Background: an optimization exercise with open tools, aiming at small area and a short achievable clock period. Do not read the settings as production practice. Where RTL was checked, it was by simulation tests only, not by an equivalence proof against the original. The series may have gaps, and a smaller design here may also do less where the tests do not look. For run 9, only the layout was checked, not whether the RTL still works.

--- design/flow/flow/run.sh ---
#!/bin/bash
# Own layout flow: the standard synthesis, then the combinational logic between the
# registers is re-mapped with a stronger ABC script (registers, their names and cell types are
# kept as the standard synthesis made them), then the standard layout from floorplan on.
set -euo pipefail
W=$(pwd)
R=$W/orfs/results/$FLOW_PLATFORM/encoder_3c1s_18x18/base
YOSYS=yosys
[ -x "$FLOW_HOME/../tools/install/yosys/bin/yosys" ] && YOSYS=$FLOW_HOME/../tools/install/yosys/bin/yosys
LIB=$FLOW_HOME/platforms/$FLOW_PLATFORM/lib/sky130_fd_sc_hd__tt_025C_1v80.lib

bash standard.sh synth > std_synth.log 2>&1
cp $R/1_2_yosys.v $W/std_1_2_yosys.v

DU=""
for c in $(sed -n '/^export DONT_USE_CELLS/,/^$/p' $FLOW_HOME/platforms/$FLOW_PLATFORM/config.mk | grep -o 'sky130_fd_sc_hd__[a-z0-9_]*'); do
  DU="$DU -dont_use $c"
done
cat > $W/resyn.ys <<EOT
read_liberty -ignore_miss_func $LIB
blackbox sky130_fd_sc_hd__dfxtp_1
read_verilog $W/std_1_2_yosys.v
hierarchy -top $FLOW_TOP
flatten
opt -purge
abc -script $W/flow/resyn.abc -liberty $LIB $DU -D 12000
opt_clean -purge
hilomap -singleton -hicell sky130_fd_sc_hd__conb_1 HI -locell sky130_fd_sc_hd__conb_1 LO
splitnets
opt_clean -purge
rename -hide w:* x:* %d
stat -liberty $LIB
write_verilog -noattr -nohex -nodec $W/resyn_1_2_yosys.v
EOT
$YOSYS -s $W/resyn.ys > resyn.log 2>&1

# use the re-mapped netlist only if it keeps every register (name and cell type)
regs() { grep -E '^\s*sky130_fd_sc_hd__df' "$1" | awk '{print $1, $2}' | sort; }
if [ -s $W/resyn_1_2_yosys.v ] && [ "$(regs $W/std_1_2_yosys.v)" == "$(regs $W/resyn_1_2_yosys.v)" ]; then
  echo "using re-mapped netlist" > resyn_choice.log
  cp $W/resyn_1_2_yosys.v $R/1_2_yosys.v
  touch $R/1_2_yosys.v
else
  echo "registers differ; keeping the standard netlist" > resyn_choice.log
fi
bash standard.sh > layout.log 2>&1
--- design/flow/flow/resyn.abc ---
strash; dc2; dch -f; if -K 6 -a; mfs2; strash; dc2; dch -f; if -K 6 -a; mfs2; strash; dc2; dch -f; map; topo; stime -c; buffer -c; upsize -c; dnsize -c
--- design/flow/standard.sh ---
#!/bin/bash
# synth_recipe.tcl (not shown) runs the flow's synth.tcl, then flattens the netlist and writes it again
# the make line also repeats each setting of config.mk as NAME=value (left out here)
make -C /OpenROAD-flow-scripts/flow DESIGN_CONFIG=/design/flow/config.mk WORK_HOME=/design/flow/orfs CLKGATE_MAP_FILE= SYNTH_SCRIPT=/design/flow/synth_recipe.tcl "${@:-finish}"
--- design/flow/config.mk ---
export PLATFORM = sky130hd
export DESIGN_NAME = encoder_3c1s_18x18
export DESIGN_NICKNAME = encoder_3c1s_18x18
export VERILOG_FILES = /design/flow/design.v
export SDC_FILE = /design/flow/constraint.sdc
export NUM_CORES = 4
export LEC_CHECK = 0
export CAP_MARGIN = 20
export CORE_MARGIN = 2
export CORE_UTILIZATION = 40
export SLEW_MARGIN = 20
--- design/flow/constraint.sdc ---
create_clock -name core_clock -period 12.0 [get_ports {clock}]
set_input_delay 2.4000 -clock core_clock [delete_from_list [all_inputs] [get_ports {clock}]]
set_output_delay 2.4000 -clock core_clock [all_outputs]
set_load 0.01 [all_outputs]
--- design/flow/design.v ---
module TNS_encoder_12(
    input wire [10:0] datain,
    input wire clock,
    output reg [11:0] codeout
    );
    wire [11:0] code_wire;
    TNS_core core(.datain(datain), .r_bit({codeout[11], codeout[8], codeout[5], codeout[2]}), .code_wire(code_wire));
    always @(posedge clock) codeout <= code_wire;
endmodule
module TNS_core(datain, r_bit, code_wire);
  input [10:0] datain;
  input [3:0] r_bit;
  output [11:0] code_wire;
  wire n_new_n100;
  wire n_new_n101;
  wire n_new_n102;
  wire n_new_n103;
  wire n_new_n104;
  wire n_new_n105;
  wire n_new_n106;
  wire n_new_n107;
  wire n_new_n108;
  wire n_new_n109;
  wire n_new_n110;
  wire n_new_n111;
  wire n_new_n112;
  wire n_new_n113;
  wire n_new_n114;
  wire n_new_n115;
  wire n_new_n116;
  wire n_new_n117;
  wire n_new_n118;
  wire n_new_n119;
  wire n_new_n120;
  wire n_new_n121;
  wire n_new_n122;
  wire n_new_n123;
  wire n_new_n124;
  wire n_new_n125;
  wire n_new_n126;
  wire n_new_n127;
  wire n_new_n128;
  wire n_new_n129;
  wire n_new_n130;
  wire n_new_n131;
  wire n_new_n132;
  wire n_new_n133;
  wire n_new_n134;
  wire n_new_n135;
  wire n_new_n136;
  wire n_new_n137;
  wire n_new_n138;
  wire n_new_n139;
  wire n_new_n140;
  wire n_new_n141;
  wire n_new_n142;
  wire n_new_n143;
  wire n_new_n144;
  wire n_new_n145;
  wire n_new_n146;
  wire n_new_n147;
  wire n_new_n148;
  wire n_new_n149;
  wire n_new_n150;
  wire n_new_n151;
  wire n_new_n152;
  wire n_new_n153;
  wire n_new_n154;
  wire n_new_n155;
  wire n_new_n156;
  wire n_new_n157;
  wire n_new_n158;
  wire n_new_n159;
  wire n_new_n160;
  wire n_new_n161;
  wire n_new_n162;
  wire n_new_n163;
  wire n_new_n164;
  wire n_new_n165;
  wire n_new_n166;
  wire n_new_n167;
  wire n_new_n168;
  wire n_new_n169;
  wire n_new_n170;
  wire n_new_n171;
  wire n_new_n172;
  wire n_new_n173;
  wire n_new_n174;
  wire n_new_n175;
  wire n_new_n176;
  wire n_new_n177;
  wire n_new_n178;
  wire n_new_n179;
  wire n_new_n180;
  wire n_new_n181;
  wire n_new_n182;
  wire n_new_n183;
  wire n_new_n184;
  wire n_new_n185;
  wire n_new_n186;
  wire n_new_n187;
  wire n_new_n188;
  wire n_new_n189;
  wire n_new_n190;
  wire n_new_n191;
  wire n_new_n192;
  wire n_new_n193;
  wire n_new_n194;
  wire n_new_n195;
  wire n_new_n196;
  wire n_new_n197;
  wire n_new_n198;
  wire n_new_n199;
  wire n_new_n201;
  wire n_new_n202;
  wire n_new_n203;
  wire n_new_n204;
  wire n_new_n205;
  wire n_new_n206;
  wire n_new_n207;
  wire n_new_n208;
  wire n_new_n209;
  wire n_new_n210;
  wire n_new_n211;
  wire n_new_n212;
  wire n_new_n213;
  wire n_new_n214;
  wire n_new_n216;
  wire n_new_n217;
  wire n_new_n218;
  wire n_new_n219;
  wire n_new_n220;
  wire n_new_n221;
  wire n_new_n222;
  wire n_new_n223;
  wire n_new_n224;
  wire n_new_n225;
  wire n_new_n226;
  wire n_new_n227;
  wire n_new_n228;
  wire n_new_n229;
  wire n_new_n230;
  wire n_new_n231;
  wire n_new_n233;
  wire n_new_n234;
  wire n_new_n235;
  wire n_new_n236;
  wire n_new_n237;
  wire n_new_n238;
  wire n_new_n239;
  wire n_new_n240;
  wire n_new_n241;
  wire n_new_n242;
  wire n_new_n243;
  wire n_new_n244;
  wire n_new_n245;
  wire n_new_n246;
  wire n_new_n247;
  wire n_new_n248;
  wire n_new_n249;
  wire n_new_n250;
  wire n_new_n251;
  wire n_new_n252;
  wire n_new_n253;
  wire n_new_n254;
  wire n_new_n255;
  wire n_new_n256;
  wire n_new_n257;
  wire n_new_n258;
  wire n_new_n259;
  wire n_new_n260;
  wire n_new_n261;
  wire n_new_n262;
  wire n_new_n263;
  wire n_new_n264;
  wire n_new_n265;
  wire n_new_n266;
  wire n_new_n267;
  wire n_new_n268;
  wire n_new_n269;
  wire n_new_n270;
  wire n_new_n271;
  wire n_new_n272;
  wire n_new_n273;
  wire n_new_n274;
  wire n_new_n275;
  wire n_new_n276;
  wire n_new_n277;
  wire n_new_n278;
  wire n_new_n279;
  wire n_new_n28;
  wire n_new_n280;
  wire n_new_n281;
  wire n_new_n282;
  wire n_new_n283;
  wire n_new_n284;
  wire n_new_n285;
  wire n_new_n286;
  wire n_new_n287;
  wire n_new_n288;
  wire n_new_n289;
  wire n_new_n29;
  wire n_new_n290;
  wire n_new_n291;
  wire n_new_n292;
  wire n_new_n293;
  wire n_new_n294;
  wire n_new_n295;
  wire n_new_n296;
  wire n_new_n297;
  wire n_new_n298;
  wire n_new_n299;
  wire n_new_n30;
  wire n_new_n300;
  wire n_new_n301;
  wire n_new_n302;
  wire n_new_n303;
  wire n_new_n304;
  wire n_new_n305;
  wire n_new_n306;
  wire n_new_n307;
  wire n_new_n308;
  wire n_new_n309;
  wire n_new_n31;
  wire n_new_n310;
  wire n_new_n311;
  wire n_new_n312;
  wire n_new_n313;
  wire n_new_n314;
  wire n_new_n315;
  wire n_new_n316;
  wire n_new_n317;
  wire n_new_n318;
  wire n_new_n319;
  wire n_new_n32;
  wire n_new_n320;
  wire n_new_n321;
  wire n_new_n322;
  wire n_new_n323;
  wire n_new_n324;
  wire n_new_n325;
  wire n_new_n326;
  wire n_new_n327;
  wire n_new_n328;
  wire n_new_n329;
  wire n_new_n33;
  wire n_new_n330;
  wire n_new_n331;
  wire n_new_n332;
  wire n_new_n333;
  wire n_new_n334;
  wire n_new_n335;
  wire n_new_n336;
  wire n_new_n337;
  wire n_new_n338;
  wire n_new_n339;
  wire n_new_n34;
  wire n_new_n340;
  wire n_new_n341;
  wire n_new_n342;
  wire n_new_n343;
  wire n_new_n344;
  wire n_new_n345;
  wire n_new_n346;
  wire n_new_n347;
  wire n_new_n348;
  wire n_new_n349;
  wire n_new_n35;
  wire n_new_n350;
  wire n_new_n351;
  wire n_new_n352;
  wire n_new_n353;
  wire n_new_n354;
  wire n_new_n355;
  wire n_new_n356;
  wire n_new_n357;
  wire n_new_n358;
  wire n_new_n359;
  wire n_new_n36;
  wire n_new_n360;
  wire n_new_n361;
  wire n_new_n362;
  wire n_new_n363;
  wire n_new_n364;
  wire n_new_n365;
  wire n_new_n366;
  wire n_new_n367;
  wire n_new_n368;
  wire n_new_n369;
  wire n_new_n37;
  wire n_new_n370;
  wire n_new_n371;
  wire n_new_n372;
  wire n_new_n373;
  wire n_new_n374;
  wire n_new_n375;
  wire n_new_n377;
  wire n_new_n378;
  wire n_new_n379;
  wire n_new_n38;
  wire n_new_n380;
  wire n_new_n381;
  wire n_new_n382;
  wire n_new_n383;
  wire n_new_n384;
  wire n_new_n385;
  wire n_new_n386;
  wire n_new_n387;
  wire n_new_n388;
  wire n_new_n389;
  wire n_new_n39;
  wire n_new_n390;
  wire n_new_n391;
  wire n_new_n392;
  wire n_new_n393;
  wire n_new_n394;
  wire n_new_n395;
  wire n_new_n396;
  wire n_new_n397;
  wire n_new_n398;
  wire n_new_n399;
  wire n_new_n40;
  wire n_new_n401;
  wire n_new_n402;
  wire n_new_n403;
  wire n_new_n404;
  wire n_new_n405;
  wire n_new_n406;
  wire n_new_n407;
  wire n_new_n408;
  wire n_new_n409;
  wire n_new_n41;
  wire n_new_n410;
  wire n_new_n411;
  wire n_new_n412;
  wire n_new_n414;
  wire n_new_n415;
  wire n_new_n416;
  wire n_new_n417;
  wire n_new_n418;
  wire n_new_n419;
  wire n_new_n42;
  wire n_new_n420;
  wire n_new_n421;
  wire n_new_n422;
  wire n_new_n423;
  wire n_new_n424;
  wire n_new_n425;
  wire n_new_n426;
  wire n_new_n427;
  wire n_new_n428;
  wire n_new_n429;
  wire n_new_n43;
  wire n_new_n430;
  wire n_new_n431;
  wire n_new_n432;
  wire n_new_n433;
  wire n_new_n434;
  wire n_new_n435;
  wire n_new_n436;
  wire n_new_n437;
  wire n_new_n438;
  wire n_new_n439;
  wire n_new_n44;
  wire n_new_n440;
  wire n_new_n441;
  wire n_new_n442;
  wire n_new_n443;
  wire n_new_n444;
  wire n_new_n445;
  wire n_new_n446;
  wire n_new_n447;
  wire n_new_n448;
  wire n_new_n449;
  wire n_new_n45;
  wire n_new_n450;
  wire n_new_n451;
  wire n_new_n452;
  wire n_new_n453;
  wire n_new_n454;
  wire n_new_n455;
  wire n_new_n456;
  wire n_new_n457;
  wire n_new_n458;
  wire n_new_n459;
  wire n_new_n46;
  wire n_new_n460;
  wire n_new_n461;
  wire n_new_n462;
  wire n_new_n463;
  wire n_new_n464;
  wire n_new_n465;
  wire n_new_n466;
  wire n_new_n467;
  wire n_new_n468;
  wire n_new_n469;
  wire n_new_n47;
  wire n_new_n470;
  wire n_new_n471;
  wire n_new_n472;
  wire n_new_n473;
  wire n_new_n474;
  wire n_new_n475;
  wire n_new_n476;
  wire n_new_n477;
  wire n_new_n478;
  wire n_new_n48;
  wire n_new_n480;
  wire n_new_n481;
  wire n_new_n482;
  wire n_new_n483;
  wire n_new_n484;
  wire n_new_n485;
  wire n_new_n486;
  wire n_new_n488;
  wire n_new_n489;
  wire n_new_n49;
  wire n_new_n490;
  wire n_new_n491;
  wire n_new_n492;
  wire n_new_n493;
  wire n_new_n495;
  wire n_new_n496;
  wire n_new_n497;
  wire n_new_n498;
  wire n_new_n499;
  wire n_new_n50;
  wire n_new_n500;
  wire n_new_n501;
  wire n_new_n502;
  wire n_new_n503;
  wire n_new_n504;
  wire n_new_n505;
  wire n_new_n506;
  wire n_new_n507;
  wire n_new_n508;
  wire n_new_n509;
  wire n_new_n51;
  wire n_new_n510;
  wire n_new_n511;
  wire n_new_n512;
  wire n_new_n513;
  wire n_new_n514;
  wire n_new_n515;
  wire n_new_n516;
  wire n_new_n517;
  wire n_new_n518;
  wire n_new_n519;
  wire n_new_n52;
  wire n_new_n520;
  wire n_new_n521;
  wire n_new_n522;
  wire n_new_n523;
  wire n_new_n524;
  wire n_new_n525;
  wire n_new_n526;
  wire n_new_n527;
  wire n_new_n528;
  wire n_new_n529;
  wire n_new_n53;
  wire n_new_n530;
  wire n_new_n531;
  wire n_new_n532;
  wire n_new_n533;
  wire n_new_n534;
  wire n_new_n535;
  wire n_new_n536;
  wire n_new_n538;
  wire n_new_n539;
  wire n_new_n54;
  wire n_new_n540;
  wire n_new_n541;
  wire n_new_n542;
  wire n_new_n543;
  wire n_new_n544;
  wire n_new_n545;
  wire n_new_n546;
  wire n_new_n547;
  wire n_new_n549;
  wire n_new_n55;
  wire n_new_n550;
  wire n_new_n551;
  wire n_new_n552;
  wire n_new_n553;
  wire n_new_n56;
  wire n_new_n57;
  wire n_new_n58;
  wire n_new_n59;
  wire n_new_n60;
  wire n_new_n61;
  wire n_new_n62;
  wire n_new_n63;
  wire n_new_n64;
  wire n_new_n65;
  wire n_new_n66;
  wire n_new_n67;
  wire n_new_n68;
  wire n_new_n69;
  wire n_new_n70;
  wire n_new_n71;
  wire n_new_n72;
  wire n_new_n73;
  wire n_new_n74;
  wire n_new_n75;
  wire n_new_n76;
  wire n_new_n77;
  wire n_new_n78;
  wire n_new_n79;
  wire n_new_n80;
  wire n_new_n81;
  wire n_new_n82;
  wire n_new_n83;
  wire n_new_n84;
  wire n_new_n85;
  wire n_new_n86;
  wire n_new_n87;
  wire n_new_n88;
  wire n_new_n89;
  wire n_new_n90;
  wire n_new_n91;
  wire n_new_n92;
  wire n_new_n93;
  wire n_new_n94;
  wire n_new_n95;
  wire n_new_n96;
  wire n_new_n97;
  wire n_new_n98;
  wire n_new_n99;
  assign n_new_n28 = (~datain[9] & datain[10]);
  assign n_new_n29 = (~datain[6] & n_new_n28);
  assign n_new_n30 = (datain[7] & n_new_n29);
  assign n_new_n31 = (~datain[5] & datain[6]);
  assign n_new_n32 = (~datain[7] & ~datain[10]);
  assign n_new_n33 = (datain[9] & ~n_new_n32);
  assign n_new_n34 = (n_new_n31 & n_new_n33);
  assign n_new_n35 = (~n_new_n30 & ~n_new_n34);
  assign n_new_n36 = (datain[8] & ~n_new_n35);
  assign n_new_n37 = (~datain[6] & datain[9]);
  assign n_new_n38 = (datain[6] & ~datain[9]);
  assign n_new_n39 = (~n_new_n37 & ~n_new_n38);
  assign n_new_n40 = (~datain[8] & ~datain[10]);
  assign n_new_n41 = (~datain[7] & n_new_n40);
  assign n_new_n42 = (datain[8] & ~n_new_n32);
  assign n_new_n43 = (~datain[5] & ~n_new_n42);
  assign n_new_n44 = (~n_new_n41 & ~n_new_n43);
  assign n_new_n45 = (~n_new_n39 & ~n_new_n44);
  assign n_new_n46 = (~n_new_n36 & ~n_new_n45);
  assign n_new_n47 = (datain[6] & datain[9]);
  assign n_new_n48 = (datain[8] & datain[10]);
  assign n_new_n49 = (datain[7] & n_new_n48);
  assign n_new_n50 = (~n_new_n41 & ~n_new_n49);
  assign n_new_n51 = (n_new_n47 & n_new_n50);
  assign n_new_n52 = (~datain[6] & ~datain[9]);
  assign n_new_n53 = (datain[7] & datain[10]);
  assign n_new_n54 = (~datain[8] & ~n_new_n53);
  assign n_new_n55 = (n_new_n52 & ~n_new_n54);
  assign n_new_n56 = (~n_new_n51 & ~n_new_n55);
  assign n_new_n57 = (datain[5] & ~n_new_n56);
  assign n_new_n58 = (n_new_n46 & ~n_new_n57);
  assign n_new_n59 = (datain[2] & datain[3]);
  assign n_new_n60 = (~datain[2] & ~datain[3]);
  assign n_new_n61 = (datain[0] & ~n_new_n60);
  assign n_new_n62 = (~n_new_n59 & ~n_new_n61);
  assign n_new_n63 = (datain[4] & n_new_n62);
  assign n_new_n64 = (~datain[4] & ~n_new_n62);
  assign n_new_n65 = (~n_new_n63 & ~n_new_n64);
  assign n_new_n66 = (datain[1] & n_new_n65);
  assign n_new_n67 = (datain[0] & datain[3]);
  assign n_new_n68 = (~datain[4] & n_new_n67);
  assign n_new_n69 = (~n_new_n63 & ~n_new_n68);
  assign n_new_n70 = (~datain[1] & ~n_new_n69);
  assign n_new_n71 = (~n_new_n66 & ~n_new_n70);
  assign n_new_n72 = (~datain[5] & ~datain[8]);
  assign n_new_n73 = (~n_new_n47 & n_new_n72);
  assign n_new_n74 = (~n_new_n52 & ~n_new_n73);
  assign n_new_n75 = (datain[7] & ~datain[10]);
  assign n_new_n76 = (~n_new_n74 & n_new_n75);
  assign n_new_n77 = (~datain[7] & datain[10]);
  assign n_new_n78 = (~n_new_n74 & n_new_n77);
  assign n_new_n79 = (~n_new_n76 & ~n_new_n78);
  assign n_new_n80 = (datain[9] & ~datain[10]);
  assign n_new_n81 = (datain[6] & n_new_n80);
  assign n_new_n82 = (~datain[7] & n_new_n81);
  assign n_new_n83 = (datain[5] & ~datain[6]);
  assign n_new_n84 = (~n_new_n31 & ~n_new_n83);
  assign n_new_n85 = (datain[9] & ~n_new_n84);
  assign n_new_n86 = (datain[5] & datain[6]);
  assign n_new_n87 = (datain[8] & datain[9]);
  assign n_new_n88 = (n_new_n86 & ~n_new_n87);
  assign n_new_n89 = (~n_new_n85 & ~n_new_n88);
  assign n_new_n90 = (n_new_n53 & ~n_new_n89);
  assign n_new_n91 = (~n_new_n82 & ~n_new_n90);
  assign n_new_n92 = (n_new_n79 & n_new_n91);
  assign n_new_n93 = (datain[5] & n_new_n32);
  assign n_new_n94 = (~datain[5] & n_new_n53);
  assign n_new_n95 = (~n_new_n93 & ~n_new_n94);
  assign n_new_n96 = (datain[8] & ~n_new_n52);
  assign n_new_n97 = (~n_new_n95 & n_new_n96);
  assign n_new_n98 = (n_new_n92 & ~n_new_n97);
  assign n_new_n99 = (n_new_n71 & n_new_n98);
  assign n_new_n100 = (~n_new_n71 & ~n_new_n98);
  assign n_new_n101 = (~datain[1] & ~datain[4]);
  assign n_new_n102 = (n_new_n67 & ~n_new_n101);
  assign n_new_n103 = (datain[1] & datain[4]);
  assign n_new_n104 = (~datain[0] & ~datain[3]);
  assign n_new_n105 = (n_new_n103 & n_new_n104);
  assign n_new_n106 = (~n_new_n102 & ~n_new_n105);
  assign n_new_n107 = (datain[2] & ~n_new_n106);
  assign n_new_n108 = (datain[2] & ~n_new_n101);
  assign n_new_n109 = (datain[0] & ~datain[3]);
  assign n_new_n110 = (~datain[0] & datain[3]);
  assign n_new_n111 = (~n_new_n109 & ~n_new_n110);
  assign n_new_n112 = (~n_new_n108 & ~n_new_n111);
  assign n_new_n113 = (~n_new_n107 & ~n_new_n112);
  assign n_new_n114 = (~n_new_n58 & ~n_new_n113);
  assign n_new_n115 = (~n_new_n100 & ~n_new_n114);
  assign n_new_n116 = (~n_new_n99 & ~n_new_n115);
  assign n_new_n117 = (n_new_n52 & ~n_new_n53);
  assign n_new_n118 = (~n_new_n32 & ~n_new_n117);
  assign n_new_n119 = (datain[8] & ~n_new_n118);
  assign n_new_n120 = (~datain[8] & datain[10]);
  assign n_new_n121 = (datain[7] & n_new_n120);
  assign n_new_n122 = (~n_new_n119 & ~n_new_n121);
  assign n_new_n123 = (~datain[5] & n_new_n122);
  assign n_new_n124 = (~datain[6] & datain[7]);
  assign n_new_n125 = (datain[6] & ~datain[7]);
  assign n_new_n126 = (~n_new_n124 & ~n_new_n125);
  assign n_new_n127 = (datain[10] & ~n_new_n126);
  assign n_new_n128 = (datain[9] & datain[10]);
  assign n_new_n129 = (datain[6] & datain[7]);
  assign n_new_n130 = (~n_new_n128 & n_new_n129);
  assign n_new_n131 = (~n_new_n127 & ~n_new_n130);
  assign n_new_n132 = (datain[8] & n_new_n131);
  assign n_new_n133 = (~datain[8] & n_new_n118);
  assign n_new_n134 = (~n_new_n132 & ~n_new_n133);
  assign n_new_n135 = (datain[5] & ~n_new_n134);
  assign n_new_n136 = (~n_new_n123 & ~n_new_n135);
  assign n_new_n137 = (~datain[6] & datain[8]);
  assign n_new_n138 = (datain[5] & n_new_n137);
  assign n_new_n139 = (datain[6] & ~datain[8]);
  assign n_new_n140 = (~datain[5] & n_new_n139);
  assign n_new_n141 = (~n_new_n138 & ~n_new_n140);
  assign n_new_n142 = (n_new_n33 & ~n_new_n141);
  assign n_new_n143 = (~n_new_n136 & ~n_new_n142);
  assign n_new_n144 = (~n_new_n103 & n_new_n104);
  assign n_new_n145 = (~n_new_n101 & ~n_new_n144);
  assign n_new_n146 = (datain[2] & ~n_new_n145);
  assign n_new_n147 = (~n_new_n102 & ~n_new_n103);
  assign n_new_n148 = (~datain[2] & ~n_new_n147);
  assign n_new_n149 = (~n_new_n146 & ~n_new_n148);
  assign n_new_n150 = (~n_new_n143 & ~n_new_n149);
  assign n_new_n151 = (n_new_n143 & n_new_n149);
  assign n_new_n152 = (~n_new_n150 & ~n_new_n151);
  assign n_new_n153 = (~n_new_n116 & ~n_new_n152);
  assign n_new_n154 = (n_new_n116 & n_new_n152);
  assign n_new_n155 = (~n_new_n153 & ~n_new_n154);
  assign n_new_n156 = (n_new_n58 & n_new_n113);
  assign n_new_n157 = (~n_new_n99 & ~n_new_n156);
  assign n_new_n158 = (~n_new_n100 & ~n_new_n157);
  assign n_new_n159 = (~n_new_n151 & ~n_new_n158);
  assign n_new_n160 = (~n_new_n150 & ~n_new_n159);
  assign n_new_n161 = (~n_new_n155 & ~n_new_n160);
  assign n_new_n162 = (n_new_n155 & n_new_n160);
  assign n_new_n163 = (~n_new_n161 & ~n_new_n162);
  assign n_new_n164 = (~n_new_n99 & ~n_new_n100);
  assign n_new_n165 = (~n_new_n113 & ~n_new_n164);
  assign n_new_n166 = (~n_new_n163 & n_new_n165);
  assign n_new_n167 = (n_new_n155 & ~n_new_n160);
  assign n_new_n168 = (n_new_n113 & ~n_new_n164);
  assign n_new_n169 = (n_new_n167 & n_new_n168);
  assign n_new_n170 = (~n_new_n166 & ~n_new_n169);
  assign n_new_n171 = (~n_new_n155 & n_new_n160);
  assign n_new_n172 = (n_new_n113 & n_new_n171);
  assign n_new_n173 = (n_new_n170 & ~n_new_n172);
  assign n_new_n174 = (n_new_n160 & ~n_new_n164);
  assign n_new_n175 = (n_new_n113 & n_new_n155);
  assign n_new_n176 = (n_new_n160 & n_new_n175);
  assign n_new_n177 = (~n_new_n174 & ~n_new_n176);
  assign n_new_n178 = (~n_new_n155 & ~n_new_n164);
  assign n_new_n179 = (~n_new_n113 & ~n_new_n160);
  assign n_new_n180 = (~n_new_n178 & ~n_new_n179);
  assign n_new_n181 = (n_new_n177 & n_new_n180);
  assign n_new_n182 = (r_bit[0] & n_new_n181);
  assign n_new_n183 = (n_new_n173 & ~n_new_n182);
  assign n_new_n184 = (n_new_n58 & ~n_new_n183);
  assign n_new_n185 = (~n_new_n113 & n_new_n164);
  assign n_new_n186 = (n_new_n167 & n_new_n185);
  assign n_new_n187 = (~n_new_n184 & ~n_new_n186);
  assign n_new_n188 = (~n_new_n167 & ~n_new_n178);
  assign n_new_n189 = (r_bit[0] & ~n_new_n188);
  assign n_new_n190 = (~n_new_n171 & ~n_new_n189);
  assign n_new_n191 = (~n_new_n113 & ~n_new_n190);
  assign n_new_n192 = (n_new_n113 & n_new_n160);
  assign n_new_n193 = (r_bit[0] & n_new_n192);
  assign n_new_n194 = (~n_new_n167 & ~n_new_n193);
  assign n_new_n195 = (n_new_n164 & ~n_new_n194);
  assign n_new_n196 = (~n_new_n163 & n_new_n168);
  assign n_new_n197 = (~n_new_n195 & ~n_new_n196);
  assign n_new_n198 = (~n_new_n191 & n_new_n197);
  assign n_new_n199 = (~n_new_n58 & ~n_new_n198);
  assign code_wire[0] = (n_new_n187 & ~n_new_n199);
  assign n_new_n201 = (~n_new_n164 & ~n_new_n179);
  assign n_new_n202 = (~n_new_n58 & ~n_new_n201);
  assign n_new_n203 = (n_new_n164 & ~n_new_n192);
  assign n_new_n204 = (~n_new_n202 & ~n_new_n203);
  assign n_new_n205 = (r_bit[0] & ~n_new_n204);
  assign n_new_n206 = (n_new_n113 & ~n_new_n167);
  assign n_new_n207 = (~n_new_n171 & ~n_new_n206);
  assign n_new_n208 = (n_new_n58 & ~n_new_n207);
  assign n_new_n209 = (~n_new_n172 & ~n_new_n208);
  assign n_new_n210 = (~n_new_n164 & n_new_n209);
  assign n_new_n211 = (~n_new_n58 & ~n_new_n192);
  assign n_new_n212 = (~n_new_n179 & ~n_new_n211);
  assign n_new_n213 = (n_new_n164 & n_new_n212);
  assign n_new_n214 = (~n_new_n210 & ~n_new_n213);
  assign code_wire[1] = (~n_new_n205 & ~n_new_n214);
  assign n_new_n216 = (n_new_n113 & n_new_n167);
  assign n_new_n217 = (~n_new_n113 & ~n_new_n155);
  assign n_new_n218 = (~n_new_n216 & ~n_new_n217);
  assign n_new_n219 = (~n_new_n58 & ~n_new_n218);
  assign n_new_n220 = (~n_new_n186 & ~n_new_n219);
  assign n_new_n221 = (n_new_n164 & ~n_new_n220);
  assign n_new_n222 = (n_new_n58 & ~n_new_n113);
  assign n_new_n223 = (~n_new_n58 & n_new_n113);
  assign n_new_n224 = (~n_new_n222 & ~n_new_n223);
  assign n_new_n225 = (r_bit[0] & ~n_new_n160);
  assign n_new_n226 = (n_new_n224 & ~n_new_n225);
  assign n_new_n227 = (~n_new_n114 & ~n_new_n164);
  assign n_new_n228 = (~r_bit[0] & n_new_n160);
  assign n_new_n229 = (~n_new_n227 & ~n_new_n228);
  assign n_new_n230 = (~n_new_n226 & n_new_n229);
  assign n_new_n231 = (~n_new_n155 & ~n_new_n230);
  assign code_wire[2] = (~n_new_n221 & ~n_new_n231);
  assign n_new_n233 = (~datain[7] & datain[9]);
  assign n_new_n234 = (~datain[10] & ~n_new_n233);
  assign n_new_n235 = (n_new_n72 & ~n_new_n234);
  assign n_new_n236 = (datain[7] & n_new_n80);
  assign n_new_n237 = (datain[7] & ~datain[9]);
  assign n_new_n238 = (datain[10] & ~n_new_n237);
  assign n_new_n239 = (datain[5] & ~n_new_n238);
  assign n_new_n240 = (~n_new_n236 & ~n_new_n239);
  assign n_new_n241 = (datain[8] & ~n_new_n240);
  assign n_new_n242 = (~n_new_n235 & ~n_new_n241);
  assign n_new_n243 = (~datain[6] & ~n_new_n242);
  assign n_new_n244 = (datain[8] & ~n_new_n128);
  assign n_new_n245 = (~datain[7] & ~n_new_n244);
  assign n_new_n246 = (~n_new_n120 & ~n_new_n245);
  assign n_new_n247 = (n_new_n86 & ~n_new_n246);
  assign n_new_n248 = (datain[7] & n_new_n40);
  assign n_new_n249 = (datain[8] & n_new_n128);
  assign n_new_n250 = (~n_new_n248 & ~n_new_n249);
  assign n_new_n251 = (~datain[9] & ~datain[10]);
  assign n_new_n252 = (~datain[8] & ~n_new_n251);
  assign n_new_n253 = (~datain[7] & ~n_new_n252);
  assign n_new_n254 = (n_new_n250 & ~n_new_n253);
  assign n_new_n255 = (n_new_n31 & ~n_new_n254);
  assign n_new_n256 = (~n_new_n247 & ~n_new_n255);
  assign n_new_n257 = (~datain[8] & n_new_n28);
  assign n_new_n258 = (~datain[7] & n_new_n257);
  assign n_new_n259 = (datain[5] & n_new_n258);
  assign n_new_n260 = (n_new_n256 & ~n_new_n259);
  assign n_new_n261 = (~n_new_n243 & n_new_n260);
  assign n_new_n262 = (datain[4] & ~n_new_n59);
  assign n_new_n263 = (datain[1] & n_new_n59);
  assign n_new_n264 = (~datain[4] & n_new_n263);
  assign n_new_n265 = (~n_new_n262 & ~n_new_n264);
  assign n_new_n266 = (~n_new_n261 & ~n_new_n265);
  assign n_new_n267 = (n_new_n261 & n_new_n265);
  assign n_new_n268 = (~n_new_n266 & ~n_new_n267);
  assign n_new_n269 = (datain[5] & ~datain[7]);
  assign n_new_n270 = (n_new_n29 & n_new_n269);
  assign n_new_n271 = (datain[7] & datain[8]);
  assign n_new_n272 = (~datain[6] & n_new_n271);
  assign n_new_n273 = (datain[7] & datain[9]);
  assign n_new_n274 = (~datain[7] & ~datain[9]);
  assign n_new_n275 = (~n_new_n273 & ~n_new_n274);
  assign n_new_n276 = (datain[6] & ~n_new_n275);
  assign n_new_n277 = (~n_new_n272 & ~n_new_n276);
  assign n_new_n278 = (datain[10] & ~n_new_n277);
  assign n_new_n279 = (datain[8] & ~datain[9]);
  assign n_new_n280 = (~datain[8] & n_new_n233);
  assign n_new_n281 = (~n_new_n279 & ~n_new_n280);
  assign n_new_n282 = (~datain[10] & ~n_new_n281);
  assign n_new_n283 = (~n_new_n278 & ~n_new_n282);
  assign n_new_n284 = (~datain[5] & ~n_new_n283);
  assign n_new_n285 = (datain[6] & n_new_n251);
  assign n_new_n286 = (datain[5] & datain[9]);
  assign n_new_n287 = (~datain[10] & ~n_new_n129);
  assign n_new_n288 = (n_new_n286 & ~n_new_n287);
  assign n_new_n289 = (~n_new_n285 & ~n_new_n288);
  assign n_new_n290 = (datain[8] & ~n_new_n289);
  assign n_new_n291 = (~datain[6] & ~datain[10]);
  assign n_new_n292 = (~n_new_n87 & n_new_n291);
  assign n_new_n293 = (datain[5] & n_new_n292);
  assign n_new_n294 = (~n_new_n257 & ~n_new_n293);
  assign n_new_n295 = (datain[7] & ~n_new_n294);
  assign n_new_n296 = (~n_new_n290 & ~n_new_n295);
  assign n_new_n297 = (~n_new_n284 & n_new_n296);
  assign n_new_n298 = (~n_new_n270 & n_new_n297);
  assign n_new_n299 = (datain[3] & ~n_new_n108);
  assign n_new_n300 = (datain[0] & ~n_new_n101);
  assign n_new_n301 = (~n_new_n103 & ~n_new_n300);
  assign n_new_n302 = (datain[2] & ~n_new_n301);
  assign n_new_n303 = (~datain[3] & n_new_n302);
  assign n_new_n304 = (~n_new_n299 & ~n_new_n303);
  assign n_new_n305 = (~n_new_n298 & ~n_new_n304);
  assign n_new_n306 = (n_new_n298 & n_new_n304);
  assign n_new_n307 = (~n_new_n160 & ~n_new_n306);
  assign n_new_n308 = (~n_new_n305 & ~n_new_n307);
  assign n_new_n309 = (~n_new_n268 & n_new_n308);
  assign n_new_n310 = (n_new_n268 & ~n_new_n308);
  assign n_new_n311 = (~r_bit[1] & ~n_new_n310);
  assign n_new_n312 = (~n_new_n309 & ~n_new_n311);
  assign n_new_n313 = (~n_new_n298 & n_new_n304);
  assign n_new_n314 = (n_new_n298 & ~n_new_n304);
  assign n_new_n315 = (~n_new_n313 & ~n_new_n314);
  assign n_new_n316 = (~n_new_n160 & ~n_new_n315);
  assign n_new_n317 = (n_new_n160 & n_new_n315);
  assign n_new_n318 = (~n_new_n316 & ~n_new_n317);
  assign n_new_n319 = (~n_new_n59 & n_new_n261);
  assign n_new_n320 = (datain[4] & ~n_new_n319);
  assign n_new_n321 = (~datain[5] & n_new_n87);
  assign n_new_n322 = (~datain[7] & n_new_n321);
  assign n_new_n323 = (~datain[9] & n_new_n125);
  assign n_new_n324 = (datain[7] & n_new_n128);
  assign n_new_n325 = (~n_new_n323 & ~n_new_n324);
  assign n_new_n326 = (~datain[8] & ~n_new_n325);
  assign n_new_n327 = (~datain[9] & n_new_n129);
  assign n_new_n328 = (~n_new_n120 & n_new_n327);
  assign n_new_n329 = (~n_new_n326 & ~n_new_n328);
  assign n_new_n330 = (datain[5] & ~n_new_n329);
  assign n_new_n331 = (~n_new_n322 & ~n_new_n330);
  assign n_new_n332 = (~datain[5] & datain[7]);
  assign n_new_n333 = (~datain[8] & ~datain[9]);
  assign n_new_n334 = (n_new_n332 & n_new_n333);
  assign n_new_n335 = (datain[8] & ~datain[10]);
  assign n_new_n336 = (datain[7] & ~n_new_n335);
  assign n_new_n337 = (~datain[5] & ~n_new_n336);
  assign n_new_n338 = (~datain[7] & n_new_n335);
  assign n_new_n339 = (~n_new_n337 & ~n_new_n338);
  assign n_new_n340 = (datain[9] & ~n_new_n339);
  assign n_new_n341 = (~n_new_n334 & ~n_new_n340);
  assign n_new_n342 = (datain[6] & n_new_n341);
  assign n_new_n343 = (~datain[5] & ~datain[7]);
  assign n_new_n344 = (n_new_n120 & n_new_n343);
  assign n_new_n345 = (~n_new_n269 & ~n_new_n332);
  assign n_new_n346 = (~n_new_n120 & ~n_new_n345);
  assign n_new_n347 = (~n_new_n344 & ~n_new_n346);
  assign n_new_n348 = (~datain[9] & ~n_new_n347);
  assign n_new_n349 = (~datain[5] & ~n_new_n120);
  assign n_new_n350 = (n_new_n273 & ~n_new_n349);
  assign n_new_n351 = (~n_new_n348 & ~n_new_n350);
  assign n_new_n352 = (~datain[6] & n_new_n351);
  assign n_new_n353 = (~n_new_n342 & ~n_new_n352);
  assign n_new_n354 = (n_new_n331 & ~n_new_n353);
  assign n_new_n355 = (~n_new_n261 & n_new_n263);
  assign n_new_n356 = (n_new_n354 & ~n_new_n355);
  assign n_new_n357 = (~n_new_n320 & n_new_n356);
  assign n_new_n358 = (n_new_n318 & n_new_n357);
  assign n_new_n359 = (~n_new_n318 & ~n_new_n354);
  assign n_new_n360 = (~n_new_n358 & ~n_new_n359);
  assign n_new_n361 = (~n_new_n312 & ~n_new_n360);
  assign n_new_n362 = (n_new_n268 & n_new_n354);
  assign n_new_n363 = (~n_new_n318 & n_new_n362);
  assign n_new_n364 = (~n_new_n308 & n_new_n363);
  assign n_new_n365 = (~n_new_n320 & ~n_new_n355);
  assign n_new_n366 = (n_new_n268 & ~n_new_n354);
  assign n_new_n367 = (~n_new_n365 & n_new_n366);
  assign n_new_n368 = (n_new_n318 & n_new_n367);
  assign n_new_n369 = (~n_new_n354 & n_new_n365);
  assign n_new_n370 = (~n_new_n318 & n_new_n369);
  assign n_new_n371 = (n_new_n354 & ~n_new_n365);
  assign n_new_n372 = (~n_new_n318 & n_new_n371);
  assign n_new_n373 = (~n_new_n370 & ~n_new_n372);
  assign n_new_n374 = (~n_new_n368 & n_new_n373);
  assign n_new_n375 = (~n_new_n364 & n_new_n374);
  assign code_wire[3] = ~((~n_new_n361 & n_new_n375));
  assign n_new_n377 = (n_new_n309 & n_new_n365);
  assign n_new_n378 = (n_new_n354 & n_new_n377);
  assign n_new_n379 = (~n_new_n354 & ~n_new_n365);
  assign n_new_n380 = (~n_new_n318 & n_new_n379);
  assign n_new_n381 = (~n_new_n358 & ~n_new_n380);
  assign n_new_n382 = (r_bit[1] & ~n_new_n381);
  assign n_new_n383 = (~n_new_n310 & n_new_n382);
  assign n_new_n384 = (~n_new_n364 & ~n_new_n383);
  assign n_new_n385 = (~n_new_n378 & n_new_n384);
  assign n_new_n386 = (n_new_n268 & ~n_new_n357);
  assign n_new_n387 = (n_new_n318 & n_new_n386);
  assign n_new_n388 = (n_new_n308 & n_new_n387);
  assign n_new_n389 = (~n_new_n268 & ~n_new_n357);
  assign n_new_n390 = (n_new_n318 & n_new_n389);
  assign n_new_n391 = (~n_new_n308 & n_new_n390);
  assign n_new_n392 = (~n_new_n388 & ~n_new_n391);
  assign n_new_n393 = (n_new_n268 & n_new_n365);
  assign n_new_n394 = (~n_new_n318 & n_new_n393);
  assign n_new_n395 = (~n_new_n308 & n_new_n394);
  assign n_new_n396 = (~n_new_n268 & ~n_new_n318);
  assign n_new_n397 = (n_new_n308 & n_new_n396);
  assign n_new_n398 = (~n_new_n395 & ~n_new_n397);
  assign n_new_n399 = (n_new_n392 & n_new_n398);
  assign code_wire[4] = (n_new_n385 & n_new_n399);
  assign n_new_n401 = (~n_new_n369 & ~n_new_n371);
  assign n_new_n402 = (n_new_n310 & ~n_new_n401);
  assign n_new_n403 = (~n_new_n357 & ~n_new_n380);
  assign n_new_n404 = (~r_bit[1] & ~n_new_n403);
  assign n_new_n405 = (~n_new_n318 & n_new_n357);
  assign n_new_n406 = (~n_new_n404 & ~n_new_n405);
  assign n_new_n407 = (~n_new_n310 & ~n_new_n406);
  assign n_new_n408 = (n_new_n309 & n_new_n401);
  assign n_new_n409 = (n_new_n318 & ~n_new_n401);
  assign n_new_n410 = (~n_new_n309 & n_new_n409);
  assign n_new_n411 = (~n_new_n408 & ~n_new_n410);
  assign n_new_n412 = (~n_new_n407 & n_new_n411);
  assign code_wire[5] = (~n_new_n402 & n_new_n412);
  assign n_new_n414 = (~n_new_n139 & n_new_n273);
  assign n_new_n415 = (~datain[6] & datain[10]);
  assign n_new_n416 = (~datain[8] & ~n_new_n415);
  assign n_new_n417 = (~datain[5] & ~n_new_n416);
  assign n_new_n418 = (~n_new_n137 & ~n_new_n417);
  assign n_new_n419 = (n_new_n274 & ~n_new_n418);
  assign n_new_n420 = (~n_new_n414 & ~n_new_n419);
  assign n_new_n421 = (datain[9] & n_new_n125);
  assign n_new_n422 = (~n_new_n37 & ~n_new_n327);
  assign n_new_n423 = (datain[5] & ~n_new_n422);
  assign n_new_n424 = (~n_new_n421 & ~n_new_n423);
  assign n_new_n425 = (~datain[8] & ~n_new_n424);
  assign n_new_n426 = (n_new_n420 & ~n_new_n425);
  assign n_new_n427 = (~datain[9] & n_new_n83);
  assign n_new_n428 = (datain[6] & n_new_n321);
  assign n_new_n429 = (~n_new_n427 & ~n_new_n428);
  assign n_new_n430 = (datain[7] & ~n_new_n429);
  assign n_new_n431 = (~datain[5] & n_new_n333);
  assign n_new_n432 = (~datain[8] & n_new_n80);
  assign n_new_n433 = (~datain[7] & ~n_new_n279);
  assign n_new_n434 = (~n_new_n432 & ~n_new_n433);
  assign n_new_n435 = (datain[5] & ~n_new_n434);
  assign n_new_n436 = (~n_new_n431 & ~n_new_n435);
  assign n_new_n437 = (datain[6] & n_new_n436);
  assign n_new_n438 = (datain[5] & ~n_new_n279);
  assign n_new_n439 = (~datain[8] & n_new_n128);
  assign n_new_n440 = (~datain[7] & ~n_new_n333);
  assign n_new_n441 = (~n_new_n439 & ~n_new_n440);
  assign n_new_n442 = (~datain[5] & n_new_n441);
  assign n_new_n443 = (~n_new_n438 & ~n_new_n442);
  assign n_new_n444 = (~datain[6] & ~n_new_n443);
  assign n_new_n445 = (~n_new_n437 & ~n_new_n444);
  assign n_new_n446 = (~n_new_n430 & ~n_new_n445);
  assign n_new_n447 = (n_new_n268 & ~n_new_n306);
  assign n_new_n448 = (~n_new_n150 & ~n_new_n447);
  assign n_new_n449 = (~n_new_n159 & n_new_n448);
  assign n_new_n450 = (~n_new_n268 & ~n_new_n305);
  assign n_new_n451 = (~n_new_n357 & ~n_new_n450);
  assign n_new_n452 = (~n_new_n449 & n_new_n451);
  assign n_new_n453 = (~n_new_n379 & ~n_new_n452);
  assign n_new_n454 = (n_new_n446 & n_new_n453);
  assign n_new_n455 = (~datain[9] & n_new_n269);
  assign n_new_n456 = (n_new_n273 & ~n_new_n291);
  assign n_new_n457 = (~datain[5] & n_new_n456);
  assign n_new_n458 = (~n_new_n455 & ~n_new_n457);
  assign n_new_n459 = (datain[5] & ~n_new_n124);
  assign n_new_n460 = (~n_new_n125 & ~n_new_n459);
  assign n_new_n461 = (~datain[8] & ~n_new_n460);
  assign n_new_n462 = (n_new_n458 & ~n_new_n461);
  assign n_new_n463 = (~datain[7] & n_new_n251);
  assign n_new_n464 = (datain[8] & ~n_new_n269);
  assign n_new_n465 = (~n_new_n463 & ~n_new_n464);
  assign n_new_n466 = (~datain[6] & ~n_new_n465);
  assign n_new_n467 = (n_new_n462 & ~n_new_n466);
  assign n_new_n468 = (r_bit[2] & n_new_n467);
  assign n_new_n469 = (~n_new_n446 & ~n_new_n453);
  assign n_new_n470 = (n_new_n468 & ~n_new_n469);
  assign n_new_n471 = (~n_new_n467 & n_new_n469);
  assign n_new_n472 = (~n_new_n470 & ~n_new_n471);
  assign n_new_n473 = (~n_new_n454 & n_new_n472);
  assign n_new_n474 = (n_new_n426 & ~n_new_n473);
  assign n_new_n475 = (n_new_n446 & ~n_new_n453);
  assign n_new_n476 = (~n_new_n446 & n_new_n453);
  assign n_new_n477 = (~n_new_n475 & ~n_new_n476);
  assign n_new_n478 = (~n_new_n426 & ~n_new_n477);
  assign code_wire[6] = (~n_new_n474 & ~n_new_n478);
  assign n_new_n480 = (~r_bit[2] & n_new_n426);
  assign n_new_n481 = (~n_new_n469 & n_new_n480);
  assign n_new_n482 = (~n_new_n454 & ~n_new_n481);
  assign n_new_n483 = (n_new_n467 & n_new_n482);
  assign n_new_n484 = (~n_new_n426 & ~n_new_n454);
  assign n_new_n485 = (~n_new_n469 & ~n_new_n484);
  assign n_new_n486 = (~n_new_n467 & n_new_n485);
  assign code_wire[7] = (~n_new_n483 & ~n_new_n486);
  assign n_new_n488 = (r_bit[2] & n_new_n426);
  assign n_new_n489 = (~n_new_n454 & n_new_n488);
  assign n_new_n490 = (~n_new_n469 & ~n_new_n489);
  assign n_new_n491 = (n_new_n467 & ~n_new_n490);
  assign n_new_n492 = (~n_new_n454 & n_new_n467);
  assign n_new_n493 = (~n_new_n426 & ~n_new_n492);
  assign code_wire[8] = ~((~n_new_n491 & ~n_new_n493));
  assign n_new_n495 = (~datain[8] & ~n_new_n129);
  assign n_new_n496 = (datain[9] & ~n_new_n495);
  assign n_new_n497 = (~datain[10] & ~n_new_n496);
  assign n_new_n498 = (r_bit[3] & ~n_new_n497);
  assign n_new_n499 = (~datain[6] & n_new_n128);
  assign n_new_n500 = (~n_new_n251 & ~n_new_n499);
  assign n_new_n501 = (~datain[8] & n_new_n500);
  assign n_new_n502 = (datain[7] & n_new_n28);
  assign n_new_n503 = (~n_new_n80 & ~n_new_n502);
  assign n_new_n504 = (datain[8] & n_new_n503);
  assign n_new_n505 = (~n_new_n501 & ~n_new_n504);
  assign n_new_n506 = (datain[5] & datain[8]);
  assign n_new_n507 = (n_new_n28 & n_new_n506);
  assign n_new_n508 = (~n_new_n248 & ~n_new_n507);
  assign n_new_n509 = (datain[6] & ~n_new_n508);
  assign n_new_n510 = (~n_new_n505 & ~n_new_n509);
  assign n_new_n511 = (~datain[6] & n_new_n333);
  assign n_new_n512 = (~n_new_n335 & ~n_new_n511);
  assign n_new_n513 = (~datain[5] & ~n_new_n512);
  assign n_new_n514 = (~datain[6] & n_new_n335);
  assign n_new_n515 = (~n_new_n439 & ~n_new_n514);
  assign n_new_n516 = (~n_new_n513 & n_new_n515);
  assign n_new_n517 = (~datain[7] & ~n_new_n516);
  assign n_new_n518 = (n_new_n510 & ~n_new_n517);
  assign n_new_n519 = (~n_new_n426 & n_new_n467);
  assign n_new_n520 = (~n_new_n453 & n_new_n519);
  assign n_new_n521 = (~n_new_n518 & n_new_n520);
  assign n_new_n522 = (~datain[7] & ~n_new_n86);
  assign n_new_n523 = (datain[8] & ~n_new_n522);
  assign n_new_n524 = (~datain[9] & ~n_new_n523);
  assign n_new_n525 = (datain[10] & ~n_new_n524);
  assign n_new_n526 = (~n_new_n520 & ~n_new_n525);
  assign n_new_n527 = (~n_new_n521 & ~n_new_n526);
  assign n_new_n528 = (n_new_n498 & ~n_new_n527);
  assign n_new_n529 = (n_new_n518 & n_new_n525);
  assign n_new_n530 = (n_new_n497 & n_new_n518);
  assign n_new_n531 = (~n_new_n525 & ~n_new_n530);
  assign n_new_n532 = (n_new_n520 & ~n_new_n531);
  assign n_new_n533 = (~n_new_n518 & ~n_new_n525);
  assign n_new_n534 = (~n_new_n520 & n_new_n533);
  assign n_new_n535 = (~n_new_n532 & ~n_new_n534);
  assign n_new_n536 = (~n_new_n529 & n_new_n535);
  assign code_wire[9] = (~n_new_n528 & n_new_n536);
  assign n_new_n538 = (~r_bit[3] & ~n_new_n527);
  assign n_new_n539 = (~n_new_n497 & n_new_n538);
  assign n_new_n540 = (~n_new_n497 & ~n_new_n525);
  assign n_new_n541 = (~n_new_n518 & n_new_n540);
  assign n_new_n542 = (~n_new_n520 & n_new_n541);
  assign n_new_n543 = (n_new_n520 & n_new_n525);
  assign n_new_n544 = (~n_new_n542 & ~n_new_n543);
  assign n_new_n545 = (n_new_n520 & n_new_n530);
  assign n_new_n546 = (~n_new_n529 & ~n_new_n545);
  assign n_new_n547 = (n_new_n544 & n_new_n546);
  assign code_wire[10] = ~((~n_new_n539 & n_new_n547));
  assign n_new_n549 = (~n_new_n518 & ~n_new_n520);
  assign n_new_n550 = (n_new_n518 & n_new_n520);
  assign n_new_n551 = (~r_bit[3] & ~n_new_n550);
  assign n_new_n552 = (~n_new_n549 & ~n_new_n551);
  assign n_new_n553 = (~n_new_n497 & n_new_n552);
  assign code_wire[11] = ~((~n_new_n525 & ~n_new_n553));
endmodule
module encoder_3c1s_18x18(datain, clock, codeout);
    input wire [219:0] datain;
    input wire clock;
    output wire [239:0] codeout;
    TNS_encoder_12 ecoder01( .datain(datain[10:0]), .clock(clock), .codeout(codeout[11:0]) );
    TNS_encoder_12 ecoder02( .datain(datain[21:11]), .clock(clock), .codeout(codeout[23:12]) );
    TNS_encoder_12 ecoder03( .datain(datain[32:22]), .clock(clock), .codeout(codeout[35:24]) );
    TNS_encoder_12 ecoder04( .datain(datain[43:33]), .clock(clock), .codeout(codeout[47:36]) );
    TNS_encoder_12 ecoder05( .datain(datain[54:44]), .clock(clock), .codeout(codeout[59:48]) );
    TNS_encoder_12 ecoder06( .datain(datain[65:55]), .clock(clock), .codeout(codeout[71:60]) );
    TNS_encoder_12 ecoder07( .datain(datain[76:66]), .clock(clock), .codeout(codeout[83:72]) );
    TNS_encoder_12 ecoder08( .datain(datain[87:77]), .clock(clock), .codeout(codeout[95:84]) );
    TNS_encoder_12 ecoder09( .datain(datain[98:88]), .clock(clock), .codeout(codeout[107:96]) );
    TNS_encoder_12 ecoder10( .datain(datain[109:99]), .clock(clock), .codeout(codeout[119:108]) );
    TNS_encoder_12 ecoder11( .datain(datain[120:110]), .clock(clock), .codeout(codeout[131:120]) );
    TNS_encoder_12 ecoder12( .datain(datain[131:121]), .clock(clock), .codeout(codeout[143:132]) );
    TNS_encoder_12 ecoder13( .datain(datain[142:132]), .clock(clock), .codeout(codeout[155:144]) );
    TNS_encoder_12 ecoder14( .datain(datain[153:143]), .clock(clock), .codeout(codeout[167:156]) );
    TNS_encoder_12 ecoder15( .datain(datain[164:154]), .clock(clock), .codeout(codeout[179:168]) );
    TNS_encoder_12 ecoder16( .datain(datain[175:165]), .clock(clock), .codeout(codeout[191:180]) );
    TNS_encoder_12 ecoder17( .datain(datain[186:176]), .clock(clock), .codeout(codeout[203:192]) );
    TNS_encoder_12 ecoder18( .datain(datain[197:187]), .clock(clock), .codeout(codeout[215:204]) );
    TNS_encoder_12 ecoder19( .datain(datain[208:198]), .clock(clock), .codeout(codeout[227:216]) );
    TNS_encoder_12 ecoder20( .datain(datain[219:209]), .clock(clock), .codeout(codeout[239:228]) );
endmodule
Figure 1. Met1 routing (run 1).
Scale bar: 100 um.
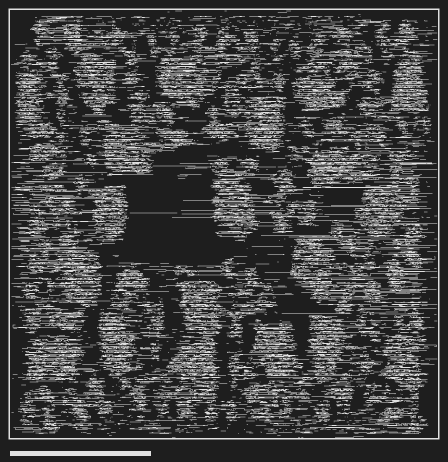
- longest straight run: 62.1 um
- nets with wire on the layer: 6,611
- main direction: horizontal
- wire length on this layer: 53.3 mm
- share of all routed wire: 42%

Figure 2. Finished layout with every layer on (run 1).
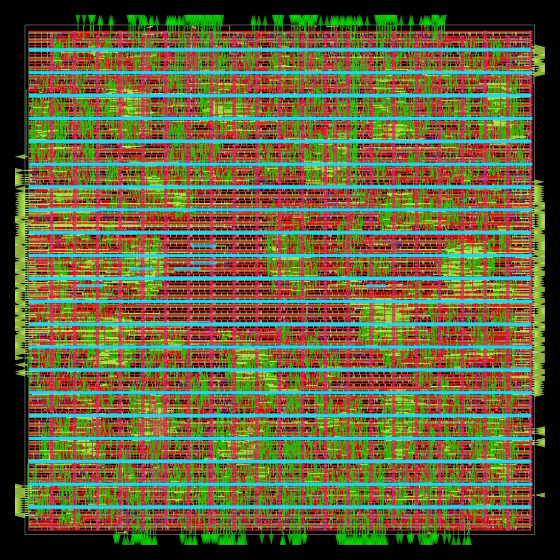
Die Width: 303 um
final instance area: 42,800 um^2
die footprint: 91,900 um^2
Final Non-Filler Cells: 7,999
Die H: 303 um

Figure 3. Met3 routing (run 1).
Scale bar: 100 um.
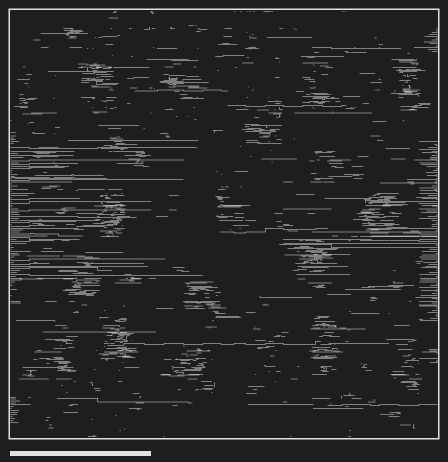
- share of all routed wire: 9.0%
- wire length on this layer: 11,300 um
- longest straight run: 123 um
- main direction: horizontal

## run 1: worst paths after layout
| path | startpoint | to | slack, ps | depth (start not counted) |
|---|---|---|---|---|
| setup / recovery | datain[127] | ecoder12.codeout[9]$_DFF_P_ | 6690 | 15 |
| hold / removal | ecoder12.codeout[8]$_DFF_P_ | ecoder12.codeout[8]$_DFF_P_ | 530 | 2 |
| setup reg to reg | ecoder12.codeout[5]$_DFF_P_ | ecoder12.codeout[3]$_DFF_P_ | 10760 | 6 |
| hold reg to reg | ecoder12.codeout[8]$_DFF_P_ | ecoder12.codeout[8]$_DFF_P_ | 530 | 2 |
## run 1: area by class of cell
| type | instances | area, um^2 |
|---|---|---|
| clock inverters | 22 | 251 |
| fillers | 9228 | 45700 |
| flip-flops and latches | 240 | 4800 |
| inverters | 777 | 2980 |
| repair buffers | 461 | 4610 |
| well taps | 1165 | 1460 |
| multi-input cells | 5274 | 27600 |
| diodes | 14 | 35.0 |
| clock buffers | 46 | 1060 |
## run 1: layer usage
| layer | global-route usage | share of wire | vias to the layer above |
|---|---|---|---|
| li1 | - | - | 23450 |
| met4 | 0.108 | 0.040 | 12 |
| met3 | 0.0558 | 0.090 | 312 |
| met5 | 0 | 0.00061 | - |
| met2 | 0.411 | 0.45 | 2122 |
| met1 | 0.331 | 0.42 | 20956 |
## run 1: placed cells by master, fill, tap and decap left out, types with 17 or more instances in the layout
master              n
a32oi_1            49
o21ai_1            59
o211ai_1          124
nand3_2            33
nand3b_1           19
inv_4              18
nand3_1           469
clkdlybuf4s50_1   460
and2_1             19
o22ai_1            86
a22oi_1            61
o21a_1             27
a21oi_2            18
nor2_1            822
a21oi_1           490
o32ai_1            19
clkbuf_16          39
o2111ai_1          53
nand4_1           111
nand2_1          1493
dfxtp_1           240
a211oi_1           32
o221ai_1           43
o31ai_1            41
inv_1             674
nor3_1            125
xor2_1             17
a31oi_1           120
o21ai_0           492
nand2_2            48
a221oi_1           17
nor2_2             22
inv_2              78
o21ai_2            28
## run 1: worst max-delay path: stages
cell and delay (ps):
clkdlybuf4s50_1 1010, inv_1 410, nand2_1 190, nand3_1 130, a21oi_1 270, nor2_1 80
nand2_1 110, nand3_1 170, nand3_1 110, nand3_1 170, nand3_2 130, nand3_2 100
nand2_2 150, a41oi_2 120, o211a_1 240
## run 1: through the flow
step	setup WS, ps	util	area (um^2)	std cells
finish	6690	0.484	42800	7999
global route	6360	0.484	42800	7995
CTS	6770	0.483	42800	7985
floorplan	7780	-	35800	6347
global placement	6140	0.468	41500	7917
detailed placement	6100	0.468	41500	7917
==> impl_metrics.env, run 1 <==
export IMPL_antenna_found_initial=17
export IMPL_crit_required_ps=12510
export IMPL_layout_min_cycle_time_ps=5310
export IMPL_grt_ovfl_total=0
export IMPL_fin_crit_sh=0.442
export IMPL_cts_tree="done"
export IMPL_via_count=46852
export IMPL_maxCapViolCount=0
export IMPL_cts_root_buffer_cell="clkbuf_16"
export IMPL_ys_warn_count=1
export IMPL_clock_latency_ps=610
export IMPL_worst_hold_path_type="flop to flop"
export IMPL_areaGrowthSynthToFinish_pct=19.6
export IMPL_drt_iter0_drc=4426
export IMPL_critPathKind="input pin to flop"
export IMPL_ant_nets=0
export IMPL_wl_per_cell_um=15.7
export IMPL_hold_buffers=0
export IMPL_nets=7012
export IMPL_grt_pass1_wl_um=201000
export IMPL_syn_num_nets=6568
export IMPL_cp_max_fo=20
export IMPL_wirelength_um=126000
export IMPL_slew_headroom=0.364
export IMPL_gp_congestion=0.984
export IMPL_cts_htree_levels=2
export IMPL_setup_tns_ps=0
export IMPL_post_cts_buffers=0
export IMPL_initial_utilization=0.404
export IMPL_routed_via_density=5.86
export IMPL_cts_resized=0
export IMPL_maxSlewViolCount=0
export IMPL_rsz0062_at_grt="no"
export IMPL_status="no timing/DRC/antenna violations"
export IMPL_grt_usage=0.256
export IMPL_io_pins=461
export IMPL_syn_inst=6347
export IMPL_endpoint_kind="flop"
export IMPL_tightestPinTransition_ps=951
export IMPL_dpl_hpwl_um=97100
export IMPL_drc=0
export IMPL_clkTransAtPathRegs_ps=60
export IMPL_cp_arrival_ps=5810
export IMPL_setup_violations_final=0
export IMPL_drive_gt1_frac=0.0677
export IMPL_core_area_um2=88500
export IMPL_rows=109
export IMPL_port_buffers=460
export IMPL_syn_area_per_cell_um2=5.64
export IMPL_grt_max_degree=27
export IMPL_grt_pass1_vias=41093
export IMPL_numCtsBuffers=37
export IMPL_startpoint_type="input pin"
export IMPL_whs_ps=527
export IMPL_cts_sinks=240
export IMPL_clk_path_buf_depth=3
export IMPL_clock_skew_ps=7.80
export IMPL_synthesis_area_um2=35800
--- run 2 (diff from run 1) ---
--- a/design/flow/flow/run.sh
+++ b/design/flow/flow/run.sh
@@ -43,4 +43,5 @@
 else
   echo "registers differ; keeping the standard netlist" > resyn_choice.log
 fi
+export BUFFER_PORTS_ARGS="-buffer_cell sky130_fd_sc_hd__buf_2"
 bash standard.sh > layout.log 2>&1
Figure 4. Met3 routing (run 2).
Scale bar: 100 um.
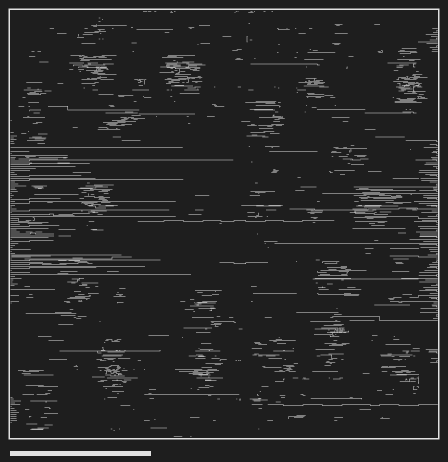
- share of all routed wire: 8.5%
- main direction: horizontal
- wire length on this layer: 10,400 um
- nets with wire on the layer: 870

Figure 5. Finished layout with every layer on (run 2).
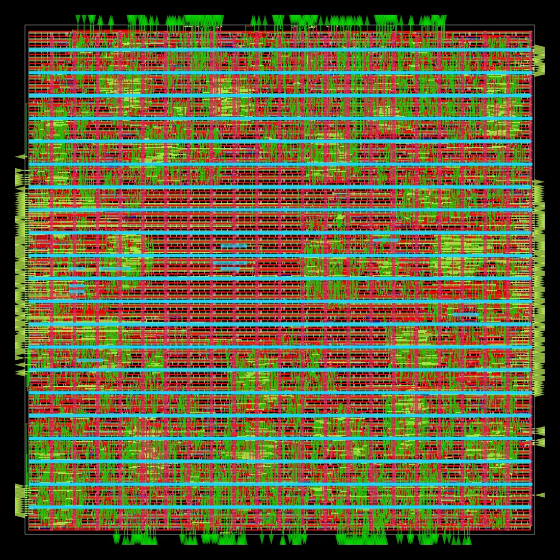
final instance area: 40,400 um^2
Layout Utilization: 0.456
routed wire length: 122,000 um

Figure 6. Placement by cell class (run 2).
Fill, decap, tap and diode cells in grey.
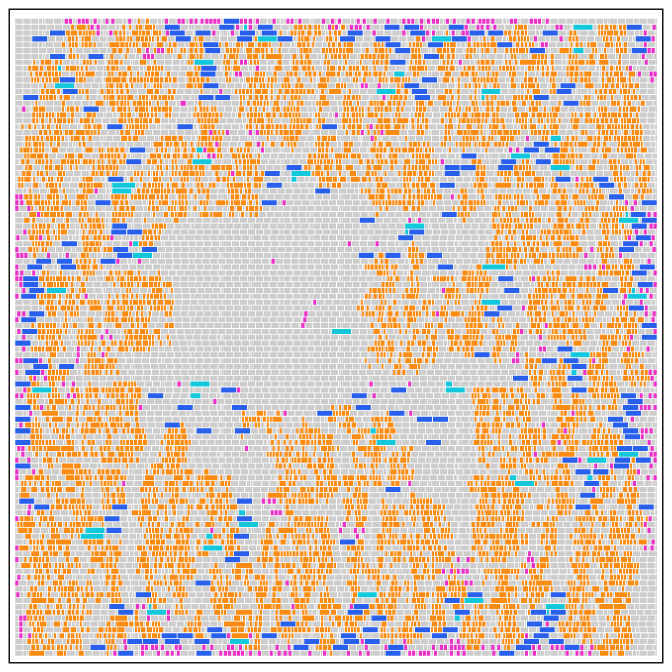
- sequential cells: blue (cells 240; share of their area 12%)
- clock drivers and dummy loads: cyan (cells 61; share of their area 3.0%)
- combinational and other logic: orange (cells 6,051; share of their area 79%)
- remaining buffers and delay cells: magenta (cells 461; share of their area 5.9%)

==> run 2 against run 1 <==
Sequential cell count is the same. Maximum frequency grew 15%. Highest routed layer unchanged. Critical path type unchanged. First-iteration DRC count grew 15%. Register-to-register slack is essentially flat. Clock skew grew 11 ps.
==> impl_metrics.env, run 2 <==
export IMPL_status="no timing/DRC/antenna violations"
export IMPL_grt_pass1_wl_um=196000
export IMPL_dpl_hpwl_um=95000
export IMPL_fin_crit_sh=0.384
export IMPL_clock_skew_ps=19.0
export IMPL_port_buffers=460
export IMPL_grt_pass1_vias=40830
export IMPL_ant_nets=0
export IMPL_grt_max_degree=27
export IMPL_maxSlewViolCount=0
export IMPL_numCtsBuffers=35
export IMPL_drt_pass1_iterations=7
export IMPL_fmax_mhz=217
export IMPL_tightestPinTransition_ps=783
export IMPL_layout_min_cycle_time_ps=4610
export IMPL_drc=0
export IMPL_endpoint_kind="flop"
export IMPL_cts_htree_levels=2
export IMPL_grt_usage=0.248
export IMPL_core_area_um2=88500
export IMPL_drive_gt1_frac=0.134
export IMPL_critPathKind="input pin to flop"
export IMPL_slew_headroom=0.477
export IMPL_clk_path_buf_depth=3
export IMPL_hold_buffers=0
export IMPL_cp_arrival_ps=5080
export IMPL_cp_common_cell="a21oi_1"
export IMPL_areaGrowthSynthToFinish_pct=12.8
export IMPL_startpoint_type="input pin"
export IMPL_rsz0062_at_grt="no"
export IMPL_synthesis_area_um2=35800
export IMPL_cts_tree="done"
export IMPL_routed_via_density=5.86
export IMPL_multi_input_area_um2=27600
export IMPL_maxCapViolCount=0
export IMPL_fp_dieW_um=303
export IMPL_setup_tns_ps=0
export IMPL_max_stage_delay_ps=450
export IMPL_nets=7010
export IMPL_rows=109
export IMPL_cp_max_fo=26
export IMPL_die_area_um2=91900
export IMPL_io_pins=461
export IMPL_seqCellArea_um2=4800
export IMPL_clock_latency_ps=600
export IMPL_gp_congestion=0.994
export IMPL_initial_utilization=0.404
export IMPL_wl_per_cell_um=15.3
export IMPL_die_height_um=303
export IMPL_n_fill_cell=9438
export IMPL_cts_sinks=240
export IMPL_drt_iter0_drc=5098
export IMPL_syn_inst=6347
export IMPL_cts_root_buffer_cell="clkbuf_16"
export IMPL_worst_hold_path_type="flop to flop"
export IMPL_cp_cell_sequence="buf_2 -> inv_1 -> a21oi_1 -> o21ai_0 -> nand3_1 -> nand2_1 -> a31oi_2 -> o22ai_1 -> o21ai_2 -> a41oi_1 -> a21oi_1 -> a21oi_1"
export IMPL_critPathSlowestCell="a31oi_2"
export IMPL_grt_ovfl_total=0
export IMPL_layout_commonest_cell="nand2_1"
export IMPL_ys_warn_count=1
export IMPL_setup_violations_final=0
export IMPL_via_count=46833
export IMPL_antenna_found_initial=27
export IMPL_syn_num_nets=6568
export IMPL_final_cell_mix="nand2_1 (1,493), nor2_1 (822), inv_1 (674)"
export IMPL_timing_final_hold_violations=0
export IMPL_clkTransAtPathRegs_ps=60
export IMPL_crit_required_ps=12470
export IMPL_cts_resized=0
export IMPL_post_cts_buffers=0
export IMPL_syn_area_per_cell_um2=5.64
==> run 2: metal layers <==
metal	vias up	GRT usage	wire, um
met2	2044	0.403	54600
met5	-	0	120
met1	20959	0.319	52300
met4	20	0.105	4730
met3	342	0.0482	10400
li1	23468	-	-
==> run 2: stage by stage <==
step	instances	instance area [um^2]	setup slack (ps)	hold slack (ps)
5_1_grt	7994	40300	7170	561
2_1_floorplan	6347	35800	7780	507
4_1_cts	7978	40300	7540	507
6_report	7997	40400	7390	508
3_5_place_dp	7917	39200	6910	499
3_3_place_gp	7917	39200	6920	496
==> run 2: path summary, 6_finish.rpt <==
path / end / cells past startpoint / slack (ps) / from
setup / recovery: ecoder14.codeout[9]$_DFF_P_ / 12 / 7390 / datain[152]
setup reg to reg: ecoder12.codeout[3]$_DFF_P_ / 6 / 10750 / ecoder12.codeout[5]$_DFF_P_
hold reg to reg: ecoder12.codeout[8]$_DFF_P_ / 2 / 510 / ecoder12.codeout[8]$_DFF_P_
hold / removal: ecoder12.codeout[8]$_DFF_P_ / 2 / 510 / ecoder12.codeout[8]$_DFF_P_
==> run 2: layout make-up <==
type / count / share of cell area
clock buffers: 42 / 0.0233
inverters: 777 / 0.0738
repair buffers: 461 / 0.0572
clock inverters: 19 / 0.00505
well taps: 1165 / 0.0361
diodes: 19 / 0.00118
multi-input cells: 5274 / 0.684
flip-flops and latches: 240 / 0.119
==> run 2: critical path, delay by kind of cell <==
family          cells  cell delay (ps)
simple gates        2              310
compound gates      8             1790
buf+inv             2              570
--- run 3 (changed files replaced; the others as in run 2) ---
removed: design/flow/flow/resyn.abc
==> design/flow/design.v <==
module TNS_encoder_12(
    input wire [10:0] datain,
    input wire clock,
    output reg [11:0] codeout
    );
    wire [11:0] code_wire;
    TNS_core core(.datain(datain), .r_bit({codeout[11], codeout[8], codeout[5], codeout[2]}), .code_wire(code_wire));
    always @(posedge clock) codeout <= code_wire;
endmodule
module TNS_core(datain, r_bit, code_wire);
  input [10:0] datain;
  input [3:0] r_bit;
  output [11:0] code_wire;
  wire n_new_n100;
  wire n_new_n101;
  wire n_new_n102;
  wire n_new_n103;
  wire n_new_n104;
  wire n_new_n105;
  wire n_new_n106;
  wire n_new_n107;
  wire n_new_n108;
  wire n_new_n109;
  wire n_new_n110;
  wire n_new_n111;
  wire n_new_n112;
  wire n_new_n113;
  wire n_new_n114;
  wire n_new_n115;
  wire n_new_n117;
  wire n_new_n118;
  wire n_new_n119;
  wire n_new_n121;
  wire n_new_n122;
  wire n_new_n124;
  wire n_new_n125;
  wire n_new_n126;
  wire n_new_n127;
  wire n_new_n128;
  wire n_new_n129;
  wire n_new_n130;
  wire n_new_n131;
  wire n_new_n132;
  wire n_new_n133;
  wire n_new_n134;
  wire n_new_n135;
  wire n_new_n136;
  wire n_new_n137;
  wire n_new_n138;
  wire n_new_n139;
  wire n_new_n140;
  wire n_new_n141;
  wire n_new_n142;
  wire n_new_n143;
  wire n_new_n144;
  wire n_new_n145;
  wire n_new_n146;
  wire n_new_n147;
  wire n_new_n148;
  wire n_new_n149;
  wire n_new_n150;
  wire n_new_n151;
  wire n_new_n152;
  wire n_new_n153;
  wire n_new_n154;
  wire n_new_n155;
  wire n_new_n156;
  wire n_new_n157;
  wire n_new_n158;
  wire n_new_n159;
  wire n_new_n160;
  wire n_new_n161;
  wire n_new_n162;
  wire n_new_n163;
  wire n_new_n164;
  wire n_new_n165;
  wire n_new_n166;
  wire n_new_n167;
  wire n_new_n168;
  wire n_new_n169;
  wire n_new_n170;
  wire n_new_n171;
  wire n_new_n172;
  wire n_new_n173;
  wire n_new_n174;
  wire n_new_n175;
  wire n_new_n176;
  wire n_new_n177;
  wire n_new_n178;
  wire n_new_n179;
  wire n_new_n180;
  wire n_new_n181;
  wire n_new_n182;
  wire n_new_n183;
  wire n_new_n184;
  wire n_new_n185;
  wire n_new_n186;
  wire n_new_n187;
  wire n_new_n188;
  wire n_new_n189;
  wire n_new_n190;
  wire n_new_n191;
  wire n_new_n192;
  wire n_new_n193;
  wire n_new_n194;
  wire n_new_n195;
  wire n_new_n196;
  wire n_new_n197;
  wire n_new_n198;
  wire n_new_n199;
  wire n_new_n200;
  wire n_new_n201;
  wire n_new_n202;
  wire n_new_n203;
  wire n_new_n204;
  wire n_new_n205;
  wire n_new_n206;
  wire n_new_n207;
  wire n_new_n208;
  wire n_new_n209;
  wire n_new_n210;
  wire n_new_n211;
  wire n_new_n212;
  wire n_new_n213;
  wire n_new_n214;
  wire n_new_n215;
  wire n_new_n216;
  wire n_new_n217;
  wire n_new_n218;
  wire n_new_n219;
  wire n_new_n220;
  wire n_new_n221;
  wire n_new_n222;
  wire n_new_n223;
  wire n_new_n225;
  wire n_new_n226;
  wire n_new_n227;
  wire n_new_n228;
  wire n_new_n229;
  wire n_new_n230;
  wire n_new_n232;
  wire n_new_n233;
  wire n_new_n235;
  wire n_new_n236;
  wire n_new_n237;
  wire n_new_n238;
  wire n_new_n239;
  wire n_new_n240;
  wire n_new_n241;
  wire n_new_n242;
  wire n_new_n243;
  wire n_new_n244;
  wire n_new_n245;
  wire n_new_n246;
  wire n_new_n247;
  wire n_new_n248;
  wire n_new_n249;
  wire n_new_n250;
  wire n_new_n251;
  wire n_new_n252;
  wire n_new_n253;
  wire n_new_n254;
  wire n_new_n255;
  wire n_new_n256;
  wire n_new_n257;
  wire n_new_n258;
  wire n_new_n259;
  wire n_new_n260;
  wire n_new_n261;
  wire n_new_n262;
  wire n_new_n263;
  wire n_new_n264;
  wire n_new_n265;
  wire n_new_n266;
  wire n_new_n267;
  wire n_new_n268;
  wire n_new_n269;
  wire n_new_n271;
  wire n_new_n272;
  wire n_new_n273;
  wire n_new_n274;
  wire n_new_n276;
  wire n_new_n277;
  wire n_new_n278;
  wire n_new_n28;
  wire n_new_n280;
  wire n_new_n281;
  wire n_new_n282;
  wire n_new_n283;
  wire n_new_n284;
  wire n_new_n285;
  wire n_new_n286;
  wire n_new_n287;
  wire n_new_n288;
  wire n_new_n29;
  wire n_new_n290;
  wire n_new_n291;
  wire n_new_n292;
  wire n_new_n293;
  wire n_new_n295;
  wire n_new_n30;
  wire n_new_n31;
  wire n_new_n32;
  wire n_new_n33;
  wire n_new_n34;
  wire n_new_n35;
  wire n_new_n36;
  wire n_new_n37;
  wire n_new_n38;
  wire n_new_n39;
  wire n_new_n40;
  wire n_new_n41;
  wire n_new_n42;
  wire n_new_n43;
  wire n_new_n44;
  wire n_new_n45;
  wire n_new_n46;
  wire n_new_n47;
  wire n_new_n48;
  wire n_new_n49;
  wire n_new_n50;
  wire n_new_n51;
  wire n_new_n52;
  wire n_new_n53;
  wire n_new_n54;
  wire n_new_n55;
  wire n_new_n56;
  wire n_new_n57;
  wire n_new_n58;
  wire n_new_n59;
  wire n_new_n60;
  wire n_new_n61;
  wire n_new_n62;
  wire n_new_n63;
  wire n_new_n64;
  wire n_new_n65;
  wire n_new_n66;
  wire n_new_n67;
  wire n_new_n68;
  wire n_new_n69;
  wire n_new_n70;
  wire n_new_n71;
  wire n_new_n72;
  wire n_new_n73;
  wire n_new_n74;
  wire n_new_n75;
  wire n_new_n76;
  wire n_new_n77;
  wire n_new_n78;
  wire n_new_n79;
  wire n_new_n80;
  wire n_new_n81;
  wire n_new_n82;
  wire n_new_n83;
  wire n_new_n84;
  wire n_new_n85;
  wire n_new_n86;
  wire n_new_n87;
  wire n_new_n88;
  wire n_new_n89;
  wire n_new_n90;
  wire n_new_n91;
  wire n_new_n92;
  wire n_new_n93;
  wire n_new_n94;
  wire n_new_n95;
  wire n_new_n96;
  wire n_new_n97;
  wire n_new_n98;
  wire n_new_n99;
  assign n_new_n28 = (datain[5] & datain[8]);
  assign n_new_n29 = (datain[7] & datain[10]);
  assign n_new_n30 = (~datain[7] & ~datain[10]);
  assign n_new_n31 = (~datain[6] & ~datain[9]);
  assign n_new_n32 = (~n_new_n30 & ~n_new_n31);
  assign n_new_n33 = (~n_new_n29 & ~n_new_n32);
  assign n_new_n34 = (~n_new_n28 & n_new_n33);
  assign n_new_n35 = (~datain[5] & ~datain[8]);
  assign n_new_n36 = (n_new_n31 & ~n_new_n35);
  assign n_new_n37 = (~n_new_n34 & n_new_n36);
  assign n_new_n38 = (datain[6] & datain[8]);
  assign n_new_n39 = (datain[5] & datain[7]);
  assign n_new_n40 = (datain[9] & ~n_new_n39);
  assign n_new_n41 = (n_new_n38 & n_new_n40);
  assign n_new_n42 = (datain[6] & datain[10]);
  assign n_new_n43 = (datain[5] & ~datain[8]);
  assign n_new_n44 = (n_new_n42 & ~n_new_n43);
  assign n_new_n45 = (~n_new_n41 & n_new_n44);
  assign n_new_n46 = (datain[6] & datain[9]);
  assign n_new_n47 = (~n_new_n30 & ~n_new_n35);
  assign n_new_n48 = (~n_new_n28 & ~n_new_n47);
  assign n_new_n49 = (n_new_n46 & ~n_new_n48);
  assign n_new_n50 = (~n_new_n45 & n_new_n49);
  assign n_new_n51 = (~n_new_n31 & ~n_new_n46);
  assign n_new_n52 = (n_new_n48 & n_new_n51);
  assign n_new_n53 = (~n_new_n50 & ~n_new_n52);
  assign n_new_n54 = (~n_new_n37 & n_new_n53);
  assign n_new_n55 = (~datain[1] & ~datain[4]);
  assign n_new_n56 = (datain[2] & ~n_new_n55);
  assign n_new_n57 = (~datain[3] & ~n_new_n56);
  assign n_new_n58 = (datain[1] & datain[4]);
  assign n_new_n59 = (~datain[0] & ~datain[3]);
  assign n_new_n60 = (~n_new_n58 & n_new_n59);
  assign n_new_n61 = (datain[3] & n_new_n56);
  assign n_new_n62 = (~n_new_n60 & ~n_new_n61);
  assign n_new_n63 = (~n_new_n57 & n_new_n62);
  assign n_new_n64 = (~datain[0] & ~n_new_n63);
  assign n_new_n65 = (datain[0] & ~n_new_n57);
  assign n_new_n66 = (~n_new_n61 & n_new_n65);
  assign n_new_n67 = (~n_new_n64 & ~n_new_n66);
  assign n_new_n68 = (~n_new_n54 & n_new_n67);
  assign n_new_n69 = (n_new_n54 & ~n_new_n67);
  assign n_new_n70 = (~n_new_n68 & ~n_new_n69);
  assign n_new_n71 = (datain[5] & datain[9]);
  assign n_new_n72 = (n_new_n38 & n_new_n71);
  assign n_new_n73 = (n_new_n29 & ~n_new_n72);
  assign n_new_n74 = (~n_new_n30 & ~n_new_n73);
  assign n_new_n75 = (~n_new_n31 & ~n_new_n52);
  assign n_new_n76 = (n_new_n74 & ~n_new_n75);
  assign n_new_n77 = (~n_new_n30 & n_new_n35);
  assign n_new_n78 = (~n_new_n76 & n_new_n77);
  assign n_new_n79 = (n_new_n29 & n_new_n46);
  assign n_new_n80 = (n_new_n28 & ~n_new_n79);
  assign n_new_n81 = (~n_new_n33 & n_new_n80);
  assign n_new_n82 = (n_new_n34 & ~n_new_n35);
  assign n_new_n83 = (~n_new_n81 & ~n_new_n82);
  assign n_new_n84 = (~n_new_n78 & n_new_n83);
  assign n_new_n85 = (n_new_n56 & ~n_new_n60);
  assign n_new_n86 = (~n_new_n61 & ~n_new_n65);
  assign n_new_n87 = (~n_new_n55 & ~n_new_n58);
  assign n_new_n88 = (~n_new_n86 & n_new_n87);
  assign n_new_n89 = (~datain[2] & ~n_new_n58);
  assign n_new_n90 = (~n_new_n88 & n_new_n89);
  assign n_new_n91 = (~n_new_n85 & ~n_new_n90);
  assign n_new_n92 = (n_new_n84 & ~n_new_n91);
  assign n_new_n93 = (~n_new_n74 & n_new_n75);
  assign n_new_n94 = (~n_new_n76 & ~n_new_n93);
  assign n_new_n95 = (n_new_n86 & ~n_new_n87);
  assign n_new_n96 = (~n_new_n88 & ~n_new_n95);
  assign n_new_n97 = (~n_new_n94 & n_new_n96);
  assign n_new_n98 = (~n_new_n84 & n_new_n91);
  assign n_new_n99 = (n_new_n94 & ~n_new_n96);
  assign n_new_n100 = (~n_new_n69 & ~n_new_n99);
  assign n_new_n101 = (~n_new_n98 & ~n_new_n100);
  assign n_new_n102 = (~n_new_n97 & n_new_n101);
  assign n_new_n103 = (~n_new_n68 & n_new_n92);
  assign n_new_n104 = (~n_new_n69 & ~n_new_n103);
  assign n_new_n105 = (~n_new_n99 & n_new_n104);
  assign n_new_n106 = (~n_new_n68 & n_new_n99);
  assign n_new_n107 = (r_bit[0] & ~n_new_n106);
  assign n_new_n108 = (~n_new_n97 & ~n_new_n107);
  assign n_new_n109 = (~n_new_n105 & n_new_n108);
  assign n_new_n110 = (~n_new_n102 & ~n_new_n109);
  assign n_new_n111 = (n_new_n92 & ~n_new_n110);
  assign n_new_n112 = (n_new_n98 & ~n_new_n109);
  assign n_new_n113 = (~n_new_n111 & ~n_new_n112);
  assign n_new_n114 = (n_new_n70 & ~n_new_n113);
  assign n_new_n115 = (~n_new_n70 & n_new_n113);
  assign code_wire[0] = ~((~n_new_n114 & ~n_new_n115));
  assign n_new_n117 = (n_new_n97 & ~n_new_n101);
  assign n_new_n118 = (n_new_n99 & ~n_new_n104);
  assign n_new_n119 = (~n_new_n110 & ~n_new_n118);
  assign code_wire[1] = ~((~n_new_n117 & ~n_new_n119));
  assign n_new_n121 = (~n_new_n92 & ~n_new_n102);
  assign n_new_n122 = (~n_new_n111 & ~n_new_n121);
  assign code_wire[2] = ~((~n_new_n112 & ~n_new_n122));
  assign n_new_n124 = (datain[7] & datain[8]);
  assign n_new_n125 = (datain[5] & ~datain[6]);
  assign n_new_n126 = (~datain[5] & datain[6]);
  assign n_new_n127 = (~n_new_n125 & ~n_new_n126);
  assign n_new_n128 = (~datain[7] & n_new_n127);
  assign n_new_n129 = (~n_new_n124 & ~n_new_n128);
  assign n_new_n130 = (~datain[9] & n_new_n129);
  assign n_new_n131 = (datain[6] & ~datain[9]);
  assign n_new_n132 = (~datain[5] & ~n_new_n131);
  assign n_new_n133 = (datain[7] & n_new_n132);
  assign n_new_n134 = (~n_new_n52 & n_new_n133);
  assign n_new_n135 = (~n_new_n130 & ~n_new_n134);
  assign n_new_n136 = (datain[10] & ~n_new_n135);
  assign n_new_n137 = (datain[8] & ~n_new_n40);
  assign n_new_n138 = (~n_new_n125 & n_new_n137);
  assign n_new_n139 = (datain[8] & datain[9]);
  assign n_new_n140 = (datain[7] & n_new_n125);
  assign n_new_n141 = (~n_new_n139 & n_new_n140);
  assign n_new_n142 = (~n_new_n138 & ~n_new_n141);
  assign n_new_n143 = (~datain[10] & ~n_new_n142);
  assign n_new_n144 = (~datain[10] & ~n_new_n35);
  assign n_new_n145 = (~n_new_n28 & ~n_new_n30);
  assign n_new_n146 = (datain[9] & ~n_new_n145);
  assign n_new_n147 = (~n_new_n144 & n_new_n146);
  assign n_new_n148 = (~n_new_n143 & ~n_new_n147);
  assign n_new_n149 = (~n_new_n136 & n_new_n148);
  assign n_new_n150 = (~n_new_n63 & n_new_n149);
  assign n_new_n151 = (n_new_n63 & ~n_new_n149);
  assign n_new_n152 = (~n_new_n150 & ~n_new_n151);
  assign n_new_n153 = (~n_new_n121 & ~n_new_n152);
  assign n_new_n154 = (~n_new_n61 & ~n_new_n151);
  assign n_new_n155 = (~datain[4] & n_new_n154);
  assign n_new_n156 = (datain[4] & ~n_new_n154);
  assign n_new_n157 = (~n_new_n155 & ~n_new_n156);
  assign n_new_n158 = (~datain[5] & ~datain[7]);
  assign n_new_n159 = (~datain[6] & ~datain[10]);
  assign n_new_n160 = (~n_new_n82 & n_new_n159);
  assign n_new_n161 = (n_new_n52 & n_new_n160);
  assign n_new_n162 = (datain[7] & ~datain[9]);
  assign n_new_n163 = (~datain[6] & ~datain[8]);
  assign n_new_n164 = (datain[10] & n_new_n163);
  assign n_new_n165 = (~n_new_n38 & ~n_new_n164);
  assign n_new_n166 = (~datain[7] & ~n_new_n165);
  assign n_new_n167 = (~n_new_n162 & ~n_new_n166);
  assign n_new_n168 = (n_new_n35 & ~n_new_n167);
  assign n_new_n169 = (~datain[7] & datain[9]);
  assign n_new_n170 = (~n_new_n39 & ~n_new_n169);
  assign n_new_n171 = (~n_new_n158 & ~n_new_n162);
  assign n_new_n172 = (n_new_n170 & n_new_n171);
  assign n_new_n173 = (n_new_n38 & ~n_new_n172);
  assign n_new_n174 = (~n_new_n28 & ~n_new_n141);
  assign n_new_n175 = (~n_new_n137 & ~n_new_n174);
  assign n_new_n176 = (~n_new_n173 & ~n_new_n175);
  assign n_new_n177 = (~n_new_n168 & n_new_n176);
  assign n_new_n178 = (~n_new_n161 & n_new_n177);
  assign n_new_n179 = (n_new_n158 & ~n_new_n178);
  assign n_new_n180 = (datain[8] & n_new_n160);
  assign n_new_n181 = (~n_new_n43 & ~n_new_n141);
  assign n_new_n182 = (~n_new_n129 & ~n_new_n181);
  assign n_new_n183 = (~datain[8] & ~n_new_n159);
  assign n_new_n184 = (n_new_n170 & n_new_n183);
  assign n_new_n185 = (~n_new_n42 & ~n_new_n184);
  assign n_new_n186 = (~n_new_n45 & ~n_new_n185);
  assign n_new_n187 = (~n_new_n182 & ~n_new_n186);
  assign n_new_n188 = (~n_new_n180 & n_new_n187);
  assign n_new_n189 = (~n_new_n179 & n_new_n188);
  assign n_new_n190 = (~n_new_n157 & ~n_new_n189);
  assign n_new_n191 = (n_new_n157 & n_new_n189);
  assign n_new_n192 = (~n_new_n190 & ~n_new_n191);
  assign n_new_n193 = (~n_new_n153 & ~n_new_n192);
  assign n_new_n194 = (n_new_n121 & n_new_n152);
  assign n_new_n195 = (~r_bit[1] & ~n_new_n194);
  assign n_new_n196 = (n_new_n193 & ~n_new_n195);
  assign n_new_n197 = (~n_new_n155 & ~n_new_n191);
  assign n_new_n198 = (datain[5] & ~n_new_n166);
  assign n_new_n199 = (~n_new_n168 & ~n_new_n198);
  assign n_new_n200 = (~datain[8] & n_new_n29);
  assign n_new_n201 = (~n_new_n126 & n_new_n200);
  assign n_new_n202 = (~n_new_n140 & ~n_new_n201);
  assign n_new_n203 = (~datain[9] & n_new_n202);
  assign n_new_n204 = (~n_new_n199 & n_new_n203);
  assign n_new_n205 = (datain[9] & ~n_new_n202);
  assign n_new_n206 = (~datain[10] & n_new_n41);
  assign n_new_n207 = (~n_new_n162 & ~n_new_n169);
  assign n_new_n208 = (n_new_n132 & ~n_new_n163);
  assign n_new_n209 = (~n_new_n207 & n_new_n208);
  assign n_new_n210 = (~n_new_n206 & ~n_new_n209);
  assign n_new_n211 = (~n_new_n205 & n_new_n210);
  assign n_new_n212 = (~n_new_n204 & n_new_n211);
  assign n_new_n213 = (~n_new_n197 & n_new_n212);
  assign n_new_n214 = (~n_new_n196 & n_new_n213);
  assign n_new_n215 = (~r_bit[1] & ~n_new_n193);
  assign n_new_n216 = (n_new_n192 & ~n_new_n194);
  assign n_new_n217 = (n_new_n197 & ~n_new_n212);
  assign n_new_n218 = (~n_new_n216 & n_new_n217);
  assign n_new_n219 = (~n_new_n215 & n_new_n218);
  assign n_new_n220 = (~n_new_n214 & ~n_new_n219);
  assign n_new_n221 = (~n_new_n153 & ~n_new_n194);
  assign n_new_n222 = (~n_new_n220 & n_new_n221);
  assign n_new_n223 = (n_new_n220 & ~n_new_n221);
  assign code_wire[3] = ~((~n_new_n222 & ~n_new_n223));
  assign n_new_n225 = (n_new_n214 & ~n_new_n216);
  assign n_new_n226 = (~n_new_n220 & ~n_new_n225);
  assign n_new_n227 = (n_new_n193 & ~n_new_n213);
  assign n_new_n228 = (n_new_n153 & n_new_n192);
  assign n_new_n229 = (~n_new_n196 & ~n_new_n228);
  assign n_new_n230 = (~n_new_n227 & n_new_n229);
  assign code_wire[4] = (~n_new_n226 & n_new_n230);
  assign n_new_n232 = (~n_new_n217 & ~n_new_n227);
  assign n_new_n233 = (~n_new_n214 & n_new_n232);
  assign code_wire[5] = ~((~n_new_n219 & ~n_new_n233));
  assign n_new_n235 = (~datain[6] & ~datain[7]);
  assign n_new_n236 = (~n_new_n71 & n_new_n235);
  assign n_new_n237 = (datain[5] & n_new_n46);
  assign n_new_n238 = (~n_new_n29 & n_new_n237);
  assign n_new_n239 = (~n_new_n236 & ~n_new_n238);
  assign n_new_n240 = (~datain[8] & ~datain[9]);
  assign n_new_n241 = (~n_new_n124 & ~n_new_n240);
  assign n_new_n242 = (~n_new_n239 & n_new_n241);
  assign n_new_n243 = (n_new_n51 & n_new_n184);
  assign n_new_n244 = (~datain[8] & datain[9]);
  assign n_new_n245 = (datain[7] & ~n_new_n244);
  assign n_new_n246 = (~n_new_n51 & ~n_new_n127);
  assign n_new_n247 = (n_new_n245 & n_new_n246);
  assign n_new_n248 = (~n_new_n243 & ~n_new_n247);
  assign n_new_n249 = (~n_new_n242 & n_new_n248);
  assign n_new_n250 = (n_new_n232 & n_new_n249);
  assign n_new_n251 = (~n_new_n232 & ~n_new_n249);
  assign n_new_n252 = (~n_new_n250 & ~n_new_n251);
  assign n_new_n253 = (~datain[9] & ~n_new_n125);
  assign n_new_n254 = (~n_new_n140 & ~n_new_n253);
  assign n_new_n255 = (~n_new_n245 & ~n_new_n254);
  assign n_new_n256 = (~n_new_n232 & n_new_n255);
  assign n_new_n257 = (datain[6] & ~datain[7]);
  assign n_new_n258 = (~datain[6] & datain[7]);
  assign n_new_n259 = (~datain[8] & ~n_new_n258);
  assign n_new_n260 = (~n_new_n257 & ~n_new_n259);
  assign n_new_n261 = (n_new_n207 & n_new_n260);
  assign n_new_n262 = (~n_new_n207 & ~n_new_n260);
  assign n_new_n263 = (~n_new_n261 & ~n_new_n262);
  assign n_new_n264 = (n_new_n178 & n_new_n263);
  assign n_new_n265 = (~n_new_n256 & ~n_new_n264);
  assign n_new_n266 = (r_bit[2] & ~n_new_n250);
  assign n_new_n267 = (~n_new_n178 & ~n_new_n207);
  assign n_new_n268 = (~n_new_n251 & n_new_n267);
  assign n_new_n269 = (~n_new_n266 & n_new_n268);
  assign code_wire[8] = (n_new_n265 & ~n_new_n269);
  assign n_new_n271 = (~n_new_n252 & ~code_wire[8]);
  assign n_new_n272 = (~n_new_n250 & code_wire[8]);
  assign n_new_n273 = (~n_new_n256 & ~n_new_n272);
  assign n_new_n274 = (~n_new_n251 & ~n_new_n273);
  assign code_wire[6] = (~n_new_n271 & ~n_new_n274);
  assign n_new_n276 = (~n_new_n251 & n_new_n273);
  assign n_new_n277 = (n_new_n178 & ~n_new_n276);
  assign n_new_n278 = (~n_new_n178 & n_new_n273);
  assign code_wire[7] = ~((~n_new_n277 & ~n_new_n278));
  assign n_new_n280 = (~datain[7] & n_new_n265);
  assign n_new_n281 = (datain[10] & ~r_bit[3]);
  assign n_new_n282 = (~n_new_n280 & n_new_n281);
  assign n_new_n283 = (n_new_n240 & ~n_new_n282);
  assign n_new_n284 = (datain[8] & ~n_new_n281);
  assign n_new_n285 = (n_new_n280 & n_new_n284);
  assign n_new_n286 = (~datain[8] & n_new_n265);
  assign n_new_n287 = (datain[9] & ~n_new_n286);
  assign n_new_n288 = (~n_new_n285 & ~n_new_n287);
  assign code_wire[9] = (~n_new_n283 & n_new_n288);
  assign n_new_n290 = (~datain[8] & n_new_n281);
  assign n_new_n291 = (~n_new_n280 & ~n_new_n290);
  assign n_new_n292 = (~n_new_n244 & ~n_new_n284);
  assign n_new_n293 = (~n_new_n291 & n_new_n292);
  assign code_wire[10] = ~((~n_new_n287 & ~n_new_n293));
  assign n_new_n295 = (~datain[9] & n_new_n293);
  assign code_wire[11] = (datain[10] & ~n_new_n295);
endmodule
module encoder_3c1s_18x18(datain, clock, codeout);
    input wire [219:0] datain;
    input wire clock;
    output wire [239:0] codeout;
    TNS_encoder_12 ecoder01( .datain(datain[10:0]), .clock(clock), .codeout(codeout[11:0]) );
    TNS_encoder_12 ecoder02( .datain(datain[21:11]), .clock(clock), .codeout(codeout[23:12]) );
    TNS_encoder_12 ecoder03( .datain(datain[32:22]), .clock(clock), .codeout(codeout[35:24]) );
    TNS_encoder_12 ecoder04( .datain(datain[43:33]), .clock(clock), .codeout(codeout[47:36]) );
    TNS_encoder_12 ecoder05( .datain(datain[54:44]), .clock(clock), .codeout(codeout[59:48]) );
    TNS_encoder_12 ecoder06( .datain(datain[65:55]), .clock(clock), .codeout(codeout[71:60]) );
    TNS_encoder_12 ecoder07( .datain(datain[76:66]), .clock(clock), .codeout(codeout[83:72]) );
    TNS_encoder_12 ecoder08( .datain(datain[87:77]), .clock(clock), .codeout(codeout[95:84]) );
    TNS_encoder_12 ecoder09( .datain(datain[98:88]), .clock(clock), .codeout(codeout[107:96]) );
    TNS_encoder_12 ecoder10( .datain(datain[109:99]), .clock(clock), .codeout(codeout[119:108]) );
    TNS_encoder_12 ecoder11( .datain(datain[120:110]), .clock(clock), .codeout(codeout[131:120]) );
    TNS_encoder_12 ecoder12( .datain(datain[131:121]), .clock(clock), .codeout(codeout[143:132]) );
    TNS_encoder_12 ecoder13( .datain(datain[142:132]), .clock(clock), .codeout(codeout[155:144]) );
    TNS_encoder_12 ecoder14( .datain(datain[153:143]), .clock(clock), .codeout(codeout[167:156]) );
    TNS_encoder_12 ecoder15( .datain(datain[164:154]), .clock(clock), .codeout(codeout[179:168]) );
    TNS_encoder_12 ecoder16( .datain(datain[175:165]), .clock(clock), .codeout(codeout[191:180]) );
    TNS_encoder_12 ecoder17( .datain(datain[186:176]), .clock(clock), .codeout(codeout[203:192]) );
    TNS_encoder_12 ecoder18( .datain(datain[197:187]), .clock(clock), .codeout(codeout[215:204]) );
    TNS_encoder_12 ecoder19( .datain(datain[208:198]), .clock(clock), .codeout(codeout[227:216]) );
    TNS_encoder_12 ecoder20( .datain(datain[219:209]), .clock(clock), .codeout(codeout[239:228]) );
endmodule
==> design/flow/flow/run.sh <==
#!/bin/bash
# Own layout flow. The standard synthesis runs first, for reference. Then our own synthesis of
# the same RTL: Yosys's generic synthesis (no fsm/share passes, flattened) without its adder
# extraction, and a light ABC mapping that keeps the structure of the logic as the RTL gives it.
# Its registers are renamed to the standard synthesis's names (paired by the port each drives,
# same cell types), and it replaces the standard netlist if that pairing succeeds. Then the standard flow's
# standard layout runs from floorplan on, with buf_2 cells as the port buffers.
set -euo pipefail
W=$(pwd)
R=$W/orfs/results/$FLOW_PLATFORM/encoder_3c1s_18x18/base
YOSYS=yosys
[ -x "$FLOW_HOME/../tools/install/yosys/bin/yosys" ] && YOSYS=$FLOW_HOME/../tools/install/yosys/bin/yosys
LIB=$FLOW_HOME/platforms/$FLOW_PLATFORM/lib/sky130_fd_sc_hd__tt_025C_1v80.lib

bash standard.sh synth > std_synth.log 2>&1
cp $R/1_2_yosys.v $W/std_1_2_yosys.v

DU=""
for c in $(sed -n '/^export DONT_USE_CELLS/,/^$/p' $FLOW_HOME/platforms/$FLOW_PLATFORM/config.mk | grep -o 'sky130_fd_sc_hd__[a-z0-9_]*'); do
  DU="$DU -dont_use $c"
done
cat > $W/own_synth.ys <<EOT
read_verilog -sv $FLOW_DESIGN
synth -flatten -nofsm -noshare -noabc -top $FLOW_TOP
opt -purge
dfflibmap -liberty $LIB $DU
opt
abc -script $W/flow/map.abc -liberty $LIB $DU -D 12000
opt_clean -purge
hilomap -singleton -hicell sky130_fd_sc_hd__conb_1 HI -locell sky130_fd_sc_hd__conb_1 LO
splitnets
opt_clean -purge
rename -hide w:* x:* %d
stat -liberty $LIB
write_verilog -noattr -nohex -nodec $W/own_1_2_yosys.v
EOT
if $YOSYS -s $W/own_synth.ys > own_synth.log 2>&1 && \
   python3 $W/flow/regnames.py $W/std_1_2_yosys.v $W/own_1_2_yosys.v $W/own_named_1_2_yosys.v > regnames.log 2>&1; then
  echo "using own synthesis" > synth_choice.log
  cp $W/own_named_1_2_yosys.v $R/1_2_yosys.v
  touch $R/1_2_yosys.v
else
  echo "own synthesis failed or registers differ; keeping the standard netlist" > synth_choice.log
fi
export BUFFER_PORTS_ARGS="-buffer_cell sky130_fd_sc_hd__buf_2"
bash standard.sh > layout.log 2>&1
==> design/flow/flow/map.abc <==
strash; dch -f; map; topo; stime -c; buffer -c; upsize -c; dnsize -c
==> design/flow/flow/regnames.py <==
"""Give the registers of our own synthesis netlist the names the standard synthesis gave them,
pairing them by the net each register drives. Exits 1 if the registers cannot be paired one to one
with the same cell types."""
import re, sys
std_path, own_path, out_path = sys.argv[1:4]
pat = re.compile(r'^\s*(sky130_fd_sc_hd__df\w+)\s+(\\\S+|\S+)\s*\((.*?)\);', re.S | re.M)
def regs(text):
    d = {}
    for m in pat.finditer(text):
        q = re.search(r'\.Q\(\s*(\\\S+\s|[^()\s]+)\s*\)', m.group(3))
        if not q:
            sys.exit('no Q pin on %s' % m.group(2))
        d[q.group(1).strip()] = (m.group(1), m.group(2), m.start(2), m.end(2))
    return d
std = open(std_path).read()
own = open(own_path).read()
rs, ro = regs(std), regs(own)
if set(rs) != set(ro) or len(rs) != len(ro):
    sys.exit('register Q nets differ: %d std, %d own' % (len(rs), len(ro)))
edits = []
for q, (cell, name, a, b) in ro.items():
    scell, sname = rs[q][0], rs[q][1]
    if scell != cell:
        sys.exit('cell type differs for %s: %s vs %s' % (q, scell, cell))
    if not sname.startswith('\\'):
        sys.exit('unexpected std name %s' % sname)
    edits.append((a, b, sname + ' '))
for a, b, s in sorted(edits, reverse=True):
    own = own[:a] + s + own[b:]
open(out_path, 'w').write(own)
print('renamed %d registers' % len(edits))
Figure 7. Placement by cell class (run 3).
Fill, decap, tap and diode cells in grey.
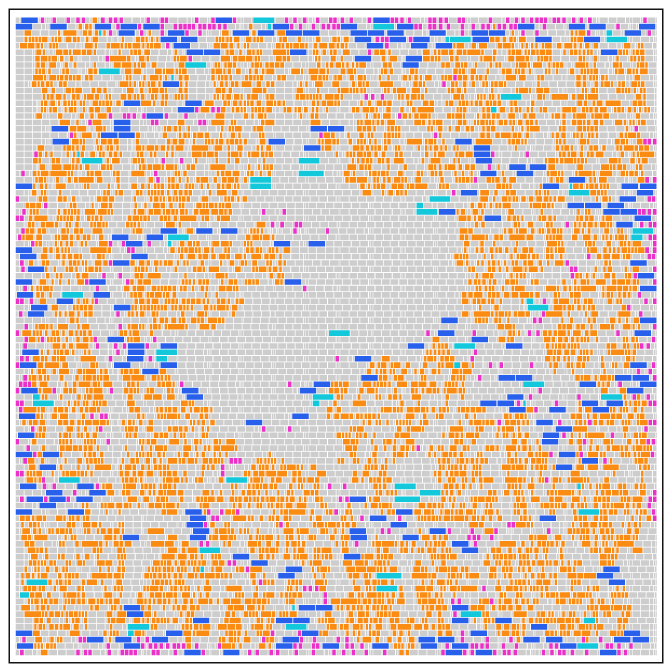
- combinational and other logic: orange (cells 4,582; share of their area 75%)
- remaining buffers and delay cells: magenta (cells 460; share of their area 6.9%)
- sequential cells: blue (cells 240; share of their area 14%)
- clock drivers and dummy loads: cyan (cells 63; share of their area 3.5%)

Figure 8. I/O pins on the die edge (run 3).
Scale bar: 100 um. Pins as bars across the die edge, other pins in grey.
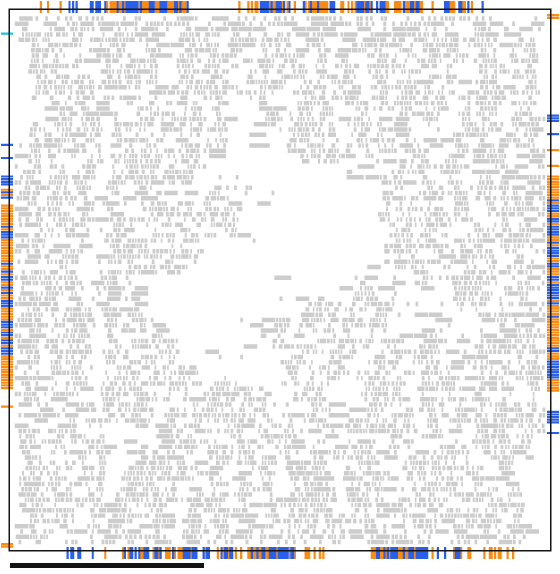
- `datain`: blue (pins 220; direction input; edge 73 south, 70 north, 46 east, 31 west)
- `codeout`: orange (pins 240; direction output; edge 74 north, 64 south, 52 west, 50 east)
- `clock`: cyan (pins 1; direction input; edge west)

Figure 9. Met1 routing (run 3).
Scale bar: 100 um.
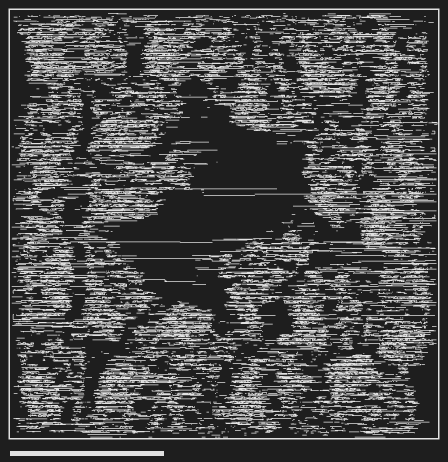
- main direction: horizontal
- nets with wire on the layer: 5,224
- longest straight run: 100 um
- share of all routed wire: 43%

==> run 3 against run 2 <==
First-iteration DRC count decreased by 48%. Wire length decreased by 21%. Still clean. Sequential cell count is the same. Synthesized area fell by 16%. Critical endpoint is now ecoder03.codeout[7]$_DFF_P_. Clock-buffer cell count increased by 4. Core utilization increased by 1.1 points. Critical path type unchanged.
==> impl_metrics.env, run 3 <==
export IMPL_grt_usage=0.238
export IMPL_initial_utilization=0.403
export IMPL_cts_resized=0
export IMPL_crit_required_ps=12410
export IMPL_synthesis_area_um2=30000
export IMPL_layout_min_cycle_time_ps=4420
export IMPL_fin_crit_sh=0.368
export IMPL_hold_buffers=0
export IMPL_setup_violations_final=0
export IMPL_syn_num_nets=5047
export IMPL_wl_per_cell_um=15.2
export IMPL_antenna_found_initial=25
export IMPL_die_area_um2=77100
export IMPL_grt_pass1_wl_um=157000
export IMPL_setup_tns_ps=0
export IMPL_maxSlewViolCount=0
export IMPL_status="no timing/DRC/antenna violations"
export IMPL_use_met1=0.299
export IMPL_clock_latency_ps=560
export IMPL_cts_root_buffer_cell="clkbuf_16"
export IMPL_drt_iter0_drc=2663
export IMPL_via_count=35124
export IMPL_critPathSlowestCell="buf_2"
export IMPL_fp_dieW_um=278
export IMPL_rsz0062_at_grt="no"
export IMPL_syn_inst=4826
export IMPL_dpl_hpwl_um=76900
export IMPL_post_cts_buffers=0
export IMPL_path_buf_inv=1
export IMPL_port_buffers=460
export IMPL_ant_nets=0
export IMPL_worst_hold_path_type="flop to flop"
export IMPL_cp_arrival_ps=4830
export IMPL_busiest_layer="met2"
export IMPL_slew_headroom=0.700
export IMPL_core_area_um2=74300
export IMPL_numCtsBuffers=36
export IMPL_maxCapViolCount=0
export IMPL_ys_warn_count=1
export IMPL_final_cell_mix="nand2_1 (1,174), inv_1 (487), buf_2 (460)"
export IMPL_drt_pass1_iterations=6
export IMPL_startpoint_type="input pin"
export IMPL_nets=5541
export IMPL_drc=0
export IMPL_design_area_um2=34700
export IMPL_clk_path_buf_depth=3
export IMPL_layout_commonest_cell="nand2_1"
export IMPL_clock_skew_ps=23.7
export IMPL_rows=100
export IMPL_routed_via_density=5.54
export IMPL_cp_max_fo=16
export IMPL_met3_usage=0.0494
export IMPL_use_met2=0.393
export IMPL_syn_area_per_cell_um2=6.21
export IMPL_grt_pass1_vias=32072
export IMPL_crit_family="compound AO/OA/AOI/OAI gates"
export IMPL_drive_gt1_frac=0.222
export IMPL_gp_congestion=0.961
export IMPL_cts_htree_levels=2
export IMPL_wirelength_um=96000
export IMPL_tightestPinTransition_ps=450
export IMPL_cp_cell_sequence="buf_2 -> nand2_2 -> nand4_2 -> a21boi_1 -> o22ai_1 -> o21bai_2 -> nand3_1 -> o21ai_2 -> nand2_1 -> nand3_2 -> nand3_1 -> nand2_1 -> nand3_2 -> a31oi_1 -> o21ai_0"
export IMPL_cts_sinks=240
export IMPL_timing_final_hold_violations=0
export IMPL_cts_tree="done"
export IMPL_clkTransAtPathRegs_ps=60
export IMPL_die_height_um=278
export IMPL_grt_max_degree=20
export IMPL_areaGrowthSynthToFinish_pct=15.7
export IMPL_endpoint_kind="flop"
export IMPL_grt_ovfl_total=0
export IMPL_placed_area_um2=33400
export IMPL_io_pins=461
export IMPL_critPathKind="input pin to flop"
[run 3: cell count changes in the layout (fill, tap and decap cells not counted), sizes merged, moves of 22 or more]
cell and delta:
nand4 +37, a31oi -44, o31ai -42, inv -197, nand3b +25, o311ai -22, o211ai -65, nor3 -117
nand2 -223, nor2 -343, o21ai -244, a21oi -129
[run 3: metal layers]
layer  vias up  wire, um
met3       195      6950
met4        14      3480
met1     15767     41500
li1      18055         -
met2      1093     44000
met5         -        85
[run 3: layout make-up]
class / instances / area [um^2]
antenna: 21 / 52.6
clock buffer: 46 / 990
clock inverter: 17 / 191
fill: 7928 / 39600
inverter: 578 / 2320
multi-input combinational: 4004 / 22800
sequential: 240 / 4800
tap: 969 / 1210
timing repair buffer: 460 / 2300
[run 3: path summary, 6_finish.rpt]
| kind | from | endpoint | slack, ps | cells after the start |
|---|---|---|---|---|
| max | datain[30] | ecoder03.codeout[7]$_DFF_P_ | 7580 | 15 |
| min | ecoder11.codeout[11]$_DFF_P_ | ecoder11.codeout[9]$_DFF_P_ | 540 | 3 |
| max reg2reg | ecoder10.codeout[5]$_DFF_P_ | ecoder10.codeout[4]$_DFF_P_ | 10860 | 5 |
| min reg2reg | ecoder11.codeout[11]$_DFF_P_ | ecoder11.codeout[9]$_DFF_P_ | 540 | 3 |
[run 3: stage by stage]
stage | setup slack, ps | util | instances | hold slack, ps
6_report | 7580 | 0.467 | 6335 | 544
2_1_floorplan | 7850 | - | 4826 | 580
3_3_place_gp | 7070 | 0.450 | 6251 | 533
3_5_place_dp | 7050 | 0.450 | 6251 | 539
4_1_cts | 7640 | 0.466 | 6314 | 545
5_1_grt | 7280 | 0.466 | 6328 | 583
[run 3: worst reg2reg max path: stages, from the launching register on]
cell,delay (ps)
dfxtp_1,330
o21ai_1,160
nor2b_1,270
nor2_2,80
a21oi_1,130
nor2_1,60
--- run 4 (diff from run 3) ---
--- a/design/flow/flow/run.sh
+++ b/design/flow/flow/run.sh
@@ -43,4 +43,6 @@
   echo "own synthesis failed or registers differ; keeping the standard netlist" > synth_choice.log
 fi
 export BUFFER_PORTS_ARGS="-buffer_cell sky130_fd_sc_hd__buf_2"
+# ask the repair steps for more setup slack than the constraints need, to shorten the period
+export SETUP_SLACK_MARGIN=8.2
 bash standard.sh > layout.log 2>&1
Figure 10. Finished layout with every layer on (run 4).
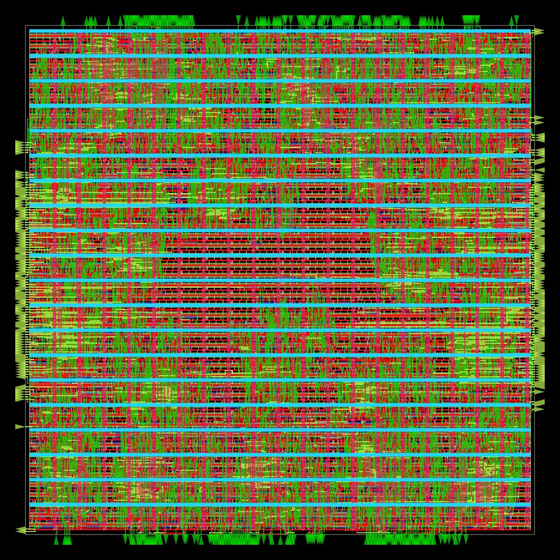
Die H: 278 um
routed wire length: 127,000 um
Ports: 461

Figure 11. Met1 routing (run 4).
Scale bar: 100 um.
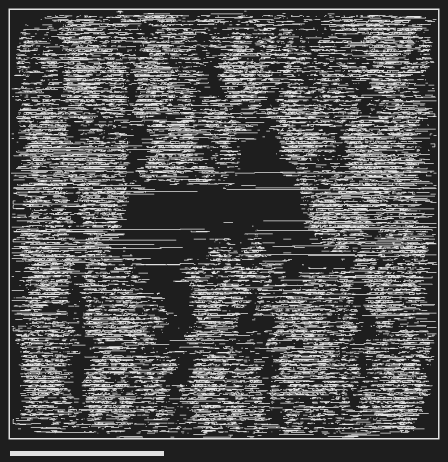
- nets with wire on the layer: 5,948
- share of all routed wire: 39%
- wire length on this layer: 49.0 mm

Figure 12. Met3 routing (run 4).
Scale bar: 100 um.
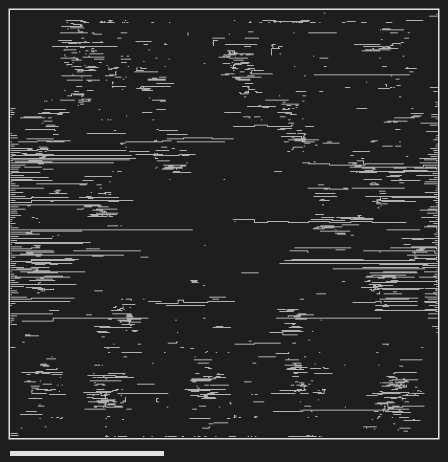
- nets with wire on the layer: 831
- share of all routed wire: 7.2%
- wire length on this layer: 9,090 um

==> run 4 against run 3 <==
Synthesized area stayed put. Sequential share of layout area shrank 4.6 points. Cell count is 11% higher. Critical endpoint is now ecoder05.codeout[10]$_DFF_P_.
==> impl_metrics.env, run 4 <==
export IMPL_min_delay_start="ecoder11.codeout[11]$_DFF_P_"
export IMPL_numCtsBuffers=37
export IMPL_clock_latency_ps=580
export IMPL_timing_final_hold_violations=0
export IMPL_ant_nets=0
export IMPL_cts_htree_levels=2
export IMPL_clkTransAtPathRegs_ps=50
export IMPL_fmax_mhz=244
export IMPL_placed_area_um2=34900
export IMPL_cp_arrival_ps=4620
export IMPL_die_area_um2=77100
export IMPL_grt_max_degree=20
export IMPL_startpoint_type="input pin"
export IMPL_rsz0062_at_grt="yes"
export IMPL_r2r_cells=5
export IMPL_dpl_hpwl_um=78100
export IMPL_layout_commonest_cell="nand2_1"
export IMPL_antenna_found_initial=7
export IMPL_cts_root_buffer_cell="clkbuf_16"
export IMPL_fin_crit_sh=0.342
export IMPL_final_cell_mix="nand2_1 (745), buf_4 (602), inv_1 (449)"
export IMPL_clock_skew_ps=22.8
export IMPL_placedCellCount=6251
export IMPL_drive_gt1_frac=0.525
export IMPL_status="no timing/DRC/antenna violations"
export IMPL_slew_headroom=0.674
export IMPL_setup_violations_final=0
export IMPL_syn_inst=4826
export IMPL_grt_pass1_vias=37159
export IMPL_worst_hold_path_type="flop to flop"
export IMPL_crit_required_ps=12520
export IMPL_drt_pass1_iterations=6
export IMPL_grt_pass1_wl_um=181000
export IMPL_cp_startpoint="datain[52]"
export IMPL_cts_tree="done"
export IMPL_grt_usage=0.276
export IMPL_ys_warn_count=1
export IMPL_routed_via_density=5.85
export IMPL_critPathKind="input pin to flop"
export IMPL_design_area_um2=51700
export IMPL_layout_min_cycle_time_ps=4100
export IMPL_setup_tns_ps=0
export IMPL_cts_sinks=240
export IMPL_r2r_end="ecoder18.codeout[0]$_DFF_P_"
export IMPL_cp_endpoint="ecoder05.codeout[10]$_DFF_P_"
export IMPL_areaGrowthSynthToFinish_pct=72.6
export IMPL_stdcell_count=7048
export IMPL_gp_congestion=0.963
export IMPL_clk_path_buf_depth=3
export IMPL_syn_num_nets=5047
export IMPL_nets=6266
export IMPL_fp_dieW_um=278
export IMPL_cp_max_fo=19
export IMPL_tightestPinTransition_ps=489
export IMPL_core_area_um2=74300
export IMPL_syn_area_per_cell_um2=6.21
export IMPL_wl_per_cell_um=18.0
export IMPL_initial_utilization=0.403
export IMPL_endpoint_kind="flop"
export IMPL_synthesis_area_um2=30000
## run 4: how the worst min path moves through the flow
stage,end,slack (ps),depth (start not counted)
after floorplan,ecoder06.codeout[9]$_DFF_P_,580,3
after global placement,ecoder05.codeout[9]$_DFF_P_,530,3
after detailed placement,ecoder05.codeout[9]$_DFF_P_,540,3
after CTS,ecoder05.codeout[9]$_DFF_P_,550,3
after global routing,ecoder05.codeout[9]$_DFF_P_,580,3
final,ecoder11.codeout[9]$_DFF_P_,550,3
## run 4: critical path: stages
cell	delay [ps]
buf_16	150
inv_4	60
a21oi_4	150
a21oi_2	60
a21oi_2	190
nand3_2	130
nand3_2	100
nand4_1	160
o21ai_2	240
nand2_2	110
nand3_4	110
nand2_4	90
a21oi_4	270
nand2_2	130
o21ai_2	100
a31o_1	170
## run 4: through the flow
| step | hold WS (ps) | utilization | setup slack, ps |
|---|---|---|---|
| after floorplan | 580 | - | 7870 |
| after global placement | 530 | 0.470 | 7070 |
| after detailed placement | 539 | 0.470 | 7080 |
| after CTS | 545 | 0.610 | 8060 |
| after global routing | 585 | 0.696 | 7780 |
| final | 554 | 0.696 | 7900 |
## run 4: layer usage
metal / global-route usage / share of wire / up-vias
li1: - / - / 19571
met1: 0.335 / 0.39 / 19367
met2: 0.474 / 0.49 / 1810
met3: 0.0462 / 0.072 / 500
met4: 0.129 / 0.054 / 0
met5: 0 / 0 / -
## run 4: repair_timing
item	in CTS	in global routing
gates cloned	32	18
resized for setup	1291	925
hold buffers	0	0
pin swaps	573	682
hold endpoints to repair	0	0
endpoints found under the setup margin	205	221
buffers inserted	412	262
## run 4: final cells by class
cell class / count / area (um^2)
flip-flops and latches: 240 / 4800
multi-input cells: 4004 / 30600
diodes: 6 / 15.0
repair buffers: 1184 / 11100
fillers: 5647 / 22600
well taps: 969 / 1210
clock buffers: 47 / 1070
inverters: 578 / 2670
clock inverters: 20 / 275
--- run 5 (diff from run 4) ---
--- a/design/flow/config.mk
+++ b/design/flow/config.mk
@@ -7,5 +7,5 @@
 export LEC_CHECK = 0
 export CAP_MARGIN = 20
 export CORE_MARGIN = 2
-export CORE_UTILIZATION = 40
+export CORE_UTILIZATION = 65
 export SLEW_MARGIN = 20
==> run 5 against run 4 <==
The run now fails in clock tree synthesis (4_1_cts). Synthesized area unchanged. Synthesized cell count unchanged.
==> impl_metrics.env, run 5 <==
export IMPL_clk_path_buf_depth=3
export IMPL_hold_buffers=0
export IMPL_numCtsBuffers=31
export IMPL_syn_num_nets=5047
export IMPL_syn_area_per_cell_um2=6.21
export IMPL_gp_congestion=1.04
export IMPL_rows=78
export IMPL_error="[ERROR DPL-0033] detailed placement checks failed during check placement."
export IMPL_cts_root_buffer_cell="clkbuf_16"
export IMPL_status="stopped before the end"
export IMPL_die_height_um=219
export IMPL_place_ws_ps=7080
export IMPL_port_buffers=460
export IMPL_synthesis_area_um2=30000
export IMPL_cts_resized=1298
export IMPL_syn_inst=4826
export IMPL_placedCellCount=5882
export IMPL_cts_htree_levels=1
export IMPL_post_cts_buffers=411
export IMPL_fp_dieW_um=219
export IMPL_initial_utilization=0.659
export IMPL_io_pins=461
export IMPL_dpl_hpwl_um=73100
export IMPL_haltStage="clock tree synthesis (4_1_cts)"
export IMPL_ys_warn_count=1
## run 5: per-stage QoR
stage	cell area, um^2
after floorplan	31500
after global placement	34500
after detailed placement	34500
## run 5: worst max path at each step
stage | from | endpoint | slack, ps | cells after the start
after floorplan | datain[32] | ecoder03.codeout[10]$_DFF_P_ | 7870 | 14
after detailed placement | datain[206] | ecoder19.codeout[9]$_DFF_P_ | 7080 | 16
after global placement | datain[206] | ecoder19.codeout[11]$_DFF_P_ | 7110 | 16
--- run 6 (diff from run 5) ---
--- a/design/flow/flow/run.sh
+++ b/design/flow/flow/run.sh
@@ -44,5 +44,5 @@
 fi
 export BUFFER_PORTS_ARGS="-buffer_cell sky130_fd_sc_hd__buf_2"
 # ask the repair steps for more setup slack than the constraints need, to shorten the period
-export SETUP_SLACK_MARGIN=8.2
+export SETUP_SLACK_MARGIN=7.6
 bash standard.sh > layout.log 2>&1
--- a/design/flow/config.mk
+++ b/design/flow/config.mk
@@ -7,5 +7,5 @@
 export LEC_CHECK = 0
 export CAP_MARGIN = 20
 export CORE_MARGIN = 2
-export CORE_UTILIZATION = 65
+export CORE_UTILIZATION = 55
 export SLEW_MARGIN = 20
Figure 13. Met3 routing (run 6).
Scale bar: 50 um.
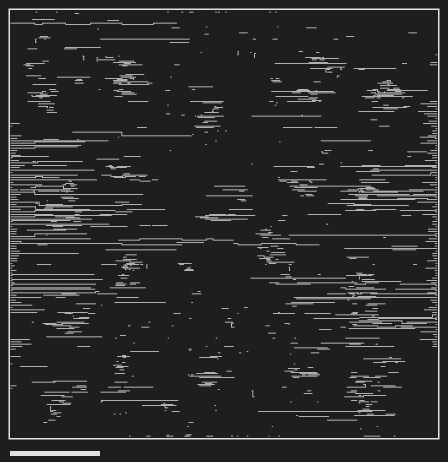
- nets with wire on the layer: 637
- main direction: horizontal
- share of all routed wire: 8.2%

Figure 14. I/O pins on the die edge (run 6).
Scale bar: 50 um. Pins as bars across the die edge, other pins in grey.
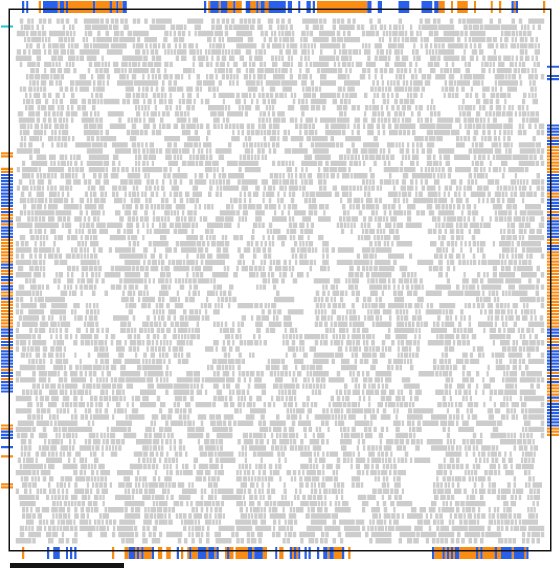
- `datain`: blue (pins 220; direction input; edge 63 north, 62 south, 50 east, 45 west)
- `codeout`: orange (pins 240; direction output; edge 78 north, 69 south, 54 east, 39 west)
- `clock`: cyan (pins 1; direction input; edge west)

Figure 15. Finished layout with every layer on (run 6).
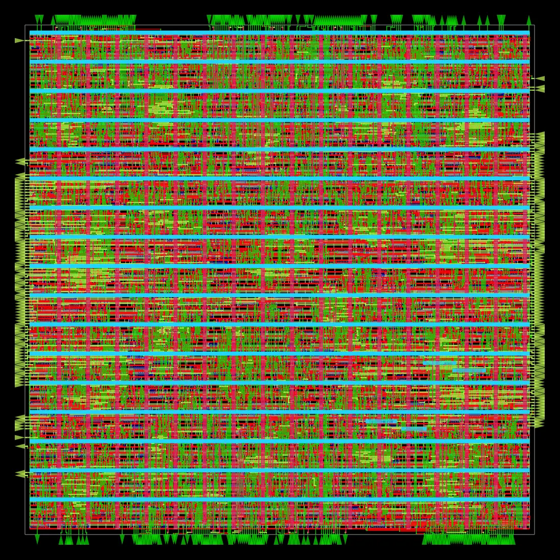
die footprint: 56,400 um^2
Final Non-Filler Cells: 6,077
final instance area: 35,200 um^2

==> run 6 against run 5 <==
The run now finishes clean. Synthesized cell count is the same. Synthesized area stayed put.
==> impl_metrics.env, run 6 <==
export IMPL_use_met2=0.512
export IMPL_clock_latency_ps=560
export IMPL_use_met1=0.393
export IMPL_cp_arrival_ps=4690
export IMPL_cp_max_fo=11
export IMPL_core_area_um2=53800
export IMPL_crit_required_ps=12440
export IMPL_fin_crit_sh=0.354
export IMPL_die_height_um=237
export IMPL_r2r_cells=4
export IMPL_rsz0062_at_grt="yes"
export IMPL_met3_usage=0.0641
export IMPL_ant_nets=0
export IMPL_r2r_slack_ps=10710
export IMPL_final_util=0.653
export IMPL_slew_headroom=0.739
export IMPL_grt_ovfl_total=0
export IMPL_setup_tns_ps=0
export IMPL_synthesis_area_um2=30000
export IMPL_reg2reg_from="ecoder17.codeout[5]$_DFF_P_"
export IMPL_syn_inst=4826
export IMPL_drt_iter0_drc=3087
export IMPL_cp_common_cell="nand3_1"
export IMPL_clkTransAtPathRegs_ps=60
export IMPL_via_count=35757
export IMPL_tightestPinTransition_ps=392
export IMPL_rows=85
export IMPL_clock_skew_ps=13.5
export IMPL_cts_tree="done"
export IMPL_grt_usage=0.311
export IMPL_drc=0
export IMPL_cts_root_buffer_cell="clkbuf_16"
export IMPL_layout_commonest_cell="nand2_1"
export IMPL_critPathKind="input pin to flop"
export IMPL_initial_utilization=0.557
export IMPL_worst_hold_path_type="flop to flop"
export IMPL_startpoint_type="input pin"
export IMPL_port_buffers=460
export IMPL_hold_buffers=0
export IMPL_dpl_hpwl_um=73100
export IMPL_grt_pass1_vias=31630
export IMPL_io_pins=461
export IMPL_timing_final_hold_violations=0
export IMPL_drive_gt1_frac=0.240
export IMPL_cts_sinks=240
export IMPL_maxSlewViolCount=0
export IMPL_endpoint_kind="flop"
export IMPL_min_delay_start="ecoder06.codeout[11]$_DFF_P_"
export IMPL_fp_dieW_um=237
export IMPL_critPathSlowestCell="nand3b_1"
export IMPL_ys_warn_count=1
export IMPL_final_cell_mix="nand2_1 (1,164), inv_1 (486), nor2_1 (424)"
export IMPL_nets=5556
export IMPL_cts_htree_levels=2
export IMPL_antenna_found_initial=25
export IMPL_areaGrowthSynthToFinish_pct=17.3
export IMPL_syn_area_per_cell_um2=6.21
export IMPL_grt_max_degree=20
export IMPL_gp_congestion=0.972
export IMPL_clk_path_buf_depth=3
export IMPL_numCtsBuffers=35
export IMPL_fmax_mhz=235
export IMPL_layout_min_cycle_time_ps=4250
export IMPL_hold_depth=3
export IMPL_max_stage_delay_ps=240
export IMPL_grt_pass1_wl_um=150000
export IMPL_wl_per_cell_um=15.3
export IMPL_cp_cell_sequence="clkbuf_4 -> inv_4 -> nand2_1 -> nand2_1 -> nand4_2 -> nand3_1 -> nand3_1 -> nand3_1 -> nand4_1 -> nand3b_1 -> nand2_1 -> nand3_2 -> nand2_4 -> nand2_2 -> nand3_2 -> nand3_1 -> nand3_1 -> o21ai_0"
export IMPL_status="no timing/DRC/antenna violations"
==> run 6: worst max-delay path by stage <==
| stage | from | end | slack, ps | cells after the start |
|---|---|---|---|---|
| final | datain[95] | ecoder09.codeout[7]$_DFF_P_ | 7750 | 18 |
| after global routing | datain[148] | ecoder14.codeout[11]$_DFF_P_ | 7560 | 16 |
| after CTS | datain[161] | ecoder15.codeout[11]$_DFF_P_ | 7640 | 16 |
| after detailed placement | datain[183] | ecoder17.codeout[7]$_DFF_P_ | 7080 | 17 |
| after global placement | datain[161] | ecoder15.codeout[7]$_DFF_P_ | 7110 | 17 |
| after floorplan | datain[163] | ecoder15.codeout[7]$_DFF_P_ | 7850 | 15 |
==> run 6: critical path, delay by kind of cell <==
family | cells | cell delay [ps]
and+or+nand+nor | 15 | 1880
buffers and inverters | 2 | 320
AOI/OAI and AO/OA | 1 | 90
==> run 6: routing by layer <==
layer  wire, um  share of wire
met3       7610          0.082
met4       3540          0.038
met1      39100           0.42
met2      42600           0.46
met5         50        0.00054
==> run 6: repair_timing <==
item | CTS | global route
setup endpoints to repair | 0 | 146
buffers inserted | 0 | 16
gates resized for setup | 0 | 241
==> run 6: layout make-up <==
class | count | area, um^2
timing repair buffer | 476 | 2720
inverter | 578 | 2320
clock buffer | 41 | 971
clock inverter | 18 | 210
sequential | 240 | 4800
tap | 696 | 871
antenna | 24 | 60.1
multi-input combinational | 4004 | 23200
fill | 5105 | 18700
==> run 6: metrics by stage <==
step                      std cells  hold slack, ps  cell area (um^2)  worst slack [ps]
final                          6077             530             35200              7750
after global routing           6068             573             35100              7560
after CTS                      6037             541             34300              7640
after detailed placement       5978             534             33100              7080
after global placement         5978             524             33100              7110
after floorplan                4826             580             30000              7850
--- run 7 (diff from run 6) ---
--- a/design/flow/config.mk
+++ b/design/flow/config.mk
@@ -7,5 +7,5 @@
 export LEC_CHECK = 0
 export CAP_MARGIN = 20
 export CORE_MARGIN = 2
-export CORE_UTILIZATION = 55
+export CORE_UTILIZATION = 40
 export SLEW_MARGIN = 20
Figure 16. Finished layout with every layer on (run 7).
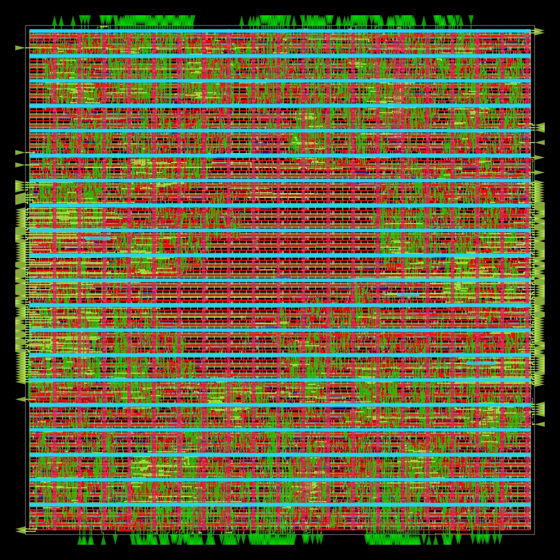
final instance area: 35,600 um^2
routed wire length: 96,600 um
cell row count: 100

Figure 17. Met1 routing (run 7).
Scale bar: 100 um.
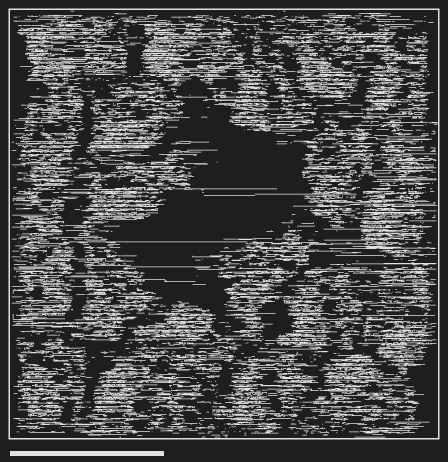
- wire length on this layer: 41.4 mm
- longest straight run: 116 um
- share of all routed wire: 43%
- nets with wire on the layer: 5,242

Figure 18. Placement by cell class (run 7).
Fill, decap, tap and diode cells in grey.
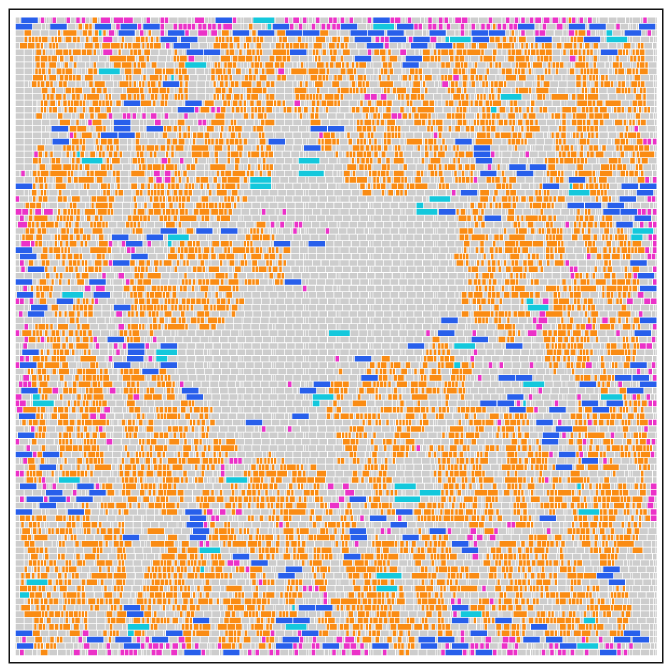
- remaining buffers and delay cells: magenta (cells 472; share of their area 7.9%)
- combinational and other logic: orange (cells 4,582; share of their area 75%)
- sequential cells: blue (cells 240; share of their area 14%)
- clock drivers and dummy loads: cyan (cells 63; share of their area 3.4%)

==> run 7 against run 6 <==
Still clean on timing, DRC and antenna. Global-route usage is 7.3 points lower. Via count is 1.3% lower. Final area is 1.2% higher. Non-clock buffer count is 4 lower. Critical endpoint is now ecoder06.codeout[9]$_DFF_P_. Highest routed layer unchanged.
==> impl_metrics.env, run 7 <==
export IMPL_drt_pass1_iterations=6
export IMPL_setup_tns_ps=0
export IMPL_fp_dieW_um=278
export IMPL_clk_path_buf_depth=3
export IMPL_ant_nets=0
export IMPL_clock_latency_ps=560
export IMPL_clkTransAtPathRegs_ps=60
export IMPL_cp_arrival_ps=4700
export IMPL_routed_via_density=5.56
export IMPL_port_buffers=460
export IMPL_place_ws_ps=7050
export IMPL_cts_htree_levels=2
export IMPL_worst_hold_path_type="flop to flop"
export IMPL_grt_max_degree=20
export IMPL_slew_headroom=0.709
export IMPL_crit_required_ps=12470
export IMPL_gp_congestion=0.961
export IMPL_areaGrowthSynthToFinish_pct=18.7
export IMPL_maxSlewViolCount=0
export IMPL_setup_violations_final=0
export IMPL_grt_ovfl_total=0
export IMPL_drive_gt1_frac=0.242
export IMPL_syn_inst=4826
export IMPL_antenna_found_initial=19
export IMPL_syn_area_per_cell_um2=6.21
export IMPL_timing_final_hold_violations=0
export IMPL_status="no timing/DRC/antenna violations"
export IMPL_n_fill_cell=7864
export IMPL_placedCellCount=6251
export IMPL_startpoint_type="input pin"
export IMPL_stdcell_count=6342
export IMPL_io_pins=461
export IMPL_die_height_um=278
export IMPL_wl_per_cell_um=15.2
export IMPL_rsz0062_at_grt="no"
export IMPL_tightestPinTransition_ps=436
export IMPL_cp_max_fo=12
export IMPL_syn_num_nets=5047
export IMPL_initial_utilization=0.403
export IMPL_grt_usage=0.238
export IMPL_timing_final_ws_setup_ps=7770
export IMPL_endpoint_kind="flop"
export IMPL_maxCapViolCount=0
export IMPL_met2WireLength_um=44300
export IMPL_met3WireLength_um=7190
export IMPL_final_cell_mix="nand2_1 (1,167), inv_1 (485), nor2_1 (420)"
export IMPL_cts_sinks=240
export IMPL_grt_pass1_wl_um=157000
export IMPL_dpl_hpwl_um=76900
export IMPL_fmax_mhz=236
export IMPL_cts_tree="done"
export IMPL_via_count=35284
export IMPL_fin_crit_sh=0.353
export IMPL_layout_min_cycle_time_ps=4230
export IMPL_grt_pass1_vias=32072
export IMPL_top_layer_used="met5"
export IMPL_ys_warn_count=1
export IMPL_cts_root_buffer_cell="clkbuf_16"
export IMPL_numCtsBuffers=36
export IMPL_critPathKind="input pin to flop"
[run 7: critical path: stages]
cell	delay [ps]
clkbuf_4	230
nand2_2	80
nand4_2	100
a21boi_1	190
o22ai_1	120
o21bai_2	280
a21oi_1	140
o22ai_2	200
nand2_1	110
nand3_2	120
nand2_4	80
a21oi_4	260
o21ai_1	130
a211oi_2	250
[run 7: repair_timing]
item                                    4_1_cts  5_1_grt
buffers inserted                              0       12
endpoints found under the setup margin        0      150
hold buffers                                  0        0
gates resized for setup                       0      281
[run 7: path summary, 6_finish.rpt]
| check | start | to | slack [ps] | cells past startpoint |
|---|---|---|---|---|
| worst max-delay path | datain[64] | ecoder06.codeout[9]$_DFF_P_ | 7770 | 14 |
| worst min-delay path | ecoder11.codeout[11]$_DFF_P_ | ecoder11.codeout[9]$_DFF_P_ | 540 | 3 |
| worst max register to register | ecoder05.codeout[5]$_DFF_P_ | ecoder05.codeout[4]$_DFF_P_ | 10860 | 5 |
| worst min register to register | ecoder11.codeout[11]$_DFF_P_ | ecoder11.codeout[9]$_DFF_P_ | 540 | 3 |
[run 7: cell type report]
cell class,count,area [um^2],share of cell area
Antenna cell,16,40.0,0.00113
Clock buffer,46,990,0.0278
Clock inverter,17,191,0.00538
Inverter,578,2320,0.0652
Multi-Input combinational cell,4004,23300,0.655
Sequential cell,240,4800,0.135
Tap cell,969,1210,0.0341
Timing Repair Buffer,472,2720,0.0765
[run 7: stage by stage]
| stage | util | instance area, um^2 | hold WS [ps] |
|---|---|---|---|
| after floorplan | - | 30000 | 580 |
| after global placement | 0.450 | 33400 | 533 |
| after detailed placement | 0.450 | 33400 | 539 |
| after CTS | 0.466 | 34600 | 545 |
| after global routing | 0.479 | 35600 | 583 |
| final | 0.479 | 35600 | 544 |
[run 7: routing by layer]
| layer | track usage | vias to the layer above |
|---|---|---|
| li1 | - | 18063 |
| met1 | 0.299 | 15862 |
| met2 | 0.393 | 1148 |
| met3 | 0.0494 | 205 |
| met4 | 0.0998 | 6 |
| met5 | 0 | - |
--- run 8 (diff from run 7) ---
--- a/design/flow/config.mk
+++ b/design/flow/config.mk
@@ -8,4 +8,5 @@
 export CAP_MARGIN = 20
 export CORE_MARGIN = 2
 export CORE_UTILIZATION = 40
+export CTS_BUF_LIST = sky130_fd_sc_hd__clkbuf_4 sky130_fd_sc_hd__clkbuf_8
 export SLEW_MARGIN = 20
Figure 19. Met1 routing (run 8).
Scale bar: 100 um.
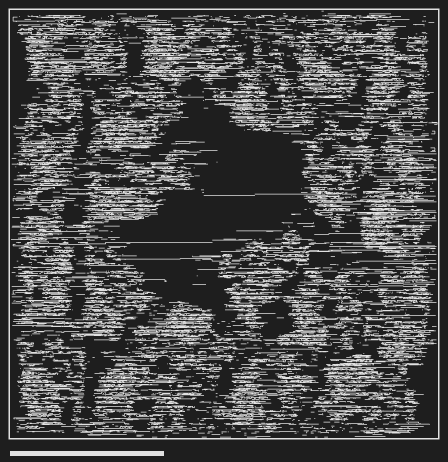
- wire length on this layer: 41.3 mm
- nets with wire on the layer: 5,243
- main direction: horizontal
- longest straight run: 69.2 um
- share of all routed wire: 43%

Figure 20. Placement by cell class (run 8).
Fill, decap, tap and diode cells in grey.
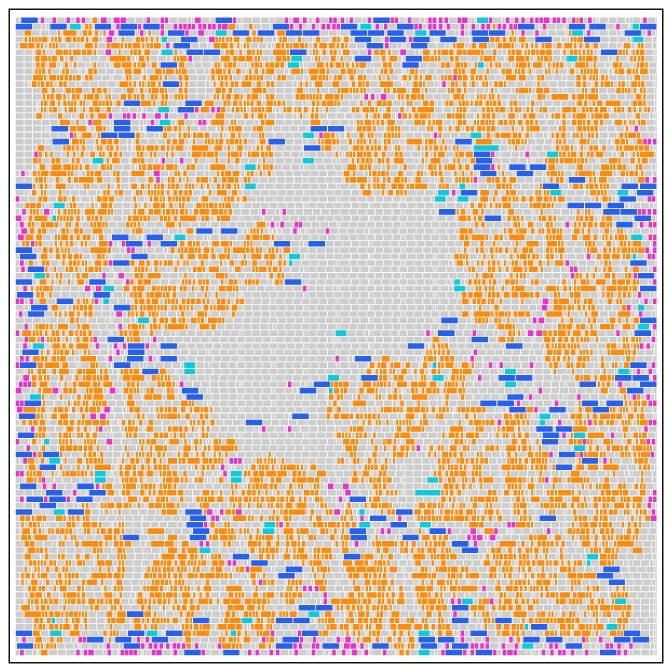
- remaining buffers and delay cells: magenta (cells 460; share of their area 7.3%)
- combinational and other logic: orange (cells 4,582; share of their area 75%)
- clock drivers and dummy loads: cyan (cells 91; share of their area 3.4%)
- sequential cells: blue (cells 240; share of their area 14%)

Figure 21. I/O pins on the die edge (run 8).
Scale bar: 100 um. Pins as bars across the die edge, other pins in grey.
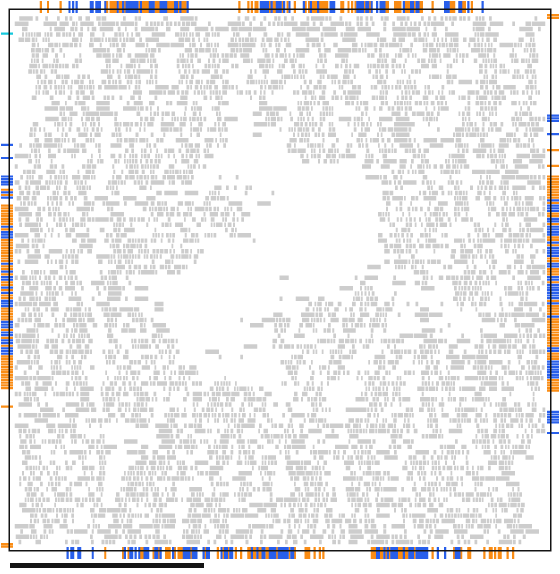
- `codeout`: orange (pins 240; direction output; edge 74 north, 64 south, 52 west, 50 east)
- `clock`: cyan (pins 1; direction input; edge west)
- `datain`: blue (pins 220; direction input; edge 73 south, 70 north, 46 east, 31 west)

==> run 8 against run 7 <==
Largest cell class unchanged. Critical path depth unchanged. Cell count is 0.28% higher. Highest routed layer unchanged.
==> impl_metrics.env, run 8 <==
export IMPL_tightestPinTransition_ps=453
export IMPL_clk_path_buf_depth=3
export IMPL_via_count=35273
export IMPL_fmax_mhz=236
export IMPL_drt_iter0_drc=2635
export IMPL_syn_area_per_cell_um2=6.21
export IMPL_die_height_um=278
export IMPL_layout_commonest_cell="nand2_1"
export IMPL_gp_congestion=0.961
export IMPL_maxSlewViolCount=0
export IMPL_crit_required_ps=12530
export IMPL_timing_final_hold_violations=0
export IMPL_final_cell_mix="nand2_1 (1,173), inv_1 (487), nor2_1 (432)"
export IMPL_grt_max_degree=20
export IMPL_grt_pass1_vias=32135
export IMPL_wl_per_cell_um=15.1
export IMPL_rows=100
export IMPL_startpoint_type="input pin"
export IMPL_routed_via_density=5.55
export IMPL_rsz0062_at_grt="yes"
export IMPL_post_cts_buffers=0
export IMPL_antenna_found_initial=23
export IMPL_drt_pass1_iterations=6
export IMPL_crit_family="compound AO/OA/AOI/OAI gates"
export IMPL_setup_violations_final=0
export IMPL_grt_ovfl_total=0
export IMPL_die_area_um2=77100
export IMPL_critPathKind="input pin to flop"
export IMPL_cp_arrival_ps=4770
export IMPL_critPathSlowestCell="a211oi_1"
export IMPL_numCtsBuffers=54
export IMPL_nets=5559
export IMPL_drive_gt1_frac=0.229
export IMPL_slew_headroom=0.698
export IMPL_endpoint_kind="flop"
export IMPL_grt_usage=0.237
export IMPL_initial_utilization=0.403
export IMPL_grt_pass1_wl_um=157000
export IMPL_status="no timing/DRC/antenna violations"
export IMPL_setup_tns_ps=0
export IMPL_maxCapViolCount=0
export IMPL_clock_latency_ps=650
export IMPL_cp_cell_sequence="clkbuf_4 -> nand2_2 -> nand4_2 -> a21boi_1 -> o22ai_1 -> o21bai_2 -> a21oi_1 -> o22ai_2 -> nand2_1 -> nand3_2 -> nand2_4 -> a21oi_4 -> o21ai_1 -> a211oi_1"
export IMPL_cts_sinks=240
export IMPL_core_area_um2=74300
export IMPL_port_buffers=460
-- run 8: tightest hold or removal path, stage by stage, from the launching register on --
cell      delay (ps)
dfxtp_1          330
nor2_1            60
nand2_1           60
a211oi_1          50
-- run 8: path summary, 6_finish.rpt --
kind	from	endpoint	slack (ps)	cells past startpoint
max reg2reg	ecoder18.codeout[5]$_DFF_P_	ecoder18.codeout[4]$_DFF_P_	10860	5
min	ecoder11.codeout[11]$_DFF_P_	ecoder11.codeout[9]$_DFF_P_	540	3
max	datain[63]	ecoder06.codeout[9]$_DFF_P_	7760	14
min reg2reg	ecoder11.codeout[11]$_DFF_P_	ecoder11.codeout[9]$_DFF_P_	540	3
-- run 8: metal layers --
| metal | share of wire | track usage | vias up |
|---|---|---|---|
| met5 | 0.00058 | 0 | - |
| met2 | 0.46 | 0.390 | 1126 |
| met1 | 0.43 | 0.297 | 15859 |
| met3 | 0.075 | 0.0531 | 205 |
| li1 | - | - | 18073 |
| met4 | 0.035 | 0.101 | 10 |
-- run 8: area by class of cell --
class,instances,area (um^2)
repair buffers,460,2440
fillers,7937,39500
multi-input cells,4004,22900
clock inverters,15,140
flip-flops and latches,240,4800
diodes,18,45.0
inverters,578,2320
well taps,969,1210
clock buffers,76,1010
-- run 8: what timing repair did --
action | 4_1_cts | 5_1_grt
hold buffers | 0 | 0
setup endpoints to repair | 0 | 75
gates resized for setup | 0 | 72
-- run 8: through the flow --
step / std cells / hold slack, ps / area [um^2] / setup slack (ps)
6_report: 6360 / 545 / 34800 / 7760
5_1_grt: 6357 / 582 / 34800 / 7560
4_1_cts: 6342 / 544 / 34600 / 7760
3_5_place_dp: 6251 / 539 / 33400 / 7050
3_3_place_gp: 6251 / 533 / 33400 / 7070
2_1_floorplan: 4826 / 580 / 30000 / 7850
--- run 9 (changed files replaced; the others as in run 8) ---
removed: design/flow/flow/run.sh
removed: design/flow/flow/map.abc
removed: design/flow/flow/regnames.py
removed: design/flow/standard.sh
==> design/flow/design.v <==
`timescale 1ns / 1ps
module TNS_encoder_12(
    input wire [11 - 1 : 0] datain,     
    input wire clock,
    output reg [11:0] codeout
    );  
    wire [11:0] code_wire;
    reg [3:0] r_bit;     
    wire [11 - 1 : 0] r04_b;
    wire [10 - 1 : 0] r04_c;
    wire [9 - 1 : 0] r03;
    wire [8 - 1 : 0] r03_b;
    wire [7 - 1 : 0] r03_c;
    wire [6 - 1 : 0] r02;
    wire [5 - 1 : 0] r02_b;
    wire [4 - 1 : 0] r02_c;
    wire [3 - 1 : 0] r01;
    wire [2 - 1 : 0] r01_b;
    wire [1 - 1 : 0] r01_c;
    assign r04_b = (code_wire[11] == 0) ? (datain) : (datain - 1029);
    assign r04_c = (code_wire[10] == 0) ? (r04_b) : (r04_b - 686);
    assign r03 = (code_wire[9] == 0) ? (r04_c) : (r04_c - 343);
    assign r03_b = (code_wire[8] == 0) ? (r03) : (r03 - 147);
    assign r03_c = (code_wire[7] == 0) ? (r03_b) : (r03_b - 98);
    assign r02 = (code_wire[6] == 0) ? (r03_c) : (r03_c - 49);
    assign r02_b = (code_wire[5] == 0) ? (r02) : (r02 - 21);
    assign r02_c = (code_wire[4] == 0) ? (r02_b) : (r02_b - 14);
    assign r01 = (code_wire[3] == 0) ? (r02_c) : (r02_c - 7);
    assign r01_b = (code_wire[2] == 0) ? (r01) : (r01 - 3);
    assign r01_c = (code_wire[1] == 0) ? (r01_b) : (r01_b - 2);
    assign code_wire[11] = (datain < 1029) ? (0) : ( (datain >= (1029 + 343)) ? (1) : (r_bit[3]) );
    assign code_wire[10] = (r04_b < 686) ? (0) : (1);
    assign code_wire[9] = (r04_c < 343) ? (0) : (1);
    assign code_wire[8] = (r03 < 147) ? (0) : ( (r03 >= (147 + 49)) ? (1) : (r_bit[2]) );
    assign code_wire[7] = (r03_b < 98) ? (0) : (1);
    assign code_wire[6] = (r03_c < 49) ? (0) : (1);
    assign code_wire[5] = (r02 < 21) ? (0) : ( (r02 >= (21 + 7)) ? (1) : (r_bit[1]) );
    assign code_wire[4] = (r02_b < 14) ? (0) : (1);
    assign code_wire[3] = (r02_c < 7) ? (0) : (1);
    assign code_wire[2] = (r01 < 3) ? (0) : ( (r01 >= (3 + 1)) ? (1) : (r_bit[0]) );
    assign code_wire[1] = (r01_b < 2) ? (0) : (1);
    assign code_wire[0] = r01_c;
    always @(posedge clock) begin
      codeout <= code_wire;
      r_bit[3] <= code_wire[11];
      r_bit[2] <= code_wire[8];
      r_bit[1] <= code_wire[5];
      r_bit[0] <= code_wire[2];
    end
endmodule
module encoder_3c1s_18x18(datain, clock, codeout);
    input wire [219:0] datain;
    input wire clock;
    output wire [239:0] codeout;
    TNS_encoder_12 ecoder01( .datain(datain[10:0]), .clock(clock), .codeout(codeout[11:0]) );
    TNS_encoder_12 ecoder02( .datain(datain[21:11]), .clock(clock), .codeout(codeout[23:12]) );
    TNS_encoder_12 ecoder03( .datain(datain[32:22]), .clock(clock), .codeout(codeout[35:24]) );
    TNS_encoder_12 ecoder04( .datain(datain[43:33]), .clock(clock), .codeout(codeout[47:36]) );
    TNS_encoder_12 ecoder05( .datain(datain[54:44]), .clock(clock), .codeout(codeout[59:48]) );
    TNS_encoder_12 ecoder06( .datain(datain[65:55]), .clock(clock), .codeout(codeout[71:60]) );
    TNS_encoder_12 ecoder07( .datain(datain[76:66]), .clock(clock), .codeout(codeout[83:72]) );
    TNS_encoder_12 ecoder08( .datain(datain[87:77]), .clock(clock), .codeout(codeout[95:84]) );
    TNS_encoder_12 ecoder09( .datain(datain[98:88]), .clock(clock), .codeout(codeout[107:96]) );
    TNS_encoder_12 ecoder10( .datain(datain[109:99]), .clock(clock), .codeout(codeout[119:108]) );
    TNS_encoder_12 ecoder11( .datain(datain[120:110]), .clock(clock), .codeout(codeout[131:120]) );
    TNS_encoder_12 ecoder12( .datain(datain[131:121]), .clock(clock), .codeout(codeout[143:132]) );
    TNS_encoder_12 ecoder13( .datain(datain[142:132]), .clock(clock), .codeout(codeout[155:144]) );
    TNS_encoder_12 ecoder14( .datain(datain[153:143]), .clock(clock), .codeout(codeout[167:156]) );
    TNS_encoder_12 ecoder15( .datain(datain[164:154]), .clock(clock), .codeout(codeout[179:168]) );
    TNS_encoder_12 ecoder16( .datain(datain[175:165]), .clock(clock), .codeout(codeout[191:180]) );
    TNS_encoder_12 ecoder17( .datain(datain[186:176]), .clock(clock), .codeout(codeout[203:192]) );
    TNS_encoder_12 ecoder18( .datain(datain[197:187]), .clock(clock), .codeout(codeout[215:204]) );
    TNS_encoder_12 ecoder19( .datain(datain[208:198]), .clock(clock), .codeout(codeout[227:216]) );
    TNS_encoder_12 ecoder20( .datain(datain[219:209]), .clock(clock), .codeout(codeout[239:228]) );
endmodule
==> design/flow/run.sh <==
#!/bin/bash
# synth_recipe.tcl (not shown) runs the flow's synth.tcl, then flattens the netlist and writes it again
# the make line also repeats each setting of config.mk as NAME=value (left out here)
make -C /OpenROAD-flow-scripts/flow DESIGN_CONFIG=/design/flow/config.mk WORK_HOME=/design/flow/orfs CLKGATE_MAP_FILE= SYNTH_SCRIPT=/design/flow/synth_recipe.tcl finish
==> design/flow/config.mk <==
export PLATFORM = sky130hd
export DESIGN_NAME = encoder_3c1s_18x18
export DESIGN_NICKNAME = encoder_3c1s_18x18
export VERILOG_FILES = /design/flow/design.v
export SDC_FILE = /design/flow/constraint.sdc
export NUM_CORES = 4
export LEC_CHECK = 0
export CAP_MARGIN = 20
export CORE_MARGIN = 2
export CORE_UTILIZATION = 40
export SLEW_MARGIN = 20
Figure 22. Placement by cell class (run 9).
Fill, decap, tap and diode cells in grey.
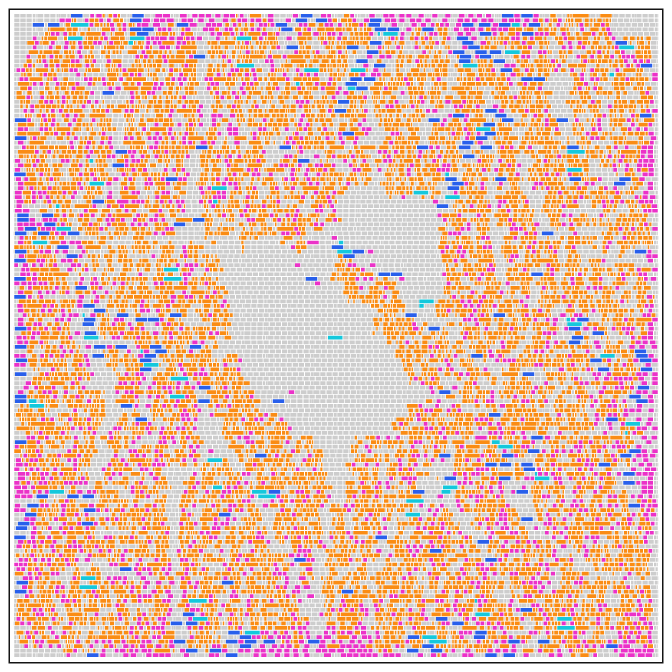
- combinational and other logic: orange (cells 7,998; share of their area 68%)
- remaining buffers and delay cells: magenta (cells 2,593; share of their area 24%)
- clock drivers and dummy loads: cyan (cells 74; share of their area 1.8%)
- sequential cells: blue (cells 240; share of their area 5.6%)

Figure 23. Met3 routing (run 9).
Scale bar: 100 um.
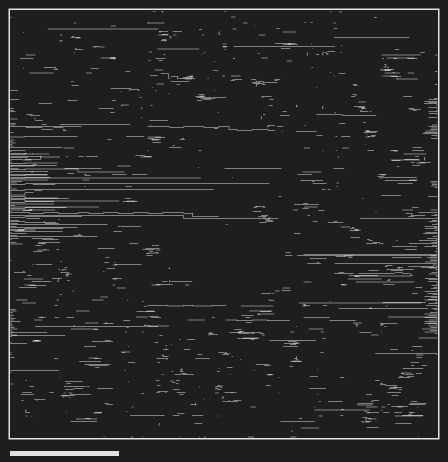
- wire length on this layer: 10,500 um
- share of all routed wire: 5.0%

Figure 24. Finished layout with every layer on (run 9).
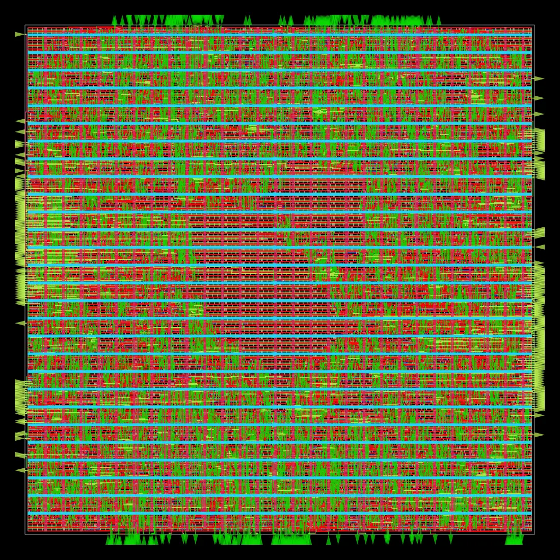
Die Width: 391 um
die footprint: 153,000 um^2
Layout Utilization: 0.586

==> run 9 against run 8 <==
Sequential cell count stayed put. Worst setup slack got worse by 7400 ps. Die area increased by 98%.
==> impl_metrics.env, run 9 <==
export IMPL_rows=142
export IMPL_gp_congestion=0.931
export IMPL_maxSlewViolCount=0
export IMPL_final_cell_mix="buf_4 (2,123), nand2_1 (621), nor2_1 (576)"
export IMPL_cp_arrival_ps=12130
export IMPL_path_buf_inv=5
export IMPL_clkTransAtPathRegs_ps=50
export IMPL_clock_skew_ps=31.9
export IMPL_syn_area_per_cell_um2=7.06
export IMPL_setup_tns_ps=0
export IMPL_maxCapViolCount=0
export IMPL_setup_violations_final=0
export IMPL_grt_max_degree=17
export IMPL_r2r_slack_ps=2090
export IMPL_io_pins=461
export IMPL_antenna_found_initial=8
export IMPL_drive_gt1_frac=0.307
export IMPL_cp_max_fo=5
export IMPL_ant_nets=0
export IMPL_cts_htree_levels=2
export IMPL_cts_tree="done"
export IMPL_hold_depth=2
export IMPL_routed_via_density=5.95
export IMPL_initial_utilization=0.402
export IMPL_placed_area_um2=83300
export IMPL_syn_num_nets=8921
export IMPL_endpoint_kind="flop"
export IMPL_dpl_hpwl_um=169000
export IMPL_r2r_cells=44
export IMPL_drt_pass1_iterations=6
export IMPL_drt_iter0_drc=4668
export IMPL_syn_inst=8491
export IMPL_synthesis_area_um2=59900
export IMPL_wirelength_um=210000
export IMPL_ys_warn_count=1
export IMPL_fin_crit_sh=0.971
export IMPL_synthFlopType="dfxtp_1"
export IMPL_worst_hold_path_type="flop to flop"
export IMPL_synth_enable_flop_cells=0
export IMPL_tightestPinTransition_ps=1170
export IMPL_synth_area_top_cells="dfxtp_1 (8.0%), xnor2_1 (5.5%), ha_1 (4.4%), a21oi_1 (4.1%), nand2_1 (4.0%)"
export IMPL_rsz0062_at_grt="yes"
export IMPL_timing_final_hold_violations=0
export IMPL_n_fill_cell=13899
export IMPL_synth_area_leader_cell="dfxtp_1"
export IMPL_ys_types=146
export IMPL_design_area_um2=87500
export IMPL_status="no timing/DRC/antenna violations"
export IMPL_clock_latency_ps=630
export IMPL_clk_path_buf_depth=3
export IMPL_cp_common_cell="ha_1"
export IMPL_r2r_end="ecoder06.codeout[1]$_DFF_P_"
export IMPL_max_stage_delay_ps=520
export IMPL_reg2reg_from="ecoder06.codeout[11]$_DFF_P_"
export IMPL_wl_per_cell_um=16.4
export IMPL_critPathKind="input pin to flop"
export IMPL_crit_required_ps=12470
export IMPL_port_buffers=460
export IMPL_synth_seq_cells=240
export IMPL_yosys_area_top_type_share=0.0802
export IMPL_synth_most_common_cell="nand2_1"
export IMPL_cts_root_buffer_cell="clkbuf_16"
export IMPL_areaGrowthSynthToFinish_pct=46.0
export IMPL_cts_sinks=240
export IMPL_async_flop_share=0
export IMPL_synth_common_cells="nand2_1 (638), nor2_1 (604), a21oi_1 (489), o21ai_0 (478), inv_1 (420)"
export IMPL_layout_min_cycle_time_ps=11650
export IMPL_grt_pass1_vias=71715
export IMPL_numCtsBuffers=41
export IMPL_nets=11304
export IMPL_fmax_mhz=85.8
export IMPL_yosysSeqAreaShare=0.0802
export IMPL_core_area_um2=149000
export IMPL_grt_usage=0.254
export IMPL_grt_ovfl_total=0
export IMPL_layout_commonest_cell="buf_4"
export IMPL_crit_family="compound AO/OA/AOI/OAI gates"
export IMPL_startpoint_type="input pin"
export IMPL_slew_headroom=0.211
export IMPL_min_delay_start="ecoder14.codeout[2]$_DFF_P_"
export IMPL_hold_end="ecoder14.codeout[2]$_DFF_P_"
export IMPL_via_count=76453
export IMPL_critPathSlowestCell="a2111o_1"
export IMPL_drc=0
export IMPL_grt_pass1_wl_um=342000
-- run 9: worst max path at each step --
| stage | start | endpoint | slack (ps) | cells past startpoint |
|---|---|---|---|---|
| final | datain[55] | ecoder06.codeout[1]$_DFF_P_ | 350 | 45 |
| after global routing | datain[79] | ecoder08.codeout[1]$_DFF_P_ | -170 | 58 |
| after CTS | datain[55] | ecoder06.codeout[1]$_DFF_P_ | 140 | 47 |
| after detailed placement | datain[15] | ecoder02.codeout[1]$_DFF_P_ | -490 | 55 |
| after global placement | datain[55] | ecoder06.codeout[1]$_DFF_P_ | -370 | 47 |
| after floorplan | datain[15] | ecoder02.codeout[1]$_DFF_P_ | -430 | 57 |
-- run 9: cell families (layout without fill, tap and decap cells) --
| logic type | count (synthesis) | after routing | share of synthesized area |
|---|---|---|---|
| compound gates | 3251 | 3251 | 0.401 |
| xor+xnor | 542 | 542 | 0.0824 |
| fa+ha+maj | 209 | 209 | 0.0436 |
| buf+inv | 699 | 3112 | 0.0463 |
| flops | 240 | 240 | 0.0802 |
| mux | 382 | 382 | 0.0673 |
| other cells | 0 | 8 | 0 |
| simple gates | 3168 | 3169 | 0.279 |
-- run 9: worst reg2reg max path, delay by kind of cell (launching register included) --
kind	cells	cell delay, ps
compound gates	21	5070
xor+xnor	2	330
buf+inv	5	680
flops	1	650
simple gates	9	1510
fa+ha+maj	5	1070
mux	2	480
-- run 9: final cells by class --
cell class                      count  area [um^2]  area share
Antenna cell                        8         20.0    0.000229
Clock buffer                       48         1090      0.0125
Clock inverter                     26          459     0.00525
Inverter                          445         1690      0.0193
Multi-Input combinational cell   7553        56200       0.643
Sequential cell                   240         4800      0.0549
Tap cell                         1944         2430      0.0278
Timing Repair Buffer             2593        20800       0.237
-- run 9: per-layer routing --
metal | track usage | vias up | part of all wire
li1 | - | 38143 | -
met5 | 0 | - | 0
met1 | 0.328 | 36318 | 0.45
met2 | 0.444 | 1768 | 0.48
met3 | 0.0372 | 224 | 0.050
met4 | 0.0576 | 0 | 0.020
-- run 9: repair_timing --
action,CTS,global route
endpoints found under the setup margin,0,68
gates resized for setup,0,380
hold buffers,0,0
endpoints found under the hold margin,0,0
buffers inserted,0,122
-- run 9: stage by stage --
stage / setup WS, ps / std cells / util / hold WS [ps]
finish: 347 / 12857 / 0.586 / 497
global route: -166 / 12857 / 0.586 / 519
CTS: 140 / 12727 / 0.568 / 500
detailed placement: -493 / 12653 / 0.558 / 482
global placement: -372 / 12653 / 0.558 / 474
floorplan: -429 / 8491 / - / 487
==> run 10: a larger rewrite; changed files in full <==
removed: design/flow/run.sh
==> design/flow/design.v <==
module TNS_encoder_12(
    input wire [10:0] datain,
    input wire clock,
    output reg [11:0] codeout
    );
    wire [11:0] code_wire;
    TNS_core core(.datain(datain), .r_bit({codeout[11], codeout[8], codeout[5], codeout[2]}), .code_wire(code_wire));
    always @(posedge clock) codeout <= code_wire;
endmodule
module TNS_core(datain, r_bit, code_wire);
  input [10:0] datain;
  input [3:0] r_bit;
  output [11:0] code_wire;
  wire n_new_n100;
  wire n_new_n101;
  wire n_new_n102;
  wire n_new_n103;
  wire n_new_n104;
  wire n_new_n106;
  wire n_new_n107;
  wire n_new_n108;
  wire n_new_n109;
  wire n_new_n110;
  wire n_new_n112;
  wire n_new_n113;
  wire n_new_n114;
  wire n_new_n116;
  wire n_new_n117;
  wire n_new_n118;
  wire n_new_n119;
  wire n_new_n120;
  wire n_new_n121;
  wire n_new_n122;
  wire n_new_n123;
  wire n_new_n124;
  wire n_new_n125;
  wire n_new_n126;
  wire n_new_n127;
  wire n_new_n128;
  wire n_new_n129;
  wire n_new_n130;
  wire n_new_n131;
  wire n_new_n132;
  wire n_new_n133;
  wire n_new_n134;
  wire n_new_n135;
  wire n_new_n136;
  wire n_new_n137;
  wire n_new_n138;
  wire n_new_n139;
  wire n_new_n140;
  wire n_new_n141;
  wire n_new_n142;
  wire n_new_n143;
  wire n_new_n144;
  wire n_new_n145;
  wire n_new_n146;
  wire n_new_n147;
  wire n_new_n148;
  wire n_new_n149;
  wire n_new_n150;
  wire n_new_n151;
  wire n_new_n152;
  wire n_new_n153;
  wire n_new_n154;
  wire n_new_n155;
  wire n_new_n156;
  wire n_new_n157;
  wire n_new_n158;
  wire n_new_n159;
  wire n_new_n160;
  wire n_new_n161;
  wire n_new_n162;
  wire n_new_n163;
  wire n_new_n164;
  wire n_new_n165;
  wire n_new_n166;
  wire n_new_n167;
  wire n_new_n168;
  wire n_new_n169;
  wire n_new_n170;
  wire n_new_n171;
  wire n_new_n172;
  wire n_new_n173;
  wire n_new_n174;
  wire n_new_n175;
  wire n_new_n176;
  wire n_new_n177;
  wire n_new_n178;
  wire n_new_n179;
  wire n_new_n180;
  wire n_new_n181;
  wire n_new_n182;
  wire n_new_n183;
  wire n_new_n184;
  wire n_new_n185;
  wire n_new_n186;
  wire n_new_n187;
  wire n_new_n188;
  wire n_new_n189;
  wire n_new_n190;
  wire n_new_n191;
  wire n_new_n192;
  wire n_new_n193;
  wire n_new_n194;
  wire n_new_n195;
  wire n_new_n196;
  wire n_new_n197;
  wire n_new_n198;
  wire n_new_n199;
  wire n_new_n200;
  wire n_new_n201;
  wire n_new_n202;
  wire n_new_n203;
  wire n_new_n204;
  wire n_new_n205;
  wire n_new_n206;
  wire n_new_n207;
  wire n_new_n208;
  wire n_new_n209;
  wire n_new_n210;
  wire n_new_n211;
  wire n_new_n212;
  wire n_new_n213;
  wire n_new_n214;
  wire n_new_n215;
  wire n_new_n216;
  wire n_new_n217;
  wire n_new_n218;
  wire n_new_n219;
  wire n_new_n221;
  wire n_new_n222;
  wire n_new_n224;
  wire n_new_n225;
  wire n_new_n227;
  wire n_new_n228;
  wire n_new_n229;
  wire n_new_n230;
  wire n_new_n231;
  wire n_new_n232;
  wire n_new_n233;
  wire n_new_n234;
  wire n_new_n235;
  wire n_new_n236;
  wire n_new_n237;
  wire n_new_n238;
  wire n_new_n239;
  wire n_new_n240;
  wire n_new_n241;
  wire n_new_n242;
  wire n_new_n243;
  wire n_new_n244;
  wire n_new_n245;
  wire n_new_n246;
  wire n_new_n247;
  wire n_new_n248;
  wire n_new_n249;
  wire n_new_n250;
  wire n_new_n251;
  wire n_new_n252;
  wire n_new_n253;
  wire n_new_n254;
  wire n_new_n255;
  wire n_new_n256;
  wire n_new_n257;
  wire n_new_n258;
  wire n_new_n259;
  wire n_new_n260;
  wire n_new_n261;
  wire n_new_n262;
  wire n_new_n263;
  wire n_new_n264;
  wire n_new_n266;
  wire n_new_n267;
  wire n_new_n268;
  wire n_new_n270;
  wire n_new_n272;
  wire n_new_n273;
  wire n_new_n274;
  wire n_new_n275;
  wire n_new_n276;
  wire n_new_n277;
  wire n_new_n278;
  wire n_new_n279;
  wire n_new_n28;
  wire n_new_n280;
  wire n_new_n282;
  wire n_new_n284;
  wire n_new_n29;
  wire n_new_n30;
  wire n_new_n31;
  wire n_new_n32;
  wire n_new_n33;
  wire n_new_n34;
  wire n_new_n35;
  wire n_new_n36;
  wire n_new_n37;
  wire n_new_n38;
  wire n_new_n39;
  wire n_new_n40;
  wire n_new_n41;
  wire n_new_n42;
  wire n_new_n43;
  wire n_new_n44;
  wire n_new_n45;
  wire n_new_n46;
  wire n_new_n47;
  wire n_new_n48;
  wire n_new_n49;
  wire n_new_n50;
  wire n_new_n51;
  wire n_new_n52;
  wire n_new_n53;
  wire n_new_n54;
  wire n_new_n55;
  wire n_new_n56;
  wire n_new_n57;
  wire n_new_n58;
  wire n_new_n59;
  wire n_new_n60;
  wire n_new_n61;
  wire n_new_n62;
  wire n_new_n63;
  wire n_new_n64;
  wire n_new_n65;
  wire n_new_n66;
  wire n_new_n67;
  wire n_new_n68;
  wire n_new_n69;
  wire n_new_n70;
  wire n_new_n71;
  wire n_new_n72;
  wire n_new_n73;
  wire n_new_n74;
  wire n_new_n75;
  wire n_new_n76;
  wire n_new_n77;
  wire n_new_n78;
  wire n_new_n79;
  wire n_new_n80;
  wire n_new_n81;
  wire n_new_n82;
  wire n_new_n83;
  wire n_new_n84;
  wire n_new_n85;
  wire n_new_n86;
  wire n_new_n87;
  wire n_new_n88;
  wire n_new_n89;
  wire n_new_n90;
  wire n_new_n91;
  wire n_new_n92;
  wire n_new_n93;
  wire n_new_n94;
  wire n_new_n95;
  wire n_new_n96;
  wire n_new_n97;
  wire n_new_n98;
  wire n_new_n99;
  assign n_new_n28 = (datain[1] & datain[4]);
  assign n_new_n29 = (~datain[1] & ~datain[4]);
  assign n_new_n30 = (~n_new_n28 & ~n_new_n29);
  assign n_new_n31 = (~datain[0] & ~datain[3]);
  assign n_new_n32 = (datain[0] & datain[3]);
  assign n_new_n33 = (datain[2] & ~n_new_n29);
  assign n_new_n34 = (~n_new_n32 & ~n_new_n33);
  assign n_new_n35 = (~n_new_n31 & ~n_new_n34);
  assign n_new_n36 = (n_new_n30 & n_new_n35);
  assign n_new_n37 = (~n_new_n28 & ~n_new_n36);
  assign n_new_n38 = (datain[2] & ~n_new_n37);
  assign n_new_n39 = (~n_new_n31 & ~n_new_n32);
  assign n_new_n40 = (~n_new_n38 & n_new_n39);
  assign n_new_n41 = (n_new_n38 & ~n_new_n39);
  assign n_new_n42 = (~n_new_n40 & ~n_new_n41);
  assign n_new_n43 = (datain[7] & datain[10]);
  assign n_new_n44 = (datain[6] & datain[9]);
  assign n_new_n45 = (~datain[5] & ~datain[8]);
  assign n_new_n46 = (~datain[6] & ~datain[9]);
  assign n_new_n47 = (~n_new_n45 & ~n_new_n46);
  assign n_new_n48 = (~n_new_n44 & ~n_new_n47);
  assign n_new_n49 = (n_new_n43 & ~n_new_n48);
  assign n_new_n50 = (datain[5] & datain[8]);
  assign n_new_n51 = (~n_new_n45 & ~n_new_n50);
  assign n_new_n52 = (~datain[7] & ~datain[10]);
  assign n_new_n53 = (~n_new_n48 & ~n_new_n52);
  assign n_new_n54 = (~n_new_n43 & ~n_new_n53);
  assign n_new_n55 = (n_new_n51 & n_new_n54);
  assign n_new_n56 = (~n_new_n45 & ~n_new_n55);
  assign n_new_n57 = (n_new_n43 & n_new_n50);
  assign n_new_n58 = (n_new_n56 & ~n_new_n57);
  assign n_new_n59 = (datain[9] & ~n_new_n58);
  assign n_new_n60 = (~datain[9] & n_new_n56);
  assign n_new_n61 = (~n_new_n59 & ~n_new_n60);
  assign n_new_n62 = (~n_new_n49 & ~n_new_n61);
  assign n_new_n63 = (~datain[6] & ~n_new_n62);
  assign n_new_n64 = (datain[6] & ~n_new_n61);
  assign n_new_n65 = (~n_new_n63 & ~n_new_n64);
  assign n_new_n66 = (n_new_n42 & ~n_new_n65);
  assign n_new_n67 = (~n_new_n42 & n_new_n65);
  assign n_new_n68 = (~n_new_n66 & ~n_new_n67);
  assign n_new_n69 = (~datain[2] & n_new_n37);
  assign n_new_n70 = (~n_new_n38 & ~n_new_n69);
  assign n_new_n71 = (datain[8] & ~n_new_n43);
  assign n_new_n72 = (n_new_n44 & n_new_n50);
  assign n_new_n73 = (~n_new_n71 & n_new_n72);
  assign n_new_n74 = (~n_new_n51 & ~n_new_n73);
  assign n_new_n75 = (~n_new_n54 & n_new_n74);
  assign n_new_n76 = (~n_new_n55 & ~n_new_n75);
  assign n_new_n77 = (~n_new_n70 & n_new_n76);
  assign n_new_n78 = (n_new_n70 & ~n_new_n76);
  assign n_new_n79 = (n_new_n49 & ~n_new_n72);
  assign n_new_n80 = (~n_new_n46 & n_new_n50);
  assign n_new_n81 = (~n_new_n44 & n_new_n52);
  assign n_new_n82 = (~n_new_n80 & n_new_n81);
  assign n_new_n83 = (n_new_n54 & ~n_new_n82);
  assign n_new_n84 = (~n_new_n79 & ~n_new_n83);
  assign n_new_n85 = (~n_new_n30 & ~n_new_n35);
  assign n_new_n86 = (~n_new_n36 & ~n_new_n85);
  assign n_new_n87 = (n_new_n84 & ~n_new_n86);
  assign n_new_n88 = (~n_new_n66 & ~n_new_n87);
  assign n_new_n89 = (~n_new_n78 & ~n_new_n88);
  assign n_new_n90 = (~n_new_n84 & n_new_n86);
  assign n_new_n91 = (n_new_n89 & ~n_new_n90);
  assign n_new_n92 = (n_new_n77 & n_new_n91);
  assign n_new_n93 = (r_bit[0] & n_new_n67);
  assign n_new_n94 = (n_new_n87 & ~n_new_n93);
  assign n_new_n95 = (n_new_n78 & ~n_new_n94);
  assign n_new_n96 = (~n_new_n92 & ~n_new_n95);
  assign n_new_n97 = (~n_new_n68 & n_new_n96);
  assign n_new_n98 = (~n_new_n89 & ~n_new_n90);
  assign n_new_n99 = (~n_new_n67 & n_new_n77);
  assign n_new_n100 = (~n_new_n66 & ~n_new_n99);
  assign n_new_n101 = (~r_bit[0] & ~n_new_n100);
  assign n_new_n102 = (n_new_n98 & n_new_n101);
  assign n_new_n103 = (n_new_n68 & ~n_new_n96);
  assign n_new_n104 = (~n_new_n102 & ~n_new_n103);
  assign code_wire[0] = ~((~n_new_n97 & n_new_n104));
  assign n_new_n106 = (n_new_n89 & n_new_n90);
  assign n_new_n107 = (~n_new_n94 & ~n_new_n106);
  assign n_new_n108 = (~n_new_n100 & ~n_new_n107);
  assign n_new_n109 = (n_new_n98 & ~n_new_n101);
  assign n_new_n110 = (n_new_n107 & n_new_n109);
  assign code_wire[1] = (~n_new_n108 & ~n_new_n110);
  assign n_new_n112 = (~n_new_n77 & ~n_new_n91);
  assign n_new_n113 = (~n_new_n95 & n_new_n112);
  assign n_new_n114 = (~n_new_n92 & ~n_new_n102);
  assign code_wire[2] = (~n_new_n113 & n_new_n114);
  assign n_new_n116 = (~datain[8] & datain[10]);
  assign n_new_n117 = (n_new_n46 & n_new_n116);
  assign n_new_n118 = (datain[6] & n_new_n51);
  assign n_new_n119 = (~n_new_n117 & ~n_new_n118);
  assign n_new_n120 = (~datain[7] & ~n_new_n119);
  assign n_new_n121 = (~datain[7] & datain[9]);
  assign n_new_n122 = (~datain[10] & ~n_new_n121);
  assign n_new_n123 = (datain[5] & datain[7]);
  assign n_new_n124 = (~datain[8] & ~n_new_n123);
  assign n_new_n125 = (n_new_n122 & n_new_n124);
  assign n_new_n126 = (~datain[5] & datain[6]);
  assign n_new_n127 = (n_new_n116 & ~n_new_n126);
  assign n_new_n128 = (~n_new_n125 & ~n_new_n127);
  assign n_new_n129 = (datain[6] & ~n_new_n128);
  assign n_new_n130 = (~n_new_n120 & ~n_new_n129);
  assign n_new_n131 = (n_new_n46 & n_new_n123);
  assign n_new_n132 = (datain[10] & n_new_n44);
  assign n_new_n133 = (~n_new_n123 & n_new_n132);
  assign n_new_n134 = (~n_new_n131 & ~n_new_n133);
  assign n_new_n135 = (datain[8] & ~n_new_n134);
  assign n_new_n136 = (datain[8] & ~datain[10]);
  assign n_new_n137 = (datain[7] & datain[9]);
  assign n_new_n138 = (~datain[5] & ~n_new_n137);
  assign n_new_n139 = (n_new_n136 & ~n_new_n138);
  assign n_new_n140 = (n_new_n45 & ~n_new_n122);
  assign n_new_n141 = (~n_new_n139 & ~n_new_n140);
  assign n_new_n142 = (~datain[6] & ~n_new_n141);
  assign n_new_n143 = (~n_new_n135 & ~n_new_n142);
  assign n_new_n144 = (n_new_n130 & n_new_n143);
  assign n_new_n145 = (datain[4] & ~n_new_n144);
  assign n_new_n146 = (~datain[3] & ~n_new_n38);
  assign n_new_n147 = (datain[3] & n_new_n38);
  assign n_new_n148 = (~n_new_n146 & ~n_new_n147);
  assign n_new_n149 = (~datain[6] & datain[8]);
  assign n_new_n150 = (datain[6] & ~datain[8]);
  assign n_new_n151 = (n_new_n123 & ~n_new_n150);
  assign n_new_n152 = (~n_new_n149 & n_new_n151);
  assign n_new_n153 = (~n_new_n140 & ~n_new_n152);
  assign n_new_n154 = (~datain[10] & ~n_new_n153);
  assign n_new_n155 = (~n_new_n71 & ~n_new_n116);
  assign n_new_n156 = (datain[5] & ~datain[6]);
  assign n_new_n157 = (~datain[10] & ~n_new_n156);
  assign n_new_n158 = (~datain[7] & ~n_new_n126);
  assign n_new_n159 = (~n_new_n157 & n_new_n158);
  assign n_new_n160 = (~datain[9] & ~n_new_n159);
  assign n_new_n161 = (~n_new_n155 & n_new_n160);
  assign n_new_n162 = (datain[9] & n_new_n126);
  assign n_new_n163 = (datain[8] & datain[9]);
  assign n_new_n164 = (~n_new_n46 & ~n_new_n163);
  assign n_new_n165 = (~n_new_n162 & n_new_n164);
  assign n_new_n166 = (~datain[5] & ~datain[7]);
  assign n_new_n167 = (~n_new_n131 & ~n_new_n166);
  assign n_new_n168 = (~n_new_n165 & n_new_n167);
  assign n_new_n169 = (datain[10] & n_new_n168);
  assign n_new_n170 = (~n_new_n161 & ~n_new_n169);
  assign n_new_n171 = (~n_new_n154 & n_new_n170);
  assign n_new_n172 = (n_new_n148 & n_new_n171);
  assign n_new_n173 = (~n_new_n146 & ~n_new_n172);
  assign n_new_n174 = (~datain[4] & n_new_n144);
  assign n_new_n175 = (~n_new_n145 & ~n_new_n174);
  assign n_new_n176 = (n_new_n173 & n_new_n175);
  assign n_new_n177 = (~n_new_n145 & ~n_new_n176);
  assign n_new_n178 = (~n_new_n44 & ~n_new_n163);
  assign n_new_n179 = (~n_new_n117 & n_new_n178);
  assign n_new_n180 = (n_new_n166 & ~n_new_n179);
  assign n_new_n181 = (~n_new_n127 & ~n_new_n156);
  assign n_new_n182 = (n_new_n137 & ~n_new_n181);
  assign n_new_n183 = (datain[7] & ~datain[9]);
  assign n_new_n184 = (datain[6] & n_new_n183);
  assign n_new_n185 = (~n_new_n51 & n_new_n184);
  assign n_new_n186 = (~n_new_n182 & ~n_new_n185);
  assign n_new_n187 = (~n_new_n180 & n_new_n186);
  assign n_new_n188 = (n_new_n168 & n_new_n179);
  assign n_new_n189 = (n_new_n44 & ~n_new_n152);
  assign n_new_n190 = (n_new_n136 & n_new_n189);
  assign n_new_n191 = (~datain[8] & ~datain[9]);
  assign n_new_n192 = (datain[6] & ~n_new_n43);
  assign n_new_n193 = (n_new_n191 & n_new_n192);
  assign n_new_n194 = (datain[5] & n_new_n193);
  assign n_new_n195 = (~n_new_n190 & ~n_new_n194);
  assign n_new_n196 = (~n_new_n188 & n_new_n195);
  assign n_new_n197 = (n_new_n187 & n_new_n196);
  assign n_new_n198 = (n_new_n177 & n_new_n197);
  assign n_new_n199 = (~n_new_n173 & ~n_new_n175);
  assign n_new_n200 = (~n_new_n176 & ~n_new_n199);
  assign n_new_n201 = (~n_new_n148 & ~n_new_n171);
  assign n_new_n202 = (~n_new_n172 & ~n_new_n201);
  assign n_new_n203 = (~n_new_n112 & n_new_n202);
  assign n_new_n204 = (n_new_n200 & ~n_new_n203);
  assign n_new_n205 = (n_new_n112 & ~n_new_n202);
  assign n_new_n206 = (n_new_n198 & ~n_new_n205);
  assign n_new_n207 = (n_new_n204 & ~n_new_n206);
  assign n_new_n208 = (~r_bit[1] & ~n_new_n207);
  assign n_new_n209 = (~n_new_n177 & ~n_new_n197);
  assign n_new_n210 = (~n_new_n204 & ~n_new_n209);
  assign n_new_n211 = (~n_new_n208 & ~n_new_n210);
  assign n_new_n212 = (n_new_n198 & ~n_new_n211);
  assign n_new_n213 = (~n_new_n200 & ~n_new_n205);
  assign n_new_n214 = (n_new_n209 & ~n_new_n213);
  assign n_new_n215 = (~n_new_n208 & n_new_n214);
  assign n_new_n216 = (~n_new_n212 & ~n_new_n215);
  assign n_new_n217 = (~n_new_n203 & ~n_new_n205);
  assign n_new_n218 = (n_new_n216 & n_new_n217);
  assign n_new_n219 = (~n_new_n216 & ~n_new_n217);
  assign code_wire[3] = (~n_new_n218 & ~n_new_n219);
  assign n_new_n221 = (~n_new_n211 & ~n_new_n213);
  assign n_new_n222 = (~n_new_n200 & n_new_n218);
  assign code_wire[4] = ~((~n_new_n221 & ~n_new_n222));
  assign n_new_n224 = (~n_new_n198 & ~n_new_n210);
  assign n_new_n225 = (~n_new_n215 & n_new_n224);
  assign code_wire[5] = (~n_new_n212 & ~n_new_n225);
  assign n_new_n227 = (n_new_n187 & n_new_n189);
  assign n_new_n228 = (n_new_n186 & ~n_new_n193);
  assign n_new_n229 = (~n_new_n123 & ~n_new_n228);
  assign n_new_n230 = (~datain[6] & datain[7]);
  assign n_new_n231 = (~datain[8] & ~n_new_n230);
  assign n_new_n232 = (~datain[5] & datain[7]);
  assign n_new_n233 = (n_new_n46 & ~n_new_n232);
  assign n_new_n234 = (~n_new_n231 & n_new_n233);
  assign n_new_n235 = (~datain[6] & datain[9]);
  assign n_new_n236 = (n_new_n166 & n_new_n235);
  assign n_new_n237 = (~n_new_n234 & ~n_new_n236);
  assign n_new_n238 = (~n_new_n229 & n_new_n237);
  assign n_new_n239 = (~n_new_n227 & n_new_n238);
  assign n_new_n240 = (~n_new_n224 & n_new_n239);
  assign n_new_n241 = (~datain[5] & ~n_new_n231);
  assign n_new_n242 = (~n_new_n239 & n_new_n241);
  assign n_new_n243 = (datain[8] & n_new_n230);
  assign n_new_n244 = (~n_new_n125 & ~n_new_n150);
  assign n_new_n245 = (~n_new_n232 & ~n_new_n244);
  assign n_new_n246 = (datain[5] & ~datain[7]);
  assign n_new_n247 = (~n_new_n163 & n_new_n246);
  assign n_new_n248 = (~n_new_n245 & ~n_new_n247);
  assign n_new_n249 = (~n_new_n243 & n_new_n248);
  assign n_new_n250 = (~n_new_n242 & n_new_n249);
  assign n_new_n251 = (~n_new_n240 & n_new_n250);
  assign n_new_n252 = (n_new_n224 & ~n_new_n239);
  assign n_new_n253 = (~n_new_n121 & ~n_new_n183);
  assign n_new_n254 = (~r_bit[2] & ~n_new_n253);
  assign n_new_n255 = (~n_new_n252 & n_new_n254);
  assign n_new_n256 = (n_new_n251 & ~n_new_n255);
  assign n_new_n257 = (~n_new_n149 & ~n_new_n248);
  assign n_new_n258 = (n_new_n253 & n_new_n257);
  assign n_new_n259 = (~n_new_n253 & ~n_new_n257);
  assign n_new_n260 = (~n_new_n258 & ~n_new_n259);
  assign n_new_n261 = (~n_new_n256 & ~n_new_n260);
  assign n_new_n262 = (~n_new_n240 & ~n_new_n252);
  assign n_new_n263 = (~n_new_n261 & n_new_n262);
  assign n_new_n264 = (n_new_n261 & ~n_new_n262);
  assign code_wire[6] = (~n_new_n263 & ~n_new_n264);
  assign n_new_n266 = (~n_new_n240 & n_new_n260);
  assign n_new_n267 = (~n_new_n250 & ~n_new_n252);
  assign n_new_n268 = (~n_new_n266 & n_new_n267);
  assign code_wire[7] = (~n_new_n256 & ~n_new_n268);
  assign n_new_n270 = (n_new_n251 & n_new_n253);
  assign code_wire[8] = (~n_new_n261 & ~n_new_n270);
  assign n_new_n272 = (~n_new_n251 & ~n_new_n257);
  assign n_new_n273 = (~datain[7] & n_new_n272);
  assign n_new_n274 = (~n_new_n191 & ~n_new_n273);
  assign n_new_n275 = (datain[10] & ~r_bit[3]);
  assign n_new_n276 = (~n_new_n274 & ~n_new_n275);
  assign n_new_n277 = (~datain[8] & n_new_n273);
  assign n_new_n278 = (n_new_n137 & ~n_new_n272);
  assign n_new_n279 = (~n_new_n163 & ~n_new_n278);
  assign n_new_n280 = (~n_new_n277 & n_new_n279);
  assign code_wire[9] = (~n_new_n276 & n_new_n280);
  assign n_new_n282 = (~n_new_n274 & n_new_n275);
  assign code_wire[10] = ~((n_new_n280 & ~n_new_n282));
  assign n_new_n284 = (~datain[9] & code_wire[10]);
  assign code_wire[11] = (datain[10] & ~n_new_n284);
endmodule
module encoder_3c1s_18x18(datain, clock, codeout);
    input wire [219:0] datain;
    input wire clock;
    output wire [239:0] codeout;
    TNS_encoder_12 ecoder01( .datain(datain[10:0]), .clock(clock), .codeout(codeout[11:0]) );
    TNS_encoder_12 ecoder02( .datain(datain[21:11]), .clock(clock), .codeout(codeout[23:12]) );
    TNS_encoder_12 ecoder03( .datain(datain[32:22]), .clock(clock), .codeout(codeout[35:24]) );
    TNS_encoder_12 ecoder04( .datain(datain[43:33]), .clock(clock), .codeout(codeout[47:36]) );
    TNS_encoder_12 ecoder05( .datain(datain[54:44]), .clock(clock), .codeout(codeout[59:48]) );
    TNS_encoder_12 ecoder06( .datain(datain[65:55]), .clock(clock), .codeout(codeout[71:60]) );
    TNS_encoder_12 ecoder07( .datain(datain[76:66]), .clock(clock), .codeout(codeout[83:72]) );
    TNS_encoder_12 ecoder08( .datain(datain[87:77]), .clock(clock), .codeout(codeout[95:84]) );
    TNS_encoder_12 ecoder09( .datain(datain[98:88]), .clock(clock), .codeout(codeout[107:96]) );
    TNS_encoder_12 ecoder10( .datain(datain[109:99]), .clock(clock), .codeout(codeout[119:108]) );
    TNS_encoder_12 ecoder11( .datain(datain[120:110]), .clock(clock), .codeout(codeout[131:120]) );
    TNS_encoder_12 ecoder12( .datain(datain[131:121]), .clock(clock), .codeout(codeout[143:132]) );
    TNS_encoder_12 ecoder13( .datain(datain[142:132]), .clock(clock), .codeout(codeout[155:144]) );
    TNS_encoder_12 ecoder14( .datain(datain[153:143]), .clock(clock), .codeout(codeout[167:156]) );
    TNS_encoder_12 ecoder15( .datain(datain[164:154]), .clock(clock), .codeout(codeout[179:168]) );
    TNS_encoder_12 ecoder16( .datain(datain[175:165]), .clock(clock), .codeout(codeout[191:180]) );
    TNS_encoder_12 ecoder17( .datain(datain[186:176]), .clock(clock), .codeout(codeout[203:192]) );
    TNS_encoder_12 ecoder18( .datain(datain[197:187]), .clock(clock), .codeout(codeout[215:204]) );
    TNS_encoder_12 ecoder19( .datain(datain[208:198]), .clock(clock), .codeout(codeout[227:216]) );
    TNS_encoder_12 ecoder20( .datain(datain[219:209]), .clock(clock), .codeout(codeout[239:228]) );
endmodule
==> design/flow/flow/run.sh <==
#!/bin/bash
# Own layout flow. The standard synthesis runs first, for reference. Then our own synthesis of
# the same RTL: Yosys's generic synthesis (no fsm/share passes, flattened) without its adder
# extraction, and a light ABC mapping that keeps the structure of the logic as the RTL gives it.
# Its registers are renamed to the standard synthesis's names (paired by the port each drives,
# same cell types), and it replaces the standard netlist if that pairing succeeds. Then the standard flow's
# standard layout runs from floorplan on, with buf_2 cells as the port buffers.
set -euo pipefail
W=$(pwd)
R=$W/orfs/results/$FLOW_PLATFORM/encoder_3c1s_18x18/base
YOSYS=yosys
[ -x "$FLOW_HOME/../tools/install/yosys/bin/yosys" ] && YOSYS=$FLOW_HOME/../tools/install/yosys/bin/yosys
LIB=$FLOW_HOME/platforms/$FLOW_PLATFORM/lib/sky130_fd_sc_hd__tt_025C_1v80.lib

bash standard.sh synth > std_synth.log 2>&1
cp $R/1_2_yosys.v $W/std_1_2_yosys.v

DU=""
for c in $(sed -n '/^export DONT_USE_CELLS/,/^$/p' $FLOW_HOME/platforms/$FLOW_PLATFORM/config.mk | grep -o 'sky130_fd_sc_hd__[a-z0-9_]*'); do
  DU="$DU -dont_use $c"
done
cat > $W/own_synth.ys <<EOT
read_verilog -sv $FLOW_DESIGN
synth -flatten -nofsm -noshare -noabc -top $FLOW_TOP
opt -purge
dfflibmap -liberty $LIB $DU
opt
abc -script $W/flow/map.abc -liberty $LIB $DU -D 12000
opt_clean -purge
hilomap -singleton -hicell sky130_fd_sc_hd__conb_1 HI -locell sky130_fd_sc_hd__conb_1 LO
splitnets
opt_clean -purge
rename -hide w:* x:* %d
stat -liberty $LIB
write_verilog -noattr -nohex -nodec $W/own_1_2_yosys.v
EOT
if $YOSYS -s $W/own_synth.ys > own_synth.log 2>&1 && \
   python3 $W/flow/regnames.py $W/std_1_2_yosys.v $W/own_1_2_yosys.v $W/own_named_1_2_yosys.v > regnames.log 2>&1; then
  echo "using own synthesis" > synth_choice.log
  cp $W/own_named_1_2_yosys.v $R/1_2_yosys.v
  touch $R/1_2_yosys.v
else
  echo "own synthesis failed or registers differ; keeping the standard netlist" > synth_choice.log
fi
export BUFFER_PORTS_ARGS="-buffer_cell sky130_fd_sc_hd__buf_2"
# ask the repair steps for more setup slack than the constraints need, to shorten the period
export SETUP_SLACK_MARGIN=7.6
bash standard.sh > layout.log 2>&1
==> design/flow/flow/map.abc <==
strash; dch -f; map; topo; stime -c; buffer -c; upsize -c; dnsize -c
==> design/flow/flow/regnames.py <==
"""Give the registers of our own synthesis netlist the names the standard synthesis gave them,
pairing them by the net each register drives. Exits 1 if the registers cannot be paired one to one
with the same cell types."""
import re, sys
std_path, own_path, out_path = sys.argv[1:4]
pat = re.compile(r'^\s*(sky130_fd_sc_hd__df\w+)\s+(\\\S+|\S+)\s*\((.*?)\);', re.S | re.M)
def regs(text):
    d = {}
    for m in pat.finditer(text):
        q = re.search(r'\.Q\(\s*(\\\S+\s|[^()\s]+)\s*\)', m.group(3))
        if not q:
            sys.exit('no Q pin on %s' % m.group(2))
        d[q.group(1).strip()] = (m.group(1), m.group(2), m.start(2), m.end(2))
    return d
std = open(std_path).read()
own = open(own_path).read()
rs, ro = regs(std), regs(own)
if set(rs) != set(ro) or len(rs) != len(ro):
    sys.exit('register Q nets differ: %d std, %d own' % (len(rs), len(ro)))
edits = []
for q, (cell, name, a, b) in ro.items():
    scell, sname = rs[q][0], rs[q][1]
    if scell != cell:
        sys.exit('cell type differs for %s: %s vs %s' % (q, scell, cell))
    if not sname.startswith('\\'):
        sys.exit('unexpected std name %s' % sname)
    edits.append((a, b, sname + ' '))
for a, b, s in sorted(edits, reverse=True):
    own = own[:a] + s + own[b:]
open(out_path, 'w').write(own)
print('renamed %d registers' % len(edits))
==> design/flow/standard.sh <==
#!/bin/bash
# synth_recipe.tcl (not shown) runs the flow's synth.tcl, then flattens the netlist and writes it again
# the make line also repeats each setting of config.mk as NAME=value (left out here)
make -C /OpenROAD-flow-scripts/flow DESIGN_CONFIG=/design/flow/config.mk WORK_HOME=/design/flow/orfs CLKGATE_MAP_FILE= SYNTH_SCRIPT=/design/flow/synth_recipe.tcl "${@:-finish}"
Figure 25. Finished layout with every layer on (run 10).
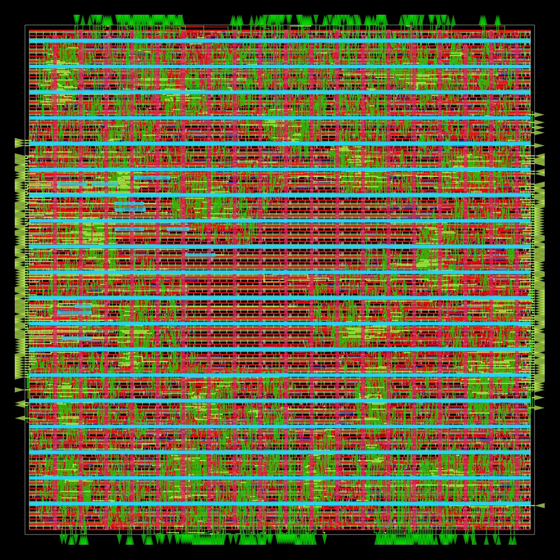
routed wire length: 90,000 um
Die H: 269 um
die footprint: 72,600 um^2

Figure 26. Placement by cell class (run 10).
Fill, decap, tap and diode cells in grey.
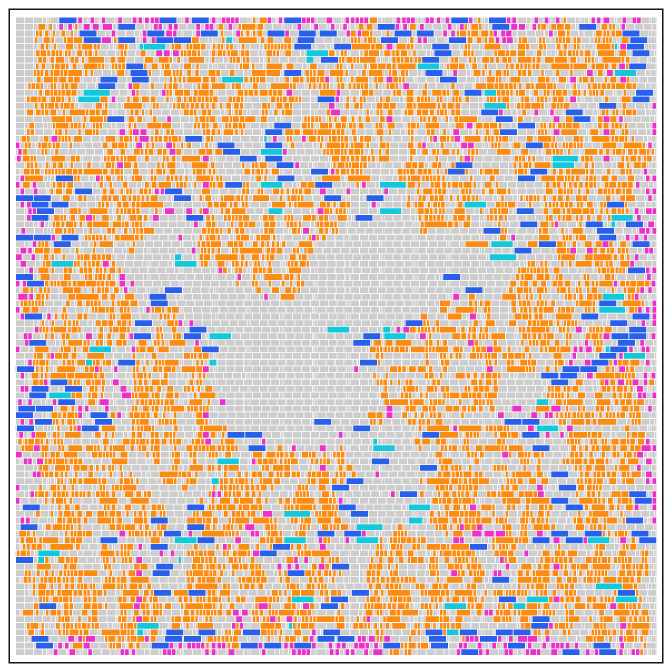
- sequential cells: blue (cells 240; share of their area 14%)
- combinational and other logic: orange (cells 4,240; share of their area 72%)
- clock drivers and dummy loads: cyan (cells 68; share of their area 4.0%)
- remaining buffers and delay cells: magenta (cells 545; share of their area 9.5%)

Figure 27. I/O pins on the die edge (run 10).
Scale bar: 100 um. Pins as bars across the die edge, other pins in grey.
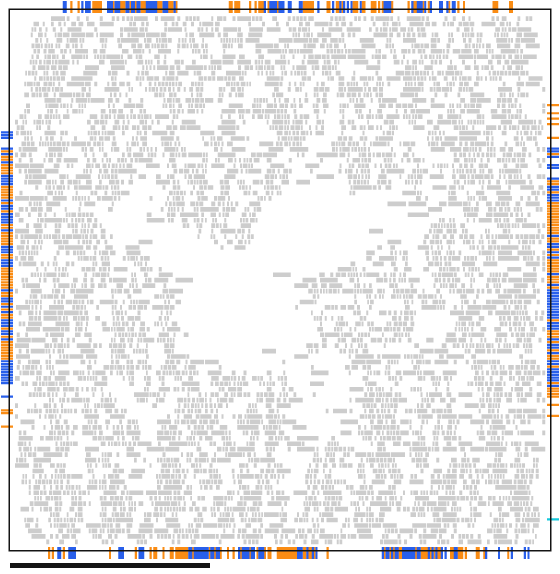
- `codeout`: orange (pins 240; direction output; edge 71 south, 70 north, 50 east, 49 west)
- `datain`: blue (pins 220; direction input; edge 69 south, 62 north, 45 west, 44 east)
- `clock`: cyan (pins 1; direction input; edge east)
- all pins by edge: 140 south, 132 north, 95 east, 94 west

==> run 10 against run 9 <==
Cell count down 53%. Wire length down 57%. First-iteration DRC count down 45%. Synthesized area down 53%. Critical path depth down 30. Sequential cell count unchanged.
==> impl_metrics.env, run 10 <==
export IMPL_status="no timing/DRC/antenna violations"
export IMPL_setup_tns_ps=0
export IMPL_nets=5285
export IMPL_grt_usage=0.228
export IMPL_cp_max_fo=7
export IMPL_startpoint_type="input pin"
export IMPL_syn_area_per_cell_um2=6.26
export IMPL_ys_warn_count=1
export IMPL_clock_skew_ps=17.1
export IMPL_routed_via_density=5.58
export IMPL_drt_pass1_iterations=8
export IMPL_clkTransAtPathRegs_ps=60
export IMPL_grt_pass1_wl_um=143000
export IMPL_fp_dieW_um=269
export IMPL_syn_num_nets=4721
export IMPL_gp_congestion=0.961
export IMPL_crit_required_ps=12450
export IMPL_drc=0
export IMPL_timing_final_hold_violations=0
export IMPL_wl_per_cell_um=14.9
export IMPL_cts_htree_levels=2
export IMPL_areaGrowthSynthToFinish_pct=24.8
export IMPL_clk_path_buf_depth=3
export IMPL_via_count=33716
export IMPL_n_fill_cell=7116
export IMPL_core_area_um2=69900
export IMPL_grt_max_degree=18
export IMPL_antenna_found_initial=17
export IMPL_cts_tree="done"
export IMPL_port_buffers=460
export IMPL_layout_min_cycle_time_ps=4320
export IMPL_drt_iter0_drc=2559
export IMPL_rsz0062_at_grt="yes"
export IMPL_cp_arrival_ps=4770
export IMPL_ant_nets=0
export IMPL_syn_inst=4500
export IMPL_clock_latency_ps=560
export IMPL_maxCapViolCount=0
export IMPL_fmax_mhz=231
export IMPL_dpl_hpwl_um=70100
export IMPL_final_cell_mix="nand2_1 (1,006), nor2_1 (490), inv_1 (407)"
export IMPL_drive_gt1_frac=0.255
export IMPL_grt_pass1_vias=29765
export IMPL_slew_headroom=0.489
export IMPL_cts_root_buffer_cell="clkbuf_16"
export IMPL_layout_commonest_cell="nand2_1"
## run 10: final timing paths
check | start | endpoint | slack [ps] | cells after the start
worst max-delay path | datain[214] | ecoder20.codeout[6]$_DFF_P_ | 7680 | 15
worst min-delay path | ecoder03.codeout[8]$_DFF_P_ | ecoder03.codeout[7]$_DFF_P_ | 570 | 3
worst max register to register | ecoder05.codeout[2]$_DFF_P_ | ecoder05.codeout[0]$_DFF_P_ | 10780 | 5
worst min register to register | ecoder03.codeout[8]$_DFF_P_ | ecoder03.codeout[7]$_DFF_P_ | 570 | 3
## run 10: metal layers
layer | GRT usage | part of all wire
met5 | 0 | 0.0016
met4 | 0.0709 | 0.030
met3 | 0.0530 | 0.076
met1 | 0.292 | 0.43
met2 | 0.379 | 0.46
## run 10: area by class of cell
class,count,area [um^2],area share
Antenna cell,5,12.5,0.000356
Clock buffer,44,992,0.0282
Clock inverter,24,370,0.0105
Inverter,563,2240,0.0637
Multi-Input combinational cell,3677,22400,0.636
Sequential cell,240,4800,0.137
Tap cell,940,1180,0.0334
Timing Repair Buffer,545,3210,0.0914
## run 10: critical path: stages
cell	delay [ps]
buf_2	170
clkinv_2	110
nand2_1	90
o211ai_1	180
nand3_1	170
o211ai_2	350
o21ai_0	130
nand2_1	100
nand2_1	100
o21bai_2	240
a21oi_4	210
nor2_1	90
nor2_2	170
a21oi_1	100
xor2_1	160
## run 10: stage by stage
stage                     utilization  worst slack (ps)  std cells  hold WS [ps]
after global routing            0.503              7530       6038           580
final                           0.503              7680       6038           567
after global placement          0.451              7050       5880           561
after CTS                       0.470              7620       5948           566
after floorplan                     -              7720       4500           606
after detailed placement        0.451              7040       5880           559
## run 10: timing repair
item	4_1_cts	5_1_grt
resized for setup	0	452
hold buffers	0	0
buffers inserted	0	85
endpoints found under the setup margin	0	142
--- run 11 (diff from run 10) ---
--- a/design/flow/config.mk
+++ b/design/flow/config.mk
@@ -8,4 +8,5 @@
 export CAP_MARGIN = 20
 export CORE_MARGIN = 2
 export CORE_UTILIZATION = 40
+export CTS_BUF_LIST = sky130_fd_sc_hd__clkbuf_4 sky130_fd_sc_hd__clkbuf_8
 export SLEW_MARGIN = 20
Figure 28. Met1 routing (run 11).
Scale bar: 100 um.
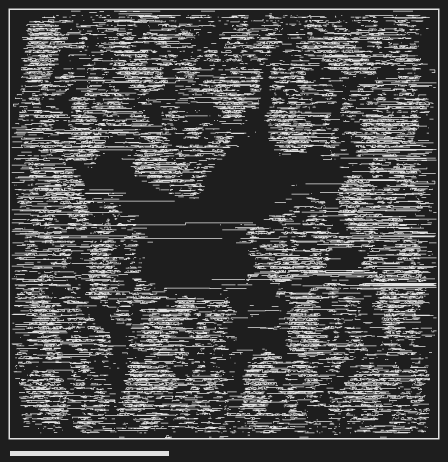
- main direction: horizontal
- longest straight run: 71.5 um
- wire length on this layer: 38.6 mm
- nets with wire on the layer: 4,938
- share of all routed wire: 44%

Figure 29. Placement by cell class (run 11).
Fill, decap, tap and diode cells in grey.
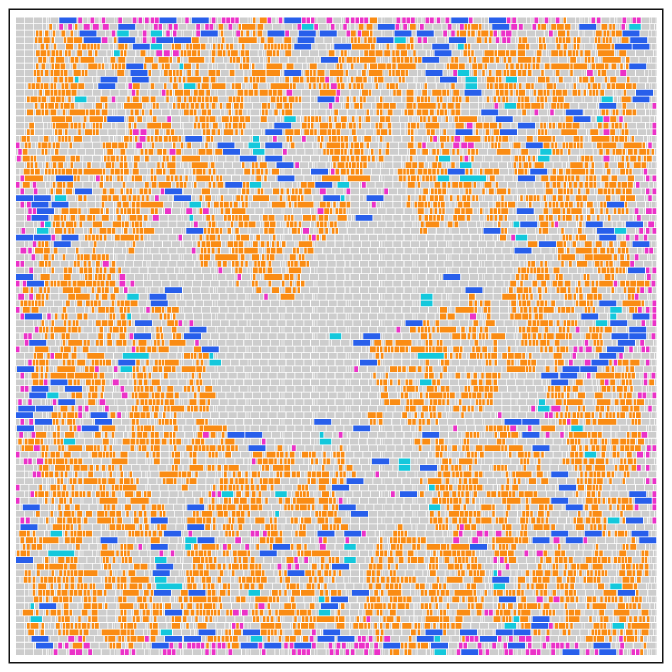
- clock drivers and dummy loads: cyan (cells 94; share of their area 3.8%)
- combinational and other logic: orange (cells 4,240; share of their area 73%)
- sequential cells: blue (cells 240; share of their area 15%)
- remaining buffers and delay cells: magenta (cells 483; share of their area 8.1%)

Figure 30. Finished layout with every layer on (run 11).
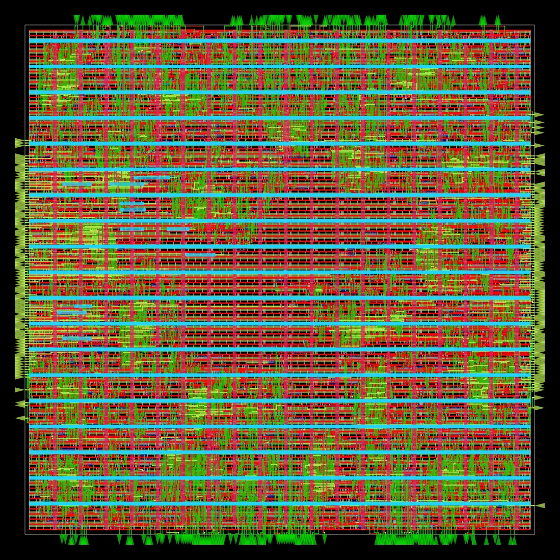
cell row count: 97
Die Width: 269 um
routed wire length: 88,600 um
Layout Utilization: 0.477
Final Non-Filler Cells: 6,006

==> run 11 against run 10 <==
Synthesized area stayed put. Core utilization is 2.6 points lower. Final area is 5.2% lower. Via count is 1.0% lower. Wire length is 1.5% lower. Die area stayed put. First-iteration DRC count is 1.1% lower. Critical endpoint is now ecoder20.codeout[11]$_DFF_P_. Sequential share of layout area is 0.75 points higher.
==> impl_metrics.env, run 11 <==
export IMPL_numCtsBuffers=53
export IMPL_initial_utilization=0.403
export IMPL_drt_pass1_iterations=7
export IMPL_min_delay_start="ecoder03.codeout[8]$_DFF_P_"
export IMPL_gp_congestion=0.961
export IMPL_drt_iter0_drc=2532
export IMPL_ant_nets=0
export IMPL_maxSlewViolCount=0
export IMPL_cts_sinks=240
export IMPL_crit_required_ps=12600
export IMPL_met1_length_um=38600
export IMPL_drc=0
export IMPL_r2r_cells=6
export IMPL_cp_cell_sequence="buf_2 -> inv_2 -> o211ai_1 -> nand3_1 -> o211ai_2 -> o21ai_0 -> nand2_1 -> nand2_1 -> o21bai_2 -> a21oi_2 -> o21bai_2 -> a31oi_1 -> o211ai_1 -> a21oi_1"
export IMPL_areaGrowthSynthToFinish_pct=18.3
export IMPL_max_stage_delay_ps=330
export IMPL_nets=5239
export IMPL_wl_per_cell_um=14.8
export IMPL_die_area_um2=72600
export IMPL_worst_hold_path_type="flop to flop"
export IMPL_rsz0062_at_grt="yes"
export IMPL_cts_htree_levels=2
export IMPL_r2r_end="ecoder05.codeout[0]$_DFF_P_"
export IMPL_fin_crit_sh=0.354
export IMPL_setup_violations_final=0
export IMPL_n_fill_cell=7304
export IMPL_cp_max_fo=13
export IMPL_status="no timing/DRC/antenna violations"
export IMPL_met3WireLength_um=6820
export IMPL_fmax_mhz=235
export IMPL_grt_max_degree=18
export IMPL_seqCellArea_um2=4800
export IMPL_grt_usage=0.230
export IMPL_port_buffers=460
export IMPL_syn_inst=4500
export IMPL_clk_path_buf_depth=3
export IMPL_final_cell_mix="nand2_1 (1,033), nor2_1 (498), inv_1 (411)"
export IMPL_critPathSlowestCell="o211ai_2"
export IMPL_r2r_slack_ps=10790
export IMPL_setup_tns_ps=0
export IMPL_layout_min_cycle_time_ps=4250
export IMPL_whs_ps=566
export IMPL_clock_latency_ps=670
export IMPL_cp_arrival_ps=4850
export IMPL_syn_num_nets=4721
export IMPL_io_pins=461
export IMPL_grt_pass1_vias=29873
export IMPL_grt_ovfl_total=0
export IMPL_syn_area_per_cell_um2=6.26
export IMPL_cts_tree="done"
export IMPL_clock_skew_ps=25.8
export IMPL_grt_pass1_wl_um=144000
export IMPL_maxCapViolCount=0
export IMPL_hold_end="ecoder03.codeout[7]$_DFF_P_"
export IMPL_hold_buffers=0
export IMPL_slew_headroom=0.541
export IMPL_endpoint_kind="flop"
export IMPL_layout_commonest_cell="nand2_1"
export IMPL_top_layer_used="met5"
export IMPL_critPathKind="input pin to flop"
export IMPL_antenna_found_initial=21
export IMPL_dpl_hpwl_um=70100
export IMPL_via_count=33366
export IMPL_drive_gt1_frac=0.223
export IMPL_timing_final_hold_violations=0
export IMPL_met2WireLength_um=40500
export IMPL_hold_depth=3
export IMPL_multi_input_area_um2=21400
export IMPL_ys_warn_count=1
export IMPL_cts_root_buffer_cell="clkbuf_8"
export IMPL_routed_via_density=5.56
export IMPL_reg2reg_from="ecoder05.codeout[2]$_DFF_P_"
export IMPL_clkTransAtPathRegs_ps=60
export IMPL_tightestPinTransition_ps=680
export IMPL_core_area_um2=69900
export IMPL_startpoint_type="input pin"
export IMPL_synthesis_area_um2=28200
run 11: worst max path at each step:
stage | start | end | slack, ps | depth (start not counted)
after floorplan | datain[204] | ecoder19.codeout[6]$_DFF_P_ | 7720 | 12
after global placement | datain[96] | ecoder09.codeout[11]$_DFF_P_ | 7050 | 16
after detailed placement | datain[96] | ecoder09.codeout[11]$_DFF_P_ | 7040 | 16
after CTS | datain[96] | ecoder09.codeout[11]$_DFF_P_ | 7730 | 16
after global routing | datain[28] | ecoder03.codeout[11]$_DFF_P_ | 7520 | 17
final | datain[218] | ecoder20.codeout[11]$_DFF_P_ | 7750 | 14
run 11: area by class of cell:
| class | instances | share of cell area |
|---|---|---|
| clock inverter | 16 | 0.00623 |
| tap | 940 | 0.0353 |
| inverter | 563 | 0.0647 |
| multi-input combinational | 3677 | 0.641 |
| antenna | 9 | 0.000675 |
| clock buffer | 78 | 0.0299 |
| timing repair buffer | 483 | 0.0784 |
| sequential | 240 | 0.144 |
run 11: critical path, delay by kind of cell:
kind                   cells  cell delay (ps)
AND/OR/NAND/NOR            3              340
AO/OA/AOI/OAI              9             1690
buffers and inverters      2              400
run 11: through the flow:
step                      setup WS (ps)  area, um^2  instances   util
after global routing               7520       33400       6006  0.477
after CTS                          7730       32700       5974  0.468
after detailed placement           7040       31500       5880  0.451
after floorplan                    7720       28200       4500      -
after global placement             7050       31500       5880  0.451
final                              7750       33400       6006  0.477
run 11: metal layers:
metal,vias up,track usage
met5,-,0
met4,22,0.0760
met3,207,0.0558
met2,1193,0.381
met1,14927,0.291
li1,17017,-
run 11: repair_timing:
action / 4_1_cts / 5_1_grt
buffers inserted: 0 / 23
gates resized for setup: 0 / 119
setup endpoints to repair: 0 / 65
hold endpoints to repair: 0 / 0
--- run 12 (diff from run 11) ---
--- a/design/flow/flow/run.sh
+++ b/design/flow/flow/run.sh
@@ -4,7 +4,8 @@
 # extraction, and a light ABC mapping that keeps the structure of the logic as the RTL gives it.
 # Its registers are renamed to the standard synthesis's names (paired by the port each drives,
 # same cell types), and it replaces the standard netlist if that pairing succeeds. Then the standard flow's
-# standard layout runs from floorplan on, with buf_2 cells as the port buffers.
+# standard layout runs from floorplan on, with buf_2 cells as the port buffers (the output
+# ones become buf_1 after global placement) and a setup margin for the repair steps.
 set -euo pipefail
 W=$(pwd)
 R=$W/orfs/results/$FLOW_PLATFORM/encoder_3c1s_18x18/base
@@ -45,4 +46,5 @@
 export BUFFER_PORTS_ARGS="-buffer_cell sky130_fd_sc_hd__buf_2"
 # ask the repair steps for more setup slack than the constraints need, to shorten the period
 export SETUP_SLACK_MARGIN=7.6
+export POST_GLOBAL_PLACE_TCL=$W/flow/post_gpl.tcl
 bash standard.sh > layout.log 2>&1
==> design/flow/flow/post_gpl.tcl (new file) <==
# Runs after global placement (POST_GLOBAL_PLACE_TCL). The output ports have setup slack to
# spare, so their port buffers become the smallest buffer; detailed placement legalizes later.
set n 0
foreach inst [get_cells output*] {
  if { [get_property $inst ref_name] == "sky130_fd_sc_hd__buf_2" } {
    replace_cell $inst sky130_fd_sc_hd__buf_1
    incr n
  }
}
puts "post_gpl: $n output port buffers set to sky130_fd_sc_hd__buf_1"
--- a/design/flow/config.mk
+++ b/design/flow/config.mk
@@ -8,5 +8,5 @@
 export CAP_MARGIN = 20
 export CORE_MARGIN = 2
 export CORE_UTILIZATION = 40
-export CTS_BUF_LIST = sky130_fd_sc_hd__clkbuf_4 sky130_fd_sc_hd__clkbuf_8
+export CTS_BUF_LIST = sky130_fd_sc_hd__clkbuf_2 sky130_fd_sc_hd__clkbuf_4
 export SLEW_MARGIN = 20
Figure 31. Placement by cell class (run 12).
Fill, decap, tap and diode cells in grey.
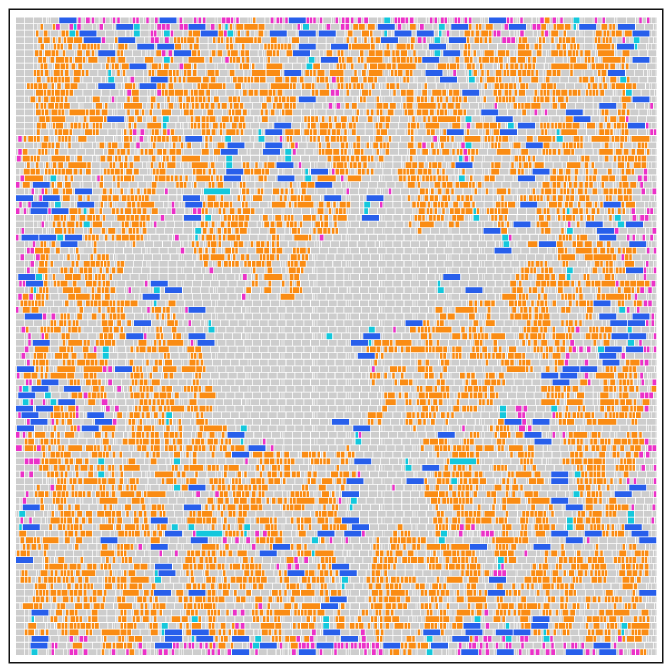
- clock drivers and dummy loads: cyan (cells 148; share of their area 3.3%)
- remaining buffers and delay cells: magenta (cells 460; share of their area 6.5%)
- sequential cells: blue (cells 240; share of their area 15%)
- combinational and other logic: orange (cells 4,240; share of their area 75%)

Figure 32. Finished layout with every layer on (run 12).
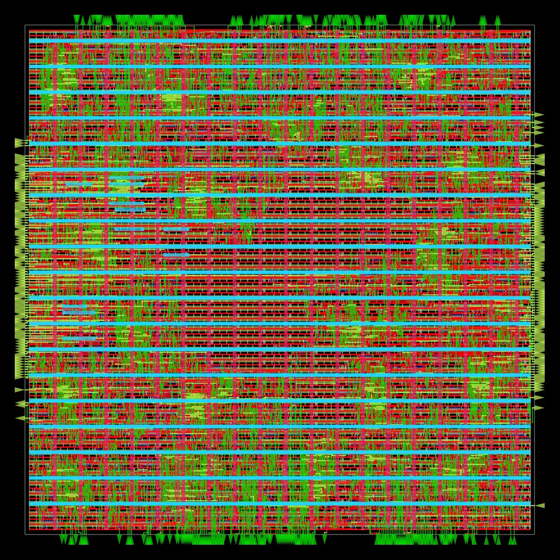
final instance area: 32,300 um^2
Final Non-Filler Cells: 6,046
routed wire length: 88,100 um
Layout Utilization: 0.462

Figure 33. I/O pins on the die edge (run 12).
Scale bar: 100 um. Pins as bars across the die edge, other pins in grey.
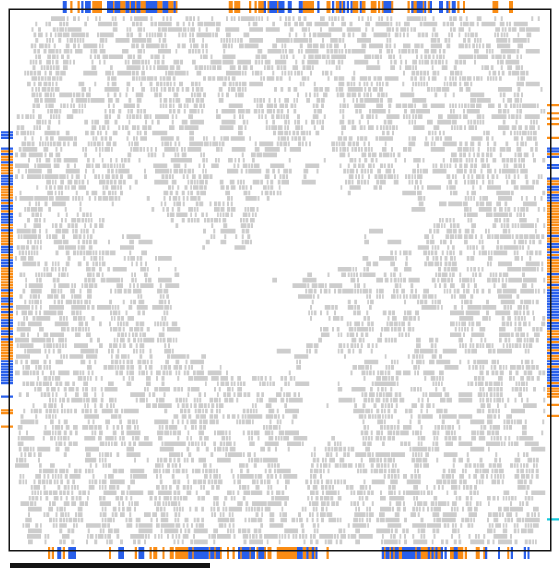
- `datain`: blue (pins 220; direction input; edge 69 south, 62 north, 45 west, 44 east)
- `clock`: cyan (pins 1; direction input; edge east)
- `codeout`: orange (pins 240; direction output; edge 71 south, 70 north, 50 east, 49 west)
- all pins by edge: 140 south, 132 north, 95 east, 94 west

==> run 12 against run 11 <==
Worst setup slack better by 81 ps. Wire length shrank 0.56%. Critical path type unchanged. Clock skew rose by 13 ps. Sequential cell count is the same. First-iteration DRC count up 1.8%. Clock-buffer cell count grew 24.
==> impl_metrics.env, run 12 <==
export IMPL_tightestPinTransition_ps=765
export IMPL_drt_iter0_drc=2578
export IMPL_use_met2=0.376
export IMPL_clock_skew_ps=38.7
export IMPL_nets=5243
export IMPL_worst_hold_path_type="flop to flop"
export IMPL_path_buf_inv=2
export IMPL_drt_pass1_iterations=7
export IMPL_setup_tns_ps=0
export IMPL_maxCapViolCount=0
export IMPL_max_stage_delay_ps=250
export IMPL_final_cell_mix="nand2_1 (1,042), nor2_1 (502), inv_1 (414)"
export IMPL_crit_family="compound AO/OA/AOI/OAI gates"
export IMPL_fin_crit_sh=0.347
export IMPL_rsz0062_at_grt="yes"
export IMPL_grt_ovfl_total=0
export IMPL_r2r_slack_ps=10800
export IMPL_startpoint_type="input pin"
export IMPL_status="no timing/DRC/antenna violations"
export IMPL_grt_max_degree=18
export IMPL_clk_path_buf_depth=3
export IMPL_cp_cell_sequence="buf_2 -> inv_2 -> nand2_1 -> nand3_1 -> nand4_1 -> o211ai_1 -> o211ai_1 -> nand4_1 -> nand2_2 -> a31oi_4 -> o21bai_4 -> a21oi_4 -> o21bai_2 -> nand2_1 -> a21oi_1 -> o211ai_1 -> a21oi_1"
export IMPL_grt_pass1_wl_um=144000
export IMPL_synthesis_area_um2=28200
export IMPL_layout_min_cycle_time_ps=4170
export IMPL_fmax_mhz=240
export IMPL_place_ws_ps=7050
export IMPL_slew_headroom=0.483
export IMPL_cts_sinks=240
export IMPL_endpoint_kind="flop"
export IMPL_hold_buffers=0
export IMPL_critPathSlowestCell="buf_2"
export IMPL_met3_usage=0.0613
export IMPL_crit_required_ps=12750
export IMPL_use_met1=0.290
export IMPL_syn_inst=4500
export IMPL_grt_pass1_vias=30066
export IMPL_ys_warn_count=1
export IMPL_drive_gt1_frac=0.164
export IMPL_busiest_layer="met2"
export IMPL_die_area_um2=72600
export IMPL_cp_common_cell="o211ai_1"
export IMPL_rows=97
export IMPL_n_fill_cell=7505
export IMPL_setup_violations_final=0
export IMPL_clkTransAtPathRegs_ps=60
export IMPL_layout_commonest_cell="nand2_1"
export IMPL_port_buffers=460
export IMPL_initial_utilization=0.403
export IMPL_critPathKind="input pin to flop"
export IMPL_die_height_um=269
export IMPL_cp_arrival_ps=4920
export IMPL_via_count=33427
export IMPL_io_pins=461
export IMPL_ant_nets=0
export IMPL_wl_per_cell_um=14.6
export IMPL_maxSlewViolCount=0
export IMPL_areaGrowthSynthToFinish_pct=14.6
export IMPL_cp_max_fo=14
export IMPL_syn_area_per_cell_um2=6.26
export IMPL_drc=0
export IMPL_dpl_hpwl_um=70100
export IMPL_timing_final_hold_violations=0
export IMPL_cts_htree_levels=3
export IMPL_numCtsBuffers=80
export IMPL_syn_num_nets=4721
export IMPL_grt_usage=0.230
export IMPL_timing_final_ws_setup_ps=7830
export IMPL_routed_via_density=5.53
export IMPL_antenna_found_initial=23
export IMPL_whs_ps=553
export IMPL_cts_tree="done"
export IMPL_fp_dieW_um=269
export IMPL_cts_root_buffer_cell="clkbuf_4"
export IMPL_post_cts_buffers=0
export IMPL_core_area_um2=69900
-- run 12: cell type report --
type,count,area [um^2],share of cell area
Clock inverter,46,263,0.00813
Tap cell,940,1180,0.0364
Multi-Input combinational cell,3677,21100,0.653
Sequential cell,240,4800,0.149
Antenna cell,18,45.0,0.00139
Timing Repair Buffer,460,2010,0.0624
Inverter,563,2150,0.0665
Clock buffer,102,766,0.0237
-- run 12: path summary, 6_finish.rpt --
path                                  endpoint                   startpoint  depth (start not counted)
hold / removal     ecoder03.codeout[7]$_DFF_P_  ecoder03.codeout[8]$_DFF_P_                          3
setup / recovery  ecoder14.codeout[11]$_DFF_P_                  datain[149]                         17
hold reg to reg    ecoder03.codeout[7]$_DFF_P_  ecoder03.codeout[8]$_DFF_P_                          3
setup reg to reg   ecoder05.codeout[0]$_DFF_P_  ecoder05.codeout[2]$_DFF_P_                          6
-- run 12: worst reg2reg max path, stage by stage, from the launching register on --
cell and delay, ps:
dfxtp_1 360, nand2_1 90, nand3_1 80, nand3_1 120
nand2_1 80, a22oi_1 140, o21ai_0 180
-- run 12: metal layers --
layer / part of all wire / vias up
met3: 0.082 / 204
met1: 0.43 / 14844
met4: 0.030 / 22
met2: 0.45 / 1265
li1: - / 17092
met5: 0.0018 / -
-- run 12: through the flow --
step	instance area, um^2	instances
CTS	32200	6028
finish	32300	6046
floorplan	28200	4500
detailed placement	31200	5880
global placement	31500	5880
global route	32300	6042
-- run 12: timing repair --
action,in CTS,in global routing
hold endpoints to repair,0,0
gates resized for setup,0,5
endpoints found under the setup margin,0,3
--- run 13 (diff from run 12) ---
--- a/design/flow/config.mk
+++ b/design/flow/config.mk
@@ -8,5 +8,4 @@
 export CAP_MARGIN = 20
 export CORE_MARGIN = 2
 export CORE_UTILIZATION = 40
-export CTS_BUF_LIST = sky130_fd_sc_hd__clkbuf_2 sky130_fd_sc_hd__clkbuf_4
 export SLEW_MARGIN = 20
Figure 34. Finished layout with every layer on (run 13).
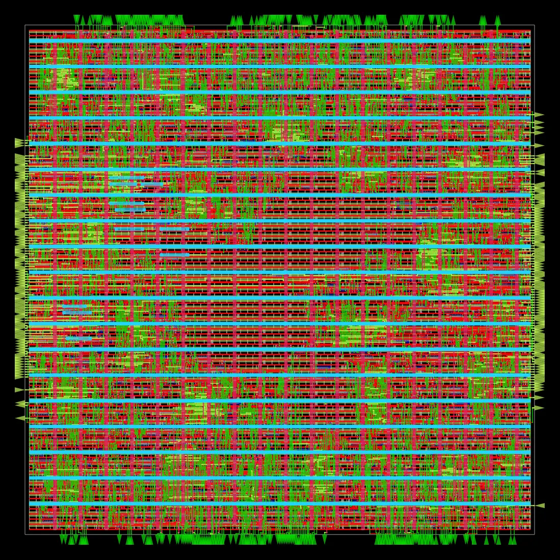
final instance area: 34,800 um^2
Final Non-Filler Cells: 6,032

Figure 35. Met1 routing (run 13).
Scale bar: 100 um.
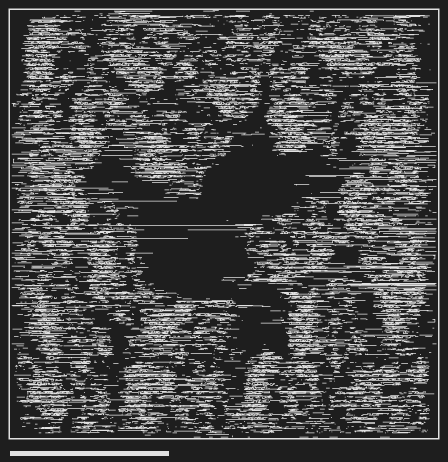
- wire length on this layer: 38.9 mm
- main direction: horizontal
- nets with wire on the layer: 4,997
- share of all routed wire: 43%
- longest straight run: 91.5 um

Figure 36. Met3 routing (run 13).
Scale bar: 100 um.
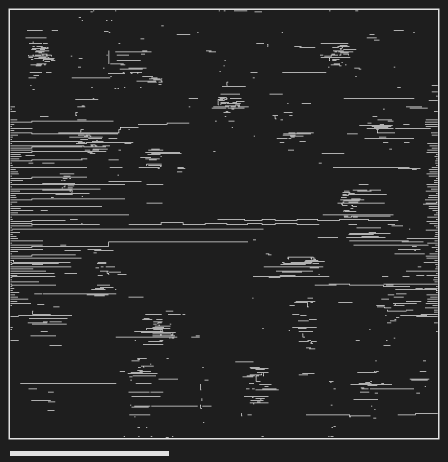
- main direction: horizontal
- longest straight run: 158 um
- wire length on this layer: 6,650 um

==> run 13 against run 12 <==
Still clean on timing, DRC and antenna. Sequential share of layout area is 1.1 points lower. Hold slack improved by 13 ps. Global-route usage decreased by 0.11 points. Synthesized area stayed put. Register-to-register slack lost 80 ps. Critical path type unchanged.
==> impl_metrics.env, run 13 <==
export IMPL_drc=0
export IMPL_final_util=0.497
export IMPL_port_buffers=460
export IMPL_ys_warn_count=1
export IMPL_maxSlewViolCount=0
export IMPL_cts_htree_levels=2
export IMPL_numCtsBuffers=37
export IMPL_core_area_um2=69900
export IMPL_setup_tns_ps=0
export IMPL_drt_pass1_iterations=6
export IMPL_via_count=33820
export IMPL_initial_utilization=0.403
export IMPL_hold_buffers=0
export IMPL_fmax_mhz=232
export IMPL_grt_pass1_vias=29751
export IMPL_clock_skew_ps=15.1
export IMPL_layout_commonest_cell="nand2_1"
export IMPL_placed_area_um2=31200
export IMPL_cts_sinks=240
export IMPL_synthesis_area_um2=28200
export IMPL_syn_area_per_cell_um2=6.26
export IMPL_rsz0062_at_grt="yes"
export IMPL_clk_path_buf_depth=3
export IMPL_maxCapViolCount=0
export IMPL_ant_nets=0
export IMPL_tightestPinTransition_ps=573
export IMPL_critPathKind="input pin to flop"
export IMPL_use_met2=0.384
export IMPL_slew_headroom=0.612
export IMPL_setup_violations_final=0
export IMPL_timing_final_hold_violations=0
export IMPL_layout_min_cycle_time_ps=4320
export IMPL_startpoint_type="input pin"
export IMPL_cts_root_buffer_cell="clkbuf_16"
export IMPL_die_area_um2=72600
export IMPL_areaGrowthSynthToFinish_pct=23.4
export IMPL_syn_num_nets=4721
export IMPL_busiest_layer="met2"
export IMPL_dpl_hpwl_um=70100
export IMPL_fin_crit_sh=0.360
export IMPL_rows=97
export IMPL_timing_final_ws_setup_ps=7680
export IMPL_cts_tree="done"
export IMPL_die_height_um=269
export IMPL_clock_latency_ps=560
export IMPL_routed_via_density=5.61
export IMPL_drive_gt1_frac=0.205
export IMPL_worst_hold_path_type="flop to flop"
export IMPL_place_ws_ps=7050
export IMPL_status="no timing/DRC/antenna violations"
export IMPL_drt_iter0_drc=2675
export IMPL_clkTransAtPathRegs_ps=60
export IMPL_final_cell_mix="nand2_1 (1,001), nor2_1 (496), inv_1 (409)"
export IMPL_crit_required_ps=12440
export IMPL_grt_max_degree=18
==> run 13: final timing paths <==
path	to	start	slack [ps]	depth (start not counted)
worst max-delay path	ecoder11.codeout[6]$_DFF_P_	datain[116]	7680	15
worst min register to register	ecoder03.codeout[7]$_DFF_P_	ecoder03.codeout[8]$_DFF_P_	570	3
worst min-delay path	ecoder03.codeout[7]$_DFF_P_	ecoder03.codeout[8]$_DFF_P_	570	3
worst max register to register	ecoder17.codeout[0]$_DFF_P_	ecoder17.codeout[2]$_DFF_P_	10720	5
==> run 13: repair_timing <==
item | in CTS | in global routing
endpoints found under the setup margin | 0 | 146
endpoints found under the hold margin | 0 | 0
gates resized for setup | 0 | 455
setup buffers | 0 | 81
==> run 13: area by class of cell <==
cell class	count	area (um^2)
tap	940	1180
clock inverter	18	260
inverter	563	2270
clock buffer	50	1080
timing repair buffer	541	2900
sequential	240	4800
multi-input combinational	3677	22300
antenna	3	7.51
fill	7236	35100
==> run 13: metal layers <==
metal  share of wire  vias up
li1                -    17102
met1            0.43    15197
met2            0.47     1282
met3           0.073      217
met4           0.030       22
met5          0.0016        -
==> run 13: critical path, cell delays in order <==
cell and delay (ps):
buf_4 200, nand2_2 130, nand2_1 130, nand3_1 140, a31oi_1 260, o211ai_1 190, nand4_1 170, nand2_2 110
a31oi_4 220, o21bai_4 100, a21oi_4 200, nor2_1 90, nor2_2 160, a21oi_1 100, xor2_1 140
==> run 13: stage by stage <==
stage / cells / hold WS (ps)
6_report: 6032 / 566
2_1_floorplan: 4500 / 606
3_3_place_gp: 5880 / 561
4_1_cts: 5948 / 563
3_5_place_dp: 5880 / 561
5_1_grt: 6030 / 611
--- run 14 (diff from run 13) ---
--- a/design/flow/config.mk
+++ b/design/flow/config.mk
@@ -8,4 +8,5 @@
 export CAP_MARGIN = 20
 export CORE_MARGIN = 2
 export CORE_UTILIZATION = 40
+export CTS_BUF_LIST = sky130_fd_sc_hd__clkbuf_4 sky130_fd_sc_hd__clkbuf_8
 export SLEW_MARGIN = 20
Figure 37. Met3 routing (run 14).
Scale bar: 100 um.
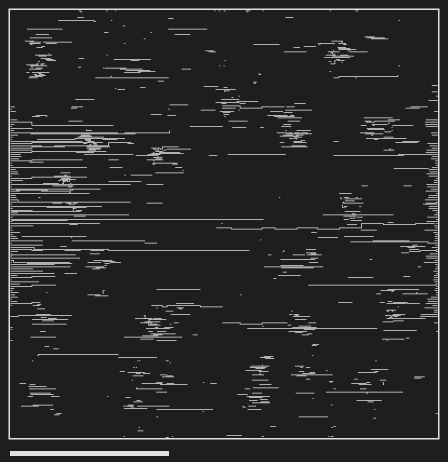
- main direction: horizontal
- share of all routed wire: 8.1%

Figure 38. I/O pins on the die edge (run 14).
Scale bar: 100 um. Pins as bars across the die edge, other pins in grey.
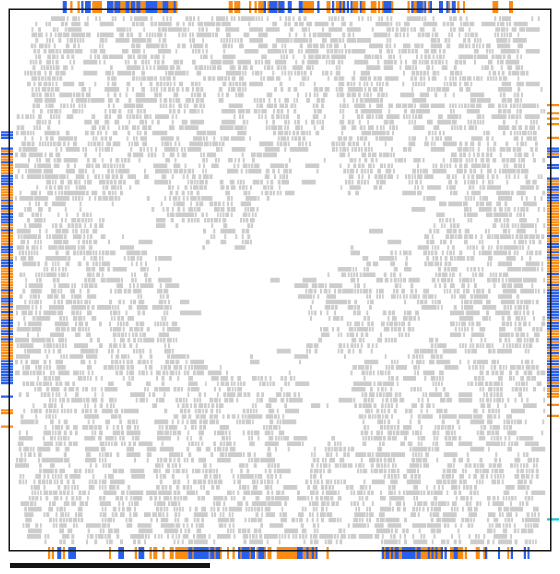
- `clock`: cyan (pins 1; direction input; edge east)
- `datain`: blue (pins 220; direction input; edge 69 south, 62 north, 45 west, 44 east)
- `codeout`: orange (pins 240; direction output; edge 71 south, 70 north, 50 east, 49 west)
- all pins by edge: 140 south, 132 north, 95 east, 94 west

Figure 39. Placement by cell class (run 14).
Fill, decap, tap and diode cells in grey.
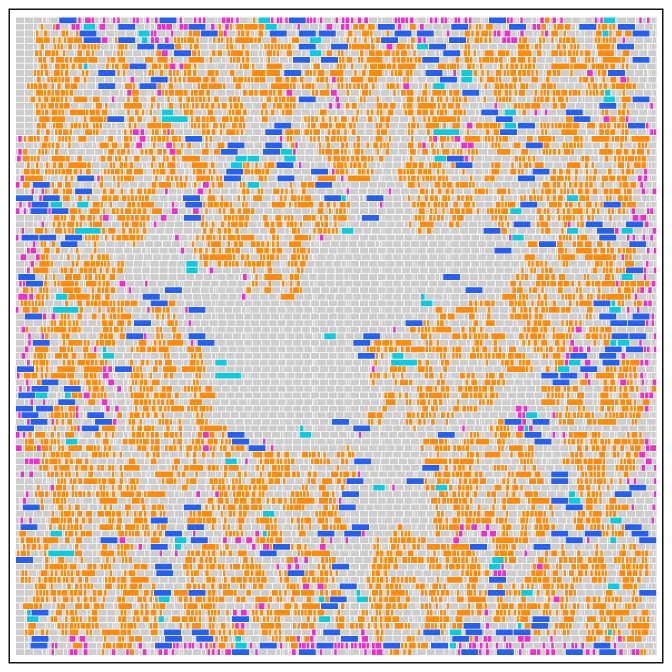
- combinational and other logic: orange (cells 4,240; share of their area 74%)
- remaining buffers and delay cells: magenta (cells 483; share of their area 7.2%)
- clock drivers and dummy loads: cyan (cells 96; share of their area 3.9%)
- sequential cells: blue (cells 240; share of their area 15%)

==> run 14 against run 13 <==
Register-to-register slack gained 60 ps. Critical path depth increased by 1. Die area unchanged. Clock skew is 0.62 ps lower. First-iteration DRC count is 0.41% lower. Core utilization down 2.3 points. Sequential cell count unchanged. Hold slack improved by 2.3 ps. Synthesized area is the same.
==> impl_metrics.env, run 14 <==
export IMPL_wl_per_cell_um=14.8
export IMPL_syn_inst=4500
export IMPL_cts_sinks=240
export IMPL_timing_final_hold_violations=0
export IMPL_core_area_um2=69900
export IMPL_maxSlewViolCount=0
export IMPL_die_area_um2=72600
export IMPL_setup_violations_final=0
export IMPL_setup_tns_ps=0
export IMPL_via_count=33355
export IMPL_startpoint_type="input pin"
export IMPL_ant_nets=0
export IMPL_antenna_found_initial=21
export IMPL_numCtsBuffers=52
export IMPL_met3_usage=0.0565
export IMPL_fin_crit_sh=0.357
export IMPL_design_area_um2=33200
export IMPL_cts_root_buffer_cell="clkbuf_8"
export IMPL_crit_required_ps=12570
export IMPL_worst_hold_path_type="flop to flop"
export IMPL_clkTransAtPathRegs_ps=60
export IMPL_syn_num_nets=4721
export IMPL_layout_min_cycle_time_ps=4280
export IMPL_seqCellArea_um2=4800
export IMPL_drt_pass1_iterations=7
export IMPL_n_fill_cell=7400
export IMPL_clock_latency_ps=650
export IMPL_use_met1=0.291
export IMPL_final_util=0.474
export IMPL_io_pins=461
export IMPL_busiest_layer="met2"
export IMPL_rsz0062_at_grt="yes"
export IMPL_hold_buffers=0
export IMPL_grt_ovfl_total=0
export IMPL_status="no timing/DRC/antenna violations"
export IMPL_multi_input_area_um2=21400
export IMPL_grt_pass1_wl_um=144000
export IMPL_die_height_um=269
export IMPL_cp_max_fo=13
export IMPL_synthesis_area_um2=28200
export IMPL_areaGrowthSynthToFinish_pct=17.6
export IMPL_wirelength_um=88700
export IMPL_layout_commonest_cell="nand2_1"
export IMPL_syn_area_per_cell_um2=6.26
export IMPL_grt_max_degree=18
export IMPL_grt_usage=0.229
export IMPL_final_cell_mix="nand2_1 (1,030), nor2_1 (500), inv_1 (412)"
export IMPL_r2r_slack_ps=10780
export IMPL_critPathKind="input pin to flop"
export IMPL_placedCellCount=5880
export IMPL_tightestPinTransition_ps=649
export IMPL_drive_gt1_frac=0.177
export IMPL_slew_headroom=0.562
export IMPL_cts_htree_levels=2
export IMPL_nets=5238
export IMPL_initial_utilization=0.403
export IMPL_cts_tree="done"
export IMPL_maxCapViolCount=0
export IMPL_fmax_mhz=234
export IMPL_fp_dieW_um=269
export IMPL_dpl_hpwl_um=70100
export IMPL_routed_via_density=5.55
export IMPL_grt_pass1_vias=29862
export IMPL_placed_area_um2=31200
export IMPL_drc=0
export IMPL_drt_iter0_drc=2664
export IMPL_clk_path_buf_depth=3
export IMPL_endpoint_kind="flop"
export IMPL_stdcell_count=6009
export IMPL_ys_warn_count=1
export IMPL_rows=97
export IMPL_clock_skew_ps=14.5
export IMPL_cp_arrival_ps=4850
export IMPL_use_met2=0.375
export IMPL_port_buffers=460
run 14: path summary, 6_finish.rpt:
kind | start | to | depth (start not counted)
worst min register to register | ecoder03.codeout[8]$_DFF_P_ | ecoder03.codeout[7]$_DFF_P_ | 3
worst max-delay path | datain[29] | ecoder03.codeout[11]$_DFF_P_ | 16
worst min-delay path | ecoder03.codeout[8]$_DFF_P_ | ecoder03.codeout[7]$_DFF_P_ | 3
worst max register to register | ecoder05.codeout[2]$_DFF_P_ | ecoder05.codeout[0]$_DFF_P_ | 6
run 14: layer usage:
metal | part of all wire | wire [um]
met1 | 0.43 | 38300
met2 | 0.45 | 40200
met3 | 0.081 | 7170
met4 | 0.033 | 2890
met5 | 0.0017 | 152
run 14: cell type report:
cell class,count,share of cell area
Antenna cell,10,0.000755
Clock buffer,77,0.0297
Clock inverter,19,0.00815
Inverter,563,0.0652
Multi-Input combinational cell,3677,0.646
Sequential cell,240,0.145
Tap cell,940,0.0355
Timing Repair Buffer,483,0.0699
run 14: through the flow:
step	setup WS (ps)	hold WS, ps
6_report	7720	569
5_1_grt	7530	613
4_1_cts	7740	572
3_5_place_dp	7050	561
3_3_place_gp	7050	561
2_1_floorplan	7720	606
run 14: worst max-delay path, cell delays in order:
cell and delay (ps):
buf_2 140, inv_2 120, a21oi_1 180, nor2_1 80, o31ai_1 350, nand3_1 110
nand2_1 150, o2111ai_1 190, nand2_1 150, o21bai_4 150, a21oi_4 100, o21bai_2 160
nand2_1 70, a21oi_1 200, o211ai_1 150, a21oi_1 140
run 14: repair_timing:
action	CTS	global route
setup endpoints to repair	0	72
hold endpoints to repair	0	0
gates resized for setup	0	139
setup buffers	0	23
--- run 15 (diff from run 14) ---
--- a/design/flow/flow/run.sh
+++ b/design/flow/flow/run.sh
@@ -45,6 +45,6 @@
 fi
 export BUFFER_PORTS_ARGS="-buffer_cell sky130_fd_sc_hd__buf_2"
 # ask the repair steps for more setup slack than the constraints need, to shorten the period
-export SETUP_SLACK_MARGIN=7.6
+export SETUP_SLACK_MARGIN=7.45
 export POST_GLOBAL_PLACE_TCL=$W/flow/post_gpl.tcl
 bash standard.sh > layout.log 2>&1
--- a/design/flow/config.mk
+++ b/design/flow/config.mk
@@ -8,5 +8,4 @@
 export CAP_MARGIN = 20
 export CORE_MARGIN = 2
 export CORE_UTILIZATION = 40
-export CTS_BUF_LIST = sky130_fd_sc_hd__clkbuf_4 sky130_fd_sc_hd__clkbuf_8
 export SLEW_MARGIN = 20
Figure 40. Met3 routing (run 15).
Scale bar: 100 um.
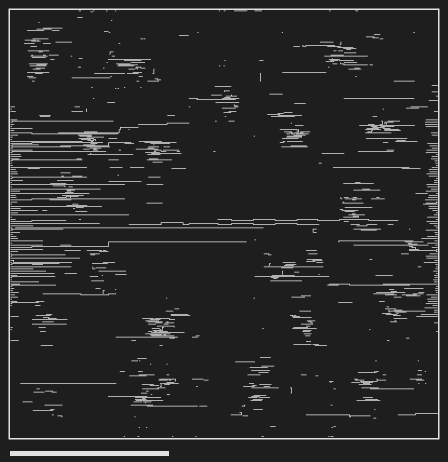
- longest straight run: 156 um
- share of all routed wire: 7.7%
- nets with wire on the layer: 604
- wire length on this layer: 6,790 um

Figure 41. Placement by cell class (run 15).
Fill, decap, tap and diode cells in grey.
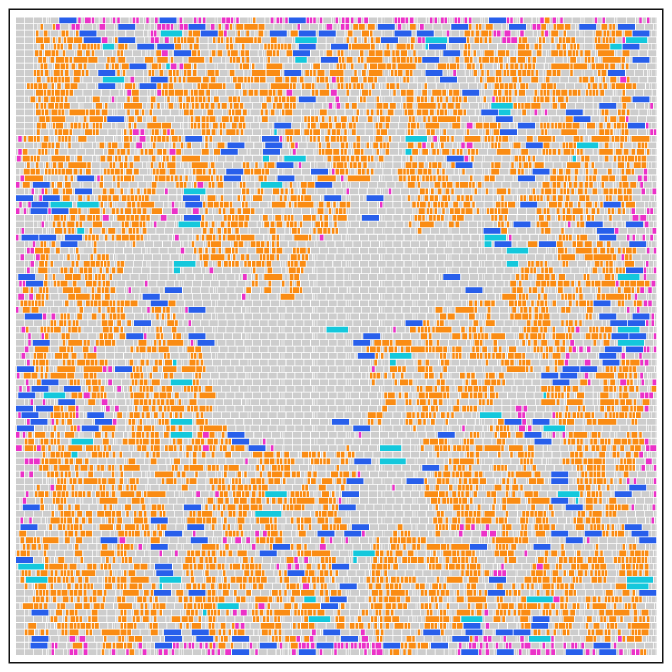
- clock drivers and dummy loads: cyan (cells 68; share of their area 4.2%)
- combinational and other logic: orange (cells 4,240; share of their area 74%)
- remaining buffers and delay cells: magenta (cells 472; share of their area 6.9%)
- sequential cells: blue (cells 240; share of their area 15%)

Figure 42. Finished layout with every layer on (run 15).
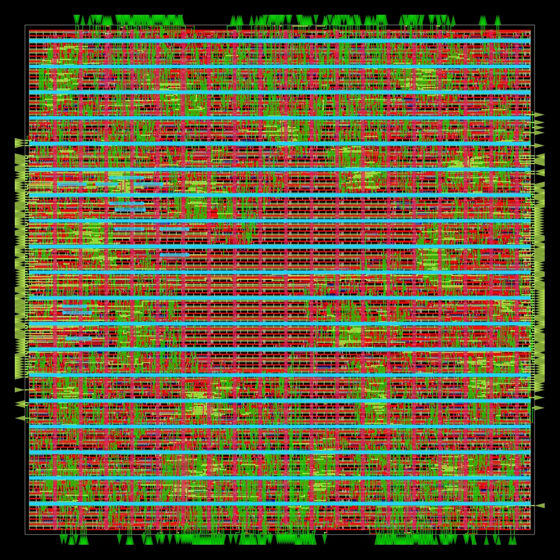
final instance area: 32,900 um^2
routed wire length: 88,100 um

==> run 15 against run 14 <==
Still clean on timing, DRC and antenna. Synthesized area unchanged. Worst setup slack worse by 75 ps. Critical path depth shrank 3. Wire length is 0.65% lower. Maximum frequency decreased by 1.7%. Via count fell by 0.53%. Sequential share of layout area grew 0.11 points. Hold slack lost 5.6 ps. Critical path type unchanged. Largest cell class unchanged. Highest routed layer unchanged.
==> impl_metrics.env, run 15 <==
export IMPL_maxSlewViolCount=0
export IMPL_setup_violations_final=0
export IMPL_antenna_found_initial=18
export IMPL_drive_gt1_frac=0.163
export IMPL_final_util=0.471
export IMPL_syn_num_nets=4721
export IMPL_grt_pass1_vias=29751
export IMPL_ant_nets=0
export IMPL_fmax_mhz=230
export IMPL_numCtsBuffers=37
export IMPL_crit_required_ps=12480
export IMPL_min_delay_start="ecoder03.codeout[8]$_DFF_P_"
export IMPL_cts_tree="done"
export IMPL_cts_root_buffer_cell="clkbuf_16"
export IMPL_cp_startpoint="datain[94]"
export IMPL_grt_max_degree=18
export IMPL_clock_skew_ps=14.1
export IMPL_startpoint_type="input pin"
export IMPL_worst_hold_path_type="flop to flop"
export IMPL_timing_final_hold_violations=0
export IMPL_final_cell_mix="nand2_1 (1,035), nor2_1 (501), inv_1 (413)"
export IMPL_port_buffers=460
export IMPL_maxCapViolCount=0
export IMPL_syn_inst=4500
export IMPL_tightestPinTransition_ps=654
export IMPL_layout_commonest_cell="nand2_1"
export IMPL_cp_max_fo=15
export IMPL_routed_via_density=5.56
export IMPL_areaGrowthSynthToFinish_pct=16.7
export IMPL_reg2reg_from="ecoder17.codeout[2]$_DFF_P_"
export IMPL_critPathKind="input pin to flop"
export IMPL_wl_per_cell_um=14.8
export IMPL_rsz0062_at_grt="yes"
export IMPL_status="no timing/DRC/antenna violations"
export IMPL_endpoint_kind="flop"
export IMPL_grt_usage=0.229
export IMPL_rows=97
export IMPL_cts_sinks=240
export IMPL_drt_iter0_drc=2774
export IMPL_initial_utilization=0.403
export IMPL_placed_area_um2=31200
export IMPL_drt_pass1_iterations=7
export IMPL_die_height_um=269
export IMPL_io_pins=461
export IMPL_layout_min_cycle_time_ps=4360
export IMPL_setup_tns_ps=0
export IMPL_syn_area_per_cell_um2=6.26
export IMPL_drc=0
export IMPL_slew_headroom=0.557
export IMPL_ys_warn_count=1
export IMPL_fp_dieW_um=269
export IMPL_grt_pass1_wl_um=144000
export IMPL_core_area_um2=69900
export IMPL_synthesis_area_um2=28200
export IMPL_via_count=33179
export IMPL_clk_path_buf_depth=3
export IMPL_grt_ovfl_total=0
export IMPL_nets=5212
export IMPL_die_area_um2=72600
export IMPL_fin_crit_sh=0.363
export IMPL_clock_latency_ps=560
export IMPL_dpl_hpwl_um=70100
export IMPL_clkTransAtPathRegs_ps=50
export IMPL_cts_htree_levels=2
export IMPL_cp_arrival_ps=4840
run 15: cell count changes in the layout (fill, tap and decap cells not counted), sizes merged:
cell	previous run	this run
clkbuf	126	93
clkinv	14	7
buf	434	429
clkinvlp	2	6
diode	10	7
inv	559	562
bufinv	7	6
run 15: what timing repair did:
item                                    in CTS  in global routing
gates resized for setup                      0                 74
endpoints found under the setup margin       0                 43
hold buffers                                 0                  0
buffers inserted                             0                 12
run 15: stage by stage:
step	hold slack (ps)	setup slack, ps	instances
2_1_floorplan	606	7720	4500
3_3_place_gp	561	7050	5880
3_5_place_dp	561	7050	5880
4_1_cts	563	7620	5948
5_1_grt	614	7410	5964
6_report	563	7640	5967
run 15: cell type report:
| type | instances | area, um^2 |
|---|---|---|
| antenna | 7 | 17.5 |
| clock buffer | 50 | 1080 |
| clock inverter | 18 | 260 |
| fill | 7384 | 37000 |
| inverter | 563 | 2150 |
| multi-input combinational | 3677 | 21200 |
| sequential | 240 | 4800 |
| tap | 940 | 1180 |
| timing repair buffer | 472 | 2200 |
run 15: path summary, 6_finish.rpt:
kind	end	cells after the start	slack, ps
hold / removal	ecoder03.codeout[7]$_DFF_P_	3	560
setup / recovery	ecoder09.codeout[11]$_DFF_P_	13	7640
setup reg to reg	ecoder17.codeout[0]$_DFF_P_	5	10790
hold reg to reg	ecoder03.codeout[7]$_DFF_P_	3	560
run 15: critical path, cell delays in order:
cell and delay [ps]:
clkbuf_4 200, inv_2 150, nand2_1 160, a31oi_1 270, a22oi_1 170, nand3b_1 320, a31oi_4 310, o21bai_4 100
a21oi_4 170, o21bai_2 90, a31oi_1 210, o211ai_1 140, a21oi_1 150
run 15: metal layers:
metal	track usage	share of wire	up-vias	wire length (um)
li1	-	-	16949	-
met1	0.292	0.44	14733	38400
met2	0.384	0.46	1286	40300
met3	0.0492	0.077	187	6790
met4	0.0713	0.029	24	2510
met5	0	0.0018	-	163
--- run 16 (diff from run 15) ---
--- a/design/flow/flow/run.sh
+++ b/design/flow/flow/run.sh
@@ -45,6 +45,8 @@
 fi
 export BUFFER_PORTS_ARGS="-buffer_cell sky130_fd_sc_hd__buf_2"
 # ask the repair steps for more setup slack than the constraints need, to shorten the period
-export SETUP_SLACK_MARGIN=7.45
+export SETUP_SLACK_MARGIN=7.4
 export POST_GLOBAL_PLACE_TCL=$W/flow/post_gpl.tcl
+# clock tree as the standard flow builds it, with the buffers of config.mk and no dummy loads
+export CTS_ARGS="-sink_clustering_enable -repair_clock_nets -dont_use_dummy_load -buf_list {sky130_fd_sc_hd__clkbuf_2 sky130_fd_sc_hd__clkbuf_4}"
 bash standard.sh > layout.log 2>&1
--- a/design/flow/config.mk
+++ b/design/flow/config.mk
@@ -8,4 +8,5 @@
 export CAP_MARGIN = 20
 export CORE_MARGIN = 2
 export CORE_UTILIZATION = 40
+export CTS_BUF_LIST = sky130_fd_sc_hd__clkbuf_2 sky130_fd_sc_hd__clkbuf_4
 export SLEW_MARGIN = 20
Figure 43. Met3 routing (run 16).
Scale bar: 100 um.
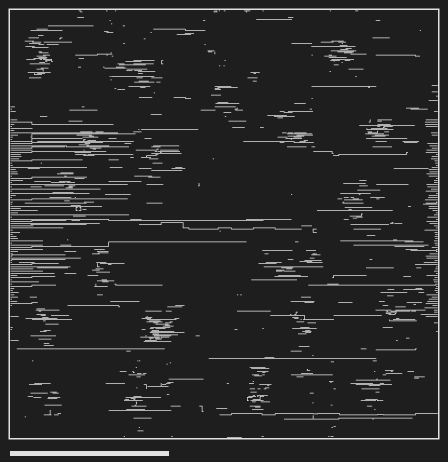
- share of all routed wire: 8.7%
- main direction: horizontal
- nets with wire on the layer: 609

Figure 44. Finished layout with every layer on (run 16).
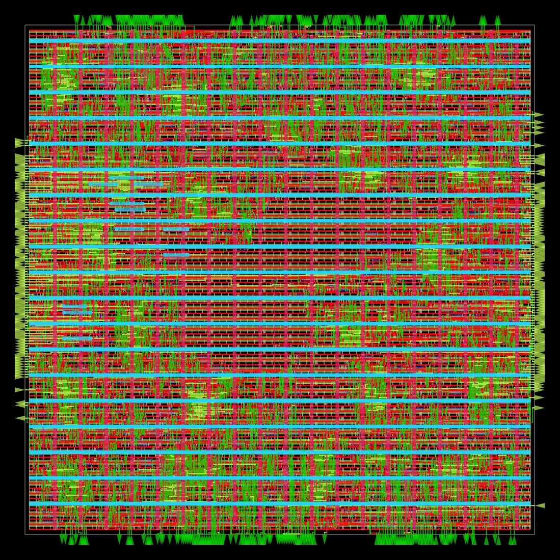
Layout Utilization: 0.456
routed wire length: 87,700 um
Final Non-Filler Cells: 5,973

Figure 45. Met1 routing (run 16).
Scale bar: 100 um.
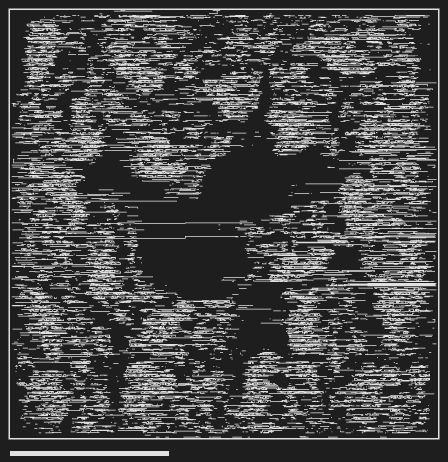
- nets with wire on the layer: 4,961
- longest straight run: 62.3 um
- main direction: horizontal
- share of all routed wire: 43%
- wire length on this layer: 37.6 mm

==> run 16 against run 15 <==
Wire length decreased by 0.46%. Sequential cell count is the same. Hold slack got worse by 11 ps. Final area fell by 3.2%. Cell count grew 0.10%. Non-clock buffer count is 12 lower. Via count grew 0.33%. Maximum frequency increased by 3.4%. Core utilization down 1.5 points. Sequential share of layout area increased by 0.48 points. Critical path depth is 2 higher.
==> impl_metrics.env, run 16 <==
export IMPL_cp_max_fo=15
export IMPL_drive_gt1_frac=0.160
export IMPL_cp_arrival_ps=4920
export IMPL_maxCapViolCount=0
export IMPL_clock_latency_ps=830
export IMPL_syn_area_per_cell_um2=6.26
export IMPL_nets=5243
export IMPL_grt_max_degree=18
export IMPL_endpoint_kind="flop"
export IMPL_routed_via_density=5.57
export IMPL_die_height_um=269
export IMPL_wl_per_cell_um=14.7
export IMPL_ys_warn_count=1
export IMPL_hold_buffers=0
export IMPL_fp_dieW_um=269
export IMPL_slew_headroom=0.488
export IMPL_core_area_um2=69900
export IMPL_placed_area_um2=31200
export IMPL_grt_ovfl_total=0
export IMPL_cts_resized=0
export IMPL_numCtsBuffers=80
export IMPL_cp_cell_sequence="buf_2 -> inv_2 -> nand2_1 -> nand3_1 -> a31oi_1 -> o211ai_1 -> nand4_1 -> nand2_2 -> a31oi_4 -> o21bai_4 -> a21oi_4 -> o21bai_2 -> a31oi_1 -> o211ai_1 -> a21oi_1"
export IMPL_die_area_um2=72600
export IMPL_startpoint_type="input pin"
export IMPL_status="no timing/DRC/antenna violations"
export IMPL_synthesis_area_um2=28200
export IMPL_setup_tns_ps=0
export IMPL_io_pins=461
export IMPL_areaGrowthSynthToFinish_pct=13.0
export IMPL_via_count=33290
export IMPL_antenna_found_initial=22
export IMPL_layout_commonest_cell="nand2_1"
export IMPL_clkTransAtPathRegs_ps=60
export IMPL_rows=97
export IMPL_max_stage_delay_ps=250
export IMPL_initial_utilization=0.403
export IMPL_dpl_hpwl_um=70100
export IMPL_cts_htree_levels=3
export IMPL_path_buf_inv=2
export IMPL_clock_skew_ps=51.7
export IMPL_fmax_mhz=237
export IMPL_maxSlewViolCount=0
export IMPL_crit_family="compound AO/OA/AOI/OAI gates"
export IMPL_cts_root_buffer_cell="clkbuf_4"
export IMPL_setup_violations_final=0
export IMPL_port_buffers=460
export IMPL_final_cell_mix="nand2_1 (1,042), nor2_1 (502), inv_1 (414)"
export IMPL_syn_inst=4500
export IMPL_post_cts_buffers=0
export IMPL_drt_iter0_drc=2575
export IMPL_grt_usage=0.230
export IMPL_ant_nets=0
export IMPL_cts_sinks=240
export IMPL_tightestPinTransition_ps=758
export IMPL_grt_pass1_vias=29978
export IMPL_clk_path_buf_depth=3
export IMPL_cts_tree="done"
export IMPL_drt_pass1_iterations=9
export IMPL_layout_min_cycle_time_ps=4210
export IMPL_rsz0062_at_grt="no"
export IMPL_design_area_um2=31800
export IMPL_grt_pass1_wl_um=143000
export IMPL_critPathSlowestCell="buf_2"
export IMPL_syn_num_nets=4721
[run 16: changes by cell type in the layout (fill, tap and decap cells not counted), sizes merged]
cell | before | now
buf | 429 | 460
clkbuf | 93 | 80
bufinv | 6 | 0
clkinvlp | 6 | 0
diode | 7 | 13
clkinv | 7 | 2
inv | 562 | 561
[run 16: final timing paths]
path                                    start                      endpoint  slack (ps)  cells after the start
setup / recovery                  datain[204]  ecoder19.codeout[11]$_DFF_P_        7790                     15
hold reg to reg   ecoder03.codeout[8]$_DFF_P_   ecoder03.codeout[7]$_DFF_P_         550                      3
hold / removal    ecoder03.codeout[8]$_DFF_P_   ecoder03.codeout[7]$_DFF_P_         550                      3
setup reg to reg  ecoder05.codeout[2]$_DFF_P_   ecoder05.codeout[0]$_DFF_P_       10790                      6
[run 16: per-layer routing]
metal / vias to the layer above / routed length, um / global-route usage
met3: 219 / 7630 / 0.0591
met1: 14672 / 37600 / 0.289
met5: - / 151 / 0
li1: 17019 / - / -
met4: 22 / 2950 / 0.0946
met2: 1358 / 39400 / 0.373
[run 16: per-stage QoR]
step                      cells  setup slack [ps]  hold WS, ps   util
final                      5973              7790          552  0.456
after CTS                  5960              7910          555  0.455
after global routing       5970              7520          601  0.455
after floorplan            4500              7720          606      -
after global placement     5880              7050          561  0.451
after detailed placement   5880              7050          561  0.447
[run 16: area by class of cell]
cell class | count | area, um^2
inverter | 563 | 2150
clock buffer | 80 | 601
sequential | 240 | 4800
multi-input combinational | 3677 | 21100
timing repair buffer | 460 | 2000
fill | 7515 | 38100
tap | 940 | 1180
antenna | 13 | 32.5
[run 16: worst min-delay path: stages (launching register included)]
cell and delay (ps):
dfxtp_1 320, nor2_1 40, nand2_1 90, a32oi_1 60
--- run 17 (diff from run 16) ---
--- a/design/flow/flow/run.sh
+++ b/design/flow/flow/run.sh
@@ -45,7 +45,7 @@
 fi
 export BUFFER_PORTS_ARGS="-buffer_cell sky130_fd_sc_hd__buf_2"
 # ask the repair steps for more setup slack than the constraints need, to shorten the period
-export SETUP_SLACK_MARGIN=7.4
+export SETUP_SLACK_MARGIN=7.8
 export POST_GLOBAL_PLACE_TCL=$W/flow/post_gpl.tcl
 # clock tree as the standard flow builds it, with the buffers of config.mk and no dummy loads
 export CTS_ARGS="-sink_clustering_enable -repair_clock_nets -dont_use_dummy_load -buf_list {sky130_fd_sc_hd__clkbuf_2 sky130_fd_sc_hd__clkbuf_4}"
Figure 46. Met1 routing (run 17).
Scale bar: 100 um.
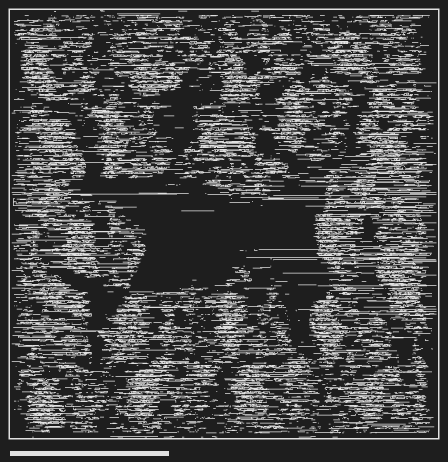
- share of all routed wire: 43%
- nets with wire on the layer: 4,961
- main direction: horizontal

Figure 47. I/O pins on the die edge (run 17).
Scale bar: 100 um. Pins as bars across the die edge, other pins in grey.
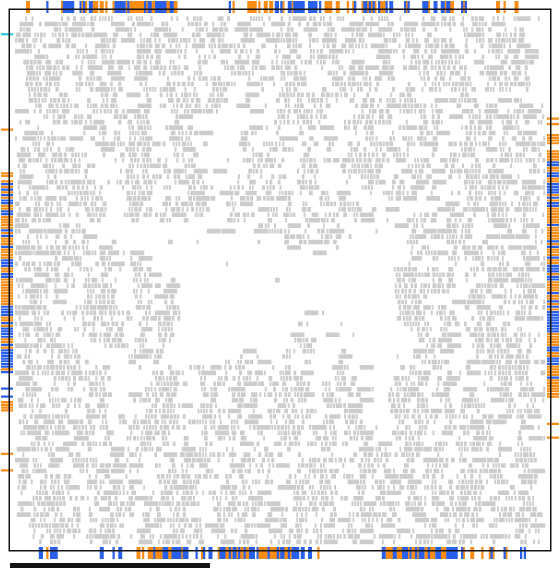
- `datain`: blue (pins 220; direction input; edge 79 south, 69 north, 37 east, 35 west)
- `codeout`: orange (pins 240; direction output; edge 67 north, 64 south, 62 east, 47 west)
- `clock`: cyan (pins 1; direction input; edge west)
- all pins by edge: 143 south, 136 north, 99 east, 83 west

Figure 48. Finished layout with every layer on (run 17).
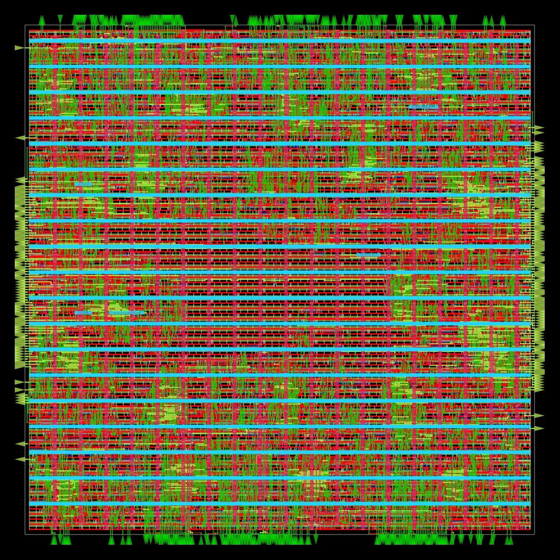
routed wire length: 87,900 um
final instance area: 32,800 um^2
Layout Utilization: 0.470

==> run 17 against run 16 <==
Hold slack improved by 20 ps. Sequential share of layout area decreased by 0.45 points. Wire length increased by 0.20%. Highest routed layer unchanged. Synthesized area unchanged. Synthesized cell count unchanged. Non-clock buffer count increased by 31. First-iteration DRC count increased by 7.8%. Die area unchanged.
==> impl_metrics.env, run 17 <==
export IMPL_status="no timing/DRC/antenna violations"
export IMPL_setup_violations_final=0
export IMPL_cts_htree_levels=3
export IMPL_synthesis_area_um2=28200
export IMPL_rows=97
export IMPL_wl_per_cell_um=14.6
export IMPL_clock_latency_ps=760
export IMPL_syn_area_per_cell_um2=6.26
export IMPL_hold_depth=3
export IMPL_maxCapViolCount=0
export IMPL_ys_warn_count=1
export IMPL_initial_utilization=0.403
export IMPL_grt_pass1_vias=29900
export IMPL_maxSlewViolCount=0
export IMPL_crit_family="compound AO/OA/AOI/OAI gates"
export IMPL_die_area_um2=72600
export IMPL_clock_skew_ps=55.1
export IMPL_startpoint_type="input pin"
export IMPL_timing_final_ws_setup_ps=7890
export IMPL_areaGrowthSynthToFinish_pct=16.5
export IMPL_grt_usage=0.228
export IMPL_final_cell_mix="nand2_1 (1,021), nor2_1 (493), inv_1 (411)"
export IMPL_seqCellArea_um2=4800
export IMPL_critPathKind="input pin to flop"
export IMPL_clkTransAtPathRegs_ps=50
export IMPL_cts_sinks=240
export IMPL_antenna_found_initial=28
export IMPL_via_count=33622
export IMPL_cp_cell_sequence="clkbuf_4 -> nor2_4 -> inv_1 -> nand2_1 -> o21ai_0 -> o21ai_1 -> nor2_1 -> a31oi_4 -> o21bai_4 -> a21oi_4 -> o21bai_2 -> a31oi_1 -> o211ai_1 -> a21oi_1"
export IMPL_stdcell_count=6007
export IMPL_routed_via_density=5.60
export IMPL_cts_tree="done"
export IMPL_drc=0
export IMPL_critPathSlowestCell="o21ai_1"
export IMPL_slew_headroom=0.537
export IMPL_max_stage_delay_ps=330
export IMPL_numCtsBuffers=78
export IMPL_port_buffers=460
export IMPL_syn_inst=4500
export IMPL_endpoint_kind="flop"
export IMPL_path_buf_inv=2
export IMPL_grt_max_degree=18
export IMPL_worst_hold_path_type="flop to flop"
export IMPL_ant_nets=0
export IMPL_nets=5272
export IMPL_place_ws_ps=7020
export IMPL_drt_iter0_drc=2776
export IMPL_dpl_hpwl_um=69600
export IMPL_die_height_um=269
export IMPL_core_area_um2=69900
export IMPL_drive_gt1_frac=0.187
export IMPL_crit_required_ps=12650
export IMPL_cp_arrival_ps=4760
export IMPL_layout_commonest_cell="nand2_1"
export IMPL_cp_depth=14
export IMPL_tightestPinTransition_ps=683
export IMPL_fp_dieW_um=269
export IMPL_grt_ovfl_total=0
export IMPL_clk_path_buf_depth=3
export IMPL_syn_num_nets=4721
run 17: final cells by class:
cell class                 count  area share
sequential                   240       0.146
inverter                     563      0.0657
antenna                       18     0.00137
timing repair buffer         491      0.0721
multi-input combinational   3677       0.661
tap                          940      0.0358
clock buffer                  78      0.0178
run 17: through the flow:
step	utilization	hold WS (ps)	area [um^2]
global route	0.470	604	32800
floorplan	-	606	28500
finish	0.470	572	32800
detailed placement	0.450	561	31500
global placement	0.455	560	31800
CTS	0.459	567	32100
run 17: worst register-to-register path, cell delays in order, from the launching register on:
cell and delay (ps):
dfxtp_1 340, a31o_2 270, nand4_1 100, nand2_1 90, a21boi_0 150, o21ai_0 90
run 17: final timing paths:
| path | start | end | slack [ps] |
|---|---|---|---|
| setup / recovery | datain[129] | ecoder12.codeout[11]$_DFF_P_ | 7890 |
| hold / removal | ecoder02.codeout[8]$_DFF_P_ | ecoder02.codeout[7]$_DFF_P_ | 570 |
| setup reg to reg | ecoder17.codeout[2]$_DFF_P_ | ecoder17.codeout[0]$_DFF_P_ | 10830 |
| hold reg to reg | ecoder02.codeout[8]$_DFF_P_ | ecoder02.codeout[7]$_DFF_P_ | 570 |
run 17: per-layer routing:
metal,wire length [um],part of all wire,track usage,vias to the layer above
met3,7080,0.081,0.0475,204
met2,40400,0.46,0.378,1294
met5,56,0.00064,0,-
li1,-,-,-,17079
met1,37500,0.43,0.288,15035
met4,2860,0.033,0.0921,10
run 17: repair_timing:
action	4_1_cts	5_1_grt
endpoints found under the hold margin	0	0
gates resized for setup	0	136
hold buffers	0	0
buffers inserted	0	31
setup endpoints to repair	0	73
--- run 18 (diff from run 17) ---
--- a/design/flow/flow/run.sh
+++ b/design/flow/flow/run.sh
@@ -45,7 +45,7 @@
 fi
 export BUFFER_PORTS_ARGS="-buffer_cell sky130_fd_sc_hd__buf_2"
 # ask the repair steps for more setup slack than the constraints need, to shorten the period
-export SETUP_SLACK_MARGIN=7.8
+export SETUP_SLACK_MARGIN=7.6
 export POST_GLOBAL_PLACE_TCL=$W/flow/post_gpl.tcl
 # clock tree as the standard flow builds it, with the buffers of config.mk and no dummy loads
 export CTS_ARGS="-sink_clustering_enable -repair_clock_nets -dont_use_dummy_load -buf_list {sky130_fd_sc_hd__clkbuf_2 sky130_fd_sc_hd__clkbuf_4}"
--- a/design/flow/config.mk
+++ b/design/flow/config.mk
@@ -9,4 +9,5 @@
 export CORE_MARGIN = 2
 export CORE_UTILIZATION = 40
 export CTS_BUF_LIST = sky130_fd_sc_hd__clkbuf_2 sky130_fd_sc_hd__clkbuf_4
+export PLACE_DENSITY = 0.8
 export SLEW_MARGIN = 20
Figure 49. Finished layout with every layer on (run 18).
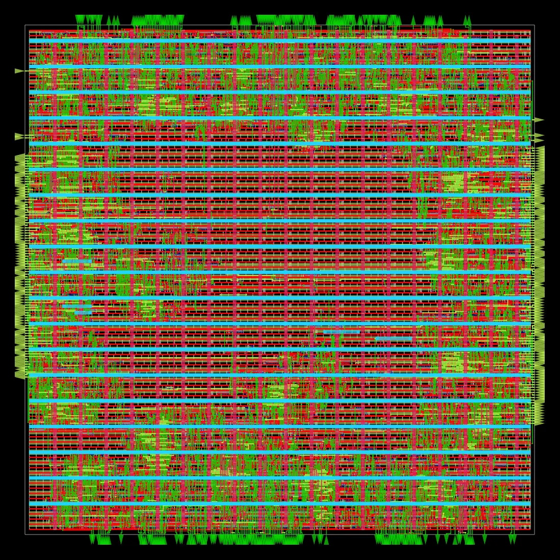
final instance area: 31,900 um^2
Layout Utilization: 0.456

Figure 50. Met1 routing (run 18).
Scale bar: 100 um.
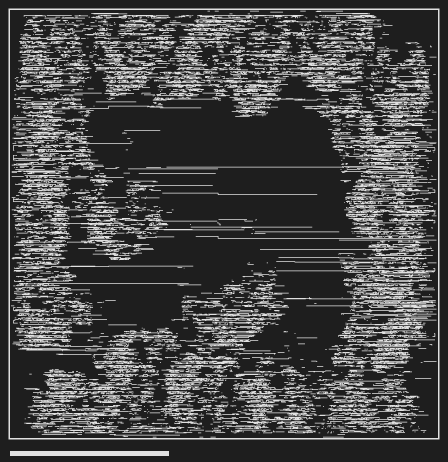
- longest straight run: 123 um
- main direction: horizontal

Figure 51. Placement by cell class (run 18).
Fill, decap, tap and diode cells in grey.
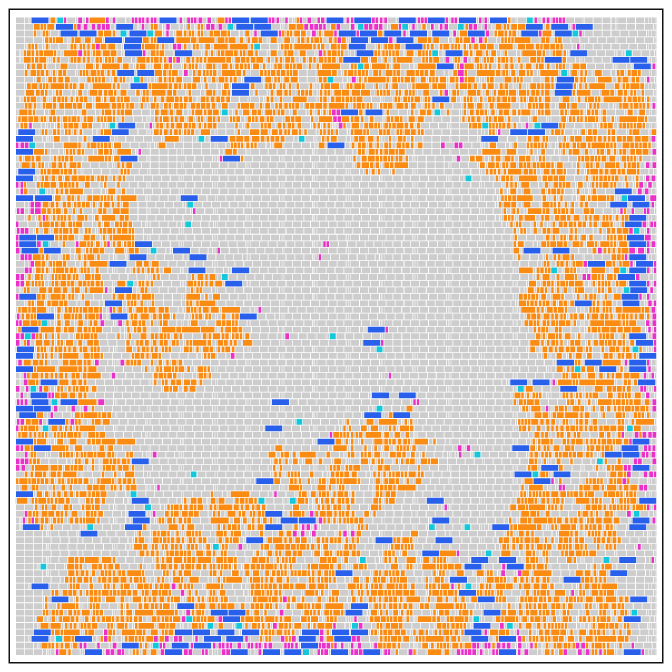
- clock drivers: cyan (cells 78; share of their area 1.9%)
- sequential cells: blue (cells 240; share of their area 16%)
- remaining buffers and delay cells: magenta (cells 460; share of their area 6.6%)
- combinational and other logic: orange (cells 4,240; share of their area 76%)

==> run 18 against run 17 <==
First-iteration DRC count is 5.2% lower. Hold slack got worse by 5.3 ps. Wire length down 2.9%. Maximum frequency down 2.9%. Critical endpoint is now ecoder18.codeout[11]$_DFF_P_.
==> impl_metrics.env, run 18 <==
export IMPL_cp_arrival_ps=4900
export IMPL_grt_pass1_wl_um=141000
export IMPL_syn_inst=4500
export IMPL_nets=5241
export IMPL_critPathKind="input pin to flop"
export IMPL_dpl_hpwl_um=68300
export IMPL_stdcell_count=5968
export IMPL_r2r_slack_ps=10700
export IMPL_multi_input_area_um2=21100
export IMPL_reg2reg_from="ecoder14.codeout[5]$_DFF_P_"
export IMPL_wirelength_um=85400
export IMPL_fmax_mhz=236
export IMPL_min_delay_start="ecoder04.codeout[11]$_DFF_P_"
export IMPL_max_stage_delay_ps=390
export IMPL_n_fill_cell=7301
export IMPL_startpoint_type="input pin"
export IMPL_fin_crit_sh=0.353
export IMPL_tightestPinTransition_ps=693
export IMPL_setup_violations_final=0
export IMPL_syn_num_nets=4721
export IMPL_crit_required_ps=12670
export IMPL_fp_dieW_um=269
export IMPL_synthesis_area_um2=28200
export IMPL_r2r_cells=5
export IMPL_antenna_found_initial=16
export IMPL_place_ws_ps=7060
export IMPL_maxSlewViolCount=0
export IMPL_rsz0062_at_grt="yes"
export IMPL_cts_sinks=240
export IMPL_areaGrowthSynthToFinish_pct=13.0
export IMPL_numCtsBuffers=78
export IMPL_clk_path_buf_depth=3
export IMPL_slew_headroom=0.530
export IMPL_grt_max_degree=18
export IMPL_initial_utilization=0.403
export IMPL_critPathSlowestCell="o31ai_1"
export IMPL_hold_end="ecoder04.codeout[9]$_DFF_P_"
export IMPL_clock_latency_ps=790
export IMPL_seqCellArea_um2=4800
export IMPL_ant_nets=0
export IMPL_placedCellCount=5880
export IMPL_status="no timing/DRC/antenna violations"
export IMPL_timing_final_ws_setup_ps=7760
export IMPL_cp_cell_sequence="buf_2 -> inv_2 -> a21oi_1 -> nor2_1 -> o31ai_1 -> nand3_1 -> nand2_1 -> o2111ai_1 -> nand2_1 -> o21bai_4 -> a21oi_4 -> o21bai_2 -> nand2_1 -> a21oi_1 -> o211ai_1 -> a21oi_1"
export IMPL_layout_min_cycle_time_ps=4240
export IMPL_path_buf_inv=2
export IMPL_hold_depth=2
export IMPL_drt_pass1_iterations=8
export IMPL_port_buffers=460
export IMPL_timing_final_hold_violations=0
export IMPL_grt_ovfl_total=0
export IMPL_grt_pass1_vias=30490
export IMPL_drc=0
export IMPL_io_pins=461
export IMPL_cp_max_fo=13
export IMPL_rows=97
export IMPL_clock_skew_ps=75.1
export IMPL_die_area_um2=72600
export IMPL_layout_commonest_cell="nand2_1"
export IMPL_drive_gt1_frac=0.160
export IMPL_grt_usage=0.224
export IMPL_die_height_um=269
export IMPL_crit_family="compound AO/OA/AOI/OAI gates"
export IMPL_routed_via_density=5.66
export IMPL_via_count=33783
export IMPL_syn_area_per_cell_um2=6.26
export IMPL_cts_tree="done"
export IMPL_endpoint_kind="flop"
export IMPL_worst_hold_path_type="flop to flop"
export IMPL_setup_tns_ps=0
export IMPL_r2r_end="ecoder14.codeout[4]$_DFF_P_"
export IMPL_drt_iter0_drc=2633
export IMPL_wl_per_cell_um=14.3
export IMPL_cts_htree_levels=3
export IMPL_cts_root_buffer_cell="clkbuf_4"
export IMPL_final_cell_mix="nand2_1 (1,042), nor2_1 (502), inv_1 (414)"
export IMPL_maxCapViolCount=0
run 18: cell types whose count changed in the layout (fill, tap and decap cells not counted), moves of 27 or more:
cell	change
a21oi_1	+28
a21oi_2	-27
buf_2	+45
buf_4	-38
clkbuf_4	-38
run 18: per-stage QoR:
| step | utilization | hold WS [ps] | area [um^2] |
|---|---|---|---|
| detailed placement | 0.447 | 572 | 31200 |
| floorplan | - | 606 | 28200 |
| CTS | 0.455 | 570 | 31800 |
| finish | 0.456 | 567 | 31900 |
| global route | 0.456 | 586 | 31800 |
| global placement | 0.451 | 557 | 31500 |
run 18: area by class of cell:
class                      count  area share
tap                          940      0.0369
multi-input combinational   3677       0.662
inverter                     563      0.0675
sequential                   240       0.151
clock buffer                  78      0.0184
timing repair buffer         460      0.0635
antenna                       10    0.000786
run 18: what timing repair did:
| item | 4_1_cts | 5_1_grt |
|---|---|---|
| resized for setup | 0 | 10 |
| endpoints found under the setup margin | 0 | 6 |
| setup buffers | 0 | 0 |
| hold buffers | 0 | 0 |
run 18: per-layer routing:
metal / vias to the layer above / track usage / part of all wire
met2: 1402 / 0.374 / 0.46
li1: 16995 / - / -
met5: - / 0 / 0.00081
met1: 15155 / 0.279 / 0.42
met3: 221 / 0.0490 / 0.083
met4: 10 / 0.0914 / 0.032
run 18: worst min-delay path: stages (launching register included):
cell,delay [ps]
dfxtp_1,310
nor2_1,140
o211a_1,160
run 18: worst max path at each step:
| stage | endpoint | slack (ps) | cells past startpoint |
|---|---|---|---|
| floorplan | ecoder19.codeout[6]$_DFF_P_ | 7720 | 12 |
| global placement | ecoder09.codeout[11]$_DFF_P_ | 7110 | 17 |
| detailed placement | ecoder18.codeout[4]$_DFF_P_ | 7060 | 14 |
| CTS | ecoder18.codeout[4]$_DFF_P_ | 7910 | 14 |
| global route | ecoder09.codeout[11]$_DFF_P_ | 7540 | 17 |
| finish | ecoder18.codeout[11]$_DFF_P_ | 7760 | 16 |

-- afterwards: timing with drivers on the ports --
The flow's constraints put no driver on any port. The routed layouts listed below were extracted and timed again, unchanged, in two steps. Step 1, drivers: a clkbuf_16 drives clock and a buf_2 each remaining input, both assumed. Step 2 adds t to the input delays and takes it off the output delays; t is the mean of the earliest and latest rising clock arrival at the registers after step 1. Input paths then give back, and output paths get back, about the clock's delay inside the block. Three values: ideal ports, drivers, drivers and shift; two values: the first two.
run | t (ns) | setup slack, ns | worst slew at a driven data input, ns
run 1 | 0.677 | 6.695 / 6.727 / 6.050 | 0.13
run 2 | 0.654 | 7.389 / 7.426 / 6.772 | 0.13
run 3 | 0.616 | 7.579 / 7.594 / 6.978 | 0.11
run 4 | 0.635 | 7.900 / 7.782 / 7.148 | 0.25
run 6 | 0.613 | 7.751 / 7.775 / 7.162 | 0.12
run 7 | 0.614 | 7.767 / 7.772 / 7.158 | 0.11
run 8 | 0.711 | 7.760 / 7.768 / 7.057 | 0.11
run 9 | 0.688 | 0.347 / 0.388 / -0.300 | 0.10
run 10 | 0.622 | 7.677 / 7.691 / 7.069 | 0.10
run 11 | 0.716 | 7.750 / 7.752 / 7.036 | 0.10
run 12 | 0.873 | 7.831 / 7.820 / 6.947 | 0.10
run 13 | 0.621 | 7.682 / 7.716 / 7.095 | 0.09
run 14 | 0.705 | 7.718 / 7.746 / 7.041 | 0.10
run 15 | 0.619 | 7.643 / 7.615 / 6.996 | 0.11
run 16 | 0.841 | 7.788 / 7.789 / 6.948 | 0.11
run 17 | 0.805 | 7.888 / 7.912 / 7.107 | 0.12
run 18 | 0.811 | 7.764 / 7.801 / 6.989 | 0.15
With both steps, setup timing fails in run 9, where it was met with ideal ports. The setup slack of run 12, which loses most, moves by -0.011 ns with the drivers and by -0.884 ns with both steps.
